Context: an optimization exercise on an open-source flow, tuned for small area. The choices shown serve that exercise and are no tape-out recipe.
Function was checked by simulation only, so behaviour that the tests miss may differ from the original.
Some runs may be left out. An edit can pass the tests and still lose a function that they never use.

--- flow/config.mk ---
export PLATFORM = sky130hd
export DESIGN_NAME = dkong_audio
export DESIGN_NICKNAME = dkong_audio
export VERILOG_FILES = /design/flow/design.v
export SDC_FILE = /design/flow/constraint.sdc
export NUM_CORES = 4
export LEC_CHECK = 0
export CAP_MARGIN = 20
export CORE_MARGIN = 2
export CORE_UTILIZATION = 40
export SLEW_MARGIN = 20
--- flow/constraint.sdc ---
create_clock -name core_clock -period 40.0 [get_ports {clk}]
set_input_delay 8.0000 -clock core_clock [delete_from_list [all_inputs] [get_ports {clk}]]
set_output_delay 8.0000 -clock core_clock [all_outputs]
set_load 0.01 [all_outputs]
--- flow/design.v ---
module LFSR(
  input clk,
  input audio_clk_en,
  input I_RSTn,
  output reg [7:0] LFSR   
);
wire feedback = LFSR[7];
always @(posedge clk) begin
  if(!I_RSTn)begin
    LFSR <= 255;
  end else if(audio_clk_en) begin
    LFSR[0] <= feedback;
    LFSR[1] <= LFSR[0];
    LFSR[2] <= LFSR[1] ^ feedback;
    LFSR[3] <= LFSR[2] ^ feedback;
    LFSR[4] <= LFSR[3] ^ feedback;
    LFSR[5] <= LFSR[4];
    LFSR[6] <= LFSR[5];
    LFSR[7] <= LFSR[6];
  end
end
endmodule
module Log2highacc
(
	input [23:0]	DIN_8_shifted,
	input			clk,
	output	[11:0]	DOUT_8_shifted
);
reg	[3:0]	priencout1;
reg	[3:0]	priencout2;
reg	[3:0]	priencout3;
reg	[5:0]	barrelout;
reg	[20:0]	barrelin;
reg	[7:0]	LUTout;
assign	DOUT_8_shifted	=	{priencout3, LUTout};	 
always @(posedge clk) 					
begin
	priencout2	<=	priencout1;
	priencout3	<=	priencout2;
	barrelin	<=	DIN_8_shifted[22:2];
end
wire [20:0] tmp1 =	(barrelin << ~priencout1);	 
always @(posedge clk)
begin
	barrelout	<=	tmp1[20:15];
end
wire	[15:0]	priencin = DIN_8_shifted[23:8];
always @(posedge clk)						 
casex (priencin)
	16'b1xxxxxxxxxxxxxxx:	priencout1	<=	15;
	16'b01xxxxxxxxxxxxxx:	priencout1	<=	14;
	16'b001xxxxxxxxxxxxx:	priencout1	<=	13;	
	16'b0001xxxxxxxxxxxx:	priencout1	<=	12;	
	16'b00001xxxxxxxxxxx:	priencout1	<=	11;	
	16'b000001xxxxxxxxxx:	priencout1	<=	10;	
	16'b0000001xxxxxxxxx:	priencout1	<=	9;	
	16'b00000001xxxxxxxx:	priencout1	<=	8;	
	16'b000000001xxxxxxx:	priencout1	<=	7;	
	16'b0000000001xxxxxx:	priencout1	<=	6;	
	16'b00000000001xxxxx:	priencout1	<=	5;	
	16'b000000000001xxxx:	priencout1	<=	4;	
	16'b0000000000001xxx:	priencout1	<=	3;	
	16'b00000000000001xx:	priencout1	<=	2;	
	16'b000000000000001x:	priencout1	<=	1;	
	16'b000000000000000x:	priencout1	<=	0;
endcase
always @(posedge clk)
case (barrelout)
	0:	LUTout	<=	0;
	1:	LUTout	<=	6;
	2:	LUTout	<=	11;
	3:	LUTout	<=	17;
	4:	LUTout	<=	22;
	5:	LUTout	<=	28;
	6:	LUTout	<=	33;
	7:	LUTout	<=	38;
	8:	LUTout	<=	44;
	9:	LUTout	<=	49;
	10:	LUTout	<=	54;
	11:	LUTout	<=	59;
	12:	LUTout	<=	63;
	13:	LUTout	<=	68;
	14:	LUTout	<=	73;
	15:	LUTout	<=	78;
	16:	LUTout	<=	82;
	17:	LUTout	<=	87;
	18:	LUTout	<=	92;
	19:	LUTout	<=	96;
	20:	LUTout	<=	100;
	21:	LUTout	<=	105;
	22:	LUTout	<=	109;
	23:	LUTout	<=	113;
	24:	LUTout	<=	118;
	25:	LUTout	<=	122;
	26:	LUTout	<=	126;
	27:	LUTout	<=	130;
	28:	LUTout	<=	134;
	29:	LUTout	<=	138;
	30:	LUTout	<=	142;
	31:	LUTout	<=	146;
	32:	LUTout	<=	150;
	33:	LUTout	<=	154;
	34:	LUTout	<=	157;
	35:	LUTout	<=	161;
	36:	LUTout	<=	165;
	37:	LUTout	<=	169;
	38:	LUTout	<=	172;
	39:	LUTout	<=	176;
	40:	LUTout	<=	179;
	41:	LUTout	<=	183;
	42:	LUTout	<=	186;
	43:	LUTout	<=	190;
	44:	LUTout	<=	193;
	45:	LUTout	<=	197;
	46:	LUTout	<=	200;
	47:	LUTout	<=	203;
	48:	LUTout	<=	207;
	49:	LUTout	<=	210;
	50:	LUTout	<=	213;
	51:	LUTout	<=	216;
	52:	LUTout	<=	220;
	53:	LUTout	<=	223;
	54:	LUTout	<=	226;
	55:	LUTout	<=	229;
	56:	LUTout	<=	232;
	57:	LUTout	<=	235;
	58:	LUTout	<=	238;
	59:	LUTout	<=	241;
	60:	LUTout	<=	244;
	61:	LUTout	<=	247;
	62:	LUTout	<=	250;
	63:	LUTout	<=	253;
endcase
endmodule
module rate_of_change_limiter #(
    parameter VCC = 12,
    parameter SAMPLE_RATE = 48000,
    parameter MAX_CHANGE_RATE = 1000  
) (
    input clk,
    input I_RSTn,
    input audio_clk_en,
    input signed[15:0] in,
    output reg signed[15:0] out
);
    localparam longint MAX_CHANGE_PER_SAMPLE = (MAX_CHANGE_RATE << 14) / VCC / SAMPLE_RATE;
    wire signed[16:0] difference;
    assign difference = in - out;
    always@(posedge clk, negedge I_RSTn) begin
        if(!I_RSTn)begin
            out <= 0;
        end else if(audio_clk_en) begin
            if(difference < -MAX_CHANGE_PER_SAMPLE)begin
                out <= out - MAX_CHANGE_PER_SAMPLE;
            end else if(difference > MAX_CHANGE_PER_SAMPLE) begin
                out <= out + MAX_CHANGE_PER_SAMPLE;
            end else begin
                out <= in; 
            end
        end
    end
endmodule
module natural_log(input clk, input[23:0] in_8_shifted, input I_RSTn, output reg[11:0] out_8_shifted);
    localparam RATIO_16_SHIFTED = 45426;  
    wire[11:0] log2_x;
    Log2highacc log2(
        .DIN_8_shifted(in_8_shifted < 24'h104 ? 24'h104 : in_8_shifted),  
        .clk(clk),
        .DOUT_8_shifted(log2_x)
    );
    always_ff @( posedge clk, negedge I_RSTn ) begin : blockName
        if(!I_RSTn)begin
            out_8_shifted <= 0;
        end else if(log2_x)begin
            out_8_shifted <= RATIO_16_SHIFTED * log2_x >> 16; 
        end
    end
endmodule
module astable_555_vco#(
    parameter CLOCK_RATE = 50000000,
    parameter longint SAMPLE_RATE = 48000,
    parameter R1 = 47000,
    parameter R2 = 27000,
    parameter C_35_SHIFTED = 1134  
) (
    input clk,
    input I_RSTn,
    input audio_clk_en,
    input signed[15:0] v_control,
    output signed[15:0] out
);
    localparam VCC = 16384;
    localparam ln2_16_SHIFTED = 45426;
    localparam[63:0] C_R2_ln2_27_SHIFTED = C_35_SHIFTED * R2 * ln2_16_SHIFTED >> 24;
    localparam[63:0] C_R1_R2_35_SHIFTED = C_35_SHIFTED * (R1 + R2);
    localparam[31:0] CYCLES_LOW = C_R2_ln2_27_SHIFTED * CLOCK_RATE >> 27;
    localparam[31:0] CLOCK_RATE_C_R1_R2 = C_R1_R2_35_SHIFTED * CLOCK_RATE >> 35;
    wire signed[15:0] v_control_safe;
    reg[15:0] v_control_divided_two_vcc_minus_vcontrol;
    reg[15:0] two_vcc_minus_vcontrol;
    wire [11:0] ln_vc_vcc_vc_8_shifted;
    reg[23:0] to_log_8_shifted;
    natural_log natlog(
        .in_8_shifted(to_log_8_shifted),
        .I_RSTn(I_RSTn),
        .clk(clk),
        .out_8_shifted(ln_vc_vcc_vc_8_shifted)
    );
    wire[32:0] WAVE_LENGTH;
    reg[31:0] CYCLES_HIGH;
    assign v_control_safe = v_control < 32767 ? v_control : 32766;
    assign WAVE_LENGTH = CYCLES_HIGH + CYCLES_LOW;
    reg[63:0] wave_length_counter;
    reg signed[15:0] unfiltered_out;
    rate_of_change_limiter #(
        .SAMPLE_RATE(SAMPLE_RATE),
        .MAX_CHANGE_RATE(200000)
    ) slew_rate (
        clk,
        I_RSTn,
        audio_clk_en,
        unfiltered_out,
        out
    );
    always @(posedge clk, negedge I_RSTn) begin
        if(!I_RSTn)begin
            unfiltered_out <= 0;
            to_log_8_shifted <= 0;
            wave_length_counter <= 0;
            CYCLES_HIGH <= 1000;
        end else begin
            v_control_divided_two_vcc_minus_vcontrol <= v_control_safe / (two_vcc_minus_vcontrol >> 8);
            two_vcc_minus_vcontrol <= (VCC << 1) - (v_control_safe << 1);
            to_log_8_shifted <= (1 << 8) + v_control_divided_two_vcc_minus_vcontrol;
            CYCLES_HIGH <= ((CLOCK_RATE_C_R1_R2 >> 4) * ln_vc_vcc_vc_8_shifted) >> 4;  
            if(wave_length_counter < WAVE_LENGTH)begin
            wave_length_counter <= wave_length_counter + 1;
            end else begin 
                wave_length_counter <= 0;
            end
            if(audio_clk_en)begin
                unfiltered_out <= wave_length_counter < CYCLES_HIGH ? 16384 : 0;
            end
        end
    end
endmodule
module invertor_square_wave_oscilator#(
    parameter longint CLOCK_RATE = 50000000,
    parameter SAMPLE_RATE = 48000,
    parameter R1 = 4300,
    parameter C_MICROFARADS_16_SHIFTED = 655360  
) (
    input clk,
    input I_RSTn,
    input audio_clk_en,
    output signed[15:0] out
);
    localparam longint R1_K_OHM_16_SHIFTED = R1 * 16777 >> 8;  
    localparam CONSTANT_RATIO_16_SHIFTED = 14895;  
    localparam longint FREQUENCY_16_SHIFTED = CONSTANT_RATIO_16_SHIFTED * (R1_K_OHM_16_SHIFTED * C_MICROFARADS_16_SHIFTED) >> 32;
    localparam longint WAVE_LENGTH = (CLOCK_RATE <<< 16) / FREQUENCY_16_SHIFTED;
    localparam HALF_WAVE_LENGTH = WAVE_LENGTH >> 1;
    reg [63:0] wave_length_counter;
    reg signed[15:0] unfiltered_out;
    rate_of_change_limiter #(
        .SAMPLE_RATE(SAMPLE_RATE)
    ) slew_rate (
        .clk(clk),
        .I_RSTn(I_RSTn),
        .audio_clk_en(audio_clk_en),
        .in(unfiltered_out),
        .out(out)
    );
    always@(posedge clk, negedge I_RSTn) begin
        if(!I_RSTn)begin
            wave_length_counter <= 0;
            unfiltered_out <= 0;
        end else begin
            if(wave_length_counter < WAVE_LENGTH)begin
                wave_length_counter <= wave_length_counter + 1;
            end else begin 
                wave_length_counter <= 0;
            end
            if (audio_clk_en) begin
                unfiltered_out <=  wave_length_counter < HALF_WAVE_LENGTH ? 16384 : 0;
            end
        end
    end
endmodule
module resistive_two_way_mixer #(
    parameter longint R0 = 10000,
    parameter longint R1 = 10000
) ( 
    input clk,
    input I_RSTn,
    input audio_clk_en,
    input signed[15:0] inputs_0,
    input signed[15:0] inputs_1,
    output reg[15:0] out
);
    localparam integer R0_RATIO_16_SHIFTED = ((R1 <<< 16) / R0);
    localparam integer R1_RATIO_16_SHIFTED = ((R0 <<< 16) / R1);
    localparam longint NORMALIZATION_RATIO_16_SHIFTED = (1 <<< 32)/(R0_RATIO_16_SHIFTED+R1_RATIO_16_SHIFTED);
    always@(posedge clk, negedge I_RSTn) begin
        if(!I_RSTn)begin
            out <= 0;
        end else if(audio_clk_en)begin
            out <= (R0_RATIO_16_SHIFTED * inputs_0 + R1_RATIO_16_SHIFTED * inputs_1) * NORMALIZATION_RATIO_16_SHIFTED >>> 32;
        end
    end
endmodule
module resistor_capacitor_high_pass_filter #(
    parameter SAMPLE_RATE = 48000,
    parameter R = 47000,
    parameter C_35_SHIFTED = 1615  
) ( 
    input clk,
    input I_RSTn,
    input audio_clk_en,
    input signed[15:0] in,
    output reg signed[15:0] out
);
    localparam longint DELTA_T_32_SHIFTED = (1 <<< 32) / SAMPLE_RATE;
    localparam longint R_C_32_SHIFTED = R * C_35_SHIFTED >>> 3;
    localparam longint SMOOTHING_FACTOR_ALPHA_16_SHIFTED = (R_C_32_SHIFTED <<< 16) / (R_C_32_SHIFTED + DELTA_T_32_SHIFTED);
    wire[7:0] random_number;
    LFSR lfsr(
        .clk(clk),
        .audio_clk_en(audio_clk_en),
        .I_RSTn(I_RSTn),
        .LFSR(random_number)
    );
    reg signed[15:0] last_in;
    always@(posedge clk, negedge I_RSTn) begin
        if(!I_RSTn)begin
            out <= 0;
            last_in <= 0;
        end else if(audio_clk_en)begin
            out <= SMOOTHING_FACTOR_ALPHA_16_SHIFTED * (out + in - last_in) >> 16;
            last_in <= in + ((random_number >>> 6) - 2);  
        end
    end
endmodule
module resistor_capacitor_low_pass_filter #(
    parameter SAMPLE_RATE = 48000,
    parameter R = 47000,
    parameter C_35_SHIFTED = 1615  
) ( 
    input clk,
    input I_RSTn,
    input audio_clk_en,
    input signed[15:0] in,
    output reg signed[15:0] out
);
    localparam longint DELTA_T_32_SHIFTED = (1 <<< 32) / SAMPLE_RATE;
    localparam longint R_C_32_SHIFTED = R * C_35_SHIFTED >>> 3;
    localparam longint SMOOTHING_FACTOR_ALPHA_16_SHIFTED = (DELTA_T_32_SHIFTED <<< 16) / (R_C_32_SHIFTED + DELTA_T_32_SHIFTED);
    always@(posedge clk, negedge I_RSTn) begin
        if(!I_RSTn)begin
            out <= 0;
        end else if(audio_clk_en)begin
            out <= out + (SMOOTHING_FACTOR_ALPHA_16_SHIFTED * (in - out) >>> 16);
        end
    end
endmodule
module dk_walk #(
    parameter CLOCK_RATE = 1000000,
    parameter SAMPLE_RATE = 48000
)(
    input clk,
    input I_RSTn,
    input audio_clk_en,
    input walk_en,
    output reg signed[15:0] out
);
    wire signed[15:0] square_osc_out;
    wire signed[15:0] v_control;
    wire signed[15:0] mixer_input_0;
    wire signed[15:0] mixer_input_1;
    wire signed[15:0] walk_en_5volts;
    wire signed[15:0] walk_en_5volts_filtered;
    assign walk_en_5volts =  walk_en ? 0 : 'd6826;  
    rate_of_change_limiter #(
        .SAMPLE_RATE(SAMPLE_RATE),
        .MAX_CHANGE_RATE(950)
    ) slew_rate (
        .clk(clk),
        .I_RSTn(I_RSTn),
        .audio_clk_en(audio_clk_en),
        .in(walk_en_5volts),
        .out(walk_en_5volts_filtered)
    );
    assign mixer_input_0 = walk_en_5volts_filtered; 
    assign mixer_input_1 = square_osc_out;
    localparam SAMPLE_RATE_SHIFT = 3;
    localparam INTEGRATOR_SAMPLE_RATE = SAMPLE_RATE >> SAMPLE_RATE_SHIFT;
    wire signed[15:0] walk_en_filtered;
    wire signed[15:0] astable_555_out;
    invertor_square_wave_oscilator#(
        .CLOCK_RATE(CLOCK_RATE),
        .SAMPLE_RATE(SAMPLE_RATE),
        .R1(4100), 
        .C_MICROFARADS_16_SHIFTED(655360)
    ) square (
        .clk(clk),
        .I_RSTn(I_RSTn),
        .audio_clk_en(audio_clk_en),
        .out(square_osc_out)
    );
    resistive_two_way_mixer #(
        .R0(10000),
        .R1(12000)
    ) mixer (
        .clk(clk),
        .I_RSTn(I_RSTn),
        .audio_clk_en(audio_clk_en),
        .inputs_0(mixer_input_0),
        .inputs_1(mixer_input_1),
        .out(v_control)
    );
    wire signed[15:0] v_control_filtered;
    resistor_capacitor_low_pass_filter #(
        .SAMPLE_RATE(SAMPLE_RATE),
        .R(3700),  
        .C_35_SHIFTED(113387)
    ) filter4 (
        .clk(clk),
        .I_RSTn(I_RSTn),
        .audio_clk_en(audio_clk_en),
        .in(v_control),
        .out(v_control_filtered)
    );
    astable_555_vco #(
        .CLOCK_RATE(CLOCK_RATE),
        .SAMPLE_RATE(SAMPLE_RATE),
        .R1(47000),
        .R2(27000),
        .C_35_SHIFTED(1134)
    ) vco (
        .clk(clk),
        .I_RSTn(I_RSTn),
        .audio_clk_en(audio_clk_en),
        .v_control((v_control_filtered >>> 1) + 16'd5900),
        .out(astable_555_out)
    );
    resistor_capacitor_high_pass_filter #(
        .SAMPLE_RATE(SAMPLE_RATE),
        .R(9200),  
        .C_35_SHIFTED(113387)
    ) filter1 (
        .clk(clk),
        .I_RSTn(I_RSTn),
        .audio_clk_en(audio_clk_en),
        .in(walk_en_5volts_filtered),
        .out(walk_en_filtered)
    );
    wire signed[15:0] walk_enveloped;
    assign walk_enveloped = astable_555_out > 1000 ? walk_en_filtered : 0;
    wire signed[15:0] walk_enveloped_high_passed;
    resistor_capacitor_high_pass_filter #(
        .SAMPLE_RATE(SAMPLE_RATE),
        .R(2000),
        .C_35_SHIFTED(161491)
    ) filter2 (
        .clk(clk),
        .I_RSTn(I_RSTn),
        .audio_clk_en(audio_clk_en),
        .in(walk_enveloped),
        .out(walk_enveloped_high_passed)
    );
    wire signed[15:0] walk_enveloped_band_passed;
    resistor_capacitor_low_pass_filter #(
        .SAMPLE_RATE(SAMPLE_RATE),
        .R(3000),  
        .C_35_SHIFTED(1614)
    ) filter3 (
        .clk(clk),
        .I_RSTn(I_RSTn),
        .audio_clk_en(audio_clk_en),
        .in(walk_enveloped_high_passed),
        .out(walk_enveloped_band_passed)
    );
    always @(posedge clk, negedge I_RSTn) begin
        if(!I_RSTn)begin
            out <= 0;
        end else if(audio_clk_en)begin
            if(walk_enveloped_band_passed > 0) begin  
                out <= walk_enveloped_band_passed + (walk_enveloped_band_passed >>> 1);
            end else begin
                out <= walk_enveloped_band_passed >>> 1 + (walk_enveloped_band_passed >>> 2);
            end
        end
    end
endmodule
module dkongjr_dac
(
	input		I_CLK,
	input		I_DECAY_EN,
	input  	I_RESET_n,
	input		signed [15:0]I_SND_DAT,
	output	signed [15:0]O_SND_DAT
);
function [14:0] exp_lut;
	input [7:0] idx;
	begin
		case (idx)
			8'd0: exp_lut = 15'h000A;
			8'd1: exp_lut = 15'h001D;
			8'd2: exp_lut = 15'h0030;
			8'd3: exp_lut = 15'h0043;
			8'd4: exp_lut = 15'h0056;
			8'd5: exp_lut = 15'h0069;
			8'd6: exp_lut = 15'h007C;
			8'd7: exp_lut = 15'h0090;
			8'd8: exp_lut = 15'h00A3;
			8'd9: exp_lut = 15'h00B7;
			8'd10: exp_lut = 15'h00CA;
			8'd11: exp_lut = 15'h00DE;
			8'd12: exp_lut = 15'h00F2;
			8'd13: exp_lut = 15'h0106;
			8'd14: exp_lut = 15'h011A;
			8'd15: exp_lut = 15'h012E;
			8'd16: exp_lut = 15'h0142;
			8'd17: exp_lut = 15'h0156;
			8'd18: exp_lut = 15'h016A;
			8'd19: exp_lut = 15'h017E;
			8'd20: exp_lut = 15'h0193;
			8'd21: exp_lut = 15'h01A7;
			8'd22: exp_lut = 15'h01BC;
			8'd23: exp_lut = 15'h01D1;
			8'd24: exp_lut = 15'h01E5;
			8'd25: exp_lut = 15'h01FA;
			8'd26: exp_lut = 15'h020F;
			8'd27: exp_lut = 15'h0224;
			8'd28: exp_lut = 15'h0239;
			8'd29: exp_lut = 15'h024F;
			8'd30: exp_lut = 15'h0264;
			8'd31: exp_lut = 15'h0279;
			8'd32: exp_lut = 15'h028F;
			8'd33: exp_lut = 15'h02A5;
			8'd34: exp_lut = 15'h02BA;
			8'd35: exp_lut = 15'h02D0;
			8'd36: exp_lut = 15'h02E6;
			8'd37: exp_lut = 15'h02FC;
			8'd38: exp_lut = 15'h0312;
			8'd39: exp_lut = 15'h0328;
			8'd40: exp_lut = 15'h033F;
			8'd41: exp_lut = 15'h0355;
			8'd42: exp_lut = 15'h036C;
			8'd43: exp_lut = 15'h0382;
			8'd44: exp_lut = 15'h0399;
			8'd45: exp_lut = 15'h03B0;
			8'd46: exp_lut = 15'h03C7;
			8'd47: exp_lut = 15'h03DE;
			8'd48: exp_lut = 15'h03F5;
			8'd49: exp_lut = 15'h040C;
			8'd50: exp_lut = 15'h0424;
			8'd51: exp_lut = 15'h043B;
			8'd52: exp_lut = 15'h0453;
			8'd53: exp_lut = 15'h046B;
			8'd54: exp_lut = 15'h0483;
			8'd55: exp_lut = 15'h049B;
			8'd56: exp_lut = 15'h04B3;
			8'd57: exp_lut = 15'h04CB;
			8'd58: exp_lut = 15'h04E3;
			8'd59: exp_lut = 15'h04FC;
			8'd60: exp_lut = 15'h0514;
			8'd61: exp_lut = 15'h052D;
			8'd62: exp_lut = 15'h0546;
			8'd63: exp_lut = 15'h055F;
			8'd64: exp_lut = 15'h0578;
			8'd65: exp_lut = 15'h0591;
			8'd66: exp_lut = 15'h05AB;
			8'd67: exp_lut = 15'h05C4;
			8'd68: exp_lut = 15'h05DE;
			8'd69: exp_lut = 15'h05F8;
			8'd70: exp_lut = 15'h0612;
			8'd71: exp_lut = 15'h062C;
			8'd72: exp_lut = 15'h0646;
			8'd73: exp_lut = 15'h0661;
			8'd74: exp_lut = 15'h067B;
			8'd75: exp_lut = 15'h0696;
			8'd76: exp_lut = 15'h06B1;
			8'd77: exp_lut = 15'h06CC;
			8'd78: exp_lut = 15'h06E7;
			8'd79: exp_lut = 15'h0702;
			8'd80: exp_lut = 15'h071D;
			8'd81: exp_lut = 15'h0739;
			8'd82: exp_lut = 15'h0755;
			8'd83: exp_lut = 15'h0771;
			8'd84: exp_lut = 15'h078D;
			8'd85: exp_lut = 15'h07A9;
			8'd86: exp_lut = 15'h07C5;
			8'd87: exp_lut = 15'h07E2;
			8'd88: exp_lut = 15'h07FF;
			8'd89: exp_lut = 15'h081C;
			8'd90: exp_lut = 15'h0839;
			8'd91: exp_lut = 15'h0856;
			8'd92: exp_lut = 15'h0873;
			8'd93: exp_lut = 15'h0891;
			8'd94: exp_lut = 15'h08AF;
			8'd95: exp_lut = 15'h08CD;
			8'd96: exp_lut = 15'h08EB;
			8'd97: exp_lut = 15'h0909;
			8'd98: exp_lut = 15'h0928;
			8'd99: exp_lut = 15'h0947;
			8'd100: exp_lut = 15'h0966;
			8'd101: exp_lut = 15'h0985;
			8'd102: exp_lut = 15'h09A4;
			8'd103: exp_lut = 15'h09C4;
			8'd104: exp_lut = 15'h09E4;
			8'd105: exp_lut = 15'h0A04;
			8'd106: exp_lut = 15'h0A24;
			8'd107: exp_lut = 15'h0A44;
			8'd108: exp_lut = 15'h0A65;
			8'd109: exp_lut = 15'h0A86;
			8'd110: exp_lut = 15'h0AA7;
			8'd111: exp_lut = 15'h0AC8;
			8'd112: exp_lut = 15'h0AEA;
			8'd113: exp_lut = 15'h0B0C;
			8'd114: exp_lut = 15'h0B2E;
			8'd115: exp_lut = 15'h0B50;
			8'd116: exp_lut = 15'h0B72;
			8'd117: exp_lut = 15'h0B95;
			8'd118: exp_lut = 15'h0BB8;
			8'd119: exp_lut = 15'h0BDC;
			8'd120: exp_lut = 15'h0BFF;
			8'd121: exp_lut = 15'h0C23;
			8'd122: exp_lut = 15'h0C47;
			8'd123: exp_lut = 15'h0C6B;
			8'd124: exp_lut = 15'h0C90;
			8'd125: exp_lut = 15'h0CB5;
			8'd126: exp_lut = 15'h0CDA;
			8'd127: exp_lut = 15'h0D00;
			8'd128: exp_lut = 15'h0D25;
			8'd129: exp_lut = 15'h0D4B;
			8'd130: exp_lut = 15'h0D72;
			8'd131: exp_lut = 15'h0D99;
			8'd132: exp_lut = 15'h0DC0;
			8'd133: exp_lut = 15'h0DE7;
			8'd134: exp_lut = 15'h0E0F;
			8'd135: exp_lut = 15'h0E37;
			8'd136: exp_lut = 15'h0E5F;
			8'd137: exp_lut = 15'h0E88;
			8'd138: exp_lut = 15'h0EB1;
			8'd139: exp_lut = 15'h0EDA;
			8'd140: exp_lut = 15'h0F04;
			8'd141: exp_lut = 15'h0F2E;
			8'd142: exp_lut = 15'h0F58;
			8'd143: exp_lut = 15'h0F83;
			8'd144: exp_lut = 15'h0FAE;
			8'd145: exp_lut = 15'h0FDA;
			8'd146: exp_lut = 15'h1006;
			8'd147: exp_lut = 15'h1033;
			8'd148: exp_lut = 15'h105F;
			8'd149: exp_lut = 15'h108D;
			8'd150: exp_lut = 15'h10BA;
			8'd151: exp_lut = 15'h10E9;
			8'd152: exp_lut = 15'h1117;
			8'd153: exp_lut = 15'h1146;
			8'd154: exp_lut = 15'h1176;
			8'd155: exp_lut = 15'h11A6;
			8'd156: exp_lut = 15'h11D6;
			8'd157: exp_lut = 15'h1207;
			8'd158: exp_lut = 15'h1239;
			8'd159: exp_lut = 15'h126B;
			8'd160: exp_lut = 15'h129D;
			8'd161: exp_lut = 15'h12D0;
			8'd162: exp_lut = 15'h1304;
			8'd163: exp_lut = 15'h1338;
			8'd164: exp_lut = 15'h136D;
			8'd165: exp_lut = 15'h13A2;
			8'd166: exp_lut = 15'h13D8;
			8'd167: exp_lut = 15'h140F;
			8'd168: exp_lut = 15'h1446;
			8'd169: exp_lut = 15'h147E;
			8'd170: exp_lut = 15'h14B6;
			8'd171: exp_lut = 15'h14EF;
			8'd172: exp_lut = 15'h1529;
			8'd173: exp_lut = 15'h1564;
			8'd174: exp_lut = 15'h159F;
			8'd175: exp_lut = 15'h15DB;
			8'd176: exp_lut = 15'h1618;
			8'd177: exp_lut = 15'h1655;
			8'd178: exp_lut = 15'h1694;
			8'd179: exp_lut = 15'h16D3;
			8'd180: exp_lut = 15'h1713;
			8'd181: exp_lut = 15'h1754;
			8'd182: exp_lut = 15'h1795;
			8'd183: exp_lut = 15'h17D8;
			8'd184: exp_lut = 15'h181C;
			8'd185: exp_lut = 15'h1860;
			8'd186: exp_lut = 15'h18A6;
			8'd187: exp_lut = 15'h18EC;
			8'd188: exp_lut = 15'h1934;
			8'd189: exp_lut = 15'h197D;
			8'd190: exp_lut = 15'h19C7;
			8'd191: exp_lut = 15'h1A12;
			8'd192: exp_lut = 15'h1A5E;
			8'd193: exp_lut = 15'h1AAB;
			8'd194: exp_lut = 15'h1AFA;
			8'd195: exp_lut = 15'h1B4A;
			8'd196: exp_lut = 15'h1B9B;
			8'd197: exp_lut = 15'h1BEE;
			8'd198: exp_lut = 15'h1C42;
			8'd199: exp_lut = 15'h1C98;
			8'd200: exp_lut = 15'h1CEF;
			8'd201: exp_lut = 15'h1D48;
			8'd202: exp_lut = 15'h1DA3;
			8'd203: exp_lut = 15'h1DFF;
			8'd204: exp_lut = 15'h1E5D;
			8'd205: exp_lut = 15'h1EBD;
			8'd206: exp_lut = 15'h1F1F;
			8'd207: exp_lut = 15'h1F83;
			8'd208: exp_lut = 15'h1FE9;
			8'd209: exp_lut = 15'h2052;
			8'd210: exp_lut = 15'h20BC;
			8'd211: exp_lut = 15'h2129;
			8'd212: exp_lut = 15'h2199;
			8'd213: exp_lut = 15'h220B;
			8'd214: exp_lut = 15'h2280;
			8'd215: exp_lut = 15'h22F8;
			8'd216: exp_lut = 15'h2373;
			8'd217: exp_lut = 15'h23F2;
			8'd218: exp_lut = 15'h2473;
			8'd219: exp_lut = 15'h24F9;
			8'd220: exp_lut = 15'h2582;
			8'd221: exp_lut = 15'h260F;
			8'd222: exp_lut = 15'h26A1;
			8'd223: exp_lut = 15'h2737;
			8'd224: exp_lut = 15'h27D1;
			8'd225: exp_lut = 15'h2871;
			8'd226: exp_lut = 15'h2917;
			8'd227: exp_lut = 15'h29C2;
			8'd228: exp_lut = 15'h2A74;
			8'd229: exp_lut = 15'h2B2D;
			8'd230: exp_lut = 15'h2BED;
			8'd231: exp_lut = 15'h2CB5;
			8'd232: exp_lut = 15'h2D86;
			8'd233: exp_lut = 15'h2E60;
			8'd234: exp_lut = 15'h2F45;
			8'd235: exp_lut = 15'h3035;
			8'd236: exp_lut = 15'h3131;
			8'd237: exp_lut = 15'h323C;
			8'd238: exp_lut = 15'h3356;
			8'd239: exp_lut = 15'h3483;
			8'd240: exp_lut = 15'h35C3;
			8'd241: exp_lut = 15'h371A;
			8'd242: exp_lut = 15'h388B;
			8'd243: exp_lut = 15'h3A1B;
			8'd244: exp_lut = 15'h3BD0;
			8'd245: exp_lut = 15'h3DB0;
			8'd246: exp_lut = 15'h3FC6;
			8'd247: exp_lut = 15'h421F;
			8'd248: exp_lut = 15'h44CE;
			8'd249: exp_lut = 15'h47F0;
			8'd250: exp_lut = 15'h4BB3;
			8'd251: exp_lut = 15'h5069;
			8'd252: exp_lut = 15'h56B8;
			8'd253: exp_lut = 15'h604C;
			8'd254: exp_lut = 15'h74E6;
			8'd255: exp_lut = 15'h7FFF;
			default: exp_lut = 15'h0000;
		endcase
	end
endfunction
parameter div = 512;  
reg   [11:0]sample;
reg   sample_pls;
always@(posedge I_CLK or negedge I_RESET_n)
begin
  if(! I_RESET_n) begin
    sample <= 0;
    sample_pls <= 0;
  end else begin
    sample <= (sample == div-1) ? 1'b0 : sample + 1'b1;
    sample_pls <= (sample == div-1)? 1'b1 : 1'b0 ;
  end
end
reg	signed [8:0]expval;
reg	[7:0]index;
reg	[14:0]count;
reg 	signed [23:0]snd_out;
always@(posedge I_CLK or negedge I_RESET_n)
begin
	if(!I_RESET_n) begin
		expval <= 9'sd255;
		count <= 0;
		index <= 0;
		snd_out <= 0;
	end
	else begin
		if (sample_pls) begin
			if (I_DECAY_EN) begin
				count <= (count == 15'h7FF0) ? 15'h7FF0 : count + 1'b1;
				if (count == exp_lut(index)) begin
					index <= (index == 8'd255) ? 8'd255 : index + 1'b1;
					expval <= (expval == 0) ? 1'b0 : expval - 1'b1;
				end
			end
			else begin
				expval <= (expval == 9'sd255) ? 9'sd255 : expval + 1'b1;
				count <= 0;
				index <= 0;
			end
			snd_out <= I_SND_DAT * expval;
		end
	end
end
assign O_SND_DAT = snd_out[23:8];
endmodule
module iir_1st_order
#(
	parameter COEFF_WIDTH = 18,
	parameter COEFF_SCALE = 15,
	parameter DATA_WIDTH  = 8,
	parameter COUNT_BITS  = 11
)
(
	input clk,
	input reset,
	input [COUNT_BITS - 1 : 0] div,
	input signed [COEFF_WIDTH - 1 : 0] A2, B1, B2,
   input signed [DATA_WIDTH - 1 :0] in,
   output signed [DATA_WIDTH - 1:0] out
);
	reg signed [DATA_WIDTH-1:0] x0,x1,y0;
	reg signed [DATA_WIDTH + COEFF_WIDTH - 1 : 0] out32;
	reg [COUNT_BITS - 1:0] count;
	assign out = y0;
	always @ (*) begin
		out32 <= (B1*x0 + B2*x1) - A2*y0;  
	end
	always @ (posedge clk) begin
		if(reset) begin
			count <= 0;
			x0 <= 0;
			x1 <= 0;
			y0 <= 0;
		end
		else begin
			count <= count + 1'd1;
			if (count == div - 1) begin
					count <= 0;
					y0 <= {out32[DATA_WIDTH + COEFF_WIDTH - 1] , out32[COEFF_SCALE + DATA_WIDTH - 2 : COEFF_SCALE]};
					x1 <= x0;
					x0 <= in;
			end
		end
	end
endmodule  
module iir_2nd_order
#(
	parameter COEFF_WIDTH = 18,
	parameter COEFF_SCALE = 14,
	parameter DATA_WIDTH  = 16,
	parameter COUNT_BITS  = 10
)
(
	input clk,
	input reset,
	input [COUNT_BITS - 1 : 0] div,
	input signed [COEFF_WIDTH - 1 : 0] A2, A3, B1, B2, B3,
   input signed [DATA_WIDTH - 1 : 0] in,
   output [DATA_WIDTH - 1 : 0] out
);
	reg signed [DATA_WIDTH-1 : 0] x0,x1,x2;
	reg signed [DATA_WIDTH-1 : 0] y0,y1;
	reg signed [(DATA_WIDTH + COEFF_WIDTH - 1) : 0] out32;
	reg [COUNT_BITS : 0] count;
   assign out = y0;
	always @ (*) begin
		out32 <= (B1*x0 + B2*x1 + B3*x2) - (A2*y0 + A3*y1);  
	end
	always @ (posedge clk) begin
		if(reset) begin
			count <=  0;
			x0 <= 0;
			x1 <= 0;
			x2 <= 0;
			y0 <= 0;
			y1 <= 0; 
		end
		else begin
			count <= count + 1'd1;
			if (count == div - 1) begin
					count <= 0;
					y1 <= y0;
					y0 <= {out32[DATA_WIDTH + COEFF_WIDTH - 1] , out32[(DATA_WIDTH + COEFF_SCALE - 2) : COEFF_SCALE]};
					x2 <= x1;
					x1 <= x0;
					x0 <= in;
			end
		end
	end
endmodule  
module dkong_wav_sound #(
  parameter CLOCK_RATE = 24000000
)(
  input I_CLK,
  input I_RSTn,
  input [2:1]I_SW,
  output [18:0] O_ROM_AB
);
localparam WAV_SAMPLE_RATE = 11025;  
localparam Sample_cnt = CLOCK_RATE / WAV_SAMPLE_RATE;
localparam Wlk1_adr = 16'h0000;  
localparam Wlk1_cnt = 16'h07d0;  
localparam Wlk2_adr = 16'h0800;  
localparam Wlk2_cnt = 16'h07d0;  
localparam Jump_adr = 16'h1000;  
localparam Jump_cnt = 16'h1e20;  
localparam Foot_adr = 16'h3000;  
localparam Foot_cnt = 16'h1750;  
localparam Wlk3_adr = 16'h4800;  
localparam Wlk3_cnt = 16'h07d0;  
reg   [11:0]sample;
reg   sample_pls;
always@(posedge I_CLK or negedge I_RSTn)
begin
  if(! I_RSTn)begin
    sample <= 0;
    sample_pls <= 0;
  end else begin
    sample <= (sample == Sample_cnt - 1'b1) ? 12'b0 : sample+1'b1;
    sample_pls <= (sample == Sample_cnt - 1'b1)? 1'b1 : 1'b0 ;
  end
end
reg    status0_1;
reg    status0_2;
reg    [2:0]status1;
reg    [15:0]ad_cnt;
reg    [15:0]end_cnt;
reg    [1:0]steps_cnt;
reg    old_foot_rq;
reg    old_jump_rq;
wire   foot_rq = I_SW[2];
wire   jump_rq = I_SW[1];
wire   [2:0]status0 = {status0_2, status0_1, ~old_foot_rq & foot_rq};
always@(posedge I_CLK)
begin
  if(I_RSTn)begin
    old_foot_rq <= foot_rq;
    old_jump_rq <= jump_rq;
  end
end
always@(posedge I_CLK or negedge I_RSTn)
begin
  if(! I_RSTn)begin
    status0_1 <= 0;
    status0_2 <= 0;
    status1 <= 0;
    end_cnt <= Foot_cnt;
    ad_cnt  <= 0;
    steps_cnt <= 2'b01;
  end else begin
    status0_2 <= ~old_jump_rq & jump_rq;
    if(status0 > status1)begin
      if(status0[2])begin
        status1 <= 3'b111;
        ad_cnt <= Jump_adr;
        end_cnt <= Jump_cnt;
        steps_cnt <= 2'b01;
      end else if(status0[1])begin
        status1 <= 3'b011;
        case (steps_cnt)
            2'b01: begin
                ad_cnt <= Wlk1_adr;
                end_cnt <= Wlk1_cnt;
                steps_cnt <= 2'b10;
                end
            2'b10: begin
                ad_cnt <= Wlk2_adr;
                end_cnt <= Wlk2_cnt;
                steps_cnt <= 2'b11;
                end
            2'b11: begin
                ad_cnt <= Wlk3_adr;
                end_cnt <= Wlk3_cnt;
                steps_cnt <= 2'b01;
                end
        endcase
      end else begin
        status1 <= 3'b001;
        ad_cnt <= Foot_adr;
        end_cnt <= Foot_cnt;
        steps_cnt <= 2'b01;
      end
    end else begin
      if(sample_pls)begin
        if(!end_cnt)begin
          status1 <= 3'b000;
        end else begin
          end_cnt <= end_cnt-1;
          ad_cnt <= ad_cnt+1;
        end
      end
    end
  end
end
assign O_ROM_AB  = {3'b001,ad_cnt};
endmodule
module dkong_audio (
	input         clk,           
	input         rst_n,
	input         dkjr,          
	input   [7:0] snd_dat,       
	input         decay_n,       
	input   [2:0] sw,            
	input   [7:0] wav_rom_do,    
	output reg [15:0] sound,
	output [18:0] wav_rom_a
);
localparam W_CLK_24576M_RATE = 24576000;
localparam SAMPLE_RATE = 48000;
localparam [8:0] clocks_per_sample = 24000000 / 48000;
wire signed[15:0] W_D_S_DATB;
dkongjr_dac dac08
(
	.I_CLK(clk),
	.I_DECAY_EN(~decay_n),
	.I_RESET_n(rst_n),
	.I_SND_DAT({2{~snd_dat[7],snd_dat[6:0]}}),  
	.O_SND_DAT(W_D_S_DATB)
);
wire signed[15:0] W_D_S_DATC;
iir_2nd_order filter
(
	.clk(clk),
	.reset(~rst_n),
	.div({1'b0, clocks_per_sample}),
	.A2(-18'sd26649),
	.A3(18'sd11453),
	.B1(18'sd215),
	.B2(18'sd430),
	.B3(18'sd215),
	.in(W_D_S_DATB),
	.out(W_D_S_DATC)
);
dkong_wav_sound #(
	.CLOCK_RATE(W_CLK_24576M_RATE)
) Analog_sound (
	.I_CLK(clk),
	.I_RSTn(rst_n),
	.I_SW(dkjr ? 2'b00 : sw[2:1]),
	.O_ROM_AB(wav_rom_a)
);
reg[8:0] audio_clk_counter;
reg audio_clk_en;
always@(posedge clk, negedge rst_n) begin
	if(!rst_n)begin
		audio_clk_en <= 0;
		audio_clk_counter <= 0;
	end else begin
		if(audio_clk_counter != (clocks_per_sample - 9'd1))begin
			audio_clk_en <= 0;
			audio_clk_counter <= audio_clk_counter + 9'd1;
		end else begin
			audio_clk_en <= 1;
			audio_clk_counter <= 0;
		end
	end
end
wire signed[15:0] walk_out;
dk_walk #(.CLOCK_RATE(W_CLK_24576M_RATE),.SAMPLE_RATE(SAMPLE_RATE)) walk (
	.clk(clk),
	.I_RSTn(rst_n),
	.audio_clk_en(audio_clk_en),
	.walk_en(~sw[0]),
	.out(walk_out)
);
wire signed[15:0] sound_mix =
	(dkjr ? 16'd0 : {{3{~wav_rom_do[7]}}, wav_rom_do[6:0],6'b0}) +
	{{3{W_D_S_DATC[15]}},W_D_S_DATC[14:2]} + {{5{W_D_S_DATC[15]}},W_D_S_DATC[14:4]} +
	walk_out;
always@(posedge clk) begin
	if (audio_clk_en) begin
		sound <= sound_mix;
	end
end
endmodule
--- flow/run.sh ---
#!/bin/bash
# synth_recipe.tcl (not shown) runs the flow's synth.tcl, then flattens the netlist and writes it again
# the make line also repeats each setting of config.mk as NAME=value (left out here)
make -C /OpenROAD-flow-scripts/flow DESIGN_CONFIG=/design/flow/config.mk WORK_HOME=/design/flow/orfs CLKGATE_MAP_FILE= SYNTH_SCRIPT=/design/flow/synth_recipe.tcl finish
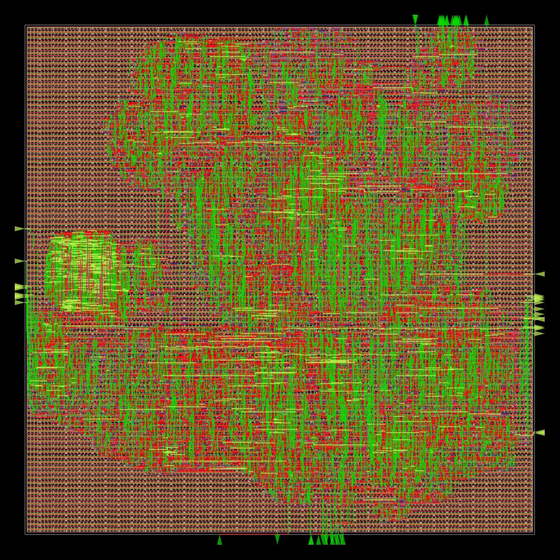
run_1/routing.png
M1 WL: 121 mm
drt total wl: 253 mm
met3 wire len: 9.63 mm

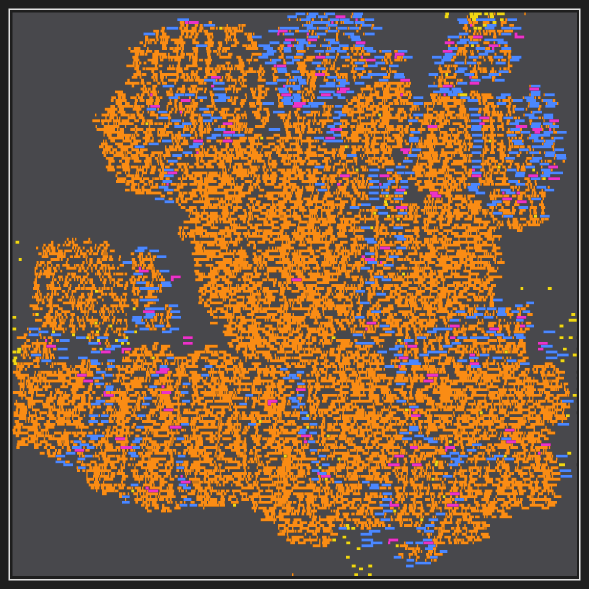
run_1/placement_by_type.png
Fill, decap, tap and diode cells in grey.
Key: orange = combinational and other logic [cells 11136, share of their area 83%]; magenta = clock drivers and dummy loads [cells 164, share of their area 2.7%]; yellow = remaining buffers and delay cells [cells 120, share of their area 0.90%]; blue = sequential cells [cells 655, share of their area 14%]
sequential cell area share: 13.1%
cell area after layout: 121000 µm²
FP Rows: 195
Placeable Area: 282000 µm²
fin util: 43.0%

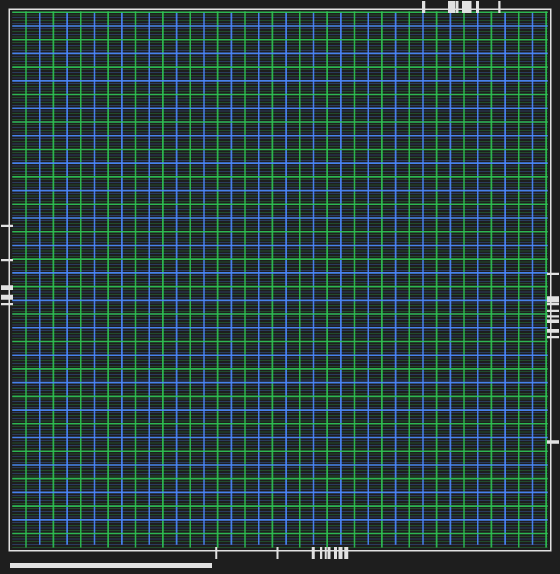
run_1/power_grid.png
Scale bar: 200 µm. Pins as bars on the die edge.
Key: green = VSS; blue = VDD
The core has 195 rows. 39 straps on met5. 196 met1 rails follow the rows.
die width: 535 µm
die height: 535 µm

## run 1: stage by stage
step | util (%) | instance area (µm²)
global placement | 41.9 | 118000
detailed placement | 41.9 | 118000
global route | 43.0 | 121000
CTS | 43.0 | 121000
finish | 43.0 | 121000
floorplan | - | 113000
## run 1: how the worst max path moves through the flow
stage                                     from    to  slack [ns]  cells after the start
5_1_grt        walk.filter4.out[3]$_DFFE_PN0P_  flop       10.20                    119
3_5_place_dp   walk.filter4.out[3]$_DFFE_PN0P_  flop       12.85                    119
2_1_floorplan  walk.filter4.out[9]$_DFFE_PN0P_  flop       16.56                    121
4_1_cts        walk.filter4.out[3]$_DFFE_PN0P_  flop       12.78                    119
3_3_place_gp   walk.filter4.out[3]$_DFFE_PN0P_  flop       13.16                    119
6_report       walk.filter4.out[3]$_DFFE_PN0P_  flop       12.71                    119
## run 1: routing by layer
metal  vias up  global-route usage [%]  share of wire, %
li1      38641                       -                 -
met1     38197                    26.2                48
met2      1223                    30.2                47
met3       279                    2.07               3.8
met4         0                    3.51               1.8
met5         -                       0                 0
## run 1: cell type report
class | count | area (µm²) | area share, %
clock buffer | 115 | 2490 | 2.06
tap | 3743 | 4680 | 3.87
inverter | 2592 | 9730 | 8.03
timing repair buffer | 120 | 1050 | 0.870
antenna | 1 | 2.50 | 0.00207
clock inverter | 49 | 598 | 0.494
multi-input combinational | 8544 | 86700 | 71.6
sequential | 655 | 15900 | 13.1
## run 1: cells in the final DEF, fill, tap and decap left out, types with 60 or more instances in the layout
cell type / count
inv_1: 2585
fa_1: 1730
ha_1: 1672
nand2_1: 683
nor2_1: 602
a21oi_1: 512
o21ai_0: 489
xnor2_1: 478
dfrtp_1: 442
nor3_1: 204
nand3_1: 181
xor2_1: 166
dfxtp_1: 147
nor2b_1: 119
o21a_1: 107
a21boi_0: 106
a21o_1: 105
conb_1: 104
o21bai_1: 93
clkbuf_16: 93
mux2_2: 92
and2_1: 86
nand2b_1: 75
and3_1: 74
buf_4: 65
a31oi_1: 63
a211oi_1: 61
nand4_1: 60
## run 1: kinds of logic (layout without fill, tap and decap cells)
family | after synthesis | in the layout
adder cells (fa/ha/maj) | 3403 | 3403
buffers and inverters | 2872 | 2876
AND/OR/NAND/NOR | 2290 | 2290
AO/OA/AOI/OAI | 1937 | 1937
flip-flops | 655 | 655
XOR/XNOR | 648 | 648
multiplexers | 162 | 162
other | 2 | 105
## run 1: critical path: cells and delay by family, from the launching register on
| family | cells | cell delay, ns |
|---|---|---|
| AO/OA/AOI/OAI | 58 | 12.30 |
| XOR/XNOR | 1 | 0.50 |
| adder cells (fa/ha/maj) | 14 | 4.22 |
| buffers and inverters | 7 | 1.11 |
| flip-flops | 1 | 0.50 |
| multiplexers | 6 | 1.98 |
| AND/OR/NAND/NOR | 33 | 6.37 |
==> key figures, run 1 <==
Logic synthesis
  – Simple logic cell fraction of the synthesized area: 9.52%
  – Main combinational cell family by area after synthesis: adder cells
  – Complex-gate fraction of the synthesized area: 10.9%
  – Cell with the most instances after synthesis: inv_1
  – Top FF cell, synth: dfrtp_1
  – Commonest cells post-synth: inv_1 (2585), fa_1 (1730), ha_1 (1672), nand2_1 (683), nor2_1 (602)
  – Seq/Total Area, Yosys: 14.1%
  – Post-synthesis adder-cell area fraction: 49.2%
  – XOR/XNOR share of the synthesized area: 5.03%
  – Synth area leader: fa_1
  – Post-Syn Area: 113000 µm²
  – Yosys warning count: 18
  – Netlist cell types: 98
  – Post-synthesis mux area share: 1.76%

Floorplanning
  – Top Ports: 58
  – Die area: 287000 µm²
  – Starting Density: 40.1%

STA
  – Setup tns final: 0 ns
  – Unrepaired setup endpoints after global routing: no
  – Final Critical Period: 27.29 ns
  – Endpoints failing hold: 0
  – Worst Slack Setup Final: 12.71 ns
  – Final setup viols: 0
  – Hold WS: 0.326 ns
  – F_max: 0.0366 GHz
  – Slew margin rel.: 29.8%
  – Worst clock skew: 0.0706 ns

Worst hold path
  – Hold path depth: 0
  – Hold Crit Class: flop to flop

Routing
  – DRC viols: 0
  – Via/cell ratio: 4.95
  – Wire length per cell: 16.0 µm
  – Drt pass-1 iters: 8
  – DRT iter0 DRCs: 4199
  – Via Count: 78340

Flow run
  – Max-cap violations: 0

Clocking
  – H-tree Lvls: 3
  – Bufs on Longest Clock Path: 3
  – CTS Buf Count: 87
  – Worst-path clk slew: 0.06 ns
  – Hold buffer count at CTS: 0
  – Worst skew pair latency: 0.77 ns
  – CTS tree: yes
  – CTS resizes: 0

Setup path
  – Most frequent CP cell: o21a_1
  – Crit Path Max Fanout: 13
  – Critical path endpoint category: flop
  – CP max stage delay: 0.61 ns
  – RR Startpoint: walk.filter4.out[3]$_DFFE_PN0P_
  – Slowest-stage cell, CP: a31oi_2
  – Crit Path Category: flop to flop
  – Critical path launch point type: flop

Global routing
  – Number of global-route vias before repair: 81643
  – First-pass GRT wire length: 431 mm
  – Initial antenna violation count: 5
  – Total GRT Usage: 18.4%
  – Remaining Overflow, GRT: 0
  – Pin count of the biggest net entering global routing: 146

Place
  – Dpl ws: 12.85 ns
  – IO Port Bufs: 54
  – DP Cell Count: 15654

Final layout
  – Net count, final: 15425
  – Finished Layout Cells: 15819
  – Area grow syn2layout: 7.27%

Run status
  – Status: timing/DRC/antenna clean
run_1/sizes.png
Scale bar: 200 µm.
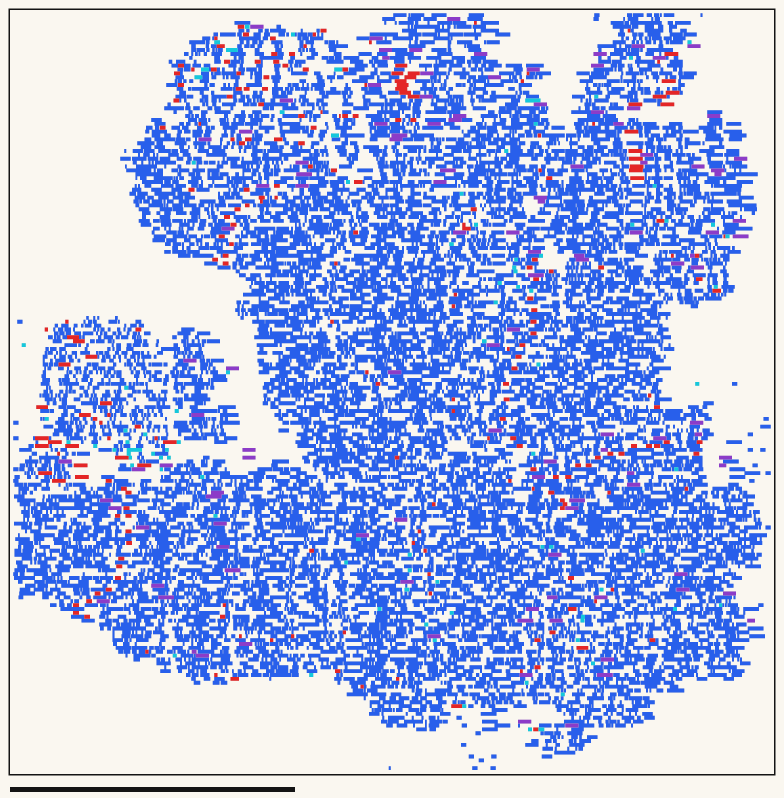

==> run 2: a larger rewrite; changed files in full <==
==> flow/design.v <==
module dkong_audio (
	input         clk,
	input         rst_n,
	input         dkjr,
	input   [7:0] snd_dat,
	input         decay_n,
	input   [2:0] sw,
	input   [7:0] wav_rom_do,
	output reg [15:0] sound,
	output [18:0] wav_rom_a
);
reg [8:0] cnt;
reg       en;
always @(posedge clk or negedge rst_n) begin
	if (!rst_n) begin
		cnt <= 9'd0;
		en  <= 1'b0;
	end else begin
		en  <= (cnt == 9'd499);
		cnt <= (cnt == 9'd499) ? 9'd0 : cnt + 9'd1;
	end
end
wire last = (cnt == 9'd499);    
function [14:0] exp_lut;
	input [7:0] idx;
	begin
		case (idx)
      8'd0: exp_lut = 15'h000A;
      8'd1: exp_lut = 15'h001D;
      8'd2: exp_lut = 15'h0030;
      8'd3: exp_lut = 15'h0043;
      8'd4: exp_lut = 15'h0056;
      8'd5: exp_lut = 15'h0069;
      8'd6: exp_lut = 15'h007C;
      8'd7: exp_lut = 15'h0090;
      8'd8: exp_lut = 15'h00A3;
      8'd9: exp_lut = 15'h00B7;
      8'd10: exp_lut = 15'h00CA;
      8'd11: exp_lut = 15'h00DE;
      8'd12: exp_lut = 15'h00F2;
      8'd13: exp_lut = 15'h0106;
      8'd14: exp_lut = 15'h011A;
      8'd15: exp_lut = 15'h012E;
      8'd16: exp_lut = 15'h0142;
      8'd17: exp_lut = 15'h0156;
      8'd18: exp_lut = 15'h016A;
      8'd19: exp_lut = 15'h017E;
      8'd20: exp_lut = 15'h0193;
      8'd21: exp_lut = 15'h01A7;
      8'd22: exp_lut = 15'h01BC;
      8'd23: exp_lut = 15'h01D1;
      8'd24: exp_lut = 15'h01E5;
      8'd25: exp_lut = 15'h01FA;
      8'd26: exp_lut = 15'h020F;
      8'd27: exp_lut = 15'h0224;
      8'd28: exp_lut = 15'h0239;
      8'd29: exp_lut = 15'h024F;
      8'd30: exp_lut = 15'h0264;
      8'd31: exp_lut = 15'h0279;
      8'd32: exp_lut = 15'h028F;
      8'd33: exp_lut = 15'h02A5;
      8'd34: exp_lut = 15'h02BA;
      8'd35: exp_lut = 15'h02D0;
      8'd36: exp_lut = 15'h02E6;
      8'd37: exp_lut = 15'h02FC;
      8'd38: exp_lut = 15'h0312;
      8'd39: exp_lut = 15'h0328;
      8'd40: exp_lut = 15'h033F;
      8'd41: exp_lut = 15'h0355;
      8'd42: exp_lut = 15'h036C;
      8'd43: exp_lut = 15'h0382;
      8'd44: exp_lut = 15'h0399;
      8'd45: exp_lut = 15'h03B0;
      8'd46: exp_lut = 15'h03C7;
      8'd47: exp_lut = 15'h03DE;
      8'd48: exp_lut = 15'h03F5;
      8'd49: exp_lut = 15'h040C;
      8'd50: exp_lut = 15'h0424;
      8'd51: exp_lut = 15'h043B;
      8'd52: exp_lut = 15'h0453;
      8'd53: exp_lut = 15'h046B;
      8'd54: exp_lut = 15'h0483;
      8'd55: exp_lut = 15'h049B;
      8'd56: exp_lut = 15'h04B3;
      8'd57: exp_lut = 15'h04CB;
      8'd58: exp_lut = 15'h04E3;
      8'd59: exp_lut = 15'h04FC;
      8'd60: exp_lut = 15'h0514;
      8'd61: exp_lut = 15'h052D;
      8'd62: exp_lut = 15'h0546;
      8'd63: exp_lut = 15'h055F;
      8'd64: exp_lut = 15'h0578;
      8'd65: exp_lut = 15'h0591;
      8'd66: exp_lut = 15'h05AB;
      8'd67: exp_lut = 15'h05C4;
      8'd68: exp_lut = 15'h05DE;
      8'd69: exp_lut = 15'h05F8;
      8'd70: exp_lut = 15'h0612;
      8'd71: exp_lut = 15'h062C;
      8'd72: exp_lut = 15'h0646;
      8'd73: exp_lut = 15'h0661;
      8'd74: exp_lut = 15'h067B;
      8'd75: exp_lut = 15'h0696;
      8'd76: exp_lut = 15'h06B1;
      8'd77: exp_lut = 15'h06CC;
      8'd78: exp_lut = 15'h06E7;
      8'd79: exp_lut = 15'h0702;
      8'd80: exp_lut = 15'h071D;
      8'd81: exp_lut = 15'h0739;
      8'd82: exp_lut = 15'h0755;
      8'd83: exp_lut = 15'h0771;
      8'd84: exp_lut = 15'h078D;
      8'd85: exp_lut = 15'h07A9;
      8'd86: exp_lut = 15'h07C5;
      8'd87: exp_lut = 15'h07E2;
      8'd88: exp_lut = 15'h07FF;
      8'd89: exp_lut = 15'h081C;
      8'd90: exp_lut = 15'h0839;
      8'd91: exp_lut = 15'h0856;
      8'd92: exp_lut = 15'h0873;
      8'd93: exp_lut = 15'h0891;
      8'd94: exp_lut = 15'h08AF;
      8'd95: exp_lut = 15'h08CD;
      8'd96: exp_lut = 15'h08EB;
      8'd97: exp_lut = 15'h0909;
      8'd98: exp_lut = 15'h0928;
      8'd99: exp_lut = 15'h0947;
      8'd100: exp_lut = 15'h0966;
      8'd101: exp_lut = 15'h0985;
      8'd102: exp_lut = 15'h09A4;
      8'd103: exp_lut = 15'h09C4;
      8'd104: exp_lut = 15'h09E4;
      8'd105: exp_lut = 15'h0A04;
      8'd106: exp_lut = 15'h0A24;
      8'd107: exp_lut = 15'h0A44;
      8'd108: exp_lut = 15'h0A65;
      8'd109: exp_lut = 15'h0A86;
      8'd110: exp_lut = 15'h0AA7;
      8'd111: exp_lut = 15'h0AC8;
      8'd112: exp_lut = 15'h0AEA;
      8'd113: exp_lut = 15'h0B0C;
      8'd114: exp_lut = 15'h0B2E;
      8'd115: exp_lut = 15'h0B50;
      8'd116: exp_lut = 15'h0B72;
      8'd117: exp_lut = 15'h0B95;
      8'd118: exp_lut = 15'h0BB8;
      8'd119: exp_lut = 15'h0BDC;
      8'd120: exp_lut = 15'h0BFF;
      8'd121: exp_lut = 15'h0C23;
      8'd122: exp_lut = 15'h0C47;
      8'd123: exp_lut = 15'h0C6B;
      8'd124: exp_lut = 15'h0C90;
      8'd125: exp_lut = 15'h0CB5;
      8'd126: exp_lut = 15'h0CDA;
      8'd127: exp_lut = 15'h0D00;
      8'd128: exp_lut = 15'h0D25;
      8'd129: exp_lut = 15'h0D4B;
      8'd130: exp_lut = 15'h0D72;
      8'd131: exp_lut = 15'h0D99;
      8'd132: exp_lut = 15'h0DC0;
      8'd133: exp_lut = 15'h0DE7;
      8'd134: exp_lut = 15'h0E0F;
      8'd135: exp_lut = 15'h0E37;
      8'd136: exp_lut = 15'h0E5F;
      8'd137: exp_lut = 15'h0E88;
      8'd138: exp_lut = 15'h0EB1;
      8'd139: exp_lut = 15'h0EDA;
      8'd140: exp_lut = 15'h0F04;
      8'd141: exp_lut = 15'h0F2E;
      8'd142: exp_lut = 15'h0F58;
      8'd143: exp_lut = 15'h0F83;
      8'd144: exp_lut = 15'h0FAE;
      8'd145: exp_lut = 15'h0FDA;
      8'd146: exp_lut = 15'h1006;
      8'd147: exp_lut = 15'h1033;
      8'd148: exp_lut = 15'h105F;
      8'd149: exp_lut = 15'h108D;
      8'd150: exp_lut = 15'h10BA;
      8'd151: exp_lut = 15'h10E9;
      8'd152: exp_lut = 15'h1117;
      8'd153: exp_lut = 15'h1146;
      8'd154: exp_lut = 15'h1176;
      8'd155: exp_lut = 15'h11A6;
      8'd156: exp_lut = 15'h11D6;
      8'd157: exp_lut = 15'h1207;
      8'd158: exp_lut = 15'h1239;
      8'd159: exp_lut = 15'h126B;
      8'd160: exp_lut = 15'h129D;
      8'd161: exp_lut = 15'h12D0;
      8'd162: exp_lut = 15'h1304;
      8'd163: exp_lut = 15'h1338;
      8'd164: exp_lut = 15'h136D;
      8'd165: exp_lut = 15'h13A2;
      8'd166: exp_lut = 15'h13D8;
      8'd167: exp_lut = 15'h140F;
      8'd168: exp_lut = 15'h1446;
      8'd169: exp_lut = 15'h147E;
      8'd170: exp_lut = 15'h14B6;
      8'd171: exp_lut = 15'h14EF;
      8'd172: exp_lut = 15'h1529;
      8'd173: exp_lut = 15'h1564;
      8'd174: exp_lut = 15'h159F;
      8'd175: exp_lut = 15'h15DB;
      8'd176: exp_lut = 15'h1618;
      8'd177: exp_lut = 15'h1655;
      8'd178: exp_lut = 15'h1694;
      8'd179: exp_lut = 15'h16D3;
      8'd180: exp_lut = 15'h1713;
      8'd181: exp_lut = 15'h1754;
      8'd182: exp_lut = 15'h1795;
      8'd183: exp_lut = 15'h17D8;
      8'd184: exp_lut = 15'h181C;
      8'd185: exp_lut = 15'h1860;
      8'd186: exp_lut = 15'h18A6;
      8'd187: exp_lut = 15'h18EC;
      8'd188: exp_lut = 15'h1934;
      8'd189: exp_lut = 15'h197D;
      8'd190: exp_lut = 15'h19C7;
      8'd191: exp_lut = 15'h1A12;
      8'd192: exp_lut = 15'h1A5E;
      8'd193: exp_lut = 15'h1AAB;
      8'd194: exp_lut = 15'h1AFA;
      8'd195: exp_lut = 15'h1B4A;
      8'd196: exp_lut = 15'h1B9B;
      8'd197: exp_lut = 15'h1BEE;
      8'd198: exp_lut = 15'h1C42;
      8'd199: exp_lut = 15'h1C98;
      8'd200: exp_lut = 15'h1CEF;
      8'd201: exp_lut = 15'h1D48;
      8'd202: exp_lut = 15'h1DA3;
      8'd203: exp_lut = 15'h1DFF;
      8'd204: exp_lut = 15'h1E5D;
      8'd205: exp_lut = 15'h1EBD;
      8'd206: exp_lut = 15'h1F1F;
      8'd207: exp_lut = 15'h1F83;
      8'd208: exp_lut = 15'h1FE9;
      8'd209: exp_lut = 15'h2052;
      8'd210: exp_lut = 15'h20BC;
      8'd211: exp_lut = 15'h2129;
      8'd212: exp_lut = 15'h2199;
      8'd213: exp_lut = 15'h220B;
      8'd214: exp_lut = 15'h2280;
      8'd215: exp_lut = 15'h22F8;
      8'd216: exp_lut = 15'h2373;
      8'd217: exp_lut = 15'h23F2;
      8'd218: exp_lut = 15'h2473;
      8'd219: exp_lut = 15'h24F9;
      8'd220: exp_lut = 15'h2582;
      8'd221: exp_lut = 15'h260F;
      8'd222: exp_lut = 15'h26A1;
      8'd223: exp_lut = 15'h2737;
      8'd224: exp_lut = 15'h27D1;
      8'd225: exp_lut = 15'h2871;
      8'd226: exp_lut = 15'h2917;
      8'd227: exp_lut = 15'h29C2;
      8'd228: exp_lut = 15'h2A74;
      8'd229: exp_lut = 15'h2B2D;
      8'd230: exp_lut = 15'h2BED;
      8'd231: exp_lut = 15'h2CB5;
      8'd232: exp_lut = 15'h2D86;
      8'd233: exp_lut = 15'h2E60;
      8'd234: exp_lut = 15'h2F45;
      8'd235: exp_lut = 15'h3035;
      8'd236: exp_lut = 15'h3131;
      8'd237: exp_lut = 15'h323C;
      8'd238: exp_lut = 15'h3356;
      8'd239: exp_lut = 15'h3483;
      8'd240: exp_lut = 15'h35C3;
      8'd241: exp_lut = 15'h371A;
      8'd242: exp_lut = 15'h388B;
      8'd243: exp_lut = 15'h3A1B;
      8'd244: exp_lut = 15'h3BD0;
      8'd245: exp_lut = 15'h3DB0;
      8'd246: exp_lut = 15'h3FC6;
      8'd247: exp_lut = 15'h421F;
      8'd248: exp_lut = 15'h44CE;
      8'd249: exp_lut = 15'h47F0;
      8'd250: exp_lut = 15'h4BB3;
      8'd251: exp_lut = 15'h5069;
      8'd252: exp_lut = 15'h56B8;
      8'd253: exp_lut = 15'h604C;
      8'd254: exp_lut = 15'h74E6;
      8'd255: exp_lut = 15'h7FFF;
			default: exp_lut = 15'h0000;
		endcase
	end
endfunction
reg [8:0]  dsample;
reg        dpls;
reg [7:0]  expval;
reg [7:0]  index;
reg [14:0] count;
reg [15:0] dlat;       
always @(posedge clk or negedge rst_n) begin
	if (!rst_n) begin
		dsample <= 9'd0;
		dpls <= 1'b0;
		expval <= 8'd255;
		count <= 15'd0;
		index <= 8'd0;
		dlat <= 16'd0;
	end else begin
		dsample <= dsample + 9'd1;
		dpls <= (dsample == 9'd511);
		if (dpls) begin
			if (!decay_n) begin
				count <= (count == 15'h7FF0) ? 15'h7FF0 : count + 15'd1;
				if (count == exp_lut(index)) begin
					index <= (index == 8'd255) ? 8'd255 : index + 8'd1;
					expval <= (expval == 8'd0) ? 8'd0 : expval - 8'd1;
				end
			end else begin
				expval <= (expval == 8'd255) ? 8'd255 : expval + 8'd1;
				count <= 15'd0;
				index <= 8'd0;
			end
			dlat <= {~snd_dat[7], snd_dat[6:0], expval};
		end
	end
end
reg [11:0] wsample;
reg        wpls;
always @(posedge clk or negedge rst_n) begin
	if (!rst_n) begin
		wsample <= 12'd0;
		wpls <= 1'b0;
	end else begin
		wsample <= (wsample == 12'd2228) ? 12'd0 : wsample + 12'd1;
		wpls <= (wsample == 12'd2228);
	end
end
wire foot_rq = sw[2] & ~dkjr;
wire jump_rq = sw[1] & ~dkjr;
reg old_foot, old_jump, jedge;
reg busy, mj, mf;
reg [14:0] ad;
wire fedge = ~old_foot & foot_rq;
wire trig = (~busy & (jedge | fedge)) | (busy & mf & jedge);
wire [14:0] ad_end = mj ? 15'h2E20 : mf ? 15'h4750 : 15'h1750;
always @(posedge clk or negedge rst_n) begin
	if (!rst_n) begin
		old_foot <= 1'b0;
		old_jump <= 1'b0;
		jedge <= 1'b0;
		busy <= 1'b0;
		mj <= 1'b0;
		mf <= 1'b0;
		ad <= 15'd0;
	end else begin
		old_foot <= foot_rq;
		old_jump <= jump_rq;
		jedge <= ~old_jump & jump_rq;
		if (trig) begin
			busy <= 1'b1;
			mj <= jedge;
			mf <= ~jedge;
			ad <= jedge ? 15'h1000 : 15'h3000;
		end else if (wpls) begin
			if (ad == ad_end)
				busy <= 1'b0;
			else
				ad <= ad + 15'd1;
		end
	end
end
assign wav_rom_a = {4'b0010, ad};
reg [21:0] sqc;
reg        sq_uf;
reg [14:0] s1;
always @(posedge clk or negedge rst_n) begin
	if (!rst_n) begin
		sqc <= 22'd0;
		sq_uf <= 1'b0;
		s1 <= 15'd0;
	end else begin
		sqc <= (sqc < 22'd2637382) ? sqc + 22'd1 : 22'd0;
		if (en) begin
			sq_uf <= (sqc < 22'd1318691);
			if (sq_uf)
				s1 <= (s1 < 15'd16356) ? s1 + 15'd28 : 15'd16384;
			else
				s1 <= (s1 > 15'd28) ? s1 - 15'd28 : 15'd0;
		end
	end
end
reg [12:0] ws;
always @(posedge clk or negedge rst_n) begin
	if (!rst_n)
		ws <= 13'd0;
	else if (en) begin
		if (sw[0])
			ws <= (ws < 13'd6799) ? ws + 13'd27 : 13'd6826;
		else
			ws <= (ws > 13'd27) ? ws - 13'd27 : 13'd0;
	end
end
reg [15:0] c5;
reg [15:0] CH, CG, CF;
reg        uf5;
reg [2:0]  a5;        
wire [16:0] wl5 = {1'b0, CH} + 17'd15179;
always @(posedge clk or negedge rst_n) begin
	if (!rst_n) begin
		c5 <= 16'd0;
		uf5 <= 1'b0;
		a5 <= 3'd0;
		CH <= 16'd14769;
	end else begin
		c5 <= ({1'b0, c5} < wl5) ? c5 + 16'd1 : 16'd0;
		if (cnt == 9'd7) CH <= CG;
		if (cnt == 9'd8) CH <= CF;
		if (en) begin
			uf5 <= (c5 < CH);
			case (a5)
				3'd0: a5 <= uf5 ? 3'd1 : 3'd0;
				3'd1: a5 <= uf5 ? 3'd2 : 3'd0;
				3'd2: a5 <= uf5 ? 3'd3 : 3'd1;
				3'd3: a5 <= uf5 ? 3'd3 : 3'd4;
				3'd4: a5 <= uf5 ? 3'd3 : 3'd5;
				3'd5: a5 <= uf5 ? 3'd4 : 3'd0;
				default: a5 <= 3'd0;
			endcase
		end
	end
end
reg [13:0] vsh;
reg [6:0]  rr;
reg [6:0]  dcur;
wire [7:0] dt = {rr, vsh[13]};
wire       dge = dt >= {1'b0, dcur};
wire [7:0] dsub = dt - {1'b0, dcur};
wire [9:0] tl = 10'd256 + vsh[9:0];
wire [6:0] nla = tl[9] ? {1'b1, tl[8:3]} : {1'b0, tl[7:2]};
reg  [8:0] nl;
always @* begin
	case (nla)
      7'd0: nl = 9'd0;
      7'd1: nl = 9'd4;
      7'd2: nl = 9'd7;
      7'd3: nl = 9'd11;
      7'd4: nl = 9'd15;
      7'd5: nl = 9'd19;
      7'd6: nl = 9'd22;
      7'd7: nl = 9'd26;
      7'd8: nl = 9'd30;
      7'd9: nl = 9'd33;
      7'd10: nl = 9'd37;
      7'd11: nl = 9'd40;
      7'd12: nl = 9'd43;
      7'd13: nl = 9'd47;
      7'd14: nl = 9'd50;
      7'd15: nl = 9'd54;
      7'd16: nl = 9'd56;
      7'd17: nl = 9'd60;
      7'd18: nl = 9'd63;
      7'd19: nl = 9'd66;
      7'd20: nl = 9'd69;
      7'd21: nl = 9'd72;
      7'd22: nl = 9'd75;
      7'd23: nl = 9'd78;
      7'd24: nl = 9'd81;
      7'd25: nl = 9'd84;
      7'd26: nl = 9'd87;
      7'd27: nl = 9'd90;
      7'd28: nl = 9'd92;
      7'd29: nl = 9'd95;
      7'd30: nl = 9'd98;
      7'd31: nl = 9'd101;
      7'd32: nl = 9'd103;
      7'd33: nl = 9'd106;
      7'd34: nl = 9'd108;
      7'd35: nl = 9'd111;
      7'd36: nl = 9'd114;
      7'd37: nl = 9'd117;
      7'd38: nl = 9'd119;
      7'd39: nl = 9'd121;
      7'd40: nl = 9'd124;
      7'd41: nl = 9'd126;
      7'd42: nl = 9'd128;
      7'd43: nl = 9'd131;
      7'd44: nl = 9'd133;
      7'd45: nl = 9'd136;
      7'd46: nl = 9'd138;
      7'd47: nl = 9'd140;
      7'd48: nl = 9'd143;
      7'd49: nl = 9'd145;
      7'd50: nl = 9'd147;
      7'd51: nl = 9'd149;
      7'd52: nl = 9'd152;
      7'd53: nl = 9'd154;
      7'd54: nl = 9'd156;
      7'd55: nl = 9'd158;
      7'd56: nl = 9'd160;
      7'd57: nl = 9'd162;
      7'd58: nl = 9'd164;
      7'd59: nl = 9'd167;
      7'd60: nl = 9'd169;
      7'd61: nl = 9'd171;
      7'd62: nl = 9'd173;
      7'd63: nl = 9'd175;
      7'd64: nl = 9'd177;
      7'd65: nl = 9'd181;
      7'd66: nl = 9'd185;
      7'd67: nl = 9'd189;
      7'd68: nl = 9'd192;
      7'd69: nl = 9'd196;
      7'd70: nl = 9'd200;
      7'd71: nl = 9'd203;
      7'd72: nl = 9'd207;
      7'd73: nl = 9'd211;
      7'd74: nl = 9'd214;
      7'd75: nl = 9'd218;
      7'd76: nl = 9'd221;
      7'd77: nl = 9'd224;
      7'd78: nl = 9'd228;
      7'd79: nl = 9'd231;
      7'd80: nl = 9'd234;
      7'd81: nl = 9'd237;
      7'd82: nl = 9'd241;
      7'd83: nl = 9'd243;
      7'd84: nl = 9'd246;
      7'd85: nl = 9'd250;
      7'd86: nl = 9'd252;
      7'd87: nl = 9'd255;
      7'd88: nl = 9'd259;
      7'd89: nl = 9'd262;
      7'd90: nl = 9'd264;
      7'd91: nl = 9'd267;
      7'd92: nl = 9'd270;
      7'd93: nl = 9'd273;
      7'd94: nl = 9'd275;
      7'd95: nl = 9'd278;
      7'd96: nl = 9'd281;
      7'd97: nl = 9'd284;
      7'd98: nl = 9'd286;
      7'd99: nl = 9'd289;
      7'd100: nl = 9'd291;
      7'd101: nl = 9'd294;
      7'd102: nl = 9'd296;
      7'd103: nl = 9'd299;
      7'd104: nl = 9'd301;
      7'd105: nl = 9'd304;
      7'd106: nl = 9'd306;
      7'd107: nl = 9'd309;
      7'd108: nl = 9'd311;
      7'd109: nl = 9'd313;
      7'd110: nl = 9'd316;
      7'd111: nl = 9'd318;
      7'd112: nl = 9'd320;
      7'd113: nl = 9'd323;
      7'd114: nl = 9'd325;
      7'd115: nl = 9'd327;
      7'd116: nl = 9'd329;
      7'd117: nl = 9'd332;
      7'd118: nl = 9'd334;
      7'd119: nl = 9'd336;
      7'd120: nl = 9'd338;
      7'd121: nl = 9'd340;
      7'd122: nl = 9'd342;
      7'd123: nl = 9'd344;
      7'd124: nl = 9'd346;
      7'd125: nl = 9'd348;
      7'd126: nl = 9'd350;
      7'd127: nl = 9'd352;
		default: nl = 9'd0;
	endcase
end
reg signed [23:0] A;
reg [15:0] xr0, xr1, xr2, y0, y1, P, wo, l3, h2, lw2, h1;
reg [13:0] lw1, m, l4;
reg [7:0]  rnd;
wire [15:0] env = (a5 != 3'd0) ? h1 : 16'd0;
wire l3_pos = ~l3[15] & (l3 != 16'd0);
wire l3_ltm4 = l3[15] & (l3 < 16'hFFFC);
reg clr, neg, sh;
reg [4:0] src;
reg wr_x0, wr_y0, wr_y1, wr_P, wr_wo, wr_l3, wr_h2, wr_lw2, wr_h1, wr_lw1, wr_l4, wr_m, wr_CG, wr_CF;
reg lfsr, vload, dload, dstep;
always @* begin
	clr = 0; neg = 0; sh = 0; src = 0;
	wr_x0 = 0; wr_y0 = 0; wr_y1 = 0; wr_P = 0; wr_wo = 0; wr_l3 = 0; wr_h2 = 0; wr_lw2 = 0; wr_h1 = 0; wr_lw1 = 0; wr_l4 = 0; wr_m = 0; wr_CG = 0; wr_CF = 0;
	lfsr = 0; vload = 0; dload = 0; dstep = 0;
	case (cnt)
      9'd1: begin clr = 1; sh = 1; src = xr0[0] ? 5'd6 : 5'd0; end
      9'd2: begin sh = 1; src = xr0[1] ? 5'd6 : 5'd0; end
      9'd3: begin sh = 1; src = xr0[2] ? 5'd6 : 5'd0; end
      9'd4: begin sh = 1; src = xr0[3] ? 5'd6 : 5'd0; end
      9'd5: begin sh = 1; src = xr0[4] ? 5'd6 : 5'd0; end
      9'd6: begin sh = 1; src = xr0[5] ? 5'd6 : 5'd0; end
      9'd7: begin sh = 1; src = xr0[6] ? 5'd6 : 5'd0; end
      9'd8: begin sh = 1; src = xr0[7] ? 5'd6 : 5'd0; end
      9'd9: begin wr_x0 = 1; end
      9'd10: begin clr = 1; neg = 1; src = 5'd7; end
      9'd11: begin neg = 1; src = 5'd9; end
      9'd12: begin src = 5'd10; end
      9'd13: begin neg = 1; sh = 1; src = 5'd11; end
      9'd14: begin neg = 1; sh = 1; src = 5'd8; end
      9'd15: begin sh = 1; src = 5'd11; end
      9'd16: begin neg = 1; src = 5'd7; end
      9'd17: begin neg = 1; src = 5'd9; end
      9'd18: begin sh = 1; src = 5'd10; end
      9'd19: begin neg = 1; src = 5'd8; end
      9'd20: begin sh = 1; src = 5'd10; end
      9'd21: begin neg = 1; src = 5'd7; end
      9'd22: begin neg = 1; sh = 1; src = 5'd9; end
      9'd23: begin neg = 1; src = 5'd8; end
      9'd24: begin sh = 1; src = 5'd11; end
      9'd25: begin sh = 1; end
      9'd26: begin src = 5'd7; end
      9'd27: begin src = 5'd9; end
      9'd28: begin neg = 1; sh = 1; src = 5'd11; end
      9'd29: begin sh = 1; src = 5'd8; end
      9'd30: begin sh = 1; src = 5'd11; end
      9'd31: begin sh = 1; src = 5'd10; end
      9'd32: begin sh = 1; src = 5'd11; end
      9'd33: begin sh = 1; src = 5'd10; end
      9'd34: begin src = 5'd10; end
      9'd35: begin neg = 1; src = 5'd11; end
      9'd36: begin wr_y0 = 1; wr_y1 = 1; end
      9'd37: begin clr = 1; sh = 1; src = 5'd10; end
      9'd38: begin sh = 1; end
      9'd39: begin src = 5'd12; end
      9'd40: begin src = 5'd13; end
      9'd41: begin wr_P = 1; end
      9'd42: begin clr = 1; src = l3_ltm4 ? 5'd1 : 5'd14; end
      9'd43: begin src = l3_pos ? 5'd15 : 5'd0; end
      9'd44: begin wr_wo = 1; end
      9'd45: begin clr = 1; neg = 1; src = 5'd16; end
      9'd46: begin sh = 1; src = 5'd14; end
      9'd47: begin sh = 1; end
      9'd48: begin sh = 1; end
      9'd49: begin sh = 1; end
      9'd50: begin sh = 1; end
      9'd51: begin src = 5'd16; end
      9'd52: begin neg = 1; sh = 1; src = 5'd14; end
      9'd53: begin sh = 1; end
      9'd54: begin sh = 1; end
      9'd55: begin sh = 1; end
      9'd56: begin sh = 1; end
      9'd57: begin src = 5'd16; end
      9'd58: begin neg = 1; sh = 1; src = 5'd14; end
      9'd59: begin sh = 1; end
      9'd60: begin sh = 1; end
      9'd61: begin src = 5'd14; end
      9'd62: begin wr_l3 = 1; end
      9'd63: begin clr = 1; neg = 1; src = 5'd16; end
      9'd64: begin neg = 1; src = 5'd18; end
      9'd65: begin sh = 1; src = 5'd17; end
      9'd66: begin sh = 1; end
      9'd67: begin sh = 1; end
      9'd68: begin sh = 1; end
      9'd69: begin neg = 1; src = 5'd16; end
      9'd70: begin neg = 1; src = 5'd18; end
      9'd71: begin sh = 1; src = 5'd17; end
      9'd72: begin sh = 1; end
      9'd73: begin sh = 1; end
      9'd74: begin neg = 1; src = 5'd16; end
      9'd75: begin neg = 1; src = 5'd18; end
      9'd76: begin sh = 1; src = 5'd17; end
      9'd77: begin sh = 1; end
      9'd78: begin sh = 1; end
      9'd79: begin sh = 1; end
      9'd80: begin sh = 1; end
      9'd81: begin sh = 1; end
      9'd82: begin sh = 1; end
      9'd83: begin sh = 1; end
      9'd84: begin sh = 1; end
      9'd85: begin src = 5'd16; end
      9'd86: begin src = 5'd18; end
      9'd87: begin neg = 1; src = 5'd17; end
      9'd88: begin wr_h2 = 1; end
      9'd89: begin clr = 1; src = 5'd18; end
      9'd90: begin src = 5'd25; end
      9'd91: begin wr_lw2 = 1; end
      9'd92: begin clr = 1; neg = 1; src = 5'd19; end
      9'd93: begin neg = 1; src = 5'd21; end
      9'd94: begin sh = 1; src = 5'd20; end
      9'd95: begin sh = 1; end
      9'd96: begin src = 5'd19; end
      9'd97: begin src = 5'd21; end
      9'd98: begin neg = 1; sh = 1; src = 5'd20; end
      9'd99: begin sh = 1; end
      9'd100: begin src = 5'd19; end
      9'd101: begin src = 5'd21; end
      9'd102: begin neg = 1; sh = 1; src = 5'd20; end
      9'd103: begin sh = 1; end
      9'd104: begin neg = 1; src = 5'd19; end
      9'd105: begin neg = 1; src = 5'd21; end
      9'd106: begin sh = 1; src = 5'd20; end
      9'd107: begin sh = 1; end
      9'd108: begin sh = 1; end
      9'd109: begin sh = 1; end
      9'd110: begin sh = 1; end
      9'd111: begin sh = 1; end
      9'd112: begin sh = 1; end
      9'd113: begin sh = 1; end
      9'd114: begin sh = 1; end
      9'd115: begin sh = 1; end
      9'd116: begin src = 5'd19; end
      9'd117: begin src = 5'd21; end
      9'd118: begin neg = 1; src = 5'd20; end
      9'd119: begin wr_h1 = 1; end
      9'd120: begin clr = 1; src = 5'd21; end
      9'd121: begin src = 5'd25; end
      9'd122: begin wr_lw1 = 1; lfsr = 1; end
      9'd123: begin clr = 1; neg = 1; src = 5'd23; end
      9'd124: begin sh = 1; src = 5'd24; end
      9'd125: begin sh = 1; end
      9'd126: begin sh = 1; end
      9'd127: begin sh = 1; end
      9'd128: begin neg = 1; src = 5'd23; end
      9'd129: begin sh = 1; src = 5'd24; end
      9'd130: begin sh = 1; end
      9'd131: begin sh = 1; end
      9'd132: begin src = 5'd23; end
      9'd133: begin neg = 1; sh = 1; src = 5'd24; end
      9'd134: begin sh = 1; end
      9'd135: begin sh = 1; end
      9'd136: begin sh = 1; end
      9'd137: begin sh = 1; end
      9'd138: begin sh = 1; end
      9'd139: begin sh = 1; end
      9'd140: begin sh = 1; end
      9'd141: begin sh = 1; end
      9'd142: begin src = 5'd24; end
      9'd143: begin wr_l4 = 1; end
      9'd144: begin clr = 1; src = 5'd21; end
      9'd145: begin neg = 1; sh = 1; src = 5'd22; end
      9'd146: begin sh = 1; end
      9'd147: begin sh = 1; end
      9'd148: begin sh = 1; src = 5'd21; end
      9'd149: begin neg = 1; sh = 1; src = 5'd22; end
      9'd150: begin neg = 1; sh = 1; src = 5'd21; end
      9'd151: begin neg = 1; sh = 1; src = 5'd22; end
      9'd152: begin neg = 1; sh = 1; src = 5'd21; end
      9'd153: begin sh = 1; end
      9'd154: begin neg = 1; sh = 1; src = 5'd22; end
      9'd155: begin sh = 1; src = 5'd21; end
      9'd156: begin neg = 1; sh = 1; src = 5'd22; end
      9'd157: begin neg = 1; sh = 1; src = 5'd21; end
      9'd158: begin sh = 1; src = 5'd22; end
      9'd159: begin sh = 1; end
      9'd160: begin sh = 1; end
      9'd161: begin sh = 1; src = 5'd22; end
      9'd162: begin sh = 1; src = 5'd21; end
      9'd163: begin sh = 1; src = 5'd22; end
      9'd164: begin sh = 1; src = 5'd21; end
      9'd165: begin neg = 1; sh = 1; src = 5'd22; end
      9'd166: begin sh = 1; end
      9'd167: begin sh = 1; end
      9'd168: begin neg = 1; src = 5'd21; end
      9'd169: begin sh = 1; src = 5'd22; end
      9'd170: begin sh = 1; end
      9'd171: begin sh = 1; end
      9'd172: begin neg = 1; src = 5'd21; end
      9'd173: begin sh = 1; src = 5'd22; end
      9'd174: begin sh = 1; end
      9'd175: begin src = 5'd21; end
      9'd176: begin neg = 1; sh = 1; src = 5'd22; end
      9'd177: begin sh = 1; end
      9'd178: begin src = 5'd21; end
      9'd179: begin sh = 1; src = 5'd22; end
      9'd180: begin wr_m = 1; end
      9'd181: begin clr = 1; sh = 1; src = 5'd24; end
      9'd182: begin src = 5'd3; end
      9'd183: begin vload = 1; end
      9'd184: begin dstep = 1; end
      9'd185: begin dstep = 1; end
      9'd186: begin dstep = 1; end
      9'd187: begin dstep = 1; end
      9'd188: begin dstep = 1; end
      9'd189: begin dstep = 1; end
      9'd190: begin dstep = 1; end
      9'd191: begin dstep = 1; end
      9'd192: begin dstep = 1; end
      9'd193: begin dstep = 1; end
      9'd194: begin dstep = 1; end
      9'd195: begin dstep = 1; end
      9'd196: begin dstep = 1; end
      9'd197: begin dstep = 1; end
      9'd198: begin clr = 1; neg = 1; sh = 1; src = 5'd26; end
      9'd199: begin sh = 1; end
      9'd200: begin sh = 1; end
      9'd201: begin sh = 1; src = 5'd26; end
      9'd202: begin sh = 1; end
      9'd203: begin sh = 1; src = 5'd26; end
      9'd204: begin sh = 1; end
      9'd205: begin sh = 1; src = 5'd26; end
      9'd206: begin sh = 1; end
      9'd207: begin neg = 1; sh = 1; src = 5'd26; end
      9'd208: begin sh = 1; end
      9'd209: begin sh = 1; end
      9'd210: begin sh = 1; src = 5'd26; end
      9'd211: begin sh = 1; end
      9'd212: begin sh = 1; end
      9'd213: begin sh = 1; end
      9'd214: begin wr_CG = 1; end
      9'd215: begin clr = 1; src = 5'd2; end
      9'd216: begin neg = 1; sh = 1; src = 5'd24; end
      9'd217: begin src = 5'd4; end
      9'd218: begin sh = 1; end
      9'd219: begin sh = 1; end
      9'd220: begin sh = 1; end
      9'd221: begin sh = 1; end
      9'd222: begin sh = 1; end
      9'd223: begin sh = 1; end
      9'd224: begin sh = 1; end
      9'd225: begin dload = 1; end
      9'd226: begin clr = 1; sh = 1; src = 5'd24; end
      9'd227: begin src = 5'd3; end
      9'd228: begin vload = 1; end
      9'd229: begin dstep = 1; end
      9'd230: begin dstep = 1; end
      9'd231: begin dstep = 1; end
      9'd232: begin dstep = 1; end
      9'd233: begin dstep = 1; end
      9'd234: begin dstep = 1; end
      9'd235: begin dstep = 1; end
      9'd236: begin dstep = 1; end
      9'd237: begin dstep = 1; end
      9'd238: begin dstep = 1; end
      9'd239: begin dstep = 1; end
      9'd240: begin dstep = 1; end
      9'd241: begin dstep = 1; end
      9'd242: begin dstep = 1; end
      9'd243: begin clr = 1; neg = 1; sh = 1; src = 5'd26; end
      9'd244: begin sh = 1; end
      9'd245: begin sh = 1; end
      9'd246: begin sh = 1; src = 5'd26; end
      9'd247: begin sh = 1; end
      9'd248: begin sh = 1; src = 5'd26; end
      9'd249: begin sh = 1; end
      9'd250: begin sh = 1; src = 5'd26; end
      9'd251: begin sh = 1; end
      9'd252: begin neg = 1; sh = 1; src = 5'd26; end
      9'd253: begin sh = 1; end
      9'd254: begin sh = 1; end
      9'd255: begin sh = 1; src = 5'd26; end
      9'd256: begin sh = 1; end
      9'd257: begin sh = 1; end
      9'd258: begin sh = 1; end
      9'd259: begin wr_CF = 1; end
		default: ;
	endcase
end
wire [12:0] t_K5900 = 13'd5900;
wire [13:0] t_K10484 = 14'd10484;
wire [13:0] t_K15179 = 14'd15179;
wire [15:0] t_BB = {xr0[15:8], xr0[15:8]};
wire [15:0] t_X0 = xr0;
wire [15:0] t_X1 = xr1;
wire [15:0] t_X2 = xr2;
wire [15:0] t_Y0 = y0;
wire [15:0] t_Y1 = y1;
wire [11:0] t_Y0S4 = y0[15:4];
wire [15:0] t_O = wo;
wire [15:0] t_L3 = l3;
wire [14:0] t_L3S1 = l3[15:1];
wire [15:0] t_H2 = h2;
wire [15:0] t_LW2 = lw2;
wire [15:0] t_E = env;
wire [15:0] t_H1 = h1;
wire [13:0] t_LW1 = lw1;
wire [12:0] t_W = ws;
wire [14:0] t_S1 = s1;
wire [13:0] t_M = m;
wire [13:0] t_L4 = l4;
wire [2:0] t_NOISE = {1'b0, rnd[7:6]} - 3'd2;
wire [20:0] t_NLS = {nl, 12'd0};
reg [23:0] opv;
always @* begin
	case (src)
		5'd0: opv = {23'd0, 1'b0};
		5'd1: opv = {24{1'b1}};
		5'd2: opv = {23'd0, 1'b1};
		5'd3: opv = {11'd0, t_K5900};
		5'd4: opv = {10'd0, t_K10484};
		5'd5: opv = {10'd0, t_K15179};
		5'd6: opv = {{8{t_BB[15]}}, t_BB};
		5'd7: opv = {{8{t_X0[15]}}, t_X0};
		5'd8: opv = {{8{t_X1[15]}}, t_X1};
		5'd9: opv = {{8{t_X2[15]}}, t_X2};
		5'd10: opv = {{8{t_Y0[15]}}, t_Y0};
		5'd11: opv = {{8{t_Y1[15]}}, t_Y1};
		5'd12: opv = {{12{t_Y0S4[11]}}, t_Y0S4};
		5'd13: opv = {{8{t_O[15]}}, t_O};
		5'd14: opv = {{8{t_L3[15]}}, t_L3};
		5'd15: opv = {{9{t_L3S1[14]}}, t_L3S1};
		5'd16: opv = {{8{t_H2[15]}}, t_H2};
		5'd17: opv = {{8{t_LW2[15]}}, t_LW2};
		5'd18: opv = {{8{t_E[15]}}, t_E};
		5'd19: opv = {{8{t_H1[15]}}, t_H1};
		5'd20: opv = {{10{t_LW1[13]}}, t_LW1};
		5'd21: opv = {11'd0, t_W};
		5'd22: opv = {9'd0, t_S1};
		5'd23: opv = {10'd0, t_M};
		5'd24: opv = {10'd0, t_L4};
		5'd25: opv = {{21{t_NOISE[2]}}, t_NOISE};
		5'd26: opv = {3'd0, t_NLS};
		default: opv = 24'd0;
	endcase
end
wire [23:0] base = clr ? 24'd0 : A;
wire [23:0] sum = base + (opv ^ {24{neg}}) + {23'd0, neg};
always @(posedge clk)
	A <= sh ? {sum[23], sum[23:1]} : sum;
always @(posedge clk or negedge rst_n) begin
	if (!rst_n) begin
		xr0 <= 16'd0; xr1 <= 16'd0; xr2 <= 16'd0;
		y0 <= 16'd0; y1 <= 16'd0;
		wo <= 16'd0; l3 <= 16'd0; h2 <= 16'd0; lw2 <= 16'd0; h1 <= 16'd0;
		lw1 <= 14'd0; m <= 14'd0; l4 <= 14'd0;
		rnd <= 8'd255;
		CG <= 16'd14769; CF <= 16'd14769;
		dcur <= 7'd81;
	end else begin
		if (last) begin
			xr2 <= xr1;
			xr1 <= xr0;
			xr0 <= dlat;
		end
		if (wr_x0) xr0 <= A[15:0];
		if (wr_y0) begin y0 <= {A[23], A[14:0]}; y1 <= y0; end
		if (wr_wo) wo <= A[15:0];
		if (wr_l3) l3 <= A[15:0];
		if (wr_h2) h2 <= A[15:0];
		if (wr_lw2) lw2 <= A[15:0];
		if (wr_h1) h1 <= A[15:0];
		if (wr_lw1) lw1 <= A[13:0];
		if (wr_l4) l4 <= A[13:0];
		if (wr_m) m <= A[13:0];
		if (wr_CG) CG <= A[15:0];
		if (wr_CF) CF <= A[15:0];
		if (dload) dcur <= A[6:0];
		if (lfsr) rnd <= {rnd[6:5], rnd[4], rnd[3] ^ rnd[7], rnd[2] ^ rnd[7], rnd[1] ^ rnd[7], rnd[0], rnd[7]};
	end
end
always @(posedge clk) begin
	if (wr_P) P <= A[15:0];
	if (vload) begin
		vsh <= A[13:0];
		rr <= 7'd0;
	end else if (dstep) begin
		vsh <= {vsh[12:0], dge};
		rr <= dge ? dsub[6:0] : dt[6:0];
	end
end
wire [15:0] wav_term = dkjr ? 16'd0 : {{3{~wav_rom_do[7]}}, wav_rom_do[6:0], 6'b0};
always @(posedge clk)
	if (en)
		sound <= wav_term + P;
endmodule
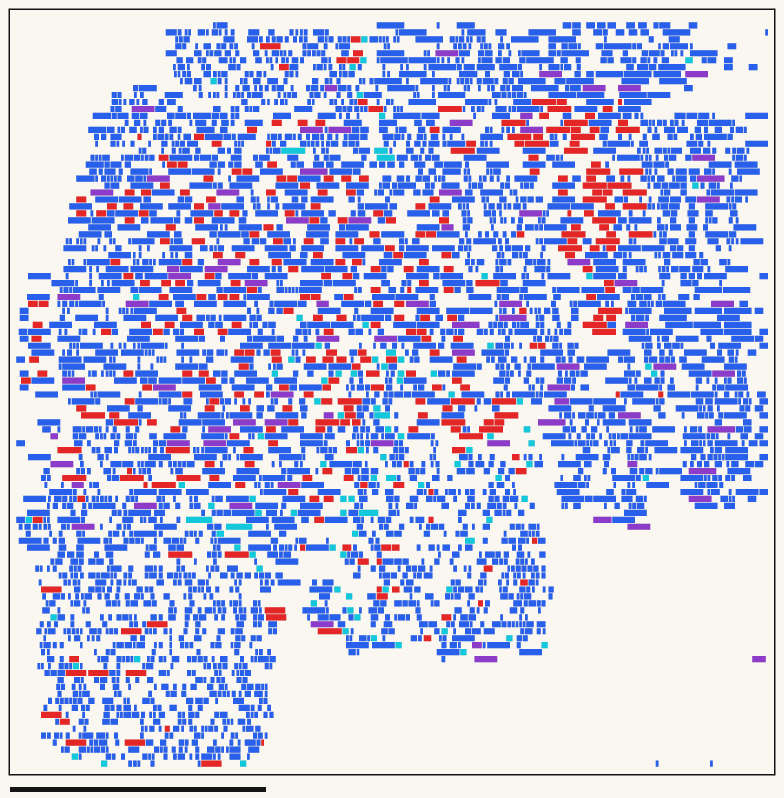
run_2/sizes.png
Scale bar: 100 µm.
Key: purple = _6 and larger [cells 79, most used clkbuf_16]; red = _2 cells [cells 342, most used mux2_2]; cyan = _3 and _4 cells [cells 97, most used buf_4]; blue = _0 and _1 cells [cells 3393, most used nand2_1]
cell area after layout: 38100 µm²
area grow syn2layout: 9.90%

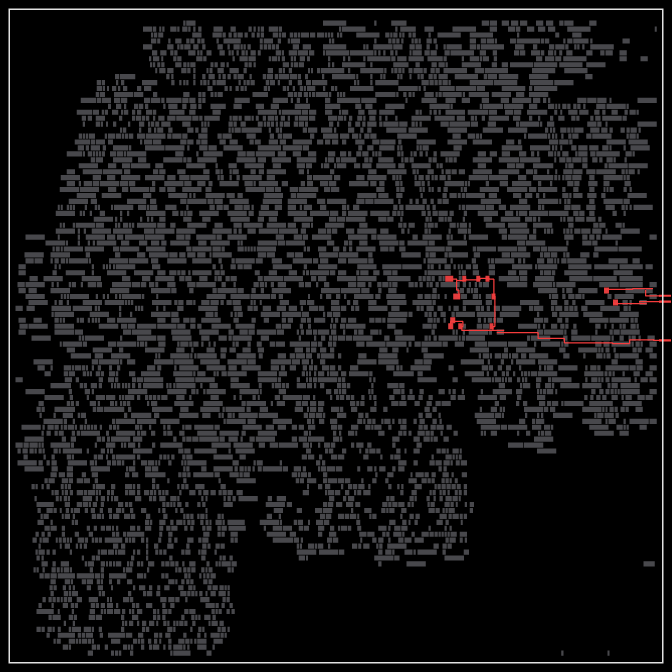
run_2/io_fan.png
Key: red = sw [bits 3, direction input, edge east, end cells 12, buffers 3, wire 225 µm]
IO Port Bufs: 53
Top Ports: 58

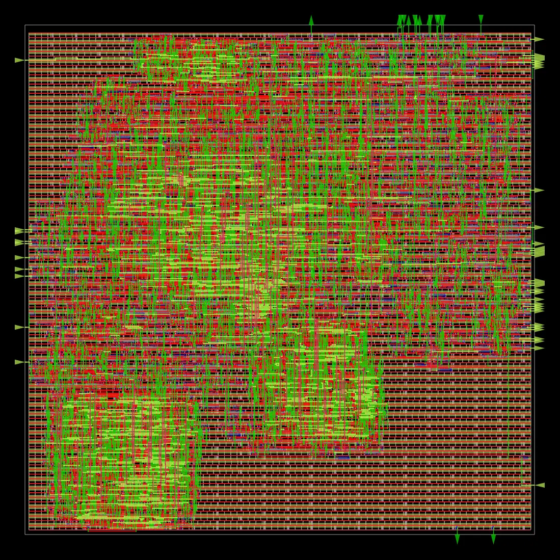
run_2/routing.png
Via Count: 31147
DR WL met2: 46.7 mm
wire length per cell: 21.8 µm

==> key figures, run 2 <==
Worst hold path
  – Hold Crit Class: flop to flop

Logic synthesis
  – Cell with the most instances after synthesis: nand2_1
  – Seq/Total Area, Yosys: 37.3% (+23 points)
  – Post-Syn Area: 34700 µm² (-69%)
  – Top FF cell, synth: dfrtp_1
  – Netlist cell types: 107 (+9.2%)
  – Fraction of registers with async set/reset: 85.0%
  – Commonest cells post-synth: nand2_1 (480), dfrtp_1 (392), nor2_1 (328), o21ai_0 (270), a21oi_1 (242)

Setup path
  – Critical path launch point type: input pin
  – Crit Path Max Fanout: 16 (+3)
  – RR Startpoint: cnt[3]$_DFF_PN0_
  – Critical path endpoint category: flop
  – CP startpoint: dkjr

STA
  – Slew margin rel.: 23.7% (-6.1 points)
  – Setup tns final: 0 ns (unchanged)
  – Final Critical Period: 10.39 ns (-16.90 ns)
  – F_max: 0.0963 GHz (+160%)
  – Period utilization: 26.0%
  – Final setup viols: 0 (unchanged)
  – Endpoints failing hold: 0 (unchanged)
  – Worst clock skew: 0.0197 ns (-0.0508 ns)
  – Unrepaired setup endpoints after global routing: no
  – Final Max Slew Viols: 0

Flow run
  – Max-cap violations: 0 (unchanged)

Clocking
  – Worst skew pair latency: 0.62 ns (-0.15 ns)
  – H-tree Lvls: 2 (-1)
  – Clock sink count: 512
  – Worst-path clk slew: 0.06 ns (about the same)
  – Hold buffer count at CTS: 0 (unchanged)
  – CTS Buf Count: 56 (-36%)
  – Bufs on Longest Clock Path: 3 (unchanged)
  – CTS resizes: 0 (unchanged)

Global routing
  – Initial antenna violation count: 1 (-4)
  – Pin count of the biggest net entering global routing: 161 (+10%)
  – First-pass GRT wire length: 173 mm (-60%)
  – Total GRT Usage: 24.1% (+5.7 points)

Routing
  – Drt total wl: 110 mm (-56%)
  – DRT iter0 DRCs: 3992 (-4.9%)
  – Drt pass-1 iters: 8 (unchanged)
  – DRC viols: 0 (unchanged)
  – Via/cell ratio: 6.16 (+24%)

Floorplanning
  – Die height: 298 µm (-44%)
  – Die width: 298 µm (-44%)
  – Die area: 89100 µm² (-69%)
  – Placeable Area: 85500 µm² (-70%)
  – FP Rows: 107 (-45%)

Run status
  – Status: timing/DRC/antenna clean

Final layout
  – Most common cell after layout, fill and taps aside: nand2_1
  – ANT cells: 0 (-1)
  – Most frequent cells in the layout: nand2_1 (480), dfrtp_1 (386), nor2_1 (327)

Place
  – GPL Wtd Cong: 0.960
  – Placed cell area: 36200 µm² (-69%)
==> run 2: changes by cell type after synthesis, moves of 84 or more <==
cell	change
inv_1	-2471
fa_1	-1727
ha_1	-1555
xnor2_1	-369
nor2_1	-274
a21oi_1	-270
o21ai_0	-219
nand2_1	-203
mux2_2	+133
nor3_1	-121
dfxtp_1	-117
xor2_1	-115
a21boi_0	-101
o21a_1	-84
==> run 2: per-layer routing <==
metal / GRT usage [%] / share of wire, % / vias up
li1: - / - / 14267
met1: 35.5 / 46 / 15189
met2: 35.6 / 42 / 1436
met3: 3.98 / 8.4 / 255
met4: 8.28 / 3.4 / 0
met5: 0 / 0 / -
==> run 2: per-stage QoR <==
stage | setup slack (ns) | hold slack (ns) | util, % | cells
final | 29.61 | 0.402 | 44.5 | 5055
after floorplan | 30.11 | 0.378 | - | 3974
after global routing | 29.31 | 0.422 | 44.5 | 5055
after global placement | 28.98 | 0.390 | 42.2 | 4949
after detailed placement | 28.91 | 0.404 | 42.3 | 4950
after CTS | 29.58 | 0.409 | 44.5 | 5055
==> run 2: worst paths after layout <==
check                                     end  depth (start not counted)
setup / recovery           ad[12]$_DFFE_PN0P_                         10
hold / removal                jedge$_DFF_PN0_                          1
setup reg to reg                A[22]$_DFF_P_                         30
max in group asynchronous   y1[8]$_DFFE_PN0N_                          3
hold reg to reg               jedge$_DFF_PN0_                          1
min in group asynchronous   ad[0]$_DFFE_PN0P_                          1
==> run 2: worst max-delay path, stage by stage <==
cell	delay, ns
clkdlybuf4s50_1	0.68
nor2b_1	0.24
nor3b_1	0.42
o21a_1	0.53
nand2b_1	0.20
nand4_1	0.22
nor2_1	0.23
nand4_1	0.13
xor2_1	0.15
nand2b_1	0.06
==> run 2: cells by family (layout without fill, tap and decap cells) <==
kind of cell / Yosys count / in the layout / synth area share, %
other: 2 / 4 / 0.0217
muxes: 285 / 285 / 9.51
and+or+nand+nor: 1408 / 1408 / 19.7
buffers and inverters: 420 / 357 / 4.78
DFF: 512 / 512 / 37.3
xor gates and xnor gates: 163 / 163 / 4.12
AOI/OAI and AO/OA: 1059 / 1059 / 20.1
adders and majority gates: 123 / 123 / 4.48
==> run 2: cell type report <==
| type | instances | area (µm²) | area share (%) |
|---|---|---|---|
| multi-input cells | 3042 | 20200 | 52.9 |
| flip-flops and latches | 512 | 13000 | 34.0 |
| clock inverters | 24 | 344 | 0.903 |
| well taps | 1144 | 1430 | 3.76 |
| clock buffers | 81 | 1610 | 4.22 |
| repair buffers | 135 | 1170 | 3.06 |
| inverters | 117 | 439 | 1.15 |
run_2/power_grid.png
Scale bar: 100 µm. Pins as bars on the die edge.
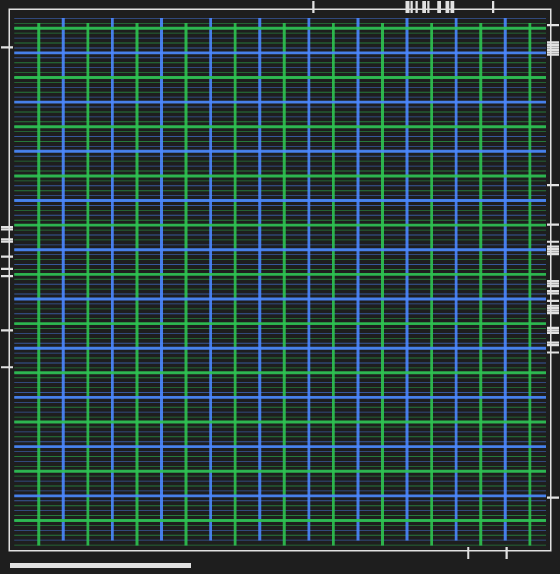

==> run 3: a larger rewrite; changed files in full <==
==> flow/design.v <==
module dkong_audio (
	input         clk,
	input         rst_n,
	input         dkjr,
	input   [7:0] snd_dat,
	input         decay_n,
	input   [2:0] sw,
	input   [7:0] wav_rom_do,
	output reg [15:0] sound,
	output [18:0] wav_rom_a
);
reg [8:0] cnt;
reg       en;
always @(posedge clk or negedge rst_n) begin
	if (!rst_n) begin
		cnt <= 9'd0;
		en  <= 1'b0;
	end else begin
		en  <= (cnt == 9'd499);
		cnt <= (cnt == 9'd499) ? 9'd0 : cnt + 9'd1;
	end
end
wire last = (cnt == 9'd499);    
reg exp_hit;
always @* begin
	case (count)
      15'd10: exp_hit = 1'b1;
      15'd29: exp_hit = 1'b1;
      15'd48: exp_hit = 1'b1;
      15'd67: exp_hit = 1'b1;
      15'd86: exp_hit = 1'b1;
      15'd105: exp_hit = 1'b1;
      15'd124: exp_hit = 1'b1;
      15'd144: exp_hit = 1'b1;
      15'd163: exp_hit = 1'b1;
      15'd183: exp_hit = 1'b1;
      15'd202: exp_hit = 1'b1;
      15'd222: exp_hit = 1'b1;
      15'd242: exp_hit = 1'b1;
      15'd262: exp_hit = 1'b1;
      15'd282: exp_hit = 1'b1;
      15'd302: exp_hit = 1'b1;
      15'd322: exp_hit = 1'b1;
      15'd342: exp_hit = 1'b1;
      15'd362: exp_hit = 1'b1;
      15'd382: exp_hit = 1'b1;
      15'd403: exp_hit = 1'b1;
      15'd423: exp_hit = 1'b1;
      15'd444: exp_hit = 1'b1;
      15'd465: exp_hit = 1'b1;
      15'd485: exp_hit = 1'b1;
      15'd506: exp_hit = 1'b1;
      15'd527: exp_hit = 1'b1;
      15'd548: exp_hit = 1'b1;
      15'd569: exp_hit = 1'b1;
      15'd591: exp_hit = 1'b1;
      15'd612: exp_hit = 1'b1;
      15'd633: exp_hit = 1'b1;
      15'd655: exp_hit = 1'b1;
      15'd677: exp_hit = 1'b1;
      15'd698: exp_hit = 1'b1;
      15'd720: exp_hit = 1'b1;
      15'd742: exp_hit = 1'b1;
      15'd764: exp_hit = 1'b1;
      15'd786: exp_hit = 1'b1;
      15'd808: exp_hit = 1'b1;
      15'd831: exp_hit = 1'b1;
      15'd853: exp_hit = 1'b1;
      15'd876: exp_hit = 1'b1;
      15'd898: exp_hit = 1'b1;
      15'd921: exp_hit = 1'b1;
      15'd944: exp_hit = 1'b1;
      15'd967: exp_hit = 1'b1;
      15'd990: exp_hit = 1'b1;
      15'd1013: exp_hit = 1'b1;
      15'd1036: exp_hit = 1'b1;
      15'd1060: exp_hit = 1'b1;
      15'd1083: exp_hit = 1'b1;
      15'd1107: exp_hit = 1'b1;
      15'd1131: exp_hit = 1'b1;
      15'd1155: exp_hit = 1'b1;
      15'd1179: exp_hit = 1'b1;
      15'd1203: exp_hit = 1'b1;
      15'd1227: exp_hit = 1'b1;
      15'd1251: exp_hit = 1'b1;
      15'd1276: exp_hit = 1'b1;
      15'd1300: exp_hit = 1'b1;
      15'd1325: exp_hit = 1'b1;
      15'd1350: exp_hit = 1'b1;
      15'd1375: exp_hit = 1'b1;
      15'd1400: exp_hit = 1'b1;
      15'd1425: exp_hit = 1'b1;
      15'd1451: exp_hit = 1'b1;
      15'd1476: exp_hit = 1'b1;
      15'd1502: exp_hit = 1'b1;
      15'd1528: exp_hit = 1'b1;
      15'd1554: exp_hit = 1'b1;
      15'd1580: exp_hit = 1'b1;
      15'd1606: exp_hit = 1'b1;
      15'd1633: exp_hit = 1'b1;
      15'd1659: exp_hit = 1'b1;
      15'd1686: exp_hit = 1'b1;
      15'd1713: exp_hit = 1'b1;
      15'd1740: exp_hit = 1'b1;
      15'd1767: exp_hit = 1'b1;
      15'd1794: exp_hit = 1'b1;
      15'd1821: exp_hit = 1'b1;
      15'd1849: exp_hit = 1'b1;
      15'd1877: exp_hit = 1'b1;
      15'd1905: exp_hit = 1'b1;
      15'd1933: exp_hit = 1'b1;
      15'd1961: exp_hit = 1'b1;
      15'd1989: exp_hit = 1'b1;
      15'd2018: exp_hit = 1'b1;
      15'd2047: exp_hit = 1'b1;
      15'd2076: exp_hit = 1'b1;
      15'd2105: exp_hit = 1'b1;
      15'd2134: exp_hit = 1'b1;
      15'd2163: exp_hit = 1'b1;
      15'd2193: exp_hit = 1'b1;
      15'd2223: exp_hit = 1'b1;
      15'd2253: exp_hit = 1'b1;
      15'd2283: exp_hit = 1'b1;
      15'd2313: exp_hit = 1'b1;
      15'd2344: exp_hit = 1'b1;
      15'd2375: exp_hit = 1'b1;
      15'd2406: exp_hit = 1'b1;
      15'd2437: exp_hit = 1'b1;
      15'd2468: exp_hit = 1'b1;
      15'd2500: exp_hit = 1'b1;
      15'd2532: exp_hit = 1'b1;
      15'd2564: exp_hit = 1'b1;
      15'd2596: exp_hit = 1'b1;
      15'd2628: exp_hit = 1'b1;
      15'd2661: exp_hit = 1'b1;
      15'd2694: exp_hit = 1'b1;
      15'd2727: exp_hit = 1'b1;
      15'd2760: exp_hit = 1'b1;
      15'd2794: exp_hit = 1'b1;
      15'd2828: exp_hit = 1'b1;
      15'd2862: exp_hit = 1'b1;
      15'd2896: exp_hit = 1'b1;
      15'd2930: exp_hit = 1'b1;
      15'd2965: exp_hit = 1'b1;
      15'd3000: exp_hit = 1'b1;
      15'd3036: exp_hit = 1'b1;
      15'd3071: exp_hit = 1'b1;
      15'd3107: exp_hit = 1'b1;
      15'd3143: exp_hit = 1'b1;
      15'd3179: exp_hit = 1'b1;
      15'd3216: exp_hit = 1'b1;
      15'd3253: exp_hit = 1'b1;
      15'd3290: exp_hit = 1'b1;
      15'd3328: exp_hit = 1'b1;
      15'd3365: exp_hit = 1'b1;
      15'd3403: exp_hit = 1'b1;
      15'd3442: exp_hit = 1'b1;
      15'd3481: exp_hit = 1'b1;
      15'd3520: exp_hit = 1'b1;
      15'd3559: exp_hit = 1'b1;
      15'd3599: exp_hit = 1'b1;
      15'd3639: exp_hit = 1'b1;
      15'd3679: exp_hit = 1'b1;
      15'd3720: exp_hit = 1'b1;
      15'd3761: exp_hit = 1'b1;
      15'd3802: exp_hit = 1'b1;
      15'd3844: exp_hit = 1'b1;
      15'd3886: exp_hit = 1'b1;
      15'd3928: exp_hit = 1'b1;
      15'd3971: exp_hit = 1'b1;
      15'd4014: exp_hit = 1'b1;
      15'd4058: exp_hit = 1'b1;
      15'd4102: exp_hit = 1'b1;
      15'd4147: exp_hit = 1'b1;
      15'd4191: exp_hit = 1'b1;
      15'd4237: exp_hit = 1'b1;
      15'd4282: exp_hit = 1'b1;
      15'd4329: exp_hit = 1'b1;
      15'd4375: exp_hit = 1'b1;
      15'd4422: exp_hit = 1'b1;
      15'd4470: exp_hit = 1'b1;
      15'd4518: exp_hit = 1'b1;
      15'd4566: exp_hit = 1'b1;
      15'd4615: exp_hit = 1'b1;
      15'd4665: exp_hit = 1'b1;
      15'd4715: exp_hit = 1'b1;
      15'd4765: exp_hit = 1'b1;
      15'd4816: exp_hit = 1'b1;
      15'd4868: exp_hit = 1'b1;
      15'd4920: exp_hit = 1'b1;
      15'd4973: exp_hit = 1'b1;
      15'd5026: exp_hit = 1'b1;
      15'd5080: exp_hit = 1'b1;
      15'd5135: exp_hit = 1'b1;
      15'd5190: exp_hit = 1'b1;
      15'd5246: exp_hit = 1'b1;
      15'd5302: exp_hit = 1'b1;
      15'd5359: exp_hit = 1'b1;
      15'd5417: exp_hit = 1'b1;
      15'd5476: exp_hit = 1'b1;
      15'd5535: exp_hit = 1'b1;
      15'd5595: exp_hit = 1'b1;
      15'd5656: exp_hit = 1'b1;
      15'd5717: exp_hit = 1'b1;
      15'd5780: exp_hit = 1'b1;
      15'd5843: exp_hit = 1'b1;
      15'd5907: exp_hit = 1'b1;
      15'd5972: exp_hit = 1'b1;
      15'd6037: exp_hit = 1'b1;
      15'd6104: exp_hit = 1'b1;
      15'd6172: exp_hit = 1'b1;
      15'd6240: exp_hit = 1'b1;
      15'd6310: exp_hit = 1'b1;
      15'd6380: exp_hit = 1'b1;
      15'd6452: exp_hit = 1'b1;
      15'd6525: exp_hit = 1'b1;
      15'd6599: exp_hit = 1'b1;
      15'd6674: exp_hit = 1'b1;
      15'd6750: exp_hit = 1'b1;
      15'd6827: exp_hit = 1'b1;
      15'd6906: exp_hit = 1'b1;
      15'd6986: exp_hit = 1'b1;
      15'd7067: exp_hit = 1'b1;
      15'd7150: exp_hit = 1'b1;
      15'd7234: exp_hit = 1'b1;
      15'd7320: exp_hit = 1'b1;
      15'd7407: exp_hit = 1'b1;
      15'd7496: exp_hit = 1'b1;
      15'd7587: exp_hit = 1'b1;
      15'd7679: exp_hit = 1'b1;
      15'd7773: exp_hit = 1'b1;
      15'd7869: exp_hit = 1'b1;
      15'd7967: exp_hit = 1'b1;
      15'd8067: exp_hit = 1'b1;
      15'd8169: exp_hit = 1'b1;
      15'd8274: exp_hit = 1'b1;
      15'd8380: exp_hit = 1'b1;
      15'd8489: exp_hit = 1'b1;
      15'd8601: exp_hit = 1'b1;
      15'd8715: exp_hit = 1'b1;
      15'd8832: exp_hit = 1'b1;
      15'd8952: exp_hit = 1'b1;
      15'd9075: exp_hit = 1'b1;
      15'd9202: exp_hit = 1'b1;
      15'd9331: exp_hit = 1'b1;
      15'd9465: exp_hit = 1'b1;
      15'd9602: exp_hit = 1'b1;
      15'd9743: exp_hit = 1'b1;
      15'd9889: exp_hit = 1'b1;
      15'd10039: exp_hit = 1'b1;
      15'd10193: exp_hit = 1'b1;
      15'd10353: exp_hit = 1'b1;
      15'd10519: exp_hit = 1'b1;
      15'd10690: exp_hit = 1'b1;
      15'd10868: exp_hit = 1'b1;
      15'd11053: exp_hit = 1'b1;
      15'd11245: exp_hit = 1'b1;
      15'd11445: exp_hit = 1'b1;
      15'd11654: exp_hit = 1'b1;
      15'd11872: exp_hit = 1'b1;
      15'd12101: exp_hit = 1'b1;
      15'd12341: exp_hit = 1'b1;
      15'd12593: exp_hit = 1'b1;
      15'd12860: exp_hit = 1'b1;
      15'd13142: exp_hit = 1'b1;
      15'd13443: exp_hit = 1'b1;
      15'd13763: exp_hit = 1'b1;
      15'd14106: exp_hit = 1'b1;
      15'd14475: exp_hit = 1'b1;
      15'd14875: exp_hit = 1'b1;
      15'd15312: exp_hit = 1'b1;
      15'd15792: exp_hit = 1'b1;
      15'd16326: exp_hit = 1'b1;
      15'd16927: exp_hit = 1'b1;
      15'd17614: exp_hit = 1'b1;
      15'd18416: exp_hit = 1'b1;
      15'd19379: exp_hit = 1'b1;
      15'd20585: exp_hit = 1'b1;
      15'd22200: exp_hit = 1'b1;
      15'd24652: exp_hit = 1'b1;
      15'd29926: exp_hit = 1'b1;
      15'd32767: exp_hit = 1'b1;
		default: exp_hit = 1'b0;
	endcase
end
reg [8:0]  dsample;
reg        dpls;
reg [7:0]  expval;
reg [14:0] count;
reg [15:0] dlat;       
always @(posedge clk or negedge rst_n) begin
	if (!rst_n) begin
		dsample <= 9'd0;
		dpls <= 1'b0;
		expval <= 8'd255;
		count <= 15'd0;
		dlat[7:0] <= 8'd0;
	end else begin
		dsample <= dsample + 9'd1;
		dpls <= (dsample == 9'd511);
		if (dpls) begin
			if (!decay_n) begin
				count <= (count == 15'h7FF0) ? 15'h7FF0 : count + 15'd1;
				if (exp_hit)
					expval <= (expval == 8'd0) ? 8'd0 : expval - 8'd1;
			end else begin
				expval <= (expval == 8'd255) ? 8'd255 : expval + 8'd1;
				count <= 15'd0;
			end
			dlat[7:0] <= expval;
		end
	end
end
always @(posedge clk) begin
	if (dpls)
		dlat[15:8] <= {~snd_dat[7], snd_dat[6:0]};
end
reg [11:0] wsample;
reg        wpls;
always @(posedge clk or negedge rst_n) begin
	if (!rst_n) begin
		wsample <= 12'd0;
		wpls <= 1'b0;
	end else begin
		wsample <= (wsample == 12'd2228) ? 12'd0 : wsample + 12'd1;
		wpls <= (wsample == 12'd2228);
	end
end
wire foot_rq = sw[2] & ~dkjr;
wire jump_rq = sw[1] & ~dkjr;
reg old_foot, old_jump, jedge;
reg busy, mj, mf;
reg [14:0] ad;
wire fedge = ~old_foot & foot_rq;
wire trig = (~busy & (jedge | fedge)) | (busy & mf & jedge);
wire [14:0] ad_end = mj ? 15'h2E20 : mf ? 15'h4750 : 15'h1750;
always @(posedge clk or negedge rst_n) begin
	if (!rst_n) begin
		old_foot <= 1'b0;
		old_jump <= 1'b0;
		jedge <= 1'b0;
		busy <= 1'b0;
		mj <= 1'b0;
		mf <= 1'b0;
		ad <= 15'd0;
	end else begin
		old_foot <= foot_rq;
		old_jump <= jump_rq;
		jedge <= ~old_jump & jump_rq;
		if (trig) begin
			busy <= 1'b1;
			mj <= jedge;
			mf <= ~jedge;
			ad <= jedge ? 15'h1000 : 15'h3000;
		end else if (wpls) begin
			if (ad == ad_end)
				busy <= 1'b0;
			else
				ad <= ad + 15'd1;
		end
	end
end
assign wav_rom_a = {4'b0010, ad};
reg [21:0] sqc;
reg        sq_uf;
reg [14:0] s1;
always @(posedge clk or negedge rst_n) begin
	if (!rst_n) begin
		sqc <= 22'd0;
		sq_uf <= 1'b0;
		s1 <= 15'd0;
	end else begin
		sqc <= (sqc < 22'd2637382) ? sqc + 22'd1 : 22'd0;
		if (en) begin
			sq_uf <= (sqc < 22'd1318691);
			if (sq_uf)
				s1 <= (s1 < 15'd16356) ? s1 + 15'd28 : 15'd16384;
			else
				s1 <= (s1 > 15'd28) ? s1 - 15'd28 : 15'd0;
		end
	end
end
reg [12:0] ws;
always @(posedge clk or negedge rst_n) begin
	if (!rst_n)
		ws <= 13'd0;
	else if (en) begin
		if (sw[0])
			ws <= (ws < 13'd6799) ? ws + 13'd27 : 13'd6826;
		else
			ws <= (ws > 13'd27) ? ws - 13'd27 : 13'd0;
	end
end
reg [15:0] c5;
reg [15:0] CH, CG, CF;
reg        first;
reg        uf5;
reg [2:0]  a5;        
wire [16:0] wl5 = {1'b0, CH} + 17'd15179;
always @(posedge clk or negedge rst_n) begin
	if (!rst_n) begin
		c5 <= 16'd0;
		uf5 <= 1'b0;
		a5 <= 3'd0;
		CH <= 16'd14769;
	end else begin
		c5 <= ({1'b0, c5} < wl5) ? c5 + 16'd1 : 16'd0;
		if (cnt == 9'd7 && !first) CH <= CG;
		if (cnt == 9'd8 && !first) CH <= CF;
		if (en) begin
			uf5 <= (c5 < CH);
			case (a5)
				3'd0: a5 <= uf5 ? 3'd1 : 3'd0;
				3'd1: a5 <= uf5 ? 3'd2 : 3'd0;
				3'd2: a5 <= uf5 ? 3'd3 : 3'd1;
				3'd3: a5 <= uf5 ? 3'd3 : 3'd4;
				3'd4: a5 <= uf5 ? 3'd3 : 3'd5;
				3'd5: a5 <= uf5 ? 3'd4 : 3'd0;
				default: a5 <= 3'd0;
			endcase
		end
	end
end
reg [13:0] vsh;
reg [6:0]  rr;
reg [6:0]  dcur;
wire [7:0] dt = {rr, vsh[13]};
wire       dge = dt >= {1'b0, dcur};
wire [7:0] dsub = dt - {1'b0, dcur};
wire [9:0] tl = 10'd256 + vsh[9:0];
wire [6:0] nla = tl[9] ? {1'b1, tl[8:3]} : {1'b0, tl[7:2]};
reg  [8:0] nl;
always @* begin
	case (nla)
      7'd0: nl = 9'd0;
      7'd1: nl = 9'd4;
      7'd2: nl = 9'd7;
      7'd3: nl = 9'd11;
      7'd4: nl = 9'd15;
      7'd5: nl = 9'd19;
      7'd6: nl = 9'd22;
      7'd7: nl = 9'd26;
      7'd8: nl = 9'd30;
      7'd9: nl = 9'd33;
      7'd10: nl = 9'd37;
      7'd11: nl = 9'd40;
      7'd12: nl = 9'd43;
      7'd13: nl = 9'd47;
      7'd14: nl = 9'd50;
      7'd15: nl = 9'd54;
      7'd16: nl = 9'd56;
      7'd17: nl = 9'd60;
      7'd18: nl = 9'd63;
      7'd19: nl = 9'd66;
      7'd20: nl = 9'd69;
      7'd21: nl = 9'd72;
      7'd22: nl = 9'd75;
      7'd23: nl = 9'd78;
      7'd24: nl = 9'd81;
      7'd25: nl = 9'd84;
      7'd26: nl = 9'd87;
      7'd27: nl = 9'd90;
      7'd28: nl = 9'd92;
      7'd29: nl = 9'd95;
      7'd30: nl = 9'd98;
      7'd31: nl = 9'd101;
      7'd32: nl = 9'd103;
      7'd33: nl = 9'd106;
      7'd34: nl = 9'd108;
      7'd35: nl = 9'd111;
      7'd36: nl = 9'd114;
      7'd37: nl = 9'd117;
      7'd38: nl = 9'd119;
      7'd39: nl = 9'd121;
      7'd40: nl = 9'd124;
      7'd41: nl = 9'd126;
      7'd42: nl = 9'd128;
      7'd43: nl = 9'd131;
      7'd44: nl = 9'd133;
      7'd45: nl = 9'd136;
      7'd46: nl = 9'd138;
      7'd47: nl = 9'd140;
      7'd48: nl = 9'd143;
      7'd49: nl = 9'd145;
      7'd50: nl = 9'd147;
      7'd51: nl = 9'd149;
      7'd52: nl = 9'd152;
      7'd53: nl = 9'd154;
      7'd54: nl = 9'd156;
      7'd55: nl = 9'd158;
      7'd56: nl = 9'd160;
      7'd57: nl = 9'd162;
      7'd58: nl = 9'd164;
      7'd59: nl = 9'd167;
      7'd60: nl = 9'd169;
      7'd61: nl = 9'd171;
      7'd62: nl = 9'd173;
      7'd63: nl = 9'd175;
      7'd64: nl = 9'd177;
      7'd65: nl = 9'd181;
      7'd66: nl = 9'd185;
      7'd67: nl = 9'd189;
      7'd68: nl = 9'd192;
      7'd69: nl = 9'd196;
      7'd70: nl = 9'd200;
      7'd71: nl = 9'd203;
      7'd72: nl = 9'd207;
      7'd73: nl = 9'd211;
      7'd74: nl = 9'd214;
      7'd75: nl = 9'd218;
      7'd76: nl = 9'd221;
      7'd77: nl = 9'd224;
      7'd78: nl = 9'd228;
      7'd79: nl = 9'd231;
      7'd80: nl = 9'd234;
      7'd81: nl = 9'd237;
      7'd82: nl = 9'd241;
      7'd83: nl = 9'd243;
      7'd84: nl = 9'd246;
      7'd85: nl = 9'd250;
      7'd86: nl = 9'd252;
      7'd87: nl = 9'd255;
      7'd88: nl = 9'd259;
      7'd89: nl = 9'd262;
      7'd90: nl = 9'd264;
      7'd91: nl = 9'd267;
      7'd92: nl = 9'd270;
      7'd93: nl = 9'd273;
      7'd94: nl = 9'd275;
      7'd95: nl = 9'd278;
      7'd96: nl = 9'd281;
      7'd97: nl = 9'd284;
      7'd98: nl = 9'd286;
      7'd99: nl = 9'd289;
      7'd100: nl = 9'd291;
      7'd101: nl = 9'd294;
      7'd102: nl = 9'd296;
      7'd103: nl = 9'd299;
      7'd104: nl = 9'd301;
      7'd105: nl = 9'd304;
      7'd106: nl = 9'd306;
      7'd107: nl = 9'd309;
      7'd108: nl = 9'd311;
      7'd109: nl = 9'd313;
      7'd110: nl = 9'd316;
      7'd111: nl = 9'd318;
      7'd112: nl = 9'd320;
      7'd113: nl = 9'd323;
      7'd114: nl = 9'd325;
      7'd115: nl = 9'd327;
      7'd116: nl = 9'd329;
      7'd117: nl = 9'd332;
      7'd118: nl = 9'd334;
      7'd119: nl = 9'd336;
      7'd120: nl = 9'd338;
      7'd121: nl = 9'd340;
      7'd122: nl = 9'd342;
      7'd123: nl = 9'd344;
      7'd124: nl = 9'd346;
      7'd125: nl = 9'd348;
      7'd126: nl = 9'd350;
      7'd127: nl = 9'd352;
		default: nl = 9'd0;
	endcase
end
reg signed [20:0] A;
reg [15:0] xr0, xr1, xr2, y0, y1, P, wo, l3, h2, lw2, h1;
reg [13:0] lw1, m, l4;
reg [7:0]  rnd;
wire a5nz = (a5 != 3'd0);
wire l3_pos = ~l3[15] & (l3 != 16'd0);
wire l3_ltm4 = l3[15] & (l3 < 16'hFFFC) & ~first;
reg clr, neg, sh;
reg [4:0] src;
reg wr_x0, wr_y0, wr_y1, wr_P, wr_wo, wr_l3, wr_h2, wr_lw2, wr_h1, wr_lw1, wr_l4, wr_m, wr_CG, wr_CF;
reg lfsr, vload, dload, dstep;
always @* begin
	clr = 0; neg = 0; sh = 0; src = 0;
	wr_x0 = 0; wr_y0 = 0; wr_y1 = 0; wr_P = 0; wr_wo = 0; wr_l3 = 0; wr_h2 = 0; wr_lw2 = 0; wr_h1 = 0; wr_lw1 = 0; wr_l4 = 0; wr_m = 0; wr_CG = 0; wr_CF = 0;
	lfsr = 0; vload = 0; dload = 0; dstep = 0;
	case (cnt)
      9'd1: begin clr = 1; sh = 1; src = xr0[0] ? 5'd9 : 5'd0; end
      9'd2: begin sh = 1; src = xr0[1] ? 5'd9 : 5'd0; end
      9'd3: begin sh = 1; src = xr0[2] ? 5'd9 : 5'd0; end
      9'd4: begin sh = 1; src = xr0[3] ? 5'd9 : 5'd0; end
      9'd5: begin sh = 1; src = xr0[4] ? 5'd9 : 5'd0; end
      9'd6: begin sh = 1; src = xr0[5] ? 5'd9 : 5'd0; end
      9'd7: begin sh = 1; src = xr0[6] ? 5'd9 : 5'd0; end
      9'd8: begin sh = 1; src = xr0[7] ? 5'd9 : 5'd0; end
      9'd9: begin wr_x0 = 1; end
      9'd10: begin clr = 1; neg = 1; src = 5'd10; end
      9'd11: begin neg = 1; src = 5'd12; end
      9'd12: begin src = 5'd13; end
      9'd13: begin neg = 1; sh = 1; src = 5'd14; end
      9'd14: begin neg = 1; sh = 1; src = 5'd11; end
      9'd15: begin sh = 1; src = 5'd14; end
      9'd16: begin neg = 1; src = 5'd10; end
      9'd17: begin neg = 1; src = 5'd12; end
      9'd18: begin sh = 1; src = 5'd13; end
      9'd19: begin neg = 1; src = 5'd11; end
      9'd20: begin sh = 1; src = 5'd13; end
      9'd21: begin neg = 1; src = 5'd10; end
      9'd22: begin neg = 1; sh = 1; src = 5'd12; end
      9'd23: begin neg = 1; src = 5'd11; end
      9'd24: begin sh = 1; src = 5'd14; end
      9'd25: begin sh = 1; end
      9'd26: begin src = 5'd10; end
      9'd27: begin src = 5'd12; end
      9'd28: begin neg = 1; sh = 1; src = 5'd14; end
      9'd29: begin sh = 1; src = 5'd11; end
      9'd30: begin sh = 1; src = 5'd14; end
      9'd31: begin sh = 1; src = 5'd13; end
      9'd32: begin sh = 1; src = 5'd14; end
      9'd33: begin sh = 1; src = 5'd13; end
      9'd34: begin src = 5'd13; end
      9'd35: begin neg = 1; src = 5'd14; end
      9'd36: begin wr_y0 = 1; wr_y1 = 1; end
      9'd37: begin clr = 1; sh = 1; src = 5'd13; end
      9'd38: begin sh = 1; end
      9'd39: begin src = 5'd15; end
      9'd40: begin src = 5'd16; end
      9'd41: begin wr_P = 1; end
      9'd42: begin clr = 1; src = l3_ltm4 ? 5'd1 : 5'd17; end
      9'd43: begin src = l3_ltm4 ? 5'd1 : 5'd17; end
      9'd44: begin sh = 1; src = l3_pos ? 5'd17 : 5'd0; end
      9'd45: begin wr_wo = 1; end
      9'd46: begin clr = 1; neg = 1; src = 5'd18; end
      9'd47: begin sh = 1; src = 5'd17; end
      9'd48: begin sh = 1; end
      9'd49: begin sh = 1; end
      9'd50: begin sh = 1; end
      9'd51: begin sh = 1; end
      9'd52: begin src = 5'd18; end
      9'd53: begin neg = 1; sh = 1; src = 5'd17; end
      9'd54: begin sh = 1; end
      9'd55: begin sh = 1; end
      9'd56: begin sh = 1; end
      9'd57: begin sh = 1; end
      9'd58: begin src = 5'd18; end
      9'd59: begin neg = 1; sh = 1; src = 5'd17; end
      9'd60: begin sh = 1; end
      9'd61: begin sh = 1; end
      9'd62: begin src = 5'd17; end
      9'd63: begin wr_l3 = 1; end
      9'd64: begin clr = 1; neg = 1; src = 5'd18; end
      9'd65: begin neg = 1; src = a5nz ? 5'd20 : 5'd0; end
      9'd66: begin sh = 1; src = 5'd19; end
      9'd67: begin sh = 1; end
      9'd68: begin sh = 1; end
      9'd69: begin sh = 1; end
      9'd70: begin neg = 1; src = 5'd18; end
      9'd71: begin neg = 1; src = a5nz ? 5'd20 : 5'd0; end
      9'd72: begin sh = 1; src = 5'd19; end
      9'd73: begin sh = 1; end
      9'd74: begin sh = 1; end
      9'd75: begin neg = 1; src = 5'd18; end
      9'd76: begin neg = 1; src = a5nz ? 5'd20 : 5'd0; end
      9'd77: begin sh = 1; src = 5'd19; end
      9'd78: begin sh = 1; end
      9'd79: begin sh = 1; end
      9'd80: begin sh = 1; end
      9'd81: begin sh = 1; end
      9'd82: begin sh = 1; end
      9'd83: begin sh = 1; end
      9'd84: begin sh = 1; end
      9'd85: begin sh = 1; end
      9'd86: begin src = 5'd18; end
      9'd87: begin src = a5nz ? 5'd20 : 5'd0; end
      9'd88: begin neg = 1; src = 5'd19; end
      9'd89: begin wr_h2 = 1; end
      9'd90: begin clr = 1; src = a5nz ? 5'd20 : 5'd0; end
      9'd91: begin src = 5'd5; end
      9'd92: begin wr_lw2 = 1; end
      9'd93: begin clr = 1; neg = 1; src = 5'd20; end
      9'd94: begin neg = 1; src = 5'd7; end
      9'd95: begin sh = 1; src = 5'd21; end
      9'd96: begin sh = 1; end
      9'd97: begin src = 5'd20; end
      9'd98: begin src = 5'd7; end
      9'd99: begin neg = 1; sh = 1; src = 5'd21; end
      9'd100: begin sh = 1; end
      9'd101: begin src = 5'd20; end
      9'd102: begin src = 5'd7; end
      9'd103: begin neg = 1; sh = 1; src = 5'd21; end
      9'd104: begin sh = 1; end
      9'd105: begin neg = 1; src = 5'd20; end
      9'd106: begin neg = 1; src = 5'd7; end
      9'd107: begin sh = 1; src = 5'd21; end
      9'd108: begin sh = 1; end
      9'd109: begin sh = 1; end
      9'd110: begin sh = 1; end
      9'd111: begin sh = 1; end
      9'd112: begin sh = 1; end
      9'd113: begin sh = 1; end
      9'd114: begin sh = 1; end
      9'd115: begin sh = 1; end
      9'd116: begin sh = 1; end
      9'd117: begin src = 5'd20; end
      9'd118: begin src = 5'd7; end
      9'd119: begin neg = 1; src = 5'd21; end
      9'd120: begin wr_h1 = 1; end
      9'd121: begin clr = 1; src = 5'd7; end
      9'd122: begin src = 5'd5; end
      9'd123: begin wr_lw1 = 1; lfsr = 1; end
      9'd124: begin clr = 1; neg = 1; src = 5'd22; end
      9'd125: begin sh = 1; src = 5'd23; end
      9'd126: begin sh = 1; end
      9'd127: begin sh = 1; end
      9'd128: begin sh = 1; end
      9'd129: begin neg = 1; src = 5'd22; end
      9'd130: begin sh = 1; src = 5'd23; end
      9'd131: begin sh = 1; end
      9'd132: begin sh = 1; end
      9'd133: begin src = 5'd22; end
      9'd134: begin neg = 1; sh = 1; src = 5'd23; end
      9'd135: begin sh = 1; end
      9'd136: begin sh = 1; end
      9'd137: begin sh = 1; end
      9'd138: begin sh = 1; end
      9'd139: begin sh = 1; end
      9'd140: begin sh = 1; end
      9'd141: begin sh = 1; end
      9'd142: begin sh = 1; end
      9'd143: begin src = 5'd23; end
      9'd144: begin wr_l4 = 1; end
      9'd145: begin clr = 1; src = 5'd7; end
      9'd146: begin neg = 1; sh = 1; src = 5'd8; end
      9'd147: begin sh = 1; end
      9'd148: begin sh = 1; end
      9'd149: begin sh = 1; src = 5'd7; end
      9'd150: begin neg = 1; sh = 1; src = 5'd8; end
      9'd151: begin neg = 1; sh = 1; src = 5'd7; end
      9'd152: begin neg = 1; sh = 1; src = 5'd8; end
      9'd153: begin neg = 1; sh = 1; src = 5'd7; end
      9'd154: begin sh = 1; end
      9'd155: begin neg = 1; sh = 1; src = 5'd8; end
      9'd156: begin sh = 1; src = 5'd7; end
      9'd157: begin neg = 1; sh = 1; src = 5'd8; end
      9'd158: begin neg = 1; sh = 1; src = 5'd7; end
      9'd159: begin sh = 1; src = 5'd8; end
      9'd160: begin sh = 1; end
      9'd161: begin sh = 1; end
      9'd162: begin sh = 1; src = 5'd8; end
      9'd163: begin sh = 1; src = 5'd7; end
      9'd164: begin sh = 1; src = 5'd8; end
      9'd165: begin sh = 1; src = 5'd7; end
      9'd166: begin neg = 1; sh = 1; src = 5'd8; end
      9'd167: begin sh = 1; end
      9'd168: begin sh = 1; end
      9'd169: begin neg = 1; src = 5'd7; end
      9'd170: begin sh = 1; src = 5'd8; end
      9'd171: begin sh = 1; end
      9'd172: begin sh = 1; end
      9'd173: begin neg = 1; src = 5'd7; end
      9'd174: begin sh = 1; src = 5'd8; end
      9'd175: begin sh = 1; end
      9'd176: begin src = 5'd7; end
      9'd177: begin neg = 1; sh = 1; src = 5'd8; end
      9'd178: begin sh = 1; end
      9'd179: begin src = 5'd7; end
      9'd180: begin sh = 1; src = 5'd8; end
      9'd181: begin wr_m = 1; end
      9'd182: begin clr = 1; sh = 1; src = 5'd23; end
      9'd183: begin src = 5'd3; end
      9'd184: begin vload = 1; end
      9'd185: begin dstep = 1; end
      9'd186: begin dstep = 1; end
      9'd187: begin dstep = 1; end
      9'd188: begin dstep = 1; end
      9'd189: begin dstep = 1; end
      9'd190: begin dstep = 1; end
      9'd191: begin dstep = 1; end
      9'd192: begin dstep = 1; end
      9'd193: begin dstep = 1; end
      9'd194: begin dstep = 1; end
      9'd195: begin dstep = 1; end
      9'd196: begin dstep = 1; end
      9'd197: begin dstep = 1; end
      9'd198: begin dstep = 1; end
      9'd199: begin clr = 1; neg = 1; sh = 1; src = 5'd6; end
      9'd200: begin sh = 1; end
      9'd201: begin sh = 1; end
      9'd202: begin sh = 1; src = 5'd6; end
      9'd203: begin sh = 1; end
      9'd204: begin sh = 1; src = 5'd6; end
      9'd205: begin sh = 1; end
      9'd206: begin sh = 1; src = 5'd6; end
      9'd207: begin sh = 1; end
      9'd208: begin neg = 1; sh = 1; src = 5'd6; end
      9'd209: begin sh = 1; end
      9'd210: begin sh = 1; end
      9'd211: begin sh = 1; src = 5'd6; end
      9'd212: begin sh = 1; end
      9'd213: begin sh = 1; end
      9'd214: begin sh = 1; end
      9'd215: begin wr_CG = 1; end
      9'd216: begin clr = 1; src = 5'd2; end
      9'd217: begin neg = 1; sh = 1; src = 5'd23; end
      9'd218: begin src = 5'd4; end
      9'd219: begin sh = 1; end
      9'd220: begin sh = 1; end
      9'd221: begin sh = 1; end
      9'd222: begin sh = 1; end
      9'd223: begin sh = 1; end
      9'd224: begin sh = 1; end
      9'd225: begin sh = 1; end
      9'd226: begin dload = 1; end
      9'd227: begin clr = 1; sh = 1; src = 5'd23; end
      9'd228: begin src = 5'd3; end
      9'd229: begin vload = 1; end
      9'd230: begin dstep = 1; end
      9'd231: begin dstep = 1; end
      9'd232: begin dstep = 1; end
      9'd233: begin dstep = 1; end
      9'd234: begin dstep = 1; end
      9'd235: begin dstep = 1; end
      9'd236: begin dstep = 1; end
      9'd237: begin dstep = 1; end
      9'd238: begin dstep = 1; end
      9'd239: begin dstep = 1; end
      9'd240: begin dstep = 1; end
      9'd241: begin dstep = 1; end
      9'd242: begin dstep = 1; end
      9'd243: begin dstep = 1; end
      9'd244: begin clr = 1; neg = 1; sh = 1; src = 5'd6; end
      9'd245: begin sh = 1; end
      9'd246: begin sh = 1; end
      9'd247: begin sh = 1; src = 5'd6; end
      9'd248: begin sh = 1; end
      9'd249: begin sh = 1; src = 5'd6; end
      9'd250: begin sh = 1; end
      9'd251: begin sh = 1; src = 5'd6; end
      9'd252: begin sh = 1; end
      9'd253: begin neg = 1; sh = 1; src = 5'd6; end
      9'd254: begin sh = 1; end
      9'd255: begin sh = 1; end
      9'd256: begin sh = 1; src = 5'd6; end
      9'd257: begin sh = 1; end
      9'd258: begin sh = 1; end
      9'd259: begin sh = 1; end
      9'd260: begin wr_CF = 1; end
		default: ;
	endcase
end
wire [12:0] t_K5900 = 13'd5900;
wire [13:0] t_K10484 = 14'd10484;
wire [2:0] t_NOISE = {1'b0, rnd[7:6]} - 3'd2;
wire [20:0] t_NLS = {nl, 12'd0};
wire [12:0] t_W = ws;
wire [14:0] t_S1 = s1;
wire [15:0] t_BB = {xr0[15:8], xr0[15:8]};
wire [15:0] t_X0 = xr0;
wire [15:0] t_X1 = xr1;
wire [15:0] t_X2 = xr2;
wire [15:0] t_Y0 = y0;
wire [15:0] t_Y1 = y1;
wire [11:0] t_Y0S4 = y0[15:4];
wire [15:0] t_O = wo;
wire [15:0] t_L3 = l3;
wire [15:0] t_H2 = h2;
wire [15:0] t_LW2 = lw2;
wire [15:0] t_H1 = h1;
wire [13:0] t_LW1 = lw1;
wire [13:0] t_M = m;
wire [13:0] t_L4 = l4;
reg [20:0] opv;
wire [4:0] srcg = (first && src >= 5'd9) ? 5'd0 : src;
always @* begin
	case (srcg)
		5'd0: opv = {20'd0, 1'b0};
		5'd1: opv = {21{1'b1}};
		5'd2: opv = {20'd0, 1'b1};
		5'd3: opv = {8'd0, t_K5900};
		5'd4: opv = {7'd0, t_K10484};
		5'd5: opv = {{18{t_NOISE[2]}}, t_NOISE};
		5'd6: opv = {nl, 12'd0};
		5'd7: opv = {8'd0, t_W};
		5'd8: opv = {6'd0, t_S1};
		5'd9: opv = {{5{t_BB[15]}}, t_BB};
		5'd10: opv = {{5{t_X0[15]}}, t_X0};
		5'd11: opv = {{5{t_X1[15]}}, t_X1};
		5'd12: opv = {{5{t_X2[15]}}, t_X2};
		5'd13: opv = {{5{t_Y0[15]}}, t_Y0};
		5'd14: opv = {{5{t_Y1[15]}}, t_Y1};
		5'd15: opv = {{9{t_Y0S4[11]}}, t_Y0S4};
		5'd16: opv = {{5{t_O[15]}}, t_O};
		5'd17: opv = {{5{t_L3[15]}}, t_L3};
		5'd18: opv = {{5{t_H2[15]}}, t_H2};
		5'd19: opv = {{5{t_LW2[15]}}, t_LW2};
		5'd20: opv = {{5{t_H1[15]}}, t_H1};
		5'd21: opv = {{7{t_LW1[13]}}, t_LW1};
		5'd22: opv = {7'd0, t_M};
		5'd23: opv = {7'd0, t_L4};
		default: opv = 21'd0;
	endcase
end
wire [20:0] base = clr ? 21'd0 : A;
wire [20:0] sum = base + (opv ^ {21{neg}}) + {20'd0, neg};
always @(posedge clk)
	A <= sh ? {sum[20], sum[20:1]} : sum;
always @(posedge clk or negedge rst_n) begin
	if (!rst_n) begin
		first <= 1'b1;
		xr1 <= 16'd0;
		y0 <= 16'd0;
		rnd <= 8'd255;
		dcur <= 7'd81;
	end else begin
		if (last) begin
			first <= 1'b0;
			xr1 <= xr0;
		end
		if (wr_y0) y0 <= {A[20], A[14:0]};
		if (dload) dcur <= A[6:0];
		if (lfsr) rnd <= {rnd[6:5], rnd[4], rnd[3] ^ rnd[7], rnd[2] ^ rnd[7], rnd[1] ^ rnd[7], rnd[0], rnd[7]};
	end
end
always @(posedge clk) begin
	if (rst_n) begin
		if (last) begin
			xr2 <= xr1;
			xr0 <= dlat;
		end
		if (wr_x0) xr0 <= A[15:0];
		if (wr_y0) y1 <= y0;
		if (wr_wo) wo <= A[15:0];
		if (wr_l3) l3 <= A[15:0];
		if (wr_h2) h2 <= A[15:0];
		if (wr_lw2) lw2 <= A[15:0];
		if (wr_h1) h1 <= A[15:0];
		if (wr_lw1) lw1 <= A[13:0];
		if (wr_l4) l4 <= A[13:0];
		if (wr_m) m <= A[13:0];
		if (wr_CG) CG <= A[15:0];
		if (wr_CF) CF <= A[15:0];
	end
end
always @(posedge clk) begin
	if (wr_P) P <= A[15:0];
	if (vload) begin
		vsh <= A[13:0];
		rr <= 7'd0;
	end else if (dstep) begin
		vsh <= {vsh[12:0], dge};
		rr <= dge ? dsub[6:0] : dt[6:0];
	end
end
wire [15:0] wav_term = dkjr ? 16'd0 : {{3{~wav_rom_do[7]}}, wav_rom_do[6:0], 6'b0};
always @(posedge clk)
	if (en)
		sound <= wav_term + P;
endmodule
==> flow/config.mk <==
export PLATFORM = sky130hd
export DESIGN_NAME = dkong_audio
export DESIGN_NICKNAME = dkong_audio
export VERILOG_FILES = /design/flow/design.v
export SDC_FILE = /design/flow/constraint.sdc
export NUM_CORES = 4
export LEC_CHECK = 0
export ABC_AREA = 1
export CAP_MARGIN = 20
export CORE_MARGIN = 2
export CORE_UTILIZATION = 65
export CTS_BUF_LIST = sky130_fd_sc_hd__clkbuf_4 sky130_fd_sc_hd__clkbuf_8
export CTS_CLUSTER_SIZE = 30
export SLEW_MARGIN = 20
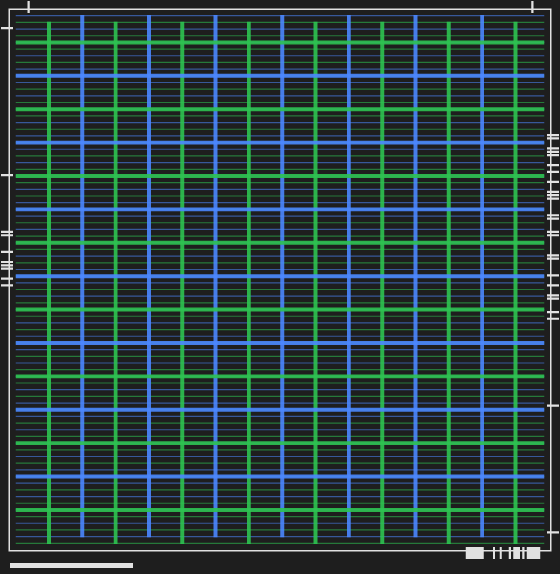
run_3/power_grid.png
Scale bar: 50 µm. Pins as bars on the die edge.
Key: blue = VDD; green = VSS
15 straps on met5. 58 signal pins sit on the boundary. The core has 79 rows.
Placeable Area: 46300 µm²
die width: 220 µm
die height: 220 µm

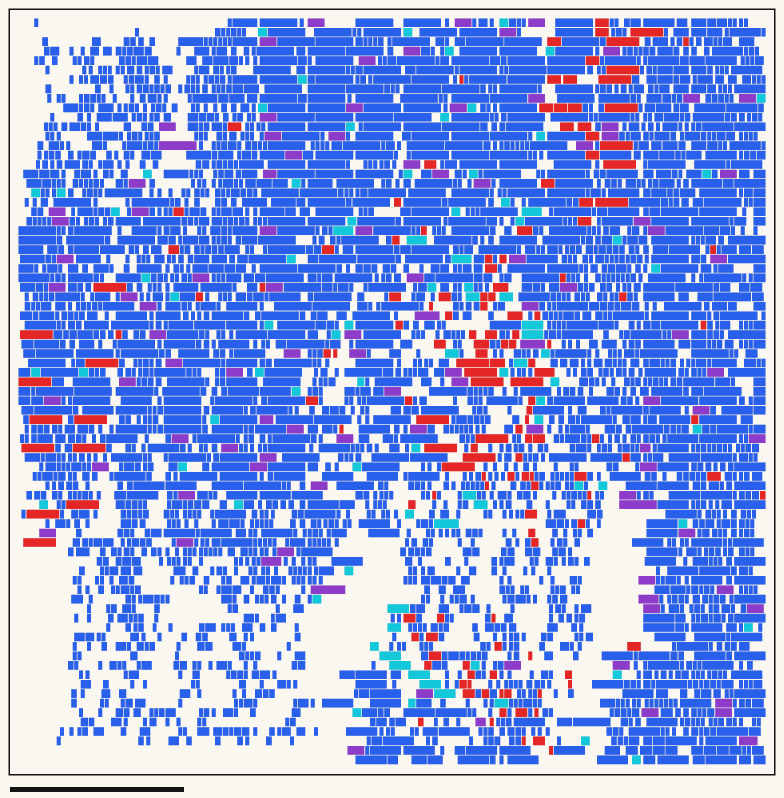
run_3/sizes.png
Scale bar: 50 µm.
Key: cyan = _3 and _4 cells [cells 86, most used clkbuf_4]; blue = _0 and _1 cells [cells 3511, most used nand2_1]; purple = _6 and larger [cells 100, most used clkbuf_8]; red = _2 cells [cells 150]
area grow syn2layout: 9.56%
Worst Slack Setup Final: 29.08 ns
bufs w/o clock: 81

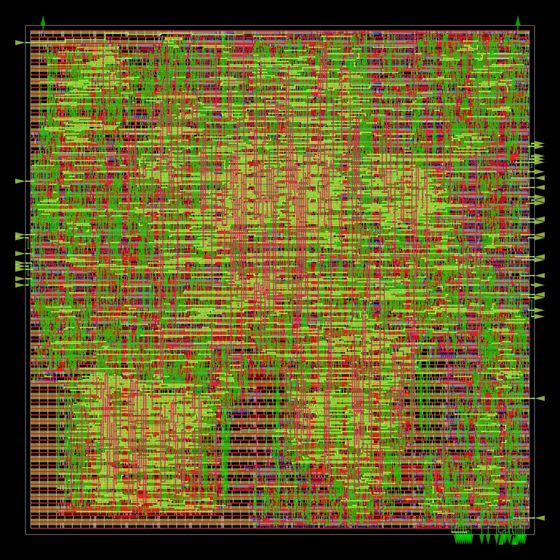
run_3/routing.png
Via Count: 30094
M1 WL: 36.2 mm
max layer used: met4
Total GRT Usage: 43.0%
drt total wl: 105 mm

==> key figures, run 3 <==
Logic synthesis
  – Synth area leaders: edfxtp_1 (25%), dfrtp_1 (16%), nand2_1 (8.2%)
  – Fraction of registers with async set/reset: 43.4% (-42 points)
  – Top FF cell, synth: edfxtp_1
  – Synth area leader: edfxtp_1
  – Synthesized instance count: 3708
  – Post-Syn Area: 30300 µm² (-13%)
  – Cell with the most instances after synthesis: nand2_1
  – Netlist cell types: 72 (-33%)
  – Seq/Total Area, Yosys: 45.3% (+8.0 points)
  – Commonest cells post-synth: nand2_1 (661), nor2_1 (500), inv_1 (455), o21ai_0 (288), edfxtp_1 (256)

Floorplanning
  – FP Rows: 79 (-26%)
  – Top Ports: 58 (unchanged)
  – Die area: 48400 µm² (-46%)

Routing
  – Via/cell ratio: 6.75 (+9.5%)
  – Wire length per cell: 23.5 µm (+7.6%)
  – DRT iter0 DRCs: 5124 (+28%)
  – Drt pass-1 iters: 10 (+2)
  – DRC viols: 0 (unchanged)

Setup path
  – FF-to-FF End: A[19]$_DFF_P_
  – RR Startpoint: cnt[3]$_DFF_PN0_
  – Crit Path Max Fanout: 11 (-5)
  – Worst R2R Path Depth: 43 (+43%)
  – Critical path endpoint category: flop
  – Critical path launch point type: input pin
  – Critical Path RT: 40.54 ns

Clocking
  – Bufs on Longest Clock Path: 3 (unchanged)
  – Worst-path clk slew: 0.05 ns (about the same)
  – H-tree Lvls: 3 (+1)
  – CTS resizes: 0 (unchanged)
  – Clock sink count: 502 (-2.0%)
  – CTS Buf Count: 80 (+43%)
  – Worst skew pair latency: 0.71 ns (+0.09 ns)
  – Hold buffer count at CTS: 0 (unchanged)

Final layout
  – Cell area after layout: 33200 µm² (-13%)
  – Most frequent cells in the layout: nand2_1 (661), nor2_1 (497), inv_1 (455)
  – Most common cell after layout, fill and taps aside: nand2_1
  – Layout cell share with drive strength beyond 1: 8.73%

STA
  – F_max: 0.0916 GHz (-4.9%)
  – Setup tns final: 0 ns (unchanged)
  – Final setup viols: 0 (unchanged)
  – Worst clock skew: 0.0512 ns (+0.0315 ns)
  – Final Max Slew Viols: 0 (unchanged)
  – Hold WS: 0.414 ns (+0.0121 ns)
  – Endpoints failing hold: 0 (unchanged)
  – Final Critical Period: 10.92 ns (+0.534 ns)
  – Period utilization: 27.3% (+1.3 points)
  – Slew margin rel.: 15.0% (-8.7 points)
  – Unrepaired setup endpoints after global routing: no

Global routing
  – First-pass GRT wire length: 160 mm (-7.8%)
  – Initial antenna violation count: 3 (+2)
  – Pin count of the biggest net entering global routing: 78 (-52%)

Place
  – Placed cell area: 31400 µm² (-13%)
  – IO Port Bufs: 53 (unchanged)
  – GPL Wtd Cong: 1.13 (+18%)
  – Post-DP HPWL: 74.4 mm

Worst hold path
  – Hold path depth: 1 (unchanged)
  – Hold Crit Class: flop to flop
  – Hold path endpoint: jedge$_DFF_PN0_

Flow run
  – Max-cap violations: 0 (unchanged)

Run status
  – Status: timing/DRC/antenna clean
-- run 3: metal layers --
layer / vias to the layer above / part of all wire (%) / GRT usage (%)
li1: 12880 / - / -
met1: 13920 / 35 / 53.3
met2: 2652 / 44 / 67.0
met3: 642 / 14 / 12.7
met4: 0 / 7.0 / 24.7
met5: - / 0 / 0
-- run 3: critical path: stages --
cell,delay [ns]
clkdlybuf4s50_1,0.66
nor2_1,0.25
nand2_1,0.11
nand2_1,0.31
clkinv_1,0.35
nand2_1,0.36
nand3_1,0.14
nor2_1,0.27
inv_1,0.07
nor2_1,0.13
inv_1,0.05
nor2_1,0.13
inv_1,0.08
nor2_1,0.17
nand4_1,0.15
o21ai_0,0.17
a21oi_1,0.06
-- run 3: cells by family after synthesis --
kind of cell    Yosys count  share of synthesized area [%]
simple gates           1618                           23.6
compound gates          775                           15.4
buf+inv                 584                           7.57
flops                   502                           45.3
xor+xnor                108                           3.12
fa+ha+maj               103                           4.33
mux                      16                          0.595
other cells               2                         0.0248
-- run 3: how the worst max path moves through the flow --
stage,from,endpoint,slack (ns)
2_1_floorplan,rst_n,l3[0]$_DFFE_PP_,29.86
3_3_place_gp,dkjr,ad[14]$_DFFE_PN0P_,28.70
3_5_place_dp,dkjr,ad[14]$_DFFE_PN0P_,28.52
4_1_cts,dkjr,ad[14]$_DFFE_PN0P_,29.15
5_1_grt,dkjr,ad[14]$_DFFE_PN0P_,28.76
6_report,dkjr,ad[14]$_DFFE_PN0P_,29.08
-- run 3: final cells by class --
type	instances	area, µm²	area share [%]
clock inverters	26	219	0.659
flip-flops and latches	502	13700	41.4
repair buffers	81	766	2.31
well taps	607	759	2.29
multi-input cells	2624	14400	43.3
inverters	492	1850	5.58
diodes	6	15.0	0.0452
clock buffers	122	1470	4.42
-- run 3: per-stage QoR --
stage | worst slack, ns | instances | utilization (%)
2_1_floorplan | 29.86 | 3710 | -
3_3_place_gp | 28.70 | 4303 | 67.9
3_5_place_dp | 28.52 | 4303 | 67.9
4_1_cts | 29.15 | 4451 | 71.6
5_1_grt | 28.76 | 4456 | 71.8
6_report | 29.08 | 4460 | 71.8
run_3/placement_by_type.png
Fill, decap, tap and diode cells in grey.
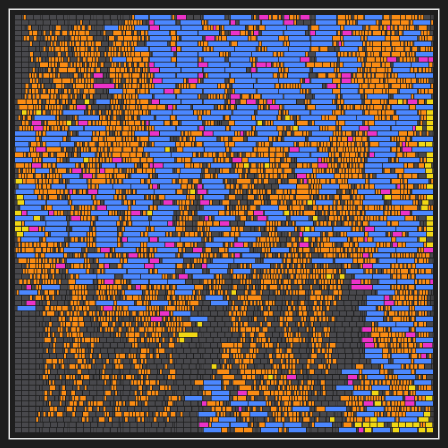

## Run 4: what changed since run 3
==> flow/config.mk (replaced) <==
export PLATFORM = sky130hd
export DESIGN_NAME = dkong_audio
export DESIGN_NICKNAME = dkong_audio
export VERILOG_FILES = /design/flow/design.v
export SDC_FILE = /design/flow/constraint.sdc
export NUM_CORES = 4
export LEC_CHECK = 0
export CAP_MARGIN = 20
export CORE_MARGIN = 2
export CORE_UTILIZATION = 40
export SLEW_MARGIN = 20
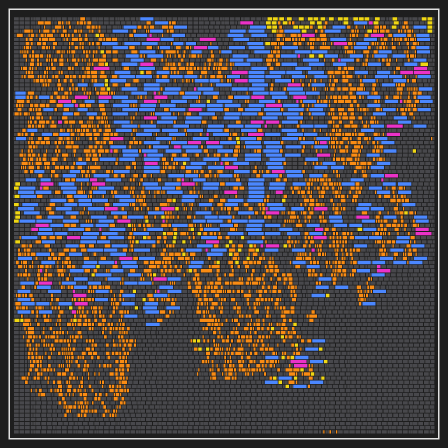
run_4/placement_by_type.png
Fill, decap, tap and diode cells in grey.
Key: orange = combinational and other logic [cells 2579, share of their area 49%]; magenta = clock drivers and dummy loads [cells 99, share of their area 5.6%]; blue = sequential cells [cells 502, share of their area 42%]; yellow = remaining buffers and delay cells [cells 123, share of their area 3.2%]
Placeable Area: 76200 µm²
sequential cell area share: 40.2%
cell area after layout: 34200 µm²
fin util: 44.9%

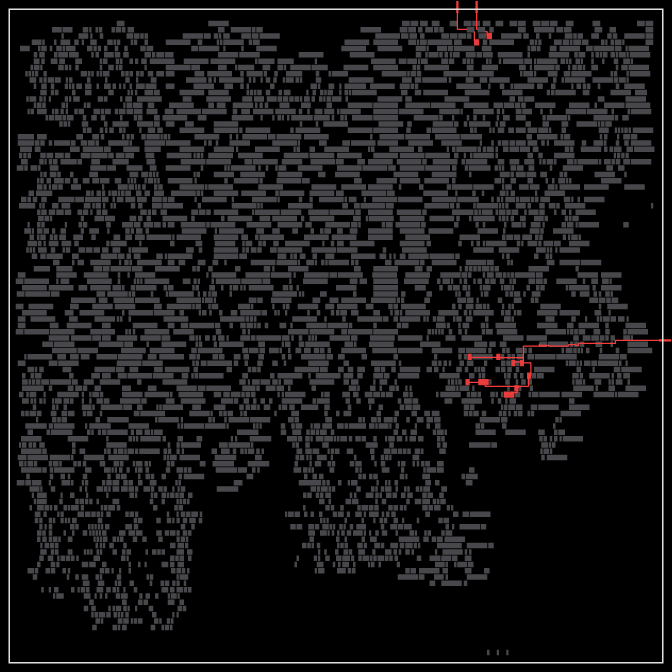
run_4/io_fan.png

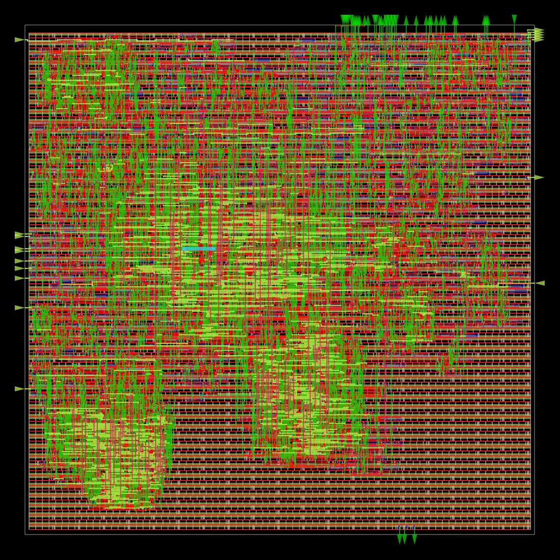
run_4/routing.png
wire length per cell: 22.6 µm
Via Count: 26728
max layer used: met5

==> key figures, run 4 <==
Run status
  – Status: timing/DRC/antenna clean

Setup path
  – Critical Path RT: 40.49 ns (-0.05 ns)
  – Critical path launch point type: input pin
  – R2R setup slack: 31.14 ns
  – Critical path buffer and inverter count: 1 (-4)
  – Crit. path cell count: 8 (-9)
  – Crit Path Category: input pin to flop
  – CP max stage delay: 0.57 ns (-0.09 ns)
  – Critical path endpoint category: flop
  – CP arrival: 10.83 ns
  – Slowest-stage cell, CP: clkdlybuf4s50_1
  – Crit Path Max Fanout: 16 (+5)
  – Worst R2R Path Depth: 29 (-33%)
  – Top Family by Delay on Critical Path: simple AND/OR/NAND/NOR gates
  – Cell Chain, Critical Path: clkdlybuf4s50_1 -> nor2b_1 -> nor3b_1 -> o21a_1 -> nand2b_1 -> nand4_1 -> o21ai_0 -> or3b_2

STA
  – Endpoints failing hold: 0 (unchanged)
  – Setup tns final: 0 ns (unchanged)
  – Period utilization: 25.9% (-1.4 points)
  – Worst Slack Setup Final: 29.65 ns (+0.576 ns)
  – Hold WS: 0.392 ns (-0.0227 ns)
  – F_max: 0.0967 GHz (+5.6%)
  – Slew @ Worst Pin: 1.12 ns
  – Worst clock skew: 0.0286 ns (-0.0226 ns)
  – Slew margin rel.: 25.5% (+11 points)
  – Unrepaired setup endpoints after global routing: no
  – Final setup viols: 0 (unchanged)
  – Final Max Slew Viols: 0 (unchanged)
  – Final Critical Period: 10.35 ns (-0.576 ns)

Global routing
  – First-pass GRT wire length: 151 mm (-5.7%)
  – Pin count of the biggest net entering global routing: 79 (+1.3%)
  – Number of global-route vias before repair: 24739
  – Initial antenna violation count: 1 (-2)
  – Remaining Overflow, GRT: 0
  – Total GRT Usage: 24.3% (-19 points)

Place
  – Dpl ws: 29.00 ns (+0.487 ns)
  – IO Port Bufs: 53 (unchanged)
  – Post-DP HPWL: 65.9 mm (-11%)
  – GPL Wtd Cong: 0.993 (-12%)

Final layout
  – Largest registers: sqc x22, A x21
  – Max reg flops: 22
  – Largest Register: sqc
  – Most common cell after layout, fill and taps aside: nand2_1
  – Layout cell share with drive strength beyond 1: 10.3% (+1.6 points)
  – Most frequent cells in the layout: nand2_1 (372), nor2_1 (286), edfxtp_1 (256)
  – Area grow syn2layout: 10.8%
  – Net count, final: 3385
  – ANT cells: 0 (-6)

Clocking
  – Worst skew pair latency: 0.62 ns (-0.09 ns)
  – Hold buffer count at CTS: 0 (unchanged)
  – Bufs on Longest Clock Path: 3 (unchanged)
  – Setup Buffers After CTS: 0
  – CTS resizes: 0 (unchanged)
  – CTS Buf Count: 53 (-34%)
  – Clock sink count: 502 (unchanged)
  – H-tree Lvls: 2 (-1)
  – CTS root buf: clkbuf_16
  – CTS tree: yes
  – Worst-path clk slew: 0.07 ns (+0.02 ns)

Floorplanning
  – Die width: 282 µm (+28%)
  – Top Ports: 58 (unchanged)
  – Die area: 79500 µm² (+64%)
  – Die height: 282 µm (+28%)
  – Starting Density: 40.5%
  – FP Rows: 101 (+28%)

Logic synthesis
  – Netlist cell types: 117 (+63%)
  – Post-synth EDFFs: 256
  – Synthesized instance count: 3313 (-11%)
  – Seq/Total Area, Yosys: 44.5% (-0.85 points)
  – Yosys warning count: 1
  – Top FF cell, synth: edfxtp_1
  – Syn Area/Cell: 9.32 µm²
  – Yosys top cell area share: 24.9%
  – Fraction of registers with async set/reset: 43.4% (unchanged)
  – Synth area leader: edfxtp_1
  – Synth area leaders: edfxtp_1 (25%), dfrtp_1 (15%), nand2_1 (4.5%)
  – Cell with the most instances after synthesis: nand2_1
  – Post-Syn Area: 30900 µm² (+1.9%)
  – Commonest cells post-synth: nand2_1 (372), nor2_1 (287), edfxtp_1 (256), o21ai_0 (210), dfrtp_1 (190)
  – Seq cells post-synth: 502

Routing
  – Via/cell ratio: 6.17 (-8.6%)
  – Drt pass-1 iters: 8 (-2)
  – Antenna Nets Post-Route: 0
  – Drt total wl: 97.8 mm (-6.6%)
  – DRT iter0 DRCs: 3544 (-31%)
  – DRC viols: 0 (unchanged)

Worst hold path
  – Hold Crit Class: flop to flop
  – Hold path depth: 1 (unchanged)

Flow run
  – Max-cap violations: 0 (unchanged)
[run 4: cells by family after synthesis]
group | Yosys count | synth area share (%)
AOI/OAI and AO/OA | 896 | 19.4
muxes | 113 | 3.99
buffers and inverters | 332 | 4.46
and+or+nand+nor | 1222 | 19.3
DFF | 502 | 44.5
other | 2 | 0.0243
xor gates and xnor gates | 142 | 4.03
adders and majority gates | 104 | 4.28
[run 4: routing by layer]
| metal | track usage (%) | vias up | part of all wire [%] |
|---|---|---|---|
| met2 | 36.2 | 1450 | 43 |
| li1 | - | 12194 | - |
| met4 | 8.63 | 2 | 3.9 |
| met3 | 4.84 | 272 | 9.6 |
| met5 | 0 | - | 0.016 |
| met1 | 34.8 | 12810 | 43 |
[run 4: per-stage QoR]
stage | std cells | cell area (µm²)
after floorplan | 3315 | 30900
after global placement | 4233 | 32300
after detailed placement | 4234 | 32400
after CTS | 4333 | 34200
after global routing | 4333 | 34200
final | 4333 | 34200
[run 4: worst paths after layout]
| check | start | endpoint |
|---|---|---|
| worst max register to register | cnt[3]$_DFF_PN0_ | A[19]$_DFF_P_ |
| worst min register to register | old_jump$_DFF_PN0_ | jedge$_DFF_PN0_ |
| min in group asynchronous | rst_n | wsample[5]$_DFF_PN0_ |
| worst max-delay path | dkjr | ad[12]$_DFFE_PN0P_ |
| worst min-delay path | old_jump$_DFF_PN0_ | jedge$_DFF_PN0_ |
| max in group asynchronous | rst_n | en$_DFF_PN0_ |
[run 4: cell type report]
| type | instances | area (µm²) |
|---|---|---|
| multi-input cells | 2481 | 15900 |
| flip-flops and latches | 502 | 13700 |
| fillers | 7296 | 42000 |
| well taps | 1030 | 1290 |
| repair buffers | 123 | 1060 |
| clock buffers | 70 | 1460 |
| inverters | 98 | 368 |
| clock inverters | 29 | 395 |
run_4/power_grid.png
Scale bar: 100 µm. Pins as bars on the die edge.
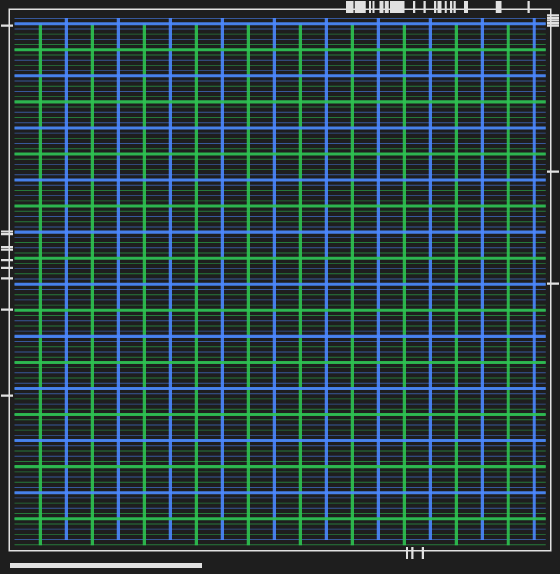

==> run 5: a larger rewrite; changed files in full <==
==> flow/design.v <==
module dkong_audio (
	input         clk,
	input         rst_n,
	input         dkjr,
	input   [7:0] snd_dat,
	input         decay_n,
	input   [2:0] sw,
	input   [7:0] wav_rom_do,
	output reg [15:0] sound,
	output [18:0] wav_rom_a
);
reg [8:0] cnt;
reg       en;
always @(posedge clk or negedge rst_n) begin
	if (!rst_n) begin
		cnt <= 9'd0;
		en  <= 1'b0;
	end else begin
		en  <= (cnt == 9'd499);
		cnt <= (cnt == 9'd499) ? 9'd0 : cnt + 9'd1;
	end
end
wire last = (cnt == 9'd499);    
reg exp_hit;
always @* begin
	case (count)
      15'd10: exp_hit = 1'b1;
      15'd29: exp_hit = 1'b1;
      15'd48: exp_hit = 1'b1;
      15'd67: exp_hit = 1'b1;
      15'd86: exp_hit = 1'b1;
      15'd105: exp_hit = 1'b1;
      15'd124: exp_hit = 1'b1;
      15'd144: exp_hit = 1'b1;
      15'd163: exp_hit = 1'b1;
      15'd183: exp_hit = 1'b1;
      15'd202: exp_hit = 1'b1;
      15'd222: exp_hit = 1'b1;
      15'd242: exp_hit = 1'b1;
      15'd262: exp_hit = 1'b1;
      15'd282: exp_hit = 1'b1;
      15'd302: exp_hit = 1'b1;
      15'd322: exp_hit = 1'b1;
      15'd342: exp_hit = 1'b1;
      15'd362: exp_hit = 1'b1;
      15'd382: exp_hit = 1'b1;
      15'd403: exp_hit = 1'b1;
      15'd423: exp_hit = 1'b1;
      15'd444: exp_hit = 1'b1;
      15'd465: exp_hit = 1'b1;
      15'd485: exp_hit = 1'b1;
      15'd506: exp_hit = 1'b1;
      15'd527: exp_hit = 1'b1;
      15'd548: exp_hit = 1'b1;
      15'd569: exp_hit = 1'b1;
      15'd591: exp_hit = 1'b1;
      15'd612: exp_hit = 1'b1;
      15'd633: exp_hit = 1'b1;
      15'd655: exp_hit = 1'b1;
      15'd677: exp_hit = 1'b1;
      15'd698: exp_hit = 1'b1;
      15'd720: exp_hit = 1'b1;
      15'd742: exp_hit = 1'b1;
      15'd764: exp_hit = 1'b1;
      15'd786: exp_hit = 1'b1;
      15'd808: exp_hit = 1'b1;
      15'd831: exp_hit = 1'b1;
      15'd853: exp_hit = 1'b1;
      15'd876: exp_hit = 1'b1;
      15'd898: exp_hit = 1'b1;
      15'd921: exp_hit = 1'b1;
      15'd944: exp_hit = 1'b1;
      15'd967: exp_hit = 1'b1;
      15'd990: exp_hit = 1'b1;
      15'd1013: exp_hit = 1'b1;
      15'd1036: exp_hit = 1'b1;
      15'd1060: exp_hit = 1'b1;
      15'd1083: exp_hit = 1'b1;
      15'd1107: exp_hit = 1'b1;
      15'd1131: exp_hit = 1'b1;
      15'd1155: exp_hit = 1'b1;
      15'd1179: exp_hit = 1'b1;
      15'd1203: exp_hit = 1'b1;
      15'd1227: exp_hit = 1'b1;
      15'd1251: exp_hit = 1'b1;
      15'd1276: exp_hit = 1'b1;
      15'd1300: exp_hit = 1'b1;
      15'd1325: exp_hit = 1'b1;
      15'd1350: exp_hit = 1'b1;
      15'd1375: exp_hit = 1'b1;
      15'd1400: exp_hit = 1'b1;
      15'd1425: exp_hit = 1'b1;
      15'd1451: exp_hit = 1'b1;
      15'd1476: exp_hit = 1'b1;
      15'd1502: exp_hit = 1'b1;
      15'd1528: exp_hit = 1'b1;
      15'd1554: exp_hit = 1'b1;
      15'd1580: exp_hit = 1'b1;
      15'd1606: exp_hit = 1'b1;
      15'd1633: exp_hit = 1'b1;
      15'd1659: exp_hit = 1'b1;
      15'd1686: exp_hit = 1'b1;
      15'd1713: exp_hit = 1'b1;
      15'd1740: exp_hit = 1'b1;
      15'd1767: exp_hit = 1'b1;
      15'd1794: exp_hit = 1'b1;
      15'd1821: exp_hit = 1'b1;
      15'd1849: exp_hit = 1'b1;
      15'd1877: exp_hit = 1'b1;
      15'd1905: exp_hit = 1'b1;
      15'd1933: exp_hit = 1'b1;
      15'd1961: exp_hit = 1'b1;
      15'd1989: exp_hit = 1'b1;
      15'd2018: exp_hit = 1'b1;
      15'd2047: exp_hit = 1'b1;
      15'd2076: exp_hit = 1'b1;
      15'd2105: exp_hit = 1'b1;
      15'd2134: exp_hit = 1'b1;
      15'd2163: exp_hit = 1'b1;
      15'd2193: exp_hit = 1'b1;
      15'd2223: exp_hit = 1'b1;
      15'd2253: exp_hit = 1'b1;
      15'd2283: exp_hit = 1'b1;
      15'd2313: exp_hit = 1'b1;
      15'd2344: exp_hit = 1'b1;
      15'd2375: exp_hit = 1'b1;
      15'd2406: exp_hit = 1'b1;
      15'd2437: exp_hit = 1'b1;
      15'd2468: exp_hit = 1'b1;
      15'd2500: exp_hit = 1'b1;
      15'd2532: exp_hit = 1'b1;
      15'd2564: exp_hit = 1'b1;
      15'd2596: exp_hit = 1'b1;
      15'd2628: exp_hit = 1'b1;
      15'd2661: exp_hit = 1'b1;
      15'd2694: exp_hit = 1'b1;
      15'd2727: exp_hit = 1'b1;
      15'd2760: exp_hit = 1'b1;
      15'd2794: exp_hit = 1'b1;
      15'd2828: exp_hit = 1'b1;
      15'd2862: exp_hit = 1'b1;
      15'd2896: exp_hit = 1'b1;
      15'd2930: exp_hit = 1'b1;
      15'd2965: exp_hit = 1'b1;
      15'd3000: exp_hit = 1'b1;
      15'd3036: exp_hit = 1'b1;
      15'd3071: exp_hit = 1'b1;
      15'd3107: exp_hit = 1'b1;
      15'd3143: exp_hit = 1'b1;
      15'd3179: exp_hit = 1'b1;
      15'd3216: exp_hit = 1'b1;
      15'd3253: exp_hit = 1'b1;
      15'd3290: exp_hit = 1'b1;
      15'd3328: exp_hit = 1'b1;
      15'd3365: exp_hit = 1'b1;
      15'd3403: exp_hit = 1'b1;
      15'd3442: exp_hit = 1'b1;
      15'd3481: exp_hit = 1'b1;
      15'd3520: exp_hit = 1'b1;
      15'd3559: exp_hit = 1'b1;
      15'd3599: exp_hit = 1'b1;
      15'd3639: exp_hit = 1'b1;
      15'd3679: exp_hit = 1'b1;
      15'd3720: exp_hit = 1'b1;
      15'd3761: exp_hit = 1'b1;
      15'd3802: exp_hit = 1'b1;
      15'd3844: exp_hit = 1'b1;
      15'd3886: exp_hit = 1'b1;
      15'd3928: exp_hit = 1'b1;
      15'd3971: exp_hit = 1'b1;
      15'd4014: exp_hit = 1'b1;
      15'd4058: exp_hit = 1'b1;
      15'd4102: exp_hit = 1'b1;
      15'd4147: exp_hit = 1'b1;
      15'd4191: exp_hit = 1'b1;
      15'd4237: exp_hit = 1'b1;
      15'd4282: exp_hit = 1'b1;
      15'd4329: exp_hit = 1'b1;
      15'd4375: exp_hit = 1'b1;
      15'd4422: exp_hit = 1'b1;
      15'd4470: exp_hit = 1'b1;
      15'd4518: exp_hit = 1'b1;
      15'd4566: exp_hit = 1'b1;
      15'd4615: exp_hit = 1'b1;
      15'd4665: exp_hit = 1'b1;
      15'd4715: exp_hit = 1'b1;
      15'd4765: exp_hit = 1'b1;
      15'd4816: exp_hit = 1'b1;
      15'd4868: exp_hit = 1'b1;
      15'd4920: exp_hit = 1'b1;
      15'd4973: exp_hit = 1'b1;
      15'd5026: exp_hit = 1'b1;
      15'd5080: exp_hit = 1'b1;
      15'd5135: exp_hit = 1'b1;
      15'd5190: exp_hit = 1'b1;
      15'd5246: exp_hit = 1'b1;
      15'd5302: exp_hit = 1'b1;
      15'd5359: exp_hit = 1'b1;
      15'd5417: exp_hit = 1'b1;
      15'd5476: exp_hit = 1'b1;
      15'd5535: exp_hit = 1'b1;
      15'd5595: exp_hit = 1'b1;
      15'd5656: exp_hit = 1'b1;
      15'd5717: exp_hit = 1'b1;
      15'd5780: exp_hit = 1'b1;
      15'd5843: exp_hit = 1'b1;
      15'd5907: exp_hit = 1'b1;
      15'd5972: exp_hit = 1'b1;
      15'd6037: exp_hit = 1'b1;
      15'd6104: exp_hit = 1'b1;
      15'd6172: exp_hit = 1'b1;
      15'd6240: exp_hit = 1'b1;
      15'd6310: exp_hit = 1'b1;
      15'd6380: exp_hit = 1'b1;
      15'd6452: exp_hit = 1'b1;
      15'd6525: exp_hit = 1'b1;
      15'd6599: exp_hit = 1'b1;
      15'd6674: exp_hit = 1'b1;
      15'd6750: exp_hit = 1'b1;
      15'd6827: exp_hit = 1'b1;
      15'd6906: exp_hit = 1'b1;
      15'd6986: exp_hit = 1'b1;
      15'd7067: exp_hit = 1'b1;
      15'd7150: exp_hit = 1'b1;
      15'd7234: exp_hit = 1'b1;
      15'd7320: exp_hit = 1'b1;
      15'd7407: exp_hit = 1'b1;
      15'd7496: exp_hit = 1'b1;
      15'd7587: exp_hit = 1'b1;
      15'd7679: exp_hit = 1'b1;
      15'd7773: exp_hit = 1'b1;
      15'd7869: exp_hit = 1'b1;
      15'd7967: exp_hit = 1'b1;
      15'd8067: exp_hit = 1'b1;
      15'd8169: exp_hit = 1'b1;
      15'd8274: exp_hit = 1'b1;
      15'd8380: exp_hit = 1'b1;
      15'd8489: exp_hit = 1'b1;
      15'd8601: exp_hit = 1'b1;
      15'd8715: exp_hit = 1'b1;
      15'd8832: exp_hit = 1'b1;
      15'd8952: exp_hit = 1'b1;
      15'd9075: exp_hit = 1'b1;
      15'd9202: exp_hit = 1'b1;
      15'd9331: exp_hit = 1'b1;
      15'd9465: exp_hit = 1'b1;
      15'd9602: exp_hit = 1'b1;
      15'd9743: exp_hit = 1'b1;
      15'd9889: exp_hit = 1'b1;
      15'd10039: exp_hit = 1'b1;
      15'd10193: exp_hit = 1'b1;
      15'd10353: exp_hit = 1'b1;
      15'd10519: exp_hit = 1'b1;
      15'd10690: exp_hit = 1'b1;
      15'd10868: exp_hit = 1'b1;
      15'd11053: exp_hit = 1'b1;
      15'd11245: exp_hit = 1'b1;
      15'd11445: exp_hit = 1'b1;
      15'd11654: exp_hit = 1'b1;
      15'd11872: exp_hit = 1'b1;
      15'd12101: exp_hit = 1'b1;
      15'd12341: exp_hit = 1'b1;
      15'd12593: exp_hit = 1'b1;
      15'd12860: exp_hit = 1'b1;
      15'd13142: exp_hit = 1'b1;
      15'd13443: exp_hit = 1'b1;
      15'd13763: exp_hit = 1'b1;
      15'd14106: exp_hit = 1'b1;
      15'd14475: exp_hit = 1'b1;
      15'd14875: exp_hit = 1'b1;
      15'd15312: exp_hit = 1'b1;
      15'd15792: exp_hit = 1'b1;
      15'd16326: exp_hit = 1'b1;
      15'd16927: exp_hit = 1'b1;
      15'd17614: exp_hit = 1'b1;
      15'd18416: exp_hit = 1'b1;
      15'd19379: exp_hit = 1'b1;
      15'd20585: exp_hit = 1'b1;
      15'd22200: exp_hit = 1'b1;
      15'd24652: exp_hit = 1'b1;
      15'd29926: exp_hit = 1'b1;
      15'd32767: exp_hit = 1'b1;
		default: exp_hit = 1'b0;
	endcase
end
reg [8:0]  dsample;
reg        dpls;
reg [7:0]  expval;
reg [14:0] count;
reg [15:0] dlat;       
always @(posedge clk or negedge rst_n) begin
	if (!rst_n) begin
		dsample <= 9'd0;
		dpls <= 1'b0;
		expval <= 8'd255;
		count <= 15'd0;
		dlat[7:0] <= 8'd0;
	end else begin
		dsample <= dsample + 9'd1;
		dpls <= (dsample == 9'd511);
		if (dpls) begin
			if (!decay_n) begin
				count <= (count == 15'h7FF0) ? 15'h7FF0 : count + 15'd1;
				if (exp_hit)
					expval <= (expval == 8'd0) ? 8'd0 : expval - 8'd1;
			end else begin
				expval <= (expval == 8'd255) ? 8'd255 : expval + 8'd1;
				count <= 15'd0;
			end
			dlat[7:0] <= expval;
		end
	end
end
always @(posedge clk) begin
	if (dpls)
		dlat[15:8] <= {~snd_dat[7], snd_dat[6:0]};
end
reg [11:0] wsample;
reg        wpls;
wire       wsend = (wsample == 12'd3915);
always @(posedge clk or negedge rst_n) begin
	if (!rst_n) begin
		wsample <= 12'd0;
		wpls <= 1'b0;
	end else begin
		wsample <= wsend ? 12'd0 : {wsample[10:0], ~(wsample[11] ^ wsample[10] ^ wsample[9] ^ wsample[3])};
		wpls <= wsend;
	end
end
wire foot_rq = sw[2] & ~dkjr;
wire jump_rq = sw[1] & ~dkjr;
reg old_foot, old_jump, jedge;
reg busy, mj, mf;
reg [14:0] ad;
wire fedge = ~old_foot & foot_rq;
wire trig = (~busy & (jedge | fedge)) | (busy & mf & jedge);
wire [14:0] ad_end = mj ? 15'h2E20 : mf ? 15'h4750 : 15'h1750;
always @(posedge clk or negedge rst_n) begin
	if (!rst_n) begin
		old_foot <= 1'b0;
		old_jump <= 1'b0;
		jedge <= 1'b0;
		busy <= 1'b0;
		mj <= 1'b0;
		mf <= 1'b0;
		ad <= 15'd0;
	end else begin
		old_foot <= foot_rq;
		old_jump <= jump_rq;
		jedge <= ~old_jump & jump_rq;
		if (trig) begin
			busy <= 1'b1;
			mj <= jedge;
			mf <= ~jedge;
			ad <= jedge ? 15'h1000 : 15'h3000;
		end else if (wpls) begin
			if (ad == ad_end)
				busy <= 1'b0;
			else
				ad <= ad + 15'd1;
		end
	end
end
assign wav_rom_a = {4'b0010, ad};
reg [21:0] sqc;
reg        sqh;
reg        sq_uf;
reg [14:0] s1;
wire       sqend = (sqc == 22'd2463828);
always @(posedge clk or negedge rst_n) begin
	if (!rst_n) begin
		sqc <= 22'd0;
		sqh <= 1'b1;
		sq_uf <= 1'b0;
	end else begin
		sqc <= sqend ? 22'd0 : {sqc[20:0], ~(sqc[21] ^ sqc[20])};
		if (sqend)
			sqh <= 1'b1;
		else if (sqc == 22'd2790992)
			sqh <= 1'b0;
		if (en)
			sq_uf <= sqh;
	end
end
wire s_keep = sq_uf ? (s1 < 15'd16356) : (s1 > 15'd28);
reg [12:0] ws;
reg        wl;            
always @(posedge clk)
	if (en)
		wl <= sw[0];
wire w_keep = wl ? (ws < 13'd6799) : (ws > 13'd27);
reg [15:0] c5;
reg [15:0] CH, CG, CF;
reg        first;
reg        uf5;
reg [2:0]  a5;        
wire [16:0] wl5 = {1'b0, CH} + 17'd15179;
always @(posedge clk or negedge rst_n) begin
	if (!rst_n) begin
		c5 <= 16'd0;
		uf5 <= 1'b0;
		a5 <= 3'd0;
		CH <= 16'd14769;
	end else begin
		c5 <= ({1'b0, c5} < wl5) ? c5 + 16'd1 : 16'd0;
		if (cnt == 9'd7 && !first) CH <= CG;
		if (cnt == 9'd8 && !first) CH <= CF;
		if (en) begin
			uf5 <= (c5 < CH);
			case (a5)
				3'd0: a5 <= uf5 ? 3'd1 : 3'd0;
				3'd1: a5 <= uf5 ? 3'd2 : 3'd0;
				3'd2: a5 <= uf5 ? 3'd3 : 3'd1;
				3'd3: a5 <= uf5 ? 3'd3 : 3'd4;
				3'd4: a5 <= uf5 ? 3'd3 : 3'd5;
				3'd5: a5 <= uf5 ? 3'd4 : 3'd0;
				default: a5 <= 3'd0;
			endcase
		end
	end
end
reg signed [18:0] A;
reg [15:0] xr0, xr1, xr2, y0, y1, P, wo, l3, h2, lw2, h1;
reg [13:0] lw1, m, l4;
reg [7:0]  rnd;
reg [6:0]  dcur;
wire a5nz = (a5 != 3'd0);
wire l3_pos = ~l3[15] & (l3 != 16'd0);
wire l3_ltm4 = l3[15] & (l3 < 16'hFFFC) & ~first;
wire [7:0] dt = {xr2[6:0], P[13]};
wire       dge = dt >= {1'b0, dcur};
wire [7:0] dsub = dt - {1'b0, dcur};
wire [9:0] tl = 10'd256 + P[9:0];
wire [6:0] nla = tl[9] ? {1'b1, tl[8:3]} : {1'b0, tl[7:2]};
reg  [8:0] nl;
always @* begin
	case (nla)
      7'd0: nl = 9'd63;
      7'd1: nl = 9'd63;
      7'd2: nl = 9'd63;
      7'd3: nl = 9'd63;
      7'd4: nl = 9'd63;
      7'd5: nl = 9'd63;
      7'd6: nl = 9'd63;
      7'd7: nl = 9'd63;
      7'd8: nl = 9'd63;
      7'd9: nl = 9'd63;
      7'd10: nl = 9'd63;
      7'd11: nl = 9'd63;
      7'd12: nl = 9'd63;
      7'd13: nl = 9'd63;
      7'd14: nl = 9'd63;
      7'd15: nl = 9'd63;
      7'd16: nl = 9'd63;
      7'd17: nl = 9'd63;
      7'd18: nl = 9'd63;
      7'd19: nl = 9'd66;
      7'd20: nl = 9'd69;
      7'd21: nl = 9'd72;
      7'd22: nl = 9'd75;
      7'd23: nl = 9'd78;
      7'd24: nl = 9'd81;
      7'd25: nl = 9'd84;
      7'd26: nl = 9'd87;
      7'd27: nl = 9'd90;
      7'd28: nl = 9'd92;
      7'd29: nl = 9'd95;
      7'd30: nl = 9'd98;
      7'd31: nl = 9'd101;
      7'd32: nl = 9'd103;
      7'd33: nl = 9'd106;
      7'd34: nl = 9'd108;
      7'd35: nl = 9'd111;
      7'd36: nl = 9'd114;
      7'd37: nl = 9'd117;
      7'd38: nl = 9'd119;
      7'd39: nl = 9'd121;
      7'd40: nl = 9'd124;
      7'd41: nl = 9'd126;
      7'd42: nl = 9'd128;
      7'd43: nl = 9'd131;
      7'd44: nl = 9'd133;
      7'd45: nl = 9'd136;
      7'd46: nl = 9'd138;
      7'd47: nl = 9'd140;
      7'd48: nl = 9'd143;
      7'd49: nl = 9'd145;
      7'd50: nl = 9'd147;
      7'd51: nl = 9'd149;
      7'd52: nl = 9'd152;
      7'd53: nl = 9'd154;
      7'd54: nl = 9'd156;
      7'd55: nl = 9'd158;
      7'd56: nl = 9'd160;
      7'd57: nl = 9'd162;
      7'd58: nl = 9'd164;
      7'd59: nl = 9'd167;
      7'd60: nl = 9'd169;
      7'd61: nl = 9'd171;
      7'd62: nl = 9'd173;
      7'd63: nl = 9'd175;
      7'd64: nl = 9'd177;
      7'd65: nl = 9'd181;
      7'd66: nl = 9'd185;
      7'd67: nl = 9'd189;
      7'd68: nl = 9'd192;
      7'd69: nl = 9'd192;
      7'd70: nl = 9'd192;
      7'd71: nl = 9'd192;
      7'd72: nl = 9'd192;
      7'd73: nl = 9'd192;
      7'd74: nl = 9'd192;
      7'd75: nl = 9'd192;
      7'd76: nl = 9'd192;
      7'd77: nl = 9'd192;
      7'd78: nl = 9'd192;
      7'd79: nl = 9'd192;
      7'd80: nl = 9'd192;
      7'd81: nl = 9'd192;
      7'd82: nl = 9'd192;
      7'd83: nl = 9'd192;
      7'd84: nl = 9'd192;
      7'd85: nl = 9'd192;
      7'd86: nl = 9'd192;
      7'd87: nl = 9'd192;
      7'd88: nl = 9'd192;
      7'd89: nl = 9'd192;
      7'd90: nl = 9'd192;
      7'd91: nl = 9'd192;
      7'd92: nl = 9'd192;
      7'd93: nl = 9'd192;
      7'd94: nl = 9'd192;
      7'd95: nl = 9'd192;
      7'd96: nl = 9'd192;
      7'd97: nl = 9'd192;
      7'd98: nl = 9'd192;
      7'd99: nl = 9'd192;
      7'd100: nl = 9'd192;
      7'd101: nl = 9'd192;
      7'd102: nl = 9'd192;
      7'd103: nl = 9'd192;
      7'd104: nl = 9'd192;
      7'd105: nl = 9'd192;
      7'd106: nl = 9'd192;
      7'd107: nl = 9'd192;
      7'd108: nl = 9'd192;
      7'd109: nl = 9'd192;
      7'd110: nl = 9'd192;
      7'd111: nl = 9'd192;
      7'd112: nl = 9'd192;
      7'd113: nl = 9'd192;
      7'd114: nl = 9'd192;
      7'd115: nl = 9'd192;
      7'd116: nl = 9'd192;
      7'd117: nl = 9'd192;
      7'd118: nl = 9'd192;
      7'd119: nl = 9'd192;
      7'd120: nl = 9'd192;
      7'd121: nl = 9'd192;
      7'd122: nl = 9'd192;
      7'd123: nl = 9'd192;
      7'd124: nl = 9'd192;
      7'd125: nl = 9'd192;
      7'd126: nl = 9'd192;
      7'd127: nl = 9'd192;
		default: nl = 9'd0;
	endcase
end
reg clr, neg, sh;
reg [4:0] src;
reg wr_ws, wr_x0, wr_y0, wr_P, wr_wo, wr_l3, wr_h2, wr_lw2, wr_h1, wr_lw1, wr_l4, wr_m, wr_s1, wr_CG, wr_CF;
reg lfsr, vload, dload, dstep;
always @* begin
	clr = 0; neg = 0; sh = 0; src = 0;
	wr_ws = 0; wr_x0 = 0; wr_y0 = 0; wr_P = 0; wr_wo = 0; wr_l3 = 0; wr_h2 = 0; wr_lw2 = 0; wr_h1 = 0; wr_lw1 = 0; wr_l4 = 0; wr_m = 0; wr_s1 = 0; wr_CG = 0; wr_CF = 0;
	lfsr = 0; vload = 0; dload = 0; dstep = 0;
	case (cnt)
      9'd1: begin clr = 1; src = (w_keep ? 5'd11 : (wl ? 5'd6 : 5'd0)); end
      9'd2: begin neg = (wl ? 1'b0 : 1'b1); src = (w_keep ? 5'd3 : 5'd0); end
      9'd3: begin wr_ws = 1; end
      9'd4: begin clr = 1; sh = 1; src = (xr0[0] ? 5'd13 : 5'd0); end
      9'd5: begin sh = 1; src = (xr0[1] ? 5'd13 : 5'd0); end
      9'd6: begin sh = 1; src = (xr0[2] ? 5'd13 : 5'd0); end
      9'd7: begin sh = 1; src = (xr0[3] ? 5'd13 : 5'd0); end
      9'd8: begin sh = 1; src = (xr0[4] ? 5'd13 : 5'd0); end
      9'd9: begin sh = 1; src = (xr0[5] ? 5'd13 : 5'd0); end
      9'd10: begin sh = 1; src = (xr0[6] ? 5'd13 : 5'd0); end
      9'd11: begin sh = 1; src = (xr0[7] ? 5'd13 : 5'd0); end
      9'd12: begin wr_x0 = 1; end
      9'd13: begin clr = 1; neg = 1'b1; src = 5'd14; end
      9'd14: begin neg = 1'b1; src = 5'd16; end
      9'd15: begin src = 5'd17; end
      9'd16: begin neg = 1'b1; sh = 1; src = 5'd18; end
      9'd17: begin neg = 1'b1; sh = 1; src = 5'd15; end
      9'd18: begin sh = 1; src = 5'd18; end
      9'd19: begin neg = 1'b1; src = 5'd14; end
      9'd20: begin neg = 1'b1; src = 5'd16; end
      9'd21: begin sh = 1; src = 5'd17; end
      9'd22: begin neg = 1'b1; src = 5'd15; end
      9'd23: begin sh = 1; src = 5'd17; end
      9'd24: begin neg = 1'b1; src = 5'd14; end
      9'd25: begin neg = 1'b1; sh = 1; src = 5'd16; end
      9'd26: begin neg = 1'b1; src = 5'd15; end
      9'd27: begin sh = 1; src = 5'd18; end
      9'd28: begin sh = 1; end
      9'd29: begin src = 5'd14; end
      9'd30: begin src = 5'd16; end
      9'd31: begin neg = 1'b1; sh = 1; src = 5'd18; end
      9'd32: begin sh = 1; src = 5'd15; end
      9'd33: begin sh = 1; src = 5'd18; end
      9'd34: begin sh = 1; src = 5'd17; end
      9'd35: begin sh = 1; src = 5'd18; end
      9'd36: begin sh = 1; src = 5'd17; end
      9'd37: begin src = 5'd17; end
      9'd38: begin neg = 1'b1; src = 5'd18; end
      9'd39: begin wr_y0 = 1; end
      9'd40: begin clr = 1; neg = 1'b1; src = 5'd26; end
      9'd41: begin sh = 1; src = 5'd27; end
      9'd42: begin sh = 1; end
      9'd43: begin sh = 1; end
      9'd44: begin sh = 1; end
      9'd45: begin neg = 1'b1; src = 5'd26; end
      9'd46: begin sh = 1; src = 5'd27; end
      9'd47: begin sh = 1; end
      9'd48: begin sh = 1; end
      9'd49: begin src = 5'd26; end
      9'd50: begin neg = 1'b1; sh = 1; src = 5'd27; end
      9'd51: begin sh = 1; end
      9'd52: begin sh = 1; end
      9'd53: begin sh = 1; end
      9'd54: begin sh = 1; end
      9'd55: begin sh = 1; end
      9'd56: begin sh = 1; end
      9'd57: begin sh = 1; end
      9'd58: begin sh = 1; end
      9'd59: begin src = 5'd27; end
      9'd60: begin wr_l4 = 1; end
      9'd61: begin clr = 1; sh = 1; src = 5'd27; end
      9'd62: begin src = 5'd5; end
      9'd63: begin vload = 1; end
      9'd64: begin dstep = 1; end
      9'd65: begin dstep = 1; end
      9'd66: begin dstep = 1; end
      9'd67: begin dstep = 1; end
      9'd68: begin dstep = 1; end
      9'd69: begin dstep = 1; end
      9'd70: begin dstep = 1; end
      9'd71: begin dstep = 1; end
      9'd72: begin dstep = 1; end
      9'd73: begin dstep = 1; end
      9'd74: begin dstep = 1; end
      9'd75: begin dstep = 1; end
      9'd76: begin dstep = 1; end
      9'd77: begin dstep = 1; end
      9'd78: begin clr = 1; neg = 1'b1; sh = 1; src = 5'd10; end
      9'd79: begin sh = 1; end
      9'd80: begin sh = 1; end
      9'd81: begin sh = 1; src = 5'd10; end
      9'd82: begin sh = 1; end
      9'd83: begin sh = 1; src = 5'd10; end
      9'd84: begin sh = 1; end
      9'd85: begin sh = 1; src = 5'd10; end
      9'd86: begin sh = 1; end
      9'd87: begin neg = 1'b1; sh = 1; src = 5'd10; end
      9'd88: begin sh = 1; end
      9'd89: begin sh = 1; end
      9'd90: begin src = 5'd10; end
      9'd91: begin wr_CG = 1; end
      9'd92: begin clr = 1; src = 5'd2; end
      9'd93: begin neg = 1'b1; sh = 1; src = 5'd27; end
      9'd94: begin src = 5'd7; end
      9'd95: begin sh = 1; end
      9'd96: begin sh = 1; end
      9'd97: begin sh = 1; end
      9'd98: begin sh = 1; end
      9'd99: begin sh = 1; end
      9'd100: begin sh = 1; end
      9'd101: begin sh = 1; end
      9'd102: begin dload = 1; end
      9'd103: begin clr = 1; sh = 1; src = 5'd27; end
      9'd104: begin src = 5'd5; end
      9'd105: begin vload = 1; end
      9'd106: begin dstep = 1; end
      9'd107: begin dstep = 1; end
      9'd108: begin dstep = 1; end
      9'd109: begin dstep = 1; end
      9'd110: begin dstep = 1; end
      9'd111: begin dstep = 1; end
      9'd112: begin dstep = 1; end
      9'd113: begin dstep = 1; end
      9'd114: begin dstep = 1; end
      9'd115: begin dstep = 1; end
      9'd116: begin dstep = 1; end
      9'd117: begin dstep = 1; end
      9'd118: begin dstep = 1; end
      9'd119: begin dstep = 1; end
      9'd120: begin clr = 1; neg = 1'b1; sh = 1; src = 5'd10; end
      9'd121: begin sh = 1; end
      9'd122: begin sh = 1; end
      9'd123: begin sh = 1; src = 5'd10; end
      9'd124: begin sh = 1; end
      9'd125: begin sh = 1; src = 5'd10; end
      9'd126: begin sh = 1; end
      9'd127: begin sh = 1; src = 5'd10; end
      9'd128: begin sh = 1; end
      9'd129: begin neg = 1'b1; sh = 1; src = 5'd10; end
      9'd130: begin sh = 1; end
      9'd131: begin sh = 1; end
      9'd132: begin src = 5'd10; end
      9'd133: begin wr_CF = 1; end
      9'd134: begin clr = 1; sh = 1; src = 5'd17; end
      9'd135: begin sh = 1; end
      9'd136: begin src = 5'd19; end
      9'd137: begin src = 5'd20; end
      9'd138: begin wr_P = 1; end
      9'd139: begin clr = 1; src = (l3_ltm4 ? 5'd1 : 5'd21); end
      9'd140: begin src = (l3_ltm4 ? 5'd1 : 5'd21); end
      9'd141: begin sh = 1; src = (l3_pos ? 5'd21 : 5'd0); end
      9'd142: begin wr_wo = 1; end
      9'd143: begin clr = 1; neg = 1'b1; src = 5'd22; end
      9'd144: begin sh = 1; src = 5'd21; end
      9'd145: begin sh = 1; end
      9'd146: begin sh = 1; end
      9'd147: begin sh = 1; end
      9'd148: begin sh = 1; end
      9'd149: begin src = 5'd22; end
      9'd150: begin neg = 1'b1; sh = 1; src = 5'd21; end
      9'd151: begin sh = 1; end
      9'd152: begin sh = 1; end
      9'd153: begin sh = 1; end
      9'd154: begin sh = 1; end
      9'd155: begin src = 5'd22; end
      9'd156: begin neg = 1'b1; sh = 1; src = 5'd21; end
      9'd157: begin sh = 1; end
      9'd158: begin sh = 1; end
      9'd159: begin src = 5'd21; end
      9'd160: begin wr_l3 = 1; end
      9'd161: begin clr = 1; neg = 1'b1; src = 5'd22; end
      9'd162: begin neg = 1'b1; src = (a5nz ? 5'd24 : 5'd0); end
      9'd163: begin sh = 1; src = 5'd23; end
      9'd164: begin sh = 1; end
      9'd165: begin sh = 1; end
      9'd166: begin sh = 1; end
      9'd167: begin neg = 1'b1; src = 5'd22; end
      9'd168: begin neg = 1'b1; src = (a5nz ? 5'd24 : 5'd0); end
      9'd169: begin sh = 1; src = 5'd23; end
      9'd170: begin sh = 1; end
      9'd171: begin sh = 1; end
      9'd172: begin neg = 1'b1; src = 5'd22; end
      9'd173: begin neg = 1'b1; src = (a5nz ? 5'd24 : 5'd0); end
      9'd174: begin sh = 1; src = 5'd23; end
      9'd175: begin sh = 1; end
      9'd176: begin sh = 1; end
      9'd177: begin sh = 1; end
      9'd178: begin sh = 1; end
      9'd179: begin sh = 1; end
      9'd180: begin sh = 1; end
      9'd181: begin sh = 1; end
      9'd182: begin sh = 1; end
      9'd183: begin src = 5'd22; end
      9'd184: begin src = (a5nz ? 5'd24 : 5'd0); end
      9'd185: begin neg = 1'b1; src = 5'd23; end
      9'd186: begin wr_h2 = 1; end
      9'd187: begin clr = 1; src = (a5nz ? 5'd24 : 5'd0); end
      9'd188: begin src = 5'd9; end
      9'd189: begin wr_lw2 = 1; end
      9'd190: begin clr = 1; neg = 1'b1; src = 5'd24; end
      9'd191: begin neg = 1'b1; src = 5'd11; end
      9'd192: begin sh = 1; src = 5'd25; end
      9'd193: begin sh = 1; end
      9'd194: begin src = 5'd24; end
      9'd195: begin src = 5'd11; end
      9'd196: begin neg = 1'b1; sh = 1; src = 5'd25; end
      9'd197: begin sh = 1; end
      9'd198: begin src = 5'd24; end
      9'd199: begin src = 5'd11; end
      9'd200: begin neg = 1'b1; sh = 1; src = 5'd25; end
      9'd201: begin sh = 1; end
      9'd202: begin neg = 1'b1; src = 5'd24; end
      9'd203: begin neg = 1'b1; src = 5'd11; end
      9'd204: begin sh = 1; src = 5'd25; end
      9'd205: begin sh = 1; end
      9'd206: begin sh = 1; end
      9'd207: begin sh = 1; end
      9'd208: begin sh = 1; end
      9'd209: begin sh = 1; end
      9'd210: begin sh = 1; end
      9'd211: begin sh = 1; end
      9'd212: begin sh = 1; end
      9'd213: begin sh = 1; end
      9'd214: begin src = 5'd24; end
      9'd215: begin src = 5'd11; end
      9'd216: begin neg = 1'b1; src = 5'd25; end
      9'd217: begin wr_h1 = 1; end
      9'd218: begin clr = 1; src = 5'd11; end
      9'd219: begin src = 5'd9; end
      9'd220: begin wr_lw1 = 1; lfsr = 1; end
      9'd221: begin clr = 1; src = 5'd11; end
      9'd222: begin neg = 1'b1; sh = 1; src = 5'd12; end
      9'd223: begin sh = 1; end
      9'd224: begin sh = 1; end
      9'd225: begin sh = 1; src = 5'd11; end
      9'd226: begin neg = 1'b1; sh = 1; src = 5'd12; end
      9'd227: begin neg = 1'b1; sh = 1; src = 5'd11; end
      9'd228: begin neg = 1'b1; sh = 1; src = 5'd12; end
      9'd229: begin neg = 1'b1; sh = 1; src = 5'd11; end
      9'd230: begin sh = 1; end
      9'd231: begin neg = 1'b1; sh = 1; src = 5'd12; end
      9'd232: begin sh = 1; src = 5'd11; end
      9'd233: begin neg = 1'b1; sh = 1; src = 5'd12; end
      9'd234: begin neg = 1'b1; sh = 1; src = 5'd11; end
      9'd235: begin sh = 1; src = 5'd12; end
      9'd236: begin sh = 1; end
      9'd237: begin sh = 1; end
      9'd238: begin sh = 1; src = 5'd12; end
      9'd239: begin sh = 1; src = 5'd11; end
      9'd240: begin sh = 1; src = 5'd12; end
      9'd241: begin sh = 1; src = 5'd11; end
      9'd242: begin neg = 1'b1; sh = 1; src = 5'd12; end
      9'd243: begin sh = 1; end
      9'd244: begin sh = 1; end
      9'd245: begin neg = 1'b1; src = 5'd11; end
      9'd246: begin sh = 1; src = 5'd12; end
      9'd247: begin sh = 1; end
      9'd248: begin sh = 1; end
      9'd249: begin neg = 1'b1; src = 5'd11; end
      9'd250: begin sh = 1; src = 5'd12; end
      9'd251: begin sh = 1; end
      9'd252: begin src = 5'd11; end
      9'd253: begin neg = 1'b1; sh = 1; src = 5'd12; end
      9'd254: begin sh = 1; end
      9'd255: begin src = 5'd11; end
      9'd256: begin sh = 1; src = 5'd12; end
      9'd257: begin wr_m = 1; end
      9'd258: begin clr = 1; src = (s_keep ? 5'd12 : (sq_uf ? 5'd8 : 5'd0)); end
      9'd259: begin neg = (sq_uf ? 1'b0 : 1'b1); src = (s_keep ? 5'd4 : 5'd0); end
      9'd260: begin wr_s1 = 1; end
		default: ;
	endcase
end
wire [4:0] t_K27 = 5'd27;
wire [4:0] t_K28 = 5'd28;
wire [12:0] t_K5900 = 13'd5900;
wire [12:0] t_K6826 = 13'd6826;
wire [13:0] t_K10484 = 14'd10484;
wire [14:0] t_K16384 = 15'd16384;
wire [2:0] t_NOISE = {1'b0, rnd[7:6]} - 3'd2;
wire [16:0] t_NLS = {nl, 8'd0};
wire [12:0] t_W = ws;
wire [14:0] t_S1 = s1;
wire [15:0] t_BB = {xr0[15:8], xr0[15:8]};
wire [15:0] t_X0 = xr0;
wire [15:0] t_X1 = xr1;
wire [15:0] t_X2 = xr2;
wire [15:0] t_Y0 = y0;
wire [15:0] t_Y1 = y1;
wire [11:0] t_Y0S4 = y0[15:4];
wire [15:0] t_O = wo;
wire [15:0] t_L3 = l3;
wire [15:0] t_H2 = h2;
wire [15:0] t_LW2 = lw2;
wire [15:0] t_H1 = h1;
wire [13:0] t_LW1 = lw1;
wire [13:0] t_M = m;
wire [13:0] t_L4 = l4;
reg [18:0] opv;
wire [4:0] srcg = (first && src >= 5'd13) ? 5'd0 : src;
always @* begin
	case (srcg)
		5'd0: opv = {18'd0, 1'b0};
		5'd1: opv = {19{1'b1}};
		5'd2: opv = {18'd0, 1'b1};
		5'd3: opv = {14'd0, t_K27};
		5'd4: opv = {14'd0, t_K28};
		5'd5: opv = {6'd0, t_K5900};
		5'd6: opv = {6'd0, t_K6826};
		5'd7: opv = {5'd0, t_K10484};
		5'd8: opv = {4'd0, t_K16384};
		5'd9: opv = {{16{t_NOISE[2]}}, t_NOISE};
		5'd10: opv = {2'd0, t_NLS};
		5'd11: opv = {6'd0, t_W};
		5'd12: opv = {4'd0, t_S1};
		5'd13: opv = {{3{t_BB[15]}}, t_BB};
		5'd14: opv = {{3{t_X0[15]}}, t_X0};
		5'd15: opv = {{3{t_X1[15]}}, t_X1};
		5'd16: opv = {{3{t_X2[15]}}, t_X2};
		5'd17: opv = {{3{t_Y0[15]}}, t_Y0};
		5'd18: opv = {{3{t_Y1[15]}}, t_Y1};
		5'd19: opv = {{7{t_Y0S4[11]}}, t_Y0S4};
		5'd20: opv = {{3{t_O[15]}}, t_O};
		5'd21: opv = {{3{t_L3[15]}}, t_L3};
		5'd22: opv = {{3{t_H2[15]}}, t_H2};
		5'd23: opv = {{3{t_LW2[15]}}, t_LW2};
		5'd24: opv = {{3{t_H1[15]}}, t_H1};
		5'd25: opv = {{5{t_LW1[13]}}, t_LW1};
		5'd26: opv = {5'd0, t_M};
		5'd27: opv = {5'd0, t_L4};
		default: opv = 19'd0;
	endcase
end
wire [18:0] base = clr ? 19'd0 : A;
wire [18:0] sum = base + (opv ^ {19{neg}}) + {18'd0, neg};
always @(posedge clk)
	A <= sh ? {sum[18], sum[18:1]} : sum;
always @(posedge clk or negedge rst_n) begin
	if (!rst_n) begin
		first <= 1'b1;
		xr1 <= 16'd0;
		y0 <= 16'd0;
		rnd <= 8'd255;
		dcur <= 7'd81;
		ws <= 13'd0;
		s1 <= 15'd0;
	end else begin
		if (last) begin
			first <= 1'b0;
			xr1 <= xr0;
		end
		if (wr_y0) y0 <= {A[18], A[14:0]};
		if (dload) dcur <= A[6:0];
		if (lfsr) rnd <= {rnd[6:5], rnd[4], rnd[3] ^ rnd[7], rnd[2] ^ rnd[7], rnd[1] ^ rnd[7], rnd[0], rnd[7]};
		if (wr_ws && !first) ws <= A[12:0];
		if (wr_s1) s1 <= A[14:0];
	end
end
always @(posedge clk) begin
	if (last)
		xr0 <= dlat;
	else if (wr_x0)
		xr0 <= A[15:0];
	if (last)
		xr2 <= xr1;
	else if (vload)
		xr2[6:0] <= 7'd0;
	else if (dstep)
		xr2[6:0] <= dge ? dsub[6:0] : dt[6:0];
	if (vload || wr_P)
		P <= A[15:0];
	else if (dstep)
		P <= {P[14:0], dge};
	if (wr_y0) y1 <= y0;
	if (wr_wo) wo <= A[15:0];
	if (wr_l3) l3 <= A[15:0];
	if (wr_h2) h2 <= A[15:0];
	if (wr_lw2) lw2 <= A[15:0];
	if (wr_h1) h1 <= A[15:0];
	if (wr_lw1) lw1 <= A[13:0];
	if (wr_l4) l4 <= A[13:0];
	if (wr_m) m <= A[13:0];
	if (wr_CG) CG <= A[15:0];
	if (wr_CF) CF <= A[15:0];
end
wire [15:0] wav_term = dkjr ? 16'd0 : {{3{~wav_rom_do[7]}}, wav_rom_do[6:0], 6'b0};
always @(posedge clk)
	if (en)
		sound <= wav_term + P;
endmodule
==> flow/config.mk <==
export PLATFORM = sky130hd
export DESIGN_NAME = dkong_audio
export DESIGN_NICKNAME = dkong_audio
export VERILOG_FILES = /design/flow/design.v
export SDC_FILE = /design/flow/constraint.sdc
export NUM_CORES = 4
export LEC_CHECK = 0
export ABC_AREA = 1
export CAP_MARGIN = 20
export CORE_MARGIN = 2
export CORE_UTILIZATION = 40
export SLEW_MARGIN = 20
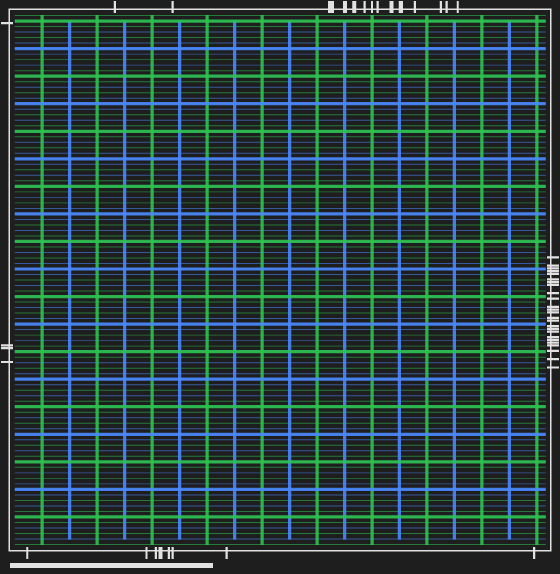
run_5/power_grid.png
Scale bar: 100 µm. Pins as bars on the die edge.
Key: blue = VDD; green = VSS
The core has 96 rows. 58 signal pins sit on the boundary. 19 straps on met4.
die height: 267 µm
Placeable Area: 68500 µm²
die width: 267 µm

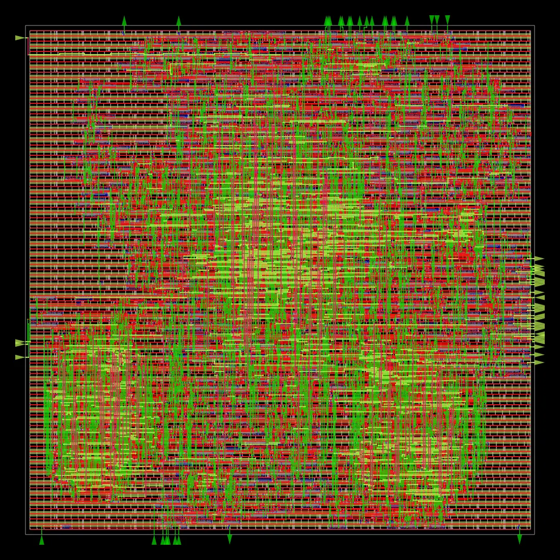
run_5/routing.png
DR WL met2: 41.6 mm
max layer used: met4
M1 WL: 41.5 mm
drt total wl: 96.6 mm
wire length per cell: 22.4 µm

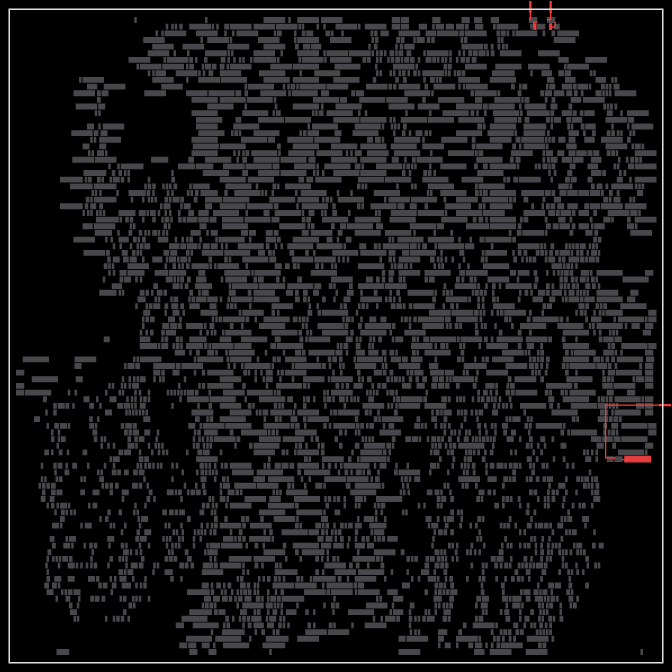
run_5/io_fan.png

==> key figures, run 5 <==
Logic synthesis
  – Synth area leader: edfxtp_1
  – Yosys warning count: 1 (unchanged)
  – Seq cells post-synth: 483 (-3.8%)
  – Synth area leaders: edfxtp_1 (26%), dfrtp_1 (17%), nand2_1 (8.9%)
  – Top FF cell, synth: edfxtp_1
  – Netlist cell types: 71 (-39%)
  – Commonest cells post-synth: nand2_1 (654), nor2_1 (454), inv_1 (389), o21ai_0 (274), edfxtp_1 (243)
  – Synthesized instance count: 3330 (+0.51%)
  – Yosys top cell area share: 26.5% (+1.6 points)
  – Seq/Total Area, Yosys: 48.0% (+3.5 points)
  – Fraction of registers with async set/reset: 45.8% (+2.3 points)
  – Post-Syn Area: 27600 µm² (-11%)
  – Post-synth EDFFs: 243 (-5.1%)
  – Syn Area/Cell: 8.28 µm² (-11%)
  – Cell with the most instances after synthesis: nand2_1

Run status
  – Status: timing/DRC/antenna clean

STA
  – Final Critical Period: 10.71 ns (+0.364 ns)
  – Slew margin rel.: 26.9% (+1.3 points)
  – F_max: 0.0934 GHz (-3.4%)
  – Worst clock skew: 0.0258 ns (-0.00279 ns)
  – Setup tns final: 0 ns (unchanged)
  – Slew @ Worst Pin: 1.09 ns (-0.0285 ns)
  – Endpoints failing hold: 0 (unchanged)
  – Worst Slack Setup Final: 29.29 ns (-0.364 ns)
  – Final setup viols: 0 (unchanged)
  – Final Max Slew Viols: 0 (unchanged)
  – Period utilization: 26.8% (+0.91 points)
  – Unrepaired setup endpoints after global routing: no

Clocking
  – CTS root buf: clkbuf_16
  – Setup Buffers After CTS: 0 (unchanged)
  – Hold buffer count at CTS: 0 (unchanged)
  – CTS Buf Count: 55 (+3.8%)
  – Bufs on Longest Clock Path: 3 (unchanged)
  – CTS resizes: 0 (unchanged)
  – CTS tree: yes
  – Worst-path clk slew: 0.06 ns (about the same)
  – Clock sink count: 483 (-3.8%)
  – H-tree Lvls: 2 (unchanged)
  – Worst skew pair latency: 0.64 ns (+0.02 ns)

Flow run
  – Max-cap violations: 0 (unchanged)

Final layout
  – Fill count: 6777 (-7.1%)
  – Max reg flops: 22 (unchanged)
  – Most frequent cells in the layout: nand2_1 (654), nor2_1 (449), inv_1 (389)
  – Fin util: 45.1% (+0.22 points)
  – Layout cell share with drive strength beyond 1: 7.32% (-3.0 points)
  – Cell area after layout: 30900 µm² (-9.7%)
  – Net count, final: 3501 (+3.4%)
  – Largest Register: sqc
  – Most common cell after layout, fill and taps aside: nand2_1
  – Area grow syn2layout: 12.0%
  – Largest registers: sqc x22, A x19

Place
  – Placed cell area: 29100 µm² (-10%)
  – Post-DP HPWL: 71.3 mm (+8.3%)
  – IO Port Bufs: 53 (unchanged)
  – GPL Wtd Cong: 1.03 (+4.0%)
  – Dpl ws: 28.63 ns (-0.372 ns)

Routing
  – DRC viols: 0 (unchanged)
  – Via/cell ratio: 5.69 (-7.8%)
  – Antenna Nets Post-Route: 0 (unchanged)
  – Via Count: 24528 (-8.2%)
  – Drt pass-1 iters: 6 (-2)
  – DRT iter0 DRCs: 2981 (-16%)

Setup path
  – CP max stage delay: 0.68 ns (+0.11 ns)
  – RR Startpoint: cnt[8]$_DFF_PN0_
  – Cell Chain, Critical Path: clkdlybuf4s50_1 -> nor2_1 -> nand2_1 -> nand2_1 -> inv_1 -> nand2_1 -> nand3_1 -> nor2_1 -> inv_1 -> nor4_1 -> inv_1 -> nor2_1 -> nand4_1 -> o21ai_0 -> a21oi_1
  – Critical path endpoint category: flop
  – Critical path launch point type: input pin
  – Worst R2R Path Depth: 38 (+31%)
  – CP arrival: 11.23 ns (+0.40 ns)
  – Slowest-stage cell, CP: clkdlybuf4s50_1
  – Crit Path Max Fanout: 13 (-3)
  – FF-to-FF End: A[17]$_DFF_P_
  – Critical Path RT: 40.52 ns (+0.03 ns)
  – Crit Path Category: input pin to flop
  – R2R setup slack: 31.40 ns (+0.26 ns)

Global routing
  – Pin count of the biggest net entering global routing: 90 (+14%)
  – Number of global-route vias before repair: 23408 (-5.4%)
  – First-pass GRT wire length: 146 mm (-3.3%)
  – Initial antenna violation count: 1 (unchanged)
  – Remaining Overflow, GRT: 0 (unchanged)
  – Total GRT Usage: 27.1% (+2.8 points)

Worst hold path
  – Hold Crit Class: flop to flop
  – HP Start: sqc[13]$_DFF_PN0_
  – Hold path endpoint: sqc[14]$_DFF_PN0_
  – Hold path depth: 0 (-1)

Floorplanning
  – Die area: 71100 µm² (-11%)
  – FP Rows: 96 (-5.0%)
  – Starting Density: 40.3% (-0.25 points)
  – Top Ports: 58 (unchanged)
[run 5: cell types whose count changed in the layout (fill, tap and decap cells not counted), moves of 52 or more]
| cell | change |
|---|---|
| inv_1 | +296 |
| nand2_1 | +282 |
| nor2_1 | +163 |
| mux2_2 | -75 |
| o21ai_0 | +64 |
| xnor2_1 | -52 |
[run 5: metrics by stage]
step	cells	hold slack, ns
2_1_floorplan	3332	0.383
3_3_place_gp	4210	0.357
3_5_place_dp	4210	0.361
4_1_cts	4313	0.377
5_1_grt	4313	0.386
6_report	4314	0.377
[run 5: cell families (layout without fill, tap and decap cells)]
kind of cell    count (synthesis)  count (layout)  synth area share [%]
flops                         483             483                  48.0
compound gates                659             659                  14.3
other cells                     2               5                0.0272
xor+xnor                       82              82                  2.63
buf+inv                       520             619                  7.36
simple gates                 1491            1491                  23.4
fa+ha+maj                      93              93                  4.30
[run 5: cell type report]
| cell class | instances | area [µm²] | share of cell area (%) |
|---|---|---|---|
| Sequential cell | 483 | 13200 | 42.9 |
| Clock inverter | 33 | 303 | 0.980 |
| Timing Repair Buffer | 86 | 783 | 2.54 |
| Clock buffer | 70 | 1490 | 4.83 |
| Inverter | 430 | 1620 | 5.23 |
| Antenna cell | 1 | 2.50 | 0.00810 |
| Multi-Input combinational cell | 2329 | 12300 | 40.0 |
| Tap cell | 882 | 1100 | 3.57 |
[run 5: per-layer routing]
layer,part of all wire (%),wire [µm],vias up,global-route usage [%]
met3,8.7,8360,278,5.00
met1,43,41500,11619,37.6
met5,0,0,-,0
li1,-,-,11460,-
met2,43,41600,1171,40.8
met4,5.3,5130,0,13.0
[run 5: worst max-delay path: cells and delay by family]
kind	cells	cell delay, ns
AO/OA/AOI/OAI	2	0.22
AND/OR/NAND/NOR	9	1.92
buffers and inverters	4	1.07
[run 5: worst max-delay path by stage]
stage | startpoint | to | slack [ns] | cells after the start
finish | dkjr | ad[14]$_DFFE_PN0P_ | 29.29 | 15
global route | dkjr | ad[14]$_DFFE_PN0P_ | 28.82 | 15
detailed placement | dkjr | ad[14]$_DFFE_PN0P_ | 28.63 | 15
CTS | dkjr | ad[14]$_DFFE_PN0P_ | 29.28 | 15
floorplan | dkjr | sound[15]$_DFFE_PP_ | 29.96 | 13
global placement | dkjr | ad[14]$_DFFE_PN0P_ | 28.66 | 15
run_5/placement_by_type.png
Fill, decap, tap and diode cells in grey.
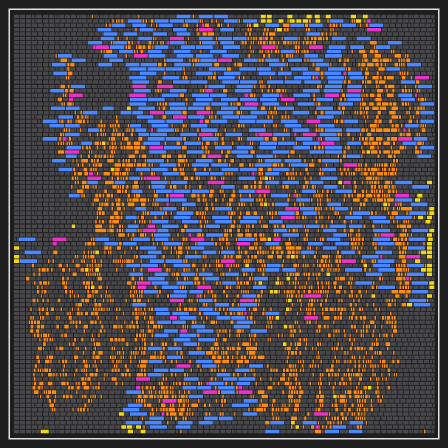

## Run 6: large edit since run 5, in outline
flow/design.v: 957 -> 955 lines; modules unchanged: 0
  dkong_audio: edited, 957 -> 955 lines
==> flow/flow/run.sh (new file) <==
#!/bin/bash
# Own flow: the standard layout (standard.sh) with two changes:
#  - synthesis maps logic with a different ABC area script (flow/abc_area.script);
#    everything else in synthesis, including the flip-flop mapping, is the standard one;
#  - the clock tree uses larger sink clusters and no dummy loads.
# Each tool's full output goes to a log file in this folder.
set -euo pipefail
rm -rf scripts
cp -r "$FLOW_HOME/scripts" scripts
cp flow/abc_area.script scripts/abc_area.script
bash standard.sh SCRIPTS_DIR="$PWD/scripts" \
  CTS_ARGS="-sink_clustering_enable -repair_clock_nets -sink_clustering_size 15 -sink_clustering_max_diameter 80 -dont_use_dummy_load" \
  finish > standard.log 2>&1
==> flow/flow/abc_area.script (new file) <==
strash
&get -n
&fraig -x
&put
scorr
dc2
strash
&get -n
&dch -f
&nf -R 1000
&put
strash
dc2
&get -n
&dch -f
&nf -R 1000
&put
topo
stime -c
upsize -c
dnsize -c
==> flow/standard.sh (new file) <==
#!/bin/bash
# synth_recipe.tcl (not shown) runs the flow's synth.tcl, then flattens the netlist and writes it again
# the make line also repeats each setting of config.mk as NAME=value (left out here)
make -C /OpenROAD-flow-scripts/flow DESIGN_CONFIG=/design/flow/config.mk WORK_HOME=/design/flow/orfs CLKGATE_MAP_FILE= SYNTH_SCRIPT=/design/flow/synth_recipe.tcl "${@:-finish}"
--- a/flow/config.mk
+++ b/flow/config.mk
@@ -7,6 +7,7 @@
 export LEC_CHECK = 0
 export ABC_AREA = 1
-export CAP_MARGIN = 20
+export CAP_MARGIN = 0
 export CORE_MARGIN = 2
 export CORE_UTILIZATION = 40
-export SLEW_MARGIN = 20
+export GPL_TIMING_DRIVEN = 0
+export SLEW_MARGIN = 0
removed: flow/run.sh
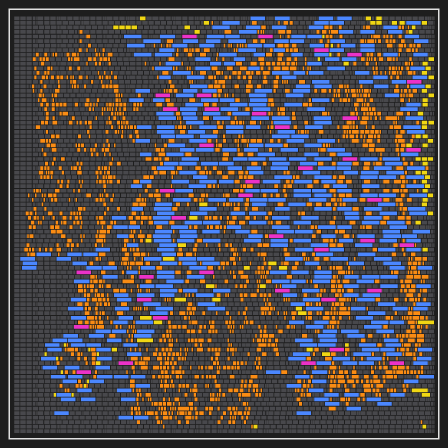
run_6/placement_by_type.png
Fill, decap, tap and diode cells in grey.
sequential cell area share: 45.8%
Placeable Area: 63100 µm²
cell area after layout: 28500 µm²
fin util: 45.2%
FP Rows: 92

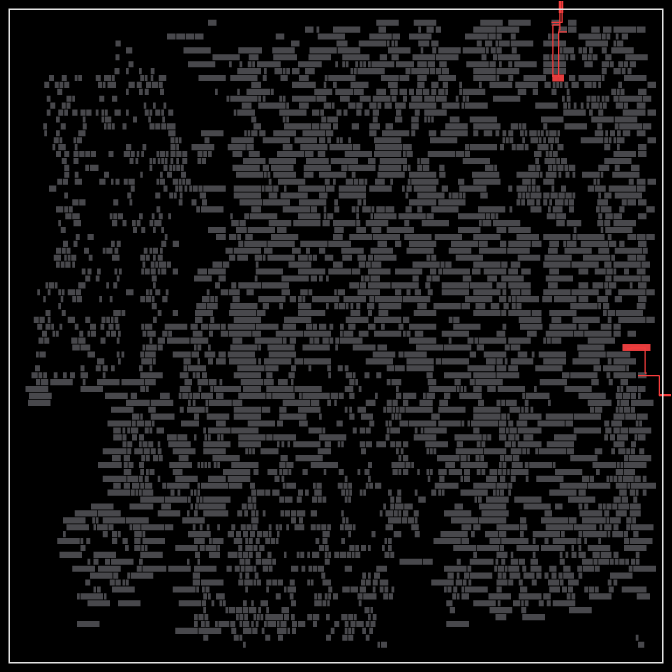
run_6/io_fan.png

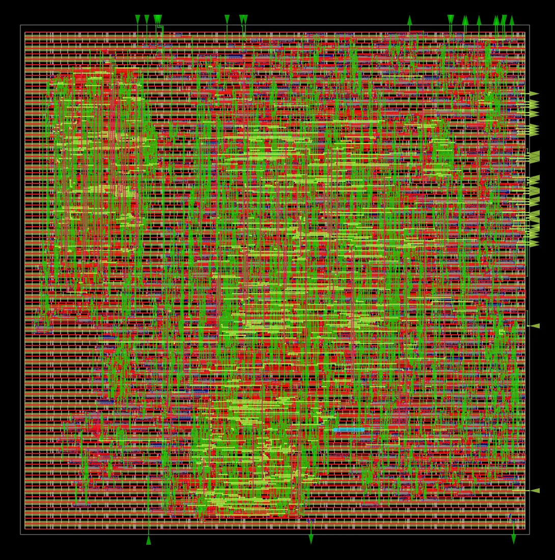
run_6/routing.png
drt total wl: 85.7 mm
M1 WL: 35.3 mm
max layer used: met5
DR WL met2: 40.8 mm
Total GRT Usage: 25.6%

==> key figures, run 6 <==
Run status
  – Status: complete, but fails checks
  – Violated checks: max-capacitance violations, max-slew violations

Logic synthesis
  – Cell with the most instances after synthesis: nand2_1
  – Synth area leader: edfxtp_1
  – Synth area leaders: edfxtp_1 (28%), dfrtp_1 (19%), ha_1 (4.3%)
  – Yosys warning count: 1 (unchanged)
  – Seq cells post-synth: 477 (-1.2%)
  – Syn Area/Cell: 10.4 µm² (+26%)
  – Simple logic cell fraction of the synthesized area: 19.5% (-3.9 points)
  – Top FF cell, synth: edfxtp_1
  – XOR/XNOR share of the synthesized area: 2.95% (+0.32 points)
  – Post-synthesis adder-cell area fraction: 4.55% (+0.25 points)
  – Main combinational cell family by area after synthesis: simple AND/OR/NAND/NOR gates
  – Post-synth EDFFs: 237 (-2.5%)
  – Synthesized instance count: 2449 (-26%)
  – Post-synthesis mux area share: 4.09% (+4.1 points)
  – Seq/Total Area, Yosys: 51.2% (+3.2 points)
  – Commonest cells post-synth: nand2_1 (268), edfxtp_1 (237), nor2_1 (217), dfrtp_1 (192), a21oi_1 (149)
  – Yosys top cell area share: 27.9% (+1.4 points)
  – Fraction of registers with async set/reset: 46.3% (+0.58 points)
  – Netlist cell types: 91 (+28%)
  – Post-Syn Area: 25500 µm² (-7.4%)
  – Complex-gate fraction of the synthesized area: 16.4% (+2.1 points)

Routing
  – Via/cell ratio: 6.24 (+9.8%)
  – Drt pass-1 iters: 6 (unchanged)
  – DRC viols: 0 (unchanged)
  – Via Count: 21292 (-13%)
  – DRT iter0 DRCs: 2363 (-21%)
  – Wire length per cell: 25.1 µm (+12%)
  – Antenna Nets Post-Route: 0 (unchanged)

Final layout
  – Most frequent cells in the layout: nand2_1 (268), edfxtp_1 (237), nor2_1 (204)
  – Fill count: 5940 (-12%)
  – Layout cell share with drive strength beyond 1: 6.86% (-0.45 points)
  – Finished Layout Cells: 3411 (-21%)
  – Largest Register: sqc
  – Area grow syn2layout: 11.8%
  – Register Area: 13100 µm² (-1.4%)
  – Max reg flops: 22 (unchanged)
  – Most common cell after layout, fill and taps aside: nand2_1
  – Largest registers: sqc x22, A x19
  – Multi-input combinational cell area: 12200 µm² (-1.1%)
  – ANT cells: 0 (-1)
  – Net count, final: 2681 (-23%)

STA
  – F_max: 0.0967 GHz (+3.6%)
  – Slew margin rel.: -4.62% (-31 points)
  – Period utilization: 25.8% (-0.93 points)
  – Final Critical Period: 10.34 ns (-0.373 ns)
  – Worst Slack Setup Final: 29.66 ns (+0.373 ns)
  – Setup tns final: 0 ns (unchanged)
  – Slew @ Worst Pin: 1.56 ns (+0.477 ns)
  – Final Max Slew Viols: 13 (+13)
  – Endpoints failing hold: 0 (unchanged)
  – Final setup viols: 0 (unchanged)
  – Worst clock skew: 0.0514 ns (+0.0256 ns)
  – Unrepaired setup endpoints after global routing: no
  – Hold WS: 0.393 ns (+0.0163 ns)

Clocking
  – CTS tree: yes
  – CTS Buf Count: 39 (-29%)
  – Worst skew pair latency: 0.58 ns (-0.06 ns)
  – Clock sink count: 477 (-1.2%)
  – Hold buffer count at CTS: 0 (unchanged)
  – H-tree Lvls: 2 (unchanged)
  – Setup Buffers After CTS: 0 (unchanged)
  – CTS resizes: 0 (unchanged)
  – Bufs on Longest Clock Path: 3 (unchanged)
  – Worst-path clk slew: 0.07 ns (about the same)
  – CTS root buf: clkbuf_16

Floorplanning
  – Die width: 257 µm (-3.7%)
  – Die area: 65800 µm² (-7.3%)
  – Top Ports: 58 (unchanged)
  – Die height: 257 µm (-3.7%)
  – Starting Density: 40.5% (+0.18 points)

Global routing
  – Pin count of the biggest net entering global routing: 104 (+16%)
  – Initial antenna violation count: 1 (unchanged)
  – Number of global-route vias before repair: 20783 (-11%)
  – First-pass GRT wire length: 130 mm (-11%)
  – Remaining Overflow, GRT: 0 (unchanged)

Setup path
  – CP max stage delay: 0.73 ns (+0.05 ns)
  – Critical path launch point type: input pin
  – Crit Path Category: input pin to flop
  – Slowest-stage cell, CP: clkdlybuf4s50_1
  – Most frequent CP cell: a21oi_1
  – Crit Path Max Fanout: 10 (-3)
  – Critical Path RT: 40.33 ns (-0.19 ns)
  – Critical path endpoint category: flop
  – Critical path buffer and inverter count: 2 (-2)
  – Top Family by Delay on Critical Path: compound AO/OA/AOI/OAI gates
  – Cell Chain, Critical Path: clkdlybuf4s50_1 -> nand2b_1 -> clkinv_1 -> ha_1 -> a21o_1 -> a21oi_1 -> o21bai_1 -> a21oi_1 -> o21bai_1 -> a21oi_1 -> o21bai_1 -> a21oi_1 -> xnor2_1
  – CP arrival: 10.67 ns (-0.56 ns)

Place
  – Placed cell area: 27500 µm² (-5.3%)
  – Dpl ws: 29.02 ns (+0.392 ns)
  – GPL Wtd Cong: 0.965 (-6.5%)
  – IO Port Bufs: 53 (unchanged)
  – DP Cell Count: 3371 (-20%)
  – Post-DP HPWL: 60.7 mm (-15%)

Worst hold path
  – Hold Crit Class: flop to flop

Flow run
  – Max-cap violations: 1 (+1)
-- run 6: cell count changes after synthesis, sizes merged, moves of 57 or more --
| cell | before | now |
|---|---|---|
| nand2 | 672 | 285 |
| nor2 | 477 | 230 |
| nor2b | 0 | 57 |
| clkbuf | 66 | 0 |
| inv | 414 | 2 |
| o21ai | 288 | 101 |
| mux2 | 0 | 88 |
| nand3 | 162 | 72 |
-- run 6: logic make-up (layout without fill, tap and decap cells) --
logic type	Yosys count	in the layout
and+or+nand+nor	995	995
AOI/OAI and AO/OA	616	616
DFF	477	477
muxes	93	93
adders and majority gates	91	91
buffers and inverters	89	203
xor gates and xnor gates	86	86
other	2	4
-- run 6: final cells by class --
| type | count | area share [%] |
|---|---|---|
| inverter | 69 | 0.912 |
| buffer | 20 | 0.316 |
| clock buffer | 39 | 3.42 |
| sequential | 477 | 45.8 |
| timing repair buffer | 75 | 3.13 |
| multi-input combinational | 1885 | 42.7 |
| tap | 846 | 3.71 |
-- run 6: final timing paths --
check	start	endpoint	slack, ns	depth (start not counted)
min in group asynchronous	rst_n	c5[8]$_DFF_PN0_	7.27	1
max in group asynchronous	rst_n	mj$_DFFE_PN0N_	31.83	2
worst min register to register	old_jump$_DFF_PN0_	jedge$_DFF_PN0_	0.39	1
worst max-delay path	dkjr	sound[15]$_DFFE_PP_	29.66	13
worst min-delay path	old_jump$_DFF_PN0_	jedge$_DFF_PN0_	0.39	1
worst max register to register	cnt[0]$_DFF_PN0_	A[17]$_DFF_P_	30.07	40
-- run 6: layer usage --
layer  up-vias  part of all wire (%)  GRT usage [%]
met5         -                 0.015              0
met1     10526                    41           33.7
li1       9573                     -              -
met2      1010                    48           42.8
met4         2                   4.1           9.93
met3       181                   7.1           3.49
run_6/sizes.png
Scale bar: 100 µm.
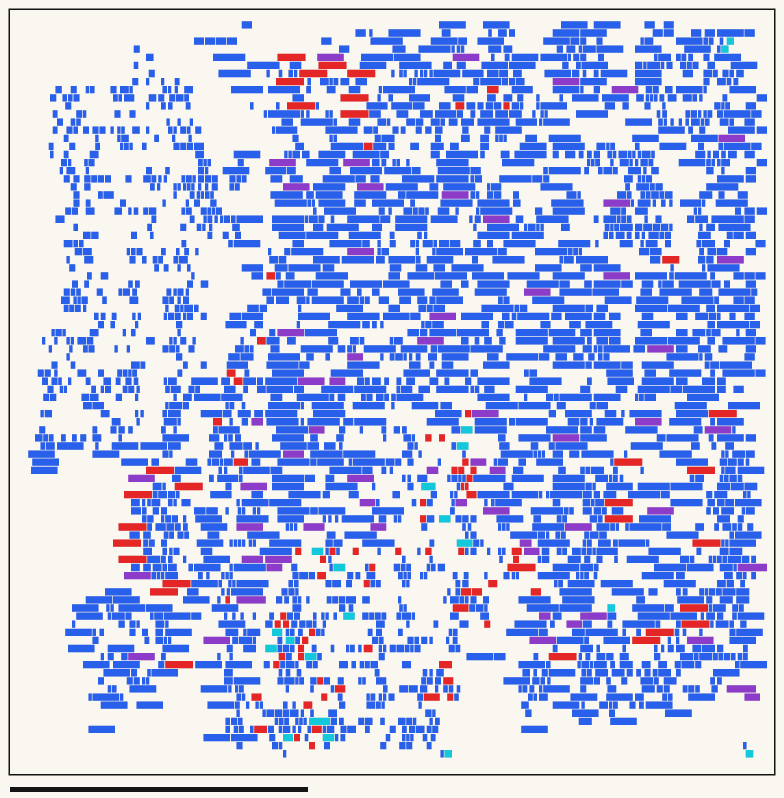

## Run 7: what changed since run 6
==> flow/flow/run.sh (replaced) <==
#!/bin/bash
# Own flow: the standard layout (standard.sh) with two changes:
#  - synthesis maps logic with a different ABC area script (flow/abc_area.script);
#    everything else in synthesis, including the flip-flop mapping, is the standard one;
#  - the clock tree uses larger sink clusters (25 sinks) and no dummy loads.
# Each tool's full output goes to a log file in this folder.
set -euo pipefail
rm -rf scripts
cp -r "$FLOW_HOME/scripts" scripts
cp flow/abc_area.script scripts/abc_area.script
bash standard.sh SCRIPTS_DIR="$PWD/scripts" \
  CTS_ARGS="-sink_clustering_enable -repair_clock_nets -sink_clustering_size 25 -sink_clustering_max_diameter 100 -dont_use_dummy_load" \
  finish > standard.log 2>&1
--- a/flow/config.mk
+++ b/flow/config.mk
@@ -8,3 +8,3 @@
 export ABC_AREA = 1
-export CAP_MARGIN = 0
+export CAP_MARGIN = 20
 export CORE_MARGIN = 2
@@ -12,2 +12,2 @@
 export GPL_TIMING_DRIVEN = 0
-export SLEW_MARGIN = 0
+export SLEW_MARGIN = 20
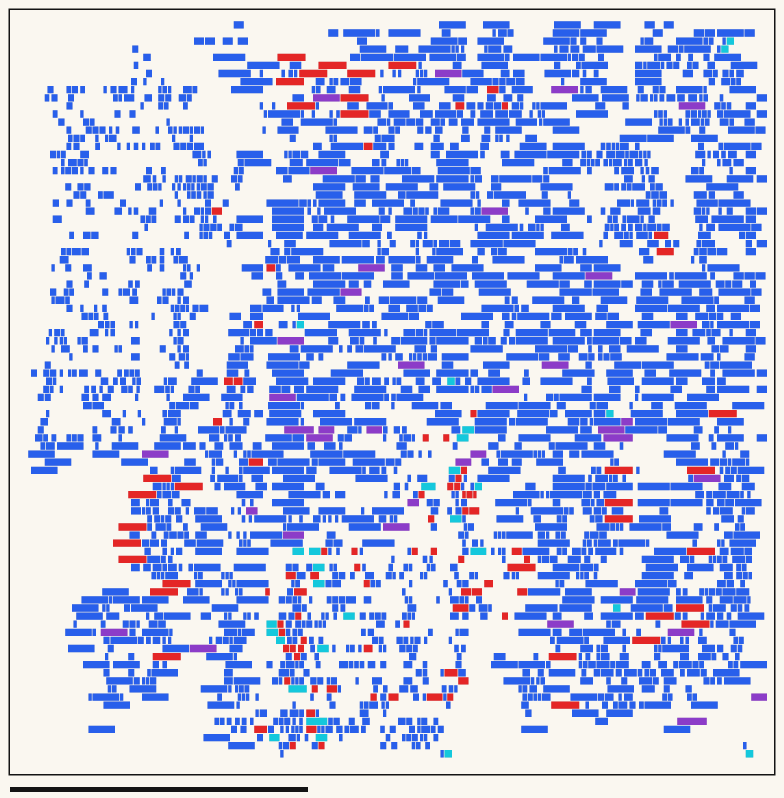
run_7/sizes.png
Scale bar: 100 µm.
Key: purple = _6 and larger [cells 37, most used clkbuf_16]; red = _2 cells [cells 101, most used dfstp_2]; blue = _0 and _1 cells [cells 2379, most used nand2_1]; cyan = _3 and _4 cells [cells 28]
Worst Slack Setup Final: 29.64 ns
area grow syn2layout: 10.1%

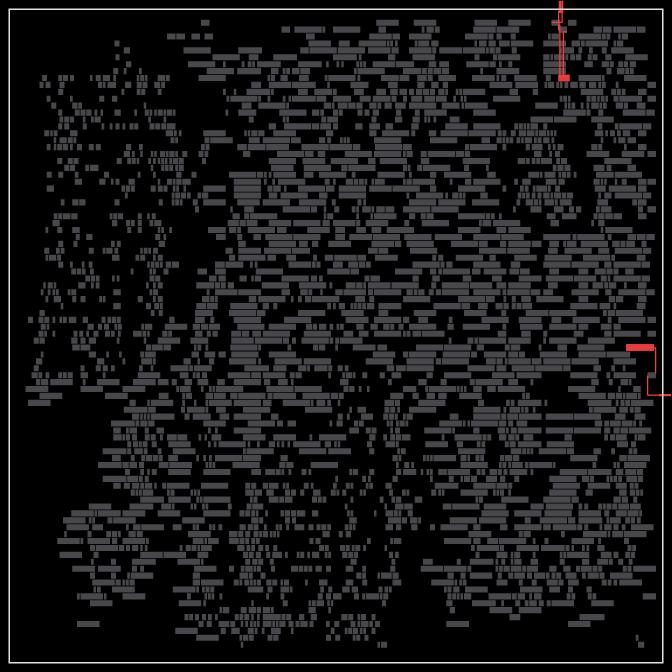
run_7/io_fan.png

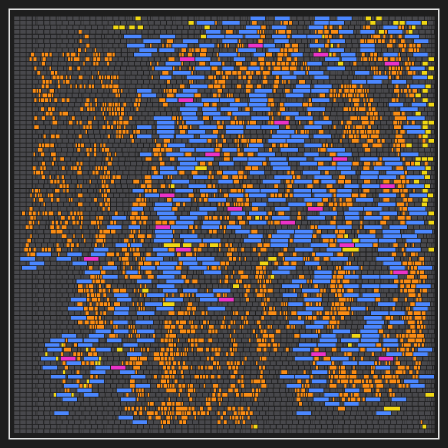
run_7/placement_by_type.png
Fill, decap, tap and diode cells in grey.
Key: blue = sequential cells [cells 477, share of their area 48%]; yellow = remaining buffers and delay cells [cells 91, share of their area 3.3%]; magenta = clock drivers [cells 23, share of their area 2.1%]; orange = combinational and other logic [cells 1954, share of their area 46%]
sequential cell area share: 46.5%
fin util: 44.6%
cell area after layout: 28100 µm²

==> key figures, run 7 <==
Floorplanning
  – Top Ports: 58 (unchanged)
  – Die height: 257 µm (unchanged)
  – Placeable Area: 63100 µm² (unchanged)
  – Starting Density: 40.5% (unchanged)
  – FP Rows: 92 (unchanged)
  – Die area: 65800 µm² (unchanged)
  – Die width: 257 µm (unchanged)

Routing
  – Via Count: 21136 (-0.73%)
  – Wire length per cell: 25.1 µm (-0.34%)
  – Antenna Nets Post-Route: 0 (unchanged)
  – Drt pass-1 iters: 8 (+2)
  – DRT iter0 DRCs: 2480 (+5.0%)
  – DRC viols: 0 (unchanged)
  – Via/cell ratio: 6.23 (-0.15%)
  – Drt total wl: 85.0 mm (-0.92%)

Logic synthesis
  – Post-synth EDFFs: 237 (unchanged)
  – Commonest cells post-synth: nand2_1 (268), edfxtp_1 (237), nor2_1 (217), dfrtp_1 (192), a21oi_1 (149)
  – Yosys top cell area share: 27.9% (unchanged)
  – Synth area leader: edfxtp_1
  – Synth area leaders: edfxtp_1 (28%), dfrtp_1 (19%), ha_1 (4.3%)
  – Netlist cell types: 91 (unchanged)
  – Fraction of registers with async set/reset: 46.3% (unchanged)
  – Cell with the most instances after synthesis: nand2_1
  – Post-Syn Area: 25500 µm² (unchanged)
  – Synthesized instance count: 2449 (unchanged)
  – Yosys warning count: 1 (unchanged)
  – Seq cells post-synth: 477 (unchanged)
  – Top FF cell, synth: edfxtp_1
  – Syn Area/Cell: 10.4 µm² (unchanged)
  – Seq/Total Area, Yosys: 51.2% (unchanged)

Place
  – Post-DP HPWL: 60.8 mm (+0.22%)
  – GPL Wtd Cong: 0.965 (unchanged)
  – DP Cell Count: 3368 (-0.089%)
  – IO Port Bufs: 53 (unchanged)

Clocking
  – Worst skew pair latency: 0.59 ns (about the same)
  – CTS Buf Count: 23 (-41%)
  – Setup Buffers After CTS: 0 (unchanged)
  – CTS root buf: clkbuf_16
  – Bufs on Longest Clock Path: 3 (unchanged)
  – H-tree Lvls: 1 (-1)
  – Worst-path clk slew: 0.10 ns (+0.03 ns)
  – CTS resizes: 0 (unchanged)
  – Clock sink count: 477 (unchanged)
  – Hold buffer count at CTS: 0 (unchanged)
  – CTS tree: yes

Setup path
  – R2R setup slack: 30.37 ns (+0.30 ns)
  – Critical Path RT: 40.34 ns (about the same)
  – FF-to-FF End: A[17]$_DFF_P_
  – Setup crit end: sound[15]$_DFFE_PP_
  – Critical path buffer and inverter count: 2 (unchanged)
  – Critical path endpoint category: flop
  – Crit. path cell count: 13 (unchanged)
  – Top Family by Delay on Critical Path: compound AO/OA/AOI/OAI gates
  – Most frequent CP cell: a21oi_1
  – CP arrival: 10.70 ns (+0.03 ns)
  – Critical path launch point type: input pin
  – Cell Chain, Critical Path: clkdlybuf4s50_1 -> nand2b_1 -> clkinv_1 -> ha_1 -> a21o_1 -> a21oi_1 -> o21bai_1 -> a21oi_1 -> o21bai_1 -> a21oi_1 -> o21bai_1 -> a21oi_1 -> xnor2_1
  – RR Startpoint: cnt[0]$_DFF_PN0_
  – Worst R2R Path Depth: 40 (unchanged)
  – CP startpoint: dkjr
  – CP max stage delay: 0.73 ns (about the same)
  – Crit Path Category: input pin to flop
  – Slowest-stage cell, CP: clkdlybuf4s50_1
  – Crit Path Max Fanout: 10 (unchanged)

Global routing
  – Number of global-route vias before repair: 20641 (-0.68%)
  – Total GRT Usage: 25.1% (-0.47 points)
  – Pin count of the biggest net entering global routing: 95 (-8.7%)
  – Initial antenna violation count: 1 (unchanged)
  – Remaining Overflow, GRT: 0 (unchanged)
  – First-pass GRT wire length: 129 mm (-1.3%)

Final layout
  – Finished Layout Cells: 3391 (-0.59%)
  – Layout cell share with drive strength beyond 1: 6.52% (-0.34 points)
  – ANT cells: 0 (unchanged)
  – Most common cell after layout, fill and taps aside: nand2_1
  – Most frequent cells in the layout: nand2_1 (268), edfxtp_1 (237), nor2_1 (201)
  – Largest Register: sqc
  – Net count, final: 2661 (-0.75%)
  – Max reg flops: 22 (unchanged)
  – Largest registers: sqc x22, A x19

STA
  – Slew @ Worst Pin: 1.04 ns (-0.519 ns)
  – Unrepaired setup endpoints after global routing: no
  – Period utilization: 25.9% (+0.057 points)
  – Final Max Slew Viols: 0 (-13)
  – F_max: 0.0965 GHz (-0.22%)
  – Final Critical Period: 10.36 ns (+0.0227 ns)
  – Final setup viols: 0 (unchanged)
  – Worst clock skew: 0.0483 ns (-0.00312 ns)
  – Hold WS: 0.405 ns (+0.0120 ns)
  – Slew margin rel.: 30.3% (+35 points)
  – Endpoints failing hold: 0 (unchanged)
  – Setup tns final: 0 ns (unchanged)

Flow run
  – Max-cap violations: 0 (-1)

Worst hold path
  – Hold Crit Class: flop to flop

Run status
  – Status: timing/DRC/antenna clean
-- run 7: cell count changes in the layout (fill, tap and decap cells not counted), moves of 2 or more --
cell	previous run	this run
nor2_1	204	201
buf_4	5	9
clkbuf_16	39	23
nand3_1	70	68
buf_6	5	3
dfrtp_2	0	2
nor2_4	6	9
buf_8	11	6
dfrtp_1	192	190
-- run 7: kinds of logic after synthesis --
family / share of synthesized area, %
and+or+nand+nor: 19.5
AOI/OAI and AO/OA: 16.4
DFF: 51.2
muxes: 4.09
adders and majority gates: 4.55
buffers and inverters: 1.37
xor gates and xnor gates: 2.95
other: 0.0294
-- run 7: worst min-delay path by stage --
stage	endpoint	slack (ns)	startpoint	cells after the start
6_report	jedge$_DFF_PN0_	0.41	old_jump$_DFF_PN0_	1
5_1_grt	jedge$_DFF_PN0_	0.44	old_jump$_DFF_PN0_	1
4_1_cts	jedge$_DFF_PN0_	0.41	old_jump$_DFF_PN0_	1
3_5_place_dp	jedge$_DFF_PN0_	0.39	old_jump$_DFF_PN0_	1
3_3_place_gp	jedge$_DFF_PN0_	0.38	old_jump$_DFF_PN0_	1
2_1_floorplan	jedge$_DFF_PN0_	0.38	old_jump$_DFF_PN0_	1
-- run 7: final cells by class --
cell class / count / area [µm²]
clock buffer: 23 / 576
multi-input combinational: 1885 / 12300
timing repair buffer: 71 / 805
inverter: 69 / 260
buffer: 20 / 90.1
fill: 5978 / 35000
tap: 846 / 1060
sequential: 477 / 13100
-- run 7: worst register-to-register path: cells and delay by family, from the launching register on --
family,cells,cell delay [ns]
xor+xnor,2,0.32
compound gates,18,3.63
mux,1,0.29
fa+ha+maj,2,0.67
buf+inv,1,0.12
simple gates,16,4.07
flops,1,0.45
-- run 7: per-stage QoR --
stage / cell area [µm²] / util, % / setup slack, ns
2_1_floorplan: 25500 / - / 30.09
3_3_place_gp: 27100 / 43.0 / 21.08
3_5_place_dp: 27500 / 43.6 / 29.04
4_1_cts: 28100 / 44.6 / 29.64
5_1_grt: 28100 / 44.6 / 29.40
6_report: 28100 / 44.6 / 29.64
-- run 7: routing by layer --
layer	part of all wire, %	GRT usage, %	wire length [µm]	vias up
met5	0.015	0	13	-
met4	4.3	9.69	3670	2
met3	7.3	3.18	6170	192
met2	47	42.3	40200	980
met1	41	33.0	34900	10439
li1	-	-	-	9523
run_7/routing.png
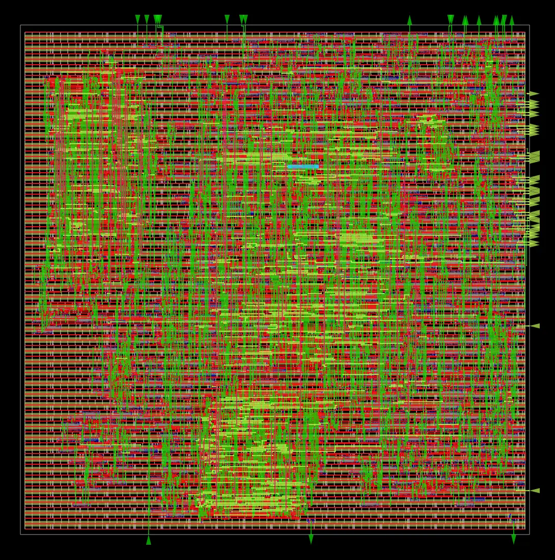

## Run 8: what changed since run 7
--- a/flow/flow/run.sh
+++ b/flow/flow/run.sh
@@ -4,3 +4,4 @@
 #    everything else in synthesis, including the flip-flop mapping, is the standard one;
-#  - the clock tree uses larger sink clusters (25 sinks) and no dummy loads.
+#  - the clock tree uses larger sink clusters (25 sinks) and no dummy loads;
+#  - the port buffers (every input and output still gets one) are buf_1 cells.
 # Each tool's full output goes to a log file in this folder.
@@ -12,2 +13,3 @@
   CTS_ARGS="-sink_clustering_enable -repair_clock_nets -sink_clustering_size 25 -sink_clustering_max_diameter 100 -dont_use_dummy_load" \
+  BUFFER_PORTS_ARGS="-buffer_cell sky130_fd_sc_hd__buf_1" \
   finish > standard.log 2>&1
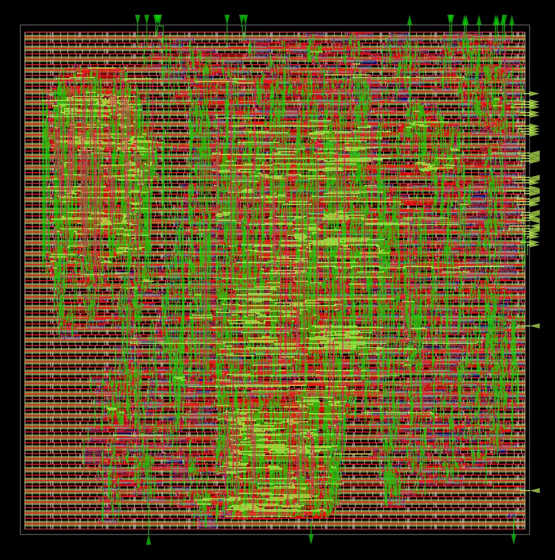
run_8/routing.png
met3 wire len: 6.60 mm
DR WL met2: 40.0 mm
wire length per cell: 25.1 µm
max layer used: met4

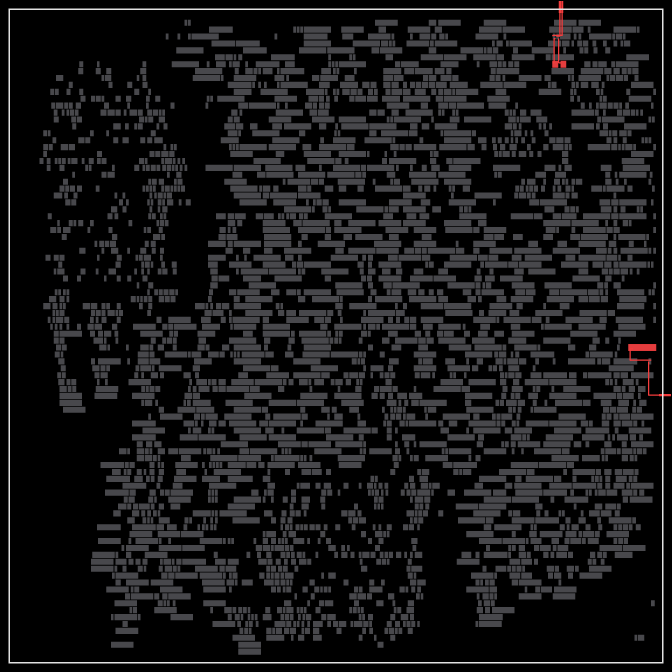
run_8/io_fan.png

==> key figures, run 8 <==
Setup path
  – Slowest-stage cell, CP: buf_1
  – Critical path endpoint category: flop
  – Most frequent CP cell: a21oi_1
  – Top Family by Delay on Critical Path: compound AO/OA/AOI/OAI gates
  – R2R setup slack: 30.43 ns (+0.06 ns)
  – Crit Path Category: input pin to flop
  – Critical path buffer and inverter count: 2 (unchanged)
  – Critical Path RT: 40.35 ns (about the same)

Final layout
  – Most common cell after layout, fill and taps aside: nand2_1
  – Fill count: 6012 (+0.57%)
  – ANT cells: 0 (unchanged)
  – Layout cell share with drive strength beyond 1: 6.78% (+0.25 points)
  – Net count, final: 2669 (+0.30%)
  – Largest Register: sqc
  – Most frequent cells in the layout: nand2_1 (268), edfxtp_1 (237), nor2_1 (201)

STA
  – Endpoints failing hold: 0 (unchanged)
  – Final Max Slew Viols: 0 (unchanged)
  – Period utilization: 25.0% (-0.91 points)
  – Setup tns final: 0 ns (unchanged)
  – Worst clock skew: 0.0726 ns (+0.0243 ns)
  – Slew @ Worst Pin: 1.21 ns (+0.162 ns)
  – Final setup viols: 0 (unchanged)
  – Unrepaired setup endpoints after global routing: no
  – Final Critical Period: 10.0 ns (-0.364 ns)
  – Worst Slack Setup Final: 30.00 ns (+0.364 ns)
  – Slew margin rel.: 19.4% (-11 points)

Global routing
  – Pin count of the biggest net entering global routing: 36 (-62%)
  – Remaining Overflow, GRT: 0 (unchanged)
  – Number of global-route vias before repair: 21002 (+1.7%)
  – Initial antenna violation count: 0 (-1)
  – Total GRT Usage: 25.4% (+0.31 points)
  – First-pass GRT wire length: 131 mm (+1.5%)

Logic synthesis
  – Yosys top cell area share: 27.9% (unchanged)
  – Post-Syn Area: 25500 µm² (unchanged)
  – Synth area leader: edfxtp_1
  – Seq cells post-synth: 477 (unchanged)
  – Syn Area/Cell: 10.4 µm² (unchanged)
  – Cell with the most instances after synthesis: nand2_1
  – Top FF cell, synth: edfxtp_1
  – Synth area leaders: edfxtp_1 (28%), dfrtp_1 (19%), ha_1 (4.3%)
  – Seq/Total Area, Yosys: 51.2% (unchanged)

Floorplanning
  – Top Ports: 58 (unchanged)
  – Die width: 257 µm (unchanged)
  – Placeable Area: 63100 µm² (unchanged)
  – Die area: 65800 µm² (unchanged)
  – Die height: 257 µm (unchanged)
  – Starting Density: 40.5% (unchanged)

Clocking
  – CTS resizes: 0 (unchanged)
  – Worst skew pair latency: 0.58 ns (about the same)
  – Hold buffer count at CTS: 0 (unchanged)
  – CTS tree: yes
  – Clock sink count: 477 (unchanged)
  – Setup Buffers After CTS: 0 (unchanged)
  – Bufs on Longest Clock Path: 3 (unchanged)
  – CTS root buf: clkbuf_16

Routing
  – DRT iter0 DRCs: 2726 (+9.9%)
  – Drt pass-1 iters: 7 (-1)
  – Via Count: 21656 (+2.5%)
  – DRC viols: 0 (unchanged)

Place
  – Placed cell area: 27300 µm² (-0.78%)
  – Dpl ws: 29.38 ns (+0.344 ns)
  – GPL Wtd Cong: 0.971 (+0.56%)

Run status
  – Status: timing/DRC/antenna clean
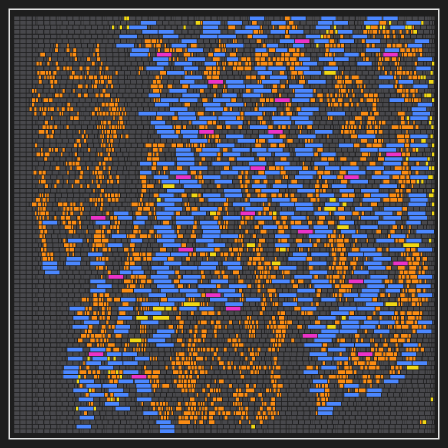
run_8/placement_by_type.png
Fill, decap, tap and diode cells in grey.
Key: orange = combinational and other logic [cells 1954, share of their area 47%]; blue = sequential cells [cells 477, share of their area 49%]; yellow = remaining buffers and delay cells [cells 98, share of their area 2.6%]; magenta = clock drivers [cells 24, share of their area 2.2%]
sequential cell area share: 46.8%
fin util: 44.3%
cell area after layout: 27900 µm²

## run 8: cell counts after synthesis
Identical to the previous run, type by type.
## run 8: per-stage QoR
stage | util (%) | hold slack (ns) | instances
after floorplan | - | 0.378 | 2451
final | 44.3 | 0.401 | 3399
after global placement | 42.5 | 0.385 | 3350
after CTS | 44.3 | 0.405 | 3399
after detailed placement | 43.3 | 0.398 | 3375
after global routing | 44.3 | 0.430 | 3399
## run 8: routing by layer
metal	wire length, µm	share of wire, %	track usage [%]	up-vias
met4	4070	4.8	10.8	0
met1	34600	41	33.3	10703
met5	0	0	0	-
met3	6600	7.7	3.34	253
li1	-	-	-	9542
met2	40000	47	42.3	1158
## run 8: final cells by class
type,count,area share [%]
sequential,477,46.8
multi-input combinational,1885,43.8
tap,846,3.79
timing repair buffer,78,2.17
clock buffer,24,2.15
inverter,69,0.932
buffer,20,0.323
## run 8: kinds of logic after synthesis
group                      Yosys count  share of synthesized area (%)
and+or+nand+nor                    995                           19.5
AOI/OAI and AO/OA                  616                           16.4
DFF                                477                           51.2
muxes                               93                           4.09
adders and majority gates           91                           4.55
buffers and inverters               89                           1.37
xor gates and xnor gates            86                           2.95
other                                2                         0.0294
## run 8: worst paths after layout
check	start	endpoint	cells past startpoint
max in group asynchronous	rst_n	sqh$_DFFE_PN1P_	5
min in group asynchronous	rst_n	c5[5]$_DFF_PN0_	1
worst max register to register	cnt[0]$_DFF_PN0_	A[17]$_DFF_P_	40
worst min-delay path	old_jump$_DFF_PN0_	jedge$_DFF_PN0_	1
worst min register to register	old_jump$_DFF_PN0_	jedge$_DFF_PN0_	1
worst max-delay path	dkjr	sound[15]$_DFFE_PP_	13
run_8/sizes.png
Scale bar: 100 µm.
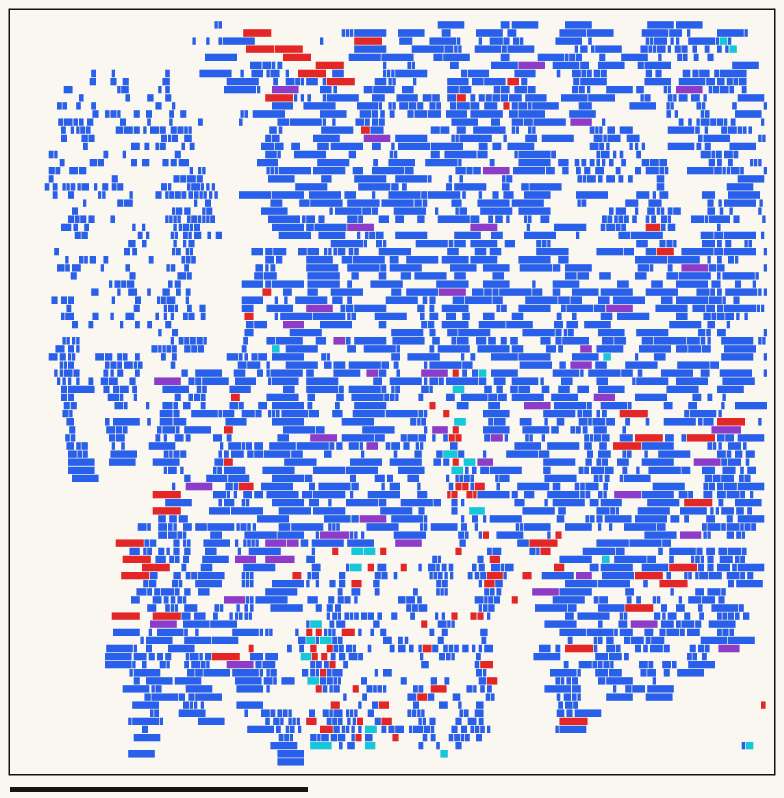

## Run 9: what changed since run 8
--- a/flow/config.mk
+++ b/flow/config.mk
@@ -8,3 +8,3 @@
 export ABC_AREA = 1
-export CAP_MARGIN = 20
+export CAP_MARGIN = 10
 export CORE_MARGIN = 2
@@ -12,2 +12,2 @@
 export GPL_TIMING_DRIVEN = 0
-export SLEW_MARGIN = 20
+export SLEW_MARGIN = 10
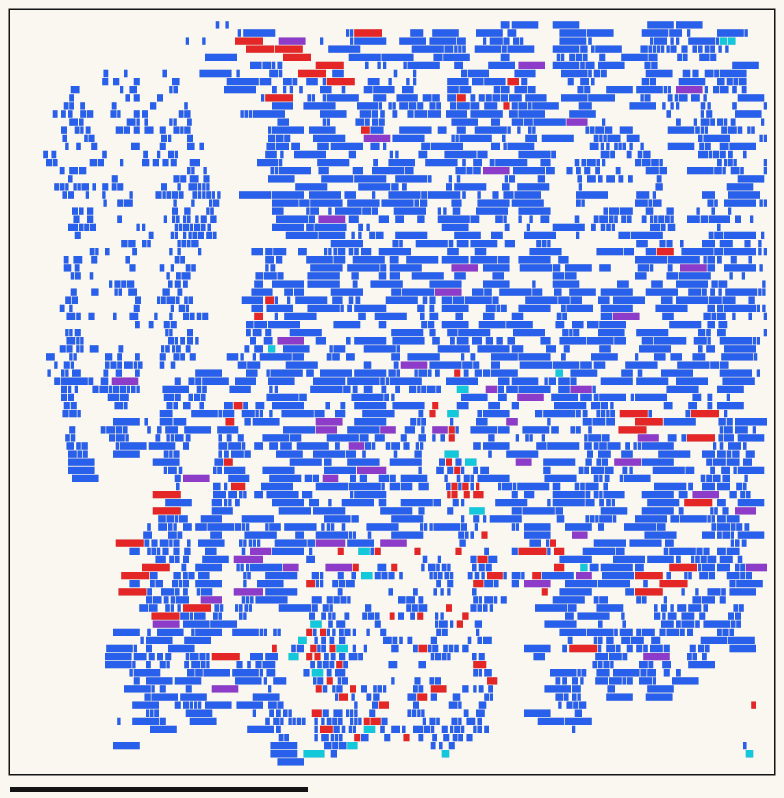
run_9/sizes.png
Scale bar: 100 µm.
Key: red = _2 cells [cells 101, most used dfstp_2]; purple = _6 and larger [cells 46, most used clkbuf_16]; cyan = _3 and _4 cells [cells 22, most used buf_4]; blue = _0 and _1 cells [cells 2385, most used nand2_1]
Worst Slack Setup Final: 29.95 ns
area grow syn2layout: 9.41%
cell area after layout: 27900 µm²
bufs w/o clock: 99

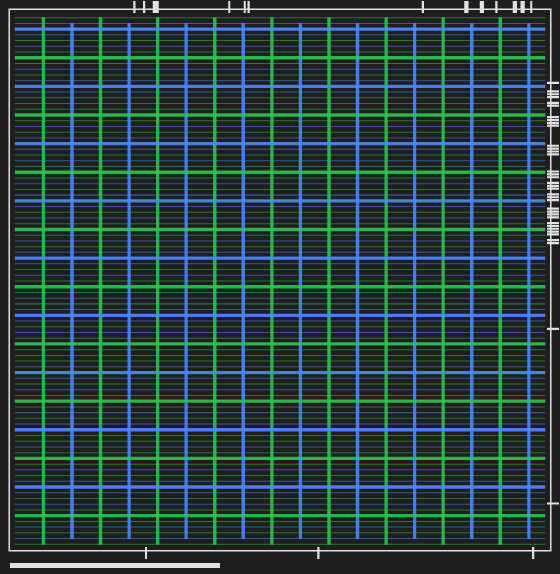
run_9/power_grid.png
Scale bar: 100 µm. Pins as bars on the die edge.
die height: 257 µm
die width: 257 µm

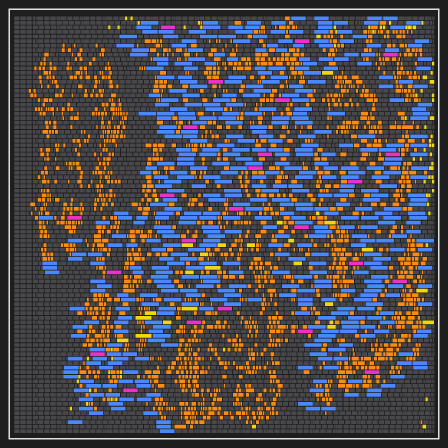
run_9/placement_by_type.png
Fill, decap, tap and diode cells in grey.
fin util: 44.3%
sequential cell area share: 46.8%

==> key figures, run 9 <==
STA
  – Endpoints failing hold: 0 (unchanged)
  – Slew margin rel.: 12.3% (-7.2 points)
  – Slew @ Worst Pin: 1.31 ns (+0.104 ns)
  – Setup tns final: 0 ns (unchanged)
  – Final Max Slew Viols: 0 (unchanged)
  – Unrepaired setup endpoints after global routing: no
  – Final Critical Period: 10.05 ns (+0.0574 ns)
  – Period utilization: 25.1% (+0.14 points)
  – Hold WS: 0.399 ns (-0.00131 ns)
  – F_max: 0.0995 GHz
  – Final setup viols: 0 (unchanged)
  – Worst clock skew: 0.0725 ns (-0.000114 ns)

Routing
  – Drt total wl: 85.2 mm
  – Antenna Nets Post-Route: 0
  – Drt pass-1 iters: 7 (unchanged)
  – Wire length per cell: 25.1 µm (-0.11%)
  – DRT iter0 DRCs: 2650 (-2.8%)
  – Via Count: 21556 (-0.46%)
  – DRC viols: 0 (unchanged)
  – Via/cell ratio: 6.34

Global routing
  – Pin count of the biggest net entering global routing: 47 (+31%)
  – Met2 Resource Use GR: 42.4% (+0.053 points)
  – Number of global-route vias before repair: 21006 (+0.019%)
  – Remaining Overflow, GRT: 0 (unchanged)
  – Met1 Use GR: 33.2% (-0.14 points)
  – Routing usage on met3: 3.27% (-0.069 points)
  – Busiest grt layer: met2
  – Initial antenna violation count: 0 (unchanged)
  – Total GRT Usage: 25.3% (-0.083 points)
  – First-pass GRT wire length: 130 mm (-0.12%)

Place
  – Post-DP HPWL: 61.6 mm
  – GPL Wtd Cong: 0.971 (unchanged)
  – IO Port Bufs: 53
  – Placed cell area: 27300 µm² (about the same)

Run status
  – Status: timing/DRC/antenna clean

Logic synthesis
  – Seq cells post-synth: 477 (unchanged)
  – Post-synthesis adder-cell area fraction: 4.55% (unchanged)
  – Main combinational cell family by area after synthesis: simple AND/OR/NAND/NOR gates
  – Syn Area/Cell: 10.4 µm² (unchanged)
  – XOR/XNOR share of the synthesized area: 2.95% (unchanged)
  – Synth area leader: edfxtp_1
  – Simple logic cell fraction of the synthesized area: 19.5% (unchanged)
  – Top FF cell, synth: edfxtp_1
  – Synth area leaders: edfxtp_1 (28%), dfrtp_1 (19%), ha_1 (4.3%)
  – Post-Syn Area: 25500 µm² (unchanged)
  – Synthesized instance count: 2449
  – Commonest cells post-synth: nand2_1 (268), edfxtp_1 (237), nor2_1 (217), dfrtp_1 (192), a21oi_1 (149)
  – Seq/Total Area, Yosys: 51.2% (unchanged)
  – Yosys warning count: 1
  – Yosys top cell area share: 27.9% (unchanged)
  – Post-synth EDFFs: 237
  – Cell with the most instances after synthesis: nand2_1
  – Post-synthesis mux area share: 4.09% (unchanged)
  – Complex-gate fraction of the synthesized area: 16.4% (unchanged)
  – Netlist cell types: 91
  – Fraction of registers with async set/reset: 46.3%

Setup path
  – Critical path launch point type: input pin
  – Crit Path Category: input pin to flop
  – Critical Path RT: 40.35 ns (about the same)
  – CP arrival: 10.40 ns
  – Crit Path Max Fanout: 10
  – Critical path endpoint category: flop

Flow run
  – Max-cap violations: 0

Clocking
  – CTS tree: yes
  – CTS resizes: 0 (unchanged)
  – H-tree Lvls: 1
  – Bufs on Longest Clock Path: 3 (unchanged)
  – CTS root buf: clkbuf_16
  – CTS Buf Count: 24
  – Hold buffer count at CTS: 0 (unchanged)
  – Clock sink count: 477 (unchanged)
  – Worst-path clk slew: 0.10 ns
  – Setup Buffers After CTS: 0 (unchanged)
  – Worst skew pair latency: 0.58 ns (about the same)

Final layout
  – Multi-input combinational cell area: 12200 µm²
  – Register Area: 13100 µm²
  – Most common cell after layout, fill and taps aside: nand2_1
  – ANT cells: 0 (unchanged)
  – Most frequent cells in the layout: nand2_1 (268), edfxtp_1 (237), nor2_1 (202)
  – Largest registers: sqc x22, A x19
  – Layout cell share with drive strength beyond 1: 6.62% (-0.16 points)
  – Max reg flops: 22
  – Largest Register: sqc
  – Fill count: 5976 (-0.60%)
  – Net count, final: 2670 (+0.037%)

Worst hold path
  – Hold Crit Class: flop to flop

Floorplanning
  – FP Rows: 92
  – Top Ports: 58 (unchanged)
  – Starting Density: 40.5% (unchanged)
  – Die area: 65800 µm² (unchanged)
  – Placeable Area: 63100 µm² (unchanged)
## run 9: metal layers
metal  vias to the layer above  wire, µm  part of all wire, %
li1                       9570         -                    -
met4                         0      4110                  4.8
met3                       238      6370                  7.5
met5                         -         0                    0
met1                     10686     34700                   41
met2                      1062     40000                   47
## run 9: cell type report
class,count,share of cell area (%)
Timing Repair Buffer,79,2.29
Buffer,20,0.323
Tap cell,846,3.79
Sequential cell,477,46.8
Clock buffer,24,2.15
Multi-Input combinational cell,1885,43.7
Inverter,69,0.932
## run 9: final timing paths
path	startpoint	to	slack, ns	cells after the start
worst max-delay path	dkjr	sound[15]$_DFFE_PP_	29.95	13
worst min register to register	old_jump$_DFF_PN0_	jedge$_DFF_PN0_	0.40	1
worst max register to register	cnt[0]$_DFF_PN0_	A[17]$_DFF_P_	30.28	40
max in group asynchronous	rst_n	dpls$_DFF_PN0_	31.25	5
worst min-delay path	old_jump$_DFF_PN0_	jedge$_DFF_PN0_	0.40	1
min in group asynchronous	rst_n	c5[4]$_DFF_PN0_	7.41	1
## run 9: worst max-delay path, stage by stage
cell	delay, ns
buf_1	0.39
nand2b_1	0.22
clkinv_1	0.08
ha_1	0.28
a21o_1	0.16
a21oi_1	0.22
o21bai_1	0.10
a21oi_1	0.24
o21bai_1	0.09
a21oi_1	0.23
o21bai_1	0.09
a21oi_1	0.20
xnor2_1	0.09
## run 9: through the flow
| step | setup slack (ns) | instances |
|---|---|---|
| after floorplan | 30.09 | 2451 |
| after global placement | 19.34 | 3350 |
| after detailed placement | 29.32 | 3376 |
| after CTS | 29.94 | 3400 |
| after global routing | 29.71 | 3400 |
| final | 29.95 | 3400 |
## run 9: logic make-up (layout without fill, tap and decap cells)
logic type,after synthesis,in the layout
AOI/OAI and AO/OA,616,616
xor gates and xnor gates,86,86
buffers and inverters,89,192
muxes,93,93
DFF,477,477
adders and majority gates,91,91
and+or+nand+nor,995,995
other,2,4
run_9/routing.png
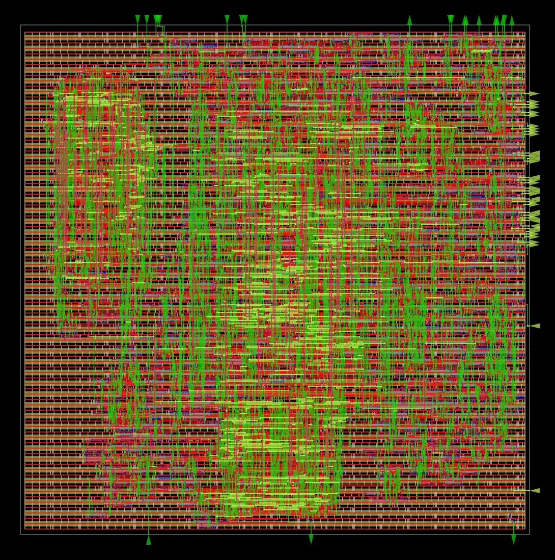

==> run 10: too many edits to list; what changed since run 9 <==
flow/design.v: 955 -> 947 lines; modules unchanged: 0
  dkong_audio: edited, 955 -> 947 lines
--- a/flow/flow/run.sh
+++ b/flow/flow/run.sh
@@ -2,5 +2,5 @@
 # Own flow: the standard layout (standard.sh) with two changes:
 #  - synthesis maps logic with a different ABC area script (flow/abc_area.script);
-#    everything else in synthesis, including the flip-flop mapping, is the standard one;
+#    (without gate upsizing); everything else in synthesis, including the flip-flop mapping, is the standard one;
 #  - the clock tree uses larger sink clusters (25 sinks) and no dummy loads;
 #  - the port buffers (every input and output still gets one) are buf_1 cells.
--- a/flow/flow/abc_area.script
+++ b/flow/flow/abc_area.script
@@ -18,4 +18,3 @@
 topo
 stime -c
-upsize -c
 dnsize -c
--- a/flow/config.mk
+++ b/flow/config.mk
@@ -7,7 +7,7 @@
 export LEC_CHECK = 0
 export ABC_AREA = 1
-export CAP_MARGIN = 10
+export CAP_MARGIN = 20
 export CORE_MARGIN = 2
 export CORE_UTILIZATION = 40
 export GPL_TIMING_DRIVEN = 0
-export SLEW_MARGIN = 10
+export SLEW_MARGIN = 20
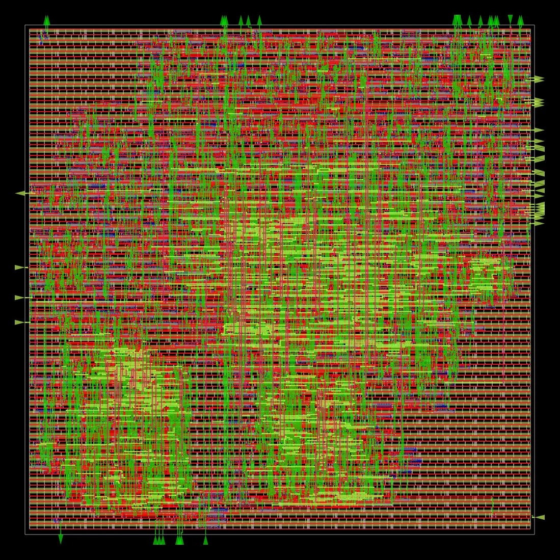
run_10/routing.png
DR WL met2: 38.3 mm
Via Count: 21641
wire length per cell: 25.2 µm
Total GRT Usage: 26.4%
met3 wire len: 8.04 mm

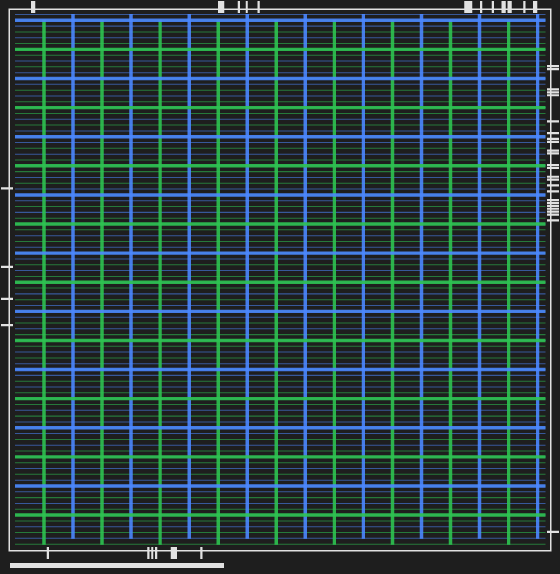
run_10/power_grid.png
Scale bar: 100 µm. Pins as bars on the die edge.
Key: green = VSS; blue = VDD
18 straps on met4. 92 met1 rails follow the rows.
die width: 252 µm
die height: 252 µm

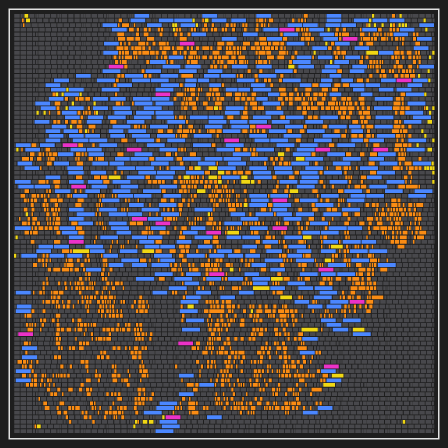
run_10/placement_by_type.png
Fill, decap, tap and diode cells in grey.
Key: magenta = clock drivers [cells 26, share of their area 2.5%]; yellow = remaining buffers and delay cells [cells 108, share of their area 3.1%]; blue = sequential cells [cells 461, share of their area 48%]; orange = combinational and other logic [cells 1990, share of their area 46%]
cell area after layout: 27200 µm²
fin util: 44.3%
sequential cell area share: 46.2%
FP Rows: 91
Placeable Area: 61400 µm²

==> key figures, run 10 <==
Run status
  – Status: timing/DRC/antenna clean

Logic synthesis
  – Yosys top cell area share: 26.9% (-0.98 points)
  – Simple logic cell fraction of the synthesized area: 19.7% (+0.20 points)
  – Synthesized instance count: 2469 (+0.82%)
  – Post-synthesis mux area share: 2.84% (-1.3 points)
  – Cell with the most instances after synthesis: nor2_1
  – Top FF cell, synth: edfxtp_1
  – Synth area leader: edfxtp_1
  – Commonest cells post-synth: nor2_1 (282), nand2_1 (267), edfxtp_1 (221), dfrtp_1 (192), a21oi_1 (175)
  – Yosys warning count: 1 (unchanged)
  – Complex-gate fraction of the synthesized area: 17.3% (+0.94 points)
  – Post-synth EDFFs: 221 (-6.8%)
  – Syn Area/Cell: 9.99 µm² (-4.1%)
  – Seq cells post-synth: 461 (-3.4%)
  – Synth area leaders: edfxtp_1 (27%), dfrtp_1 (19%), ha_1 (4.5%)
  – Seq/Total Area, Yosys: 51.0% (-0.17 points)
  – XOR/XNOR share of the synthesized area: 2.98% (+0.032 points)
  – Post-Syn Area: 24700 µm² (-3.4%)
  – Fraction of registers with async set/reset: 47.9% (+1.6 points)
  – Main combinational cell family by area after synthesis: simple AND/OR/NAND/NOR gates
  – Post-synthesis adder-cell area fraction: 4.71% (+0.16 points)

STA
  – Final Critical Period: 10.59 ns (+0.541 ns)
  – Unrepaired setup endpoints after global routing: no
  – Hold WS: 0.407 ns (+0.00721 ns)
  – Slew @ Worst Pin: 1.12 ns (-0.195 ns)
  – F_max: 0.0944 GHz (-5.1%)
  – Slew margin rel.: 25.0% (+13 points)
  – Worst Slack Setup Final: 29.41 ns (-0.541 ns)
  – Endpoints failing hold: 0 (unchanged)
  – Period utilization: 26.5% (+1.4 points)
  – Final setup viols: 0 (unchanged)
  – Worst clock skew: 0.0713 ns (-0.00117 ns)
  – Setup tns final: 0 ns (unchanged)
  – Final Max Slew Viols: 0 (unchanged)

Place
  – Dpl ws: 29.38 ns (+0.0622 ns)
  – IO Port Bufs: 53 (unchanged)
  – GPL Wtd Cong: 0.961 (-1.0%)
  – Post-DP HPWL: 61.4 mm (-0.36%)

Clocking
  – Bufs on Longest Clock Path: 3 (unchanged)
  – Hold buffer count at CTS: 0 (unchanged)
  – Setup Buffers After CTS: 0 (unchanged)
  – Worst skew pair latency: 0.60 ns (+0.02 ns)
  – CTS tree: yes
  – CTS Buf Count: 26 (+8.3%)
  – CTS resizes: 0 (unchanged)
  – CTS root buf: clkbuf_16
  – Clock sink count: 461 (-3.4%)
  – H-tree Lvls: 1 (unchanged)

Setup path
  – CP arrival: 11.09 ns (+0.69 ns)
  – Crit Path Category: flop to flop
  – Critical path launch point type: flop
  – Most frequent CP cell: a21o_1
  – Critical path endpoint category: flop
  – RR Startpoint: cnt[8]$_DFF_PN0_
  – Critical Path RT: 40.49 ns (+0.14 ns)
  – Crit Path Max Fanout: 24 (+14)
  – CP startpoint: cnt[8]$_DFF_PN0_
  – Slowest-stage cell, CP: dfrtp_1
  – CP max stage delay: 0.89 ns (+0.50 ns)

Final layout
  – Most common cell after layout, fill and taps aside: nand2_1
  – Area grow syn2layout: 10.3%
  – Largest registers: sqc x22, A x19
  – Max reg flops: 22 (unchanged)
  – Layout cell share with drive strength beyond 1: 5.18% (-1.4 points)
  – Fill count: 5856 (-2.0%)
  – Largest Register: sqc
  – Net count, final: 2701 (+1.2%)
  – Most frequent cells in the layout: nand2_1 (267), nor2_1 (258), edfxtp_1 (221)

Global routing
  – Remaining Overflow, GRT: 0 (unchanged)
  – Routing usage on met3: 4.59% (+1.3 points)
  – Initial antenna violation count: 0 (unchanged)
  – Number of global-route vias before repair: 20574 (-2.1%)
  – Met2 Resource Use GR: 41.1% (-1.2 points)
  – Busiest grt layer: met2
  – First-pass GRT wire length: 129 mm (-0.80%)
  – Met1 Use GR: 36.5% (+3.3 points)

Routing
  – DRT iter0 DRCs: 2891 (+9.1%)
  – Via/cell ratio: 6.41 (+1.1%)
  – Drt total wl: 85.0 mm (-0.26%)
  – Drt pass-1 iters: 9 (+2)
  – Antenna Nets Post-Route: 0 (unchanged)
  – DRC viols: 0 (unchanged)

Floorplanning
  – Top Ports: 58 (unchanged)
  – Starting Density: 40.2% (-0.27 points)
  – Die area: 63700 µm² (-3.3%)

Worst hold path
  – Hold Crit Class: flop to flop

Flow run
  – Max-cap violations: 0 (unchanged)
[run 10: metrics by stage]
step / util [%] / instances / area, µm²
after floorplan: - / 2471 / 24700
after global placement: 42.1 / 3314 / 25900
after detailed placement: 43.3 / 3349 / 26600
after CTS: 44.3 / 3375 / 27200
after global routing: 44.3 / 3375 / 27200
final: 44.3 / 3376 / 27200
[run 10: worst max-delay path: cells and delay by family (launching register included)]
kind	cells	cell delay [ns]
xor gates and xnor gates	1	0.11
buffers and inverters	2	0.43
AOI/OAI and AO/OA	16	3.42
muxes	2	0.54
DFF	1	0.89
and+or+nand+nor	16	4.89
adders and majority gates	1	0.24
[run 10: area by class of cell]
cell class / instances / area, µm² / share of cell area [%]
Buffer: 20 / 90.1 / 0.331
Tap cell: 790 / 988 / 3.63
Inverter: 72 / 272 / 0.998
Antenna cell: 1 / 2.50 / 0.00920
Timing Repair Buffer: 88 / 726 / 2.67
Clock buffer: 26 / 651 / 2.39
Multi-Input combinational cell: 1918 / 11900 / 43.7
Sequential cell: 461 / 12600 / 46.2
[run 10: layer usage]
| layer | share of wire (%) | vias to the layer above |
|---|---|---|
| li1 | - | 9609 |
| met1 | 41 | 10541 |
| met2 | 45 | 1257 |
| met3 | 9.5 | 234 |
| met4 | 4.5 | 0 |
| met5 | 0 | - |
[run 10: path summary, 6_finish.rpt]
check                      depth (start not counted)                     to  slack, ns
setup reg to reg                                  38          A[17]$_DFF_P_      29.41
setup / recovery                                  38          A[17]$_DFF_P_      29.41
max in group asynchronous                          5  expval[3]$_DFFE_PN1P_      31.47
hold / removal                                     1        jedge$_DFF_PN0_       0.41
min in group asynchronous                          1       cnt[4]$_DFF_PN0_       7.34
hold reg to reg                                    1        jedge$_DFF_PN0_       0.41
[run 10: logic make-up after synthesis]
logic type                 count (synthesis)
xor gates and xnor gates                  84
muxes                                     63
AOI/OAI and AO/OA                        660
other                                      2
buffers and inverters                     92
adders and majority gates                 91
DFF                                      461
and+or+nand+nor                         1016

[re-timing with driven ports]
Ports are ideal in the flow. The routed layouts listed here were re-timed in OpenROAD. Step 1: set_driving_cell puts a clkbuf_16 on clk and a buf_2 on each other input, an assumption about the parent block. Step 2 times the ports against the registers' clock, not the clock port: input delays grow and output delays shrink by t, the midpoint of the rising clock arrivals with the driver on. a / b / c = no drivers / after step 1 / after step 2; a / b = the first two.
run | t (ns) | slack for setup (ns) | cell pins on the clock port's net
run 1 | 0.824 | 12.711 / 12.711 / 12.711 | 1
run 2 | 0.672 | 29.611 / 29.655 / 28.983 | 1
run 3 | 0.745 | 29.077 / 29.117 / 28.372 | 1
run 4 | 0.667 | 29.654 / 29.700 / 29.032 | 1
run 5 | 0.693 | 29.290 / 29.335 / 28.642 | 1
run 6 | 0.617 | 29.663 / 29.692 / 29.076 | 1
run 7 | 0.615 | 29.640 / 29.671 / 29.056 | 1
run 8 | 0.613 | 30.004 / 30.038 / 29.425 | 1
run 9 | 0.613 | 29.947 / 29.988 / 29.374 | 1
run 10 | 0.631 | 29.406 / 29.406 / 29.393 | 1
For run 3, which loses most, drivers alone change the setup slack by +0.040 ns; drivers and shift together by -0.705 ns.
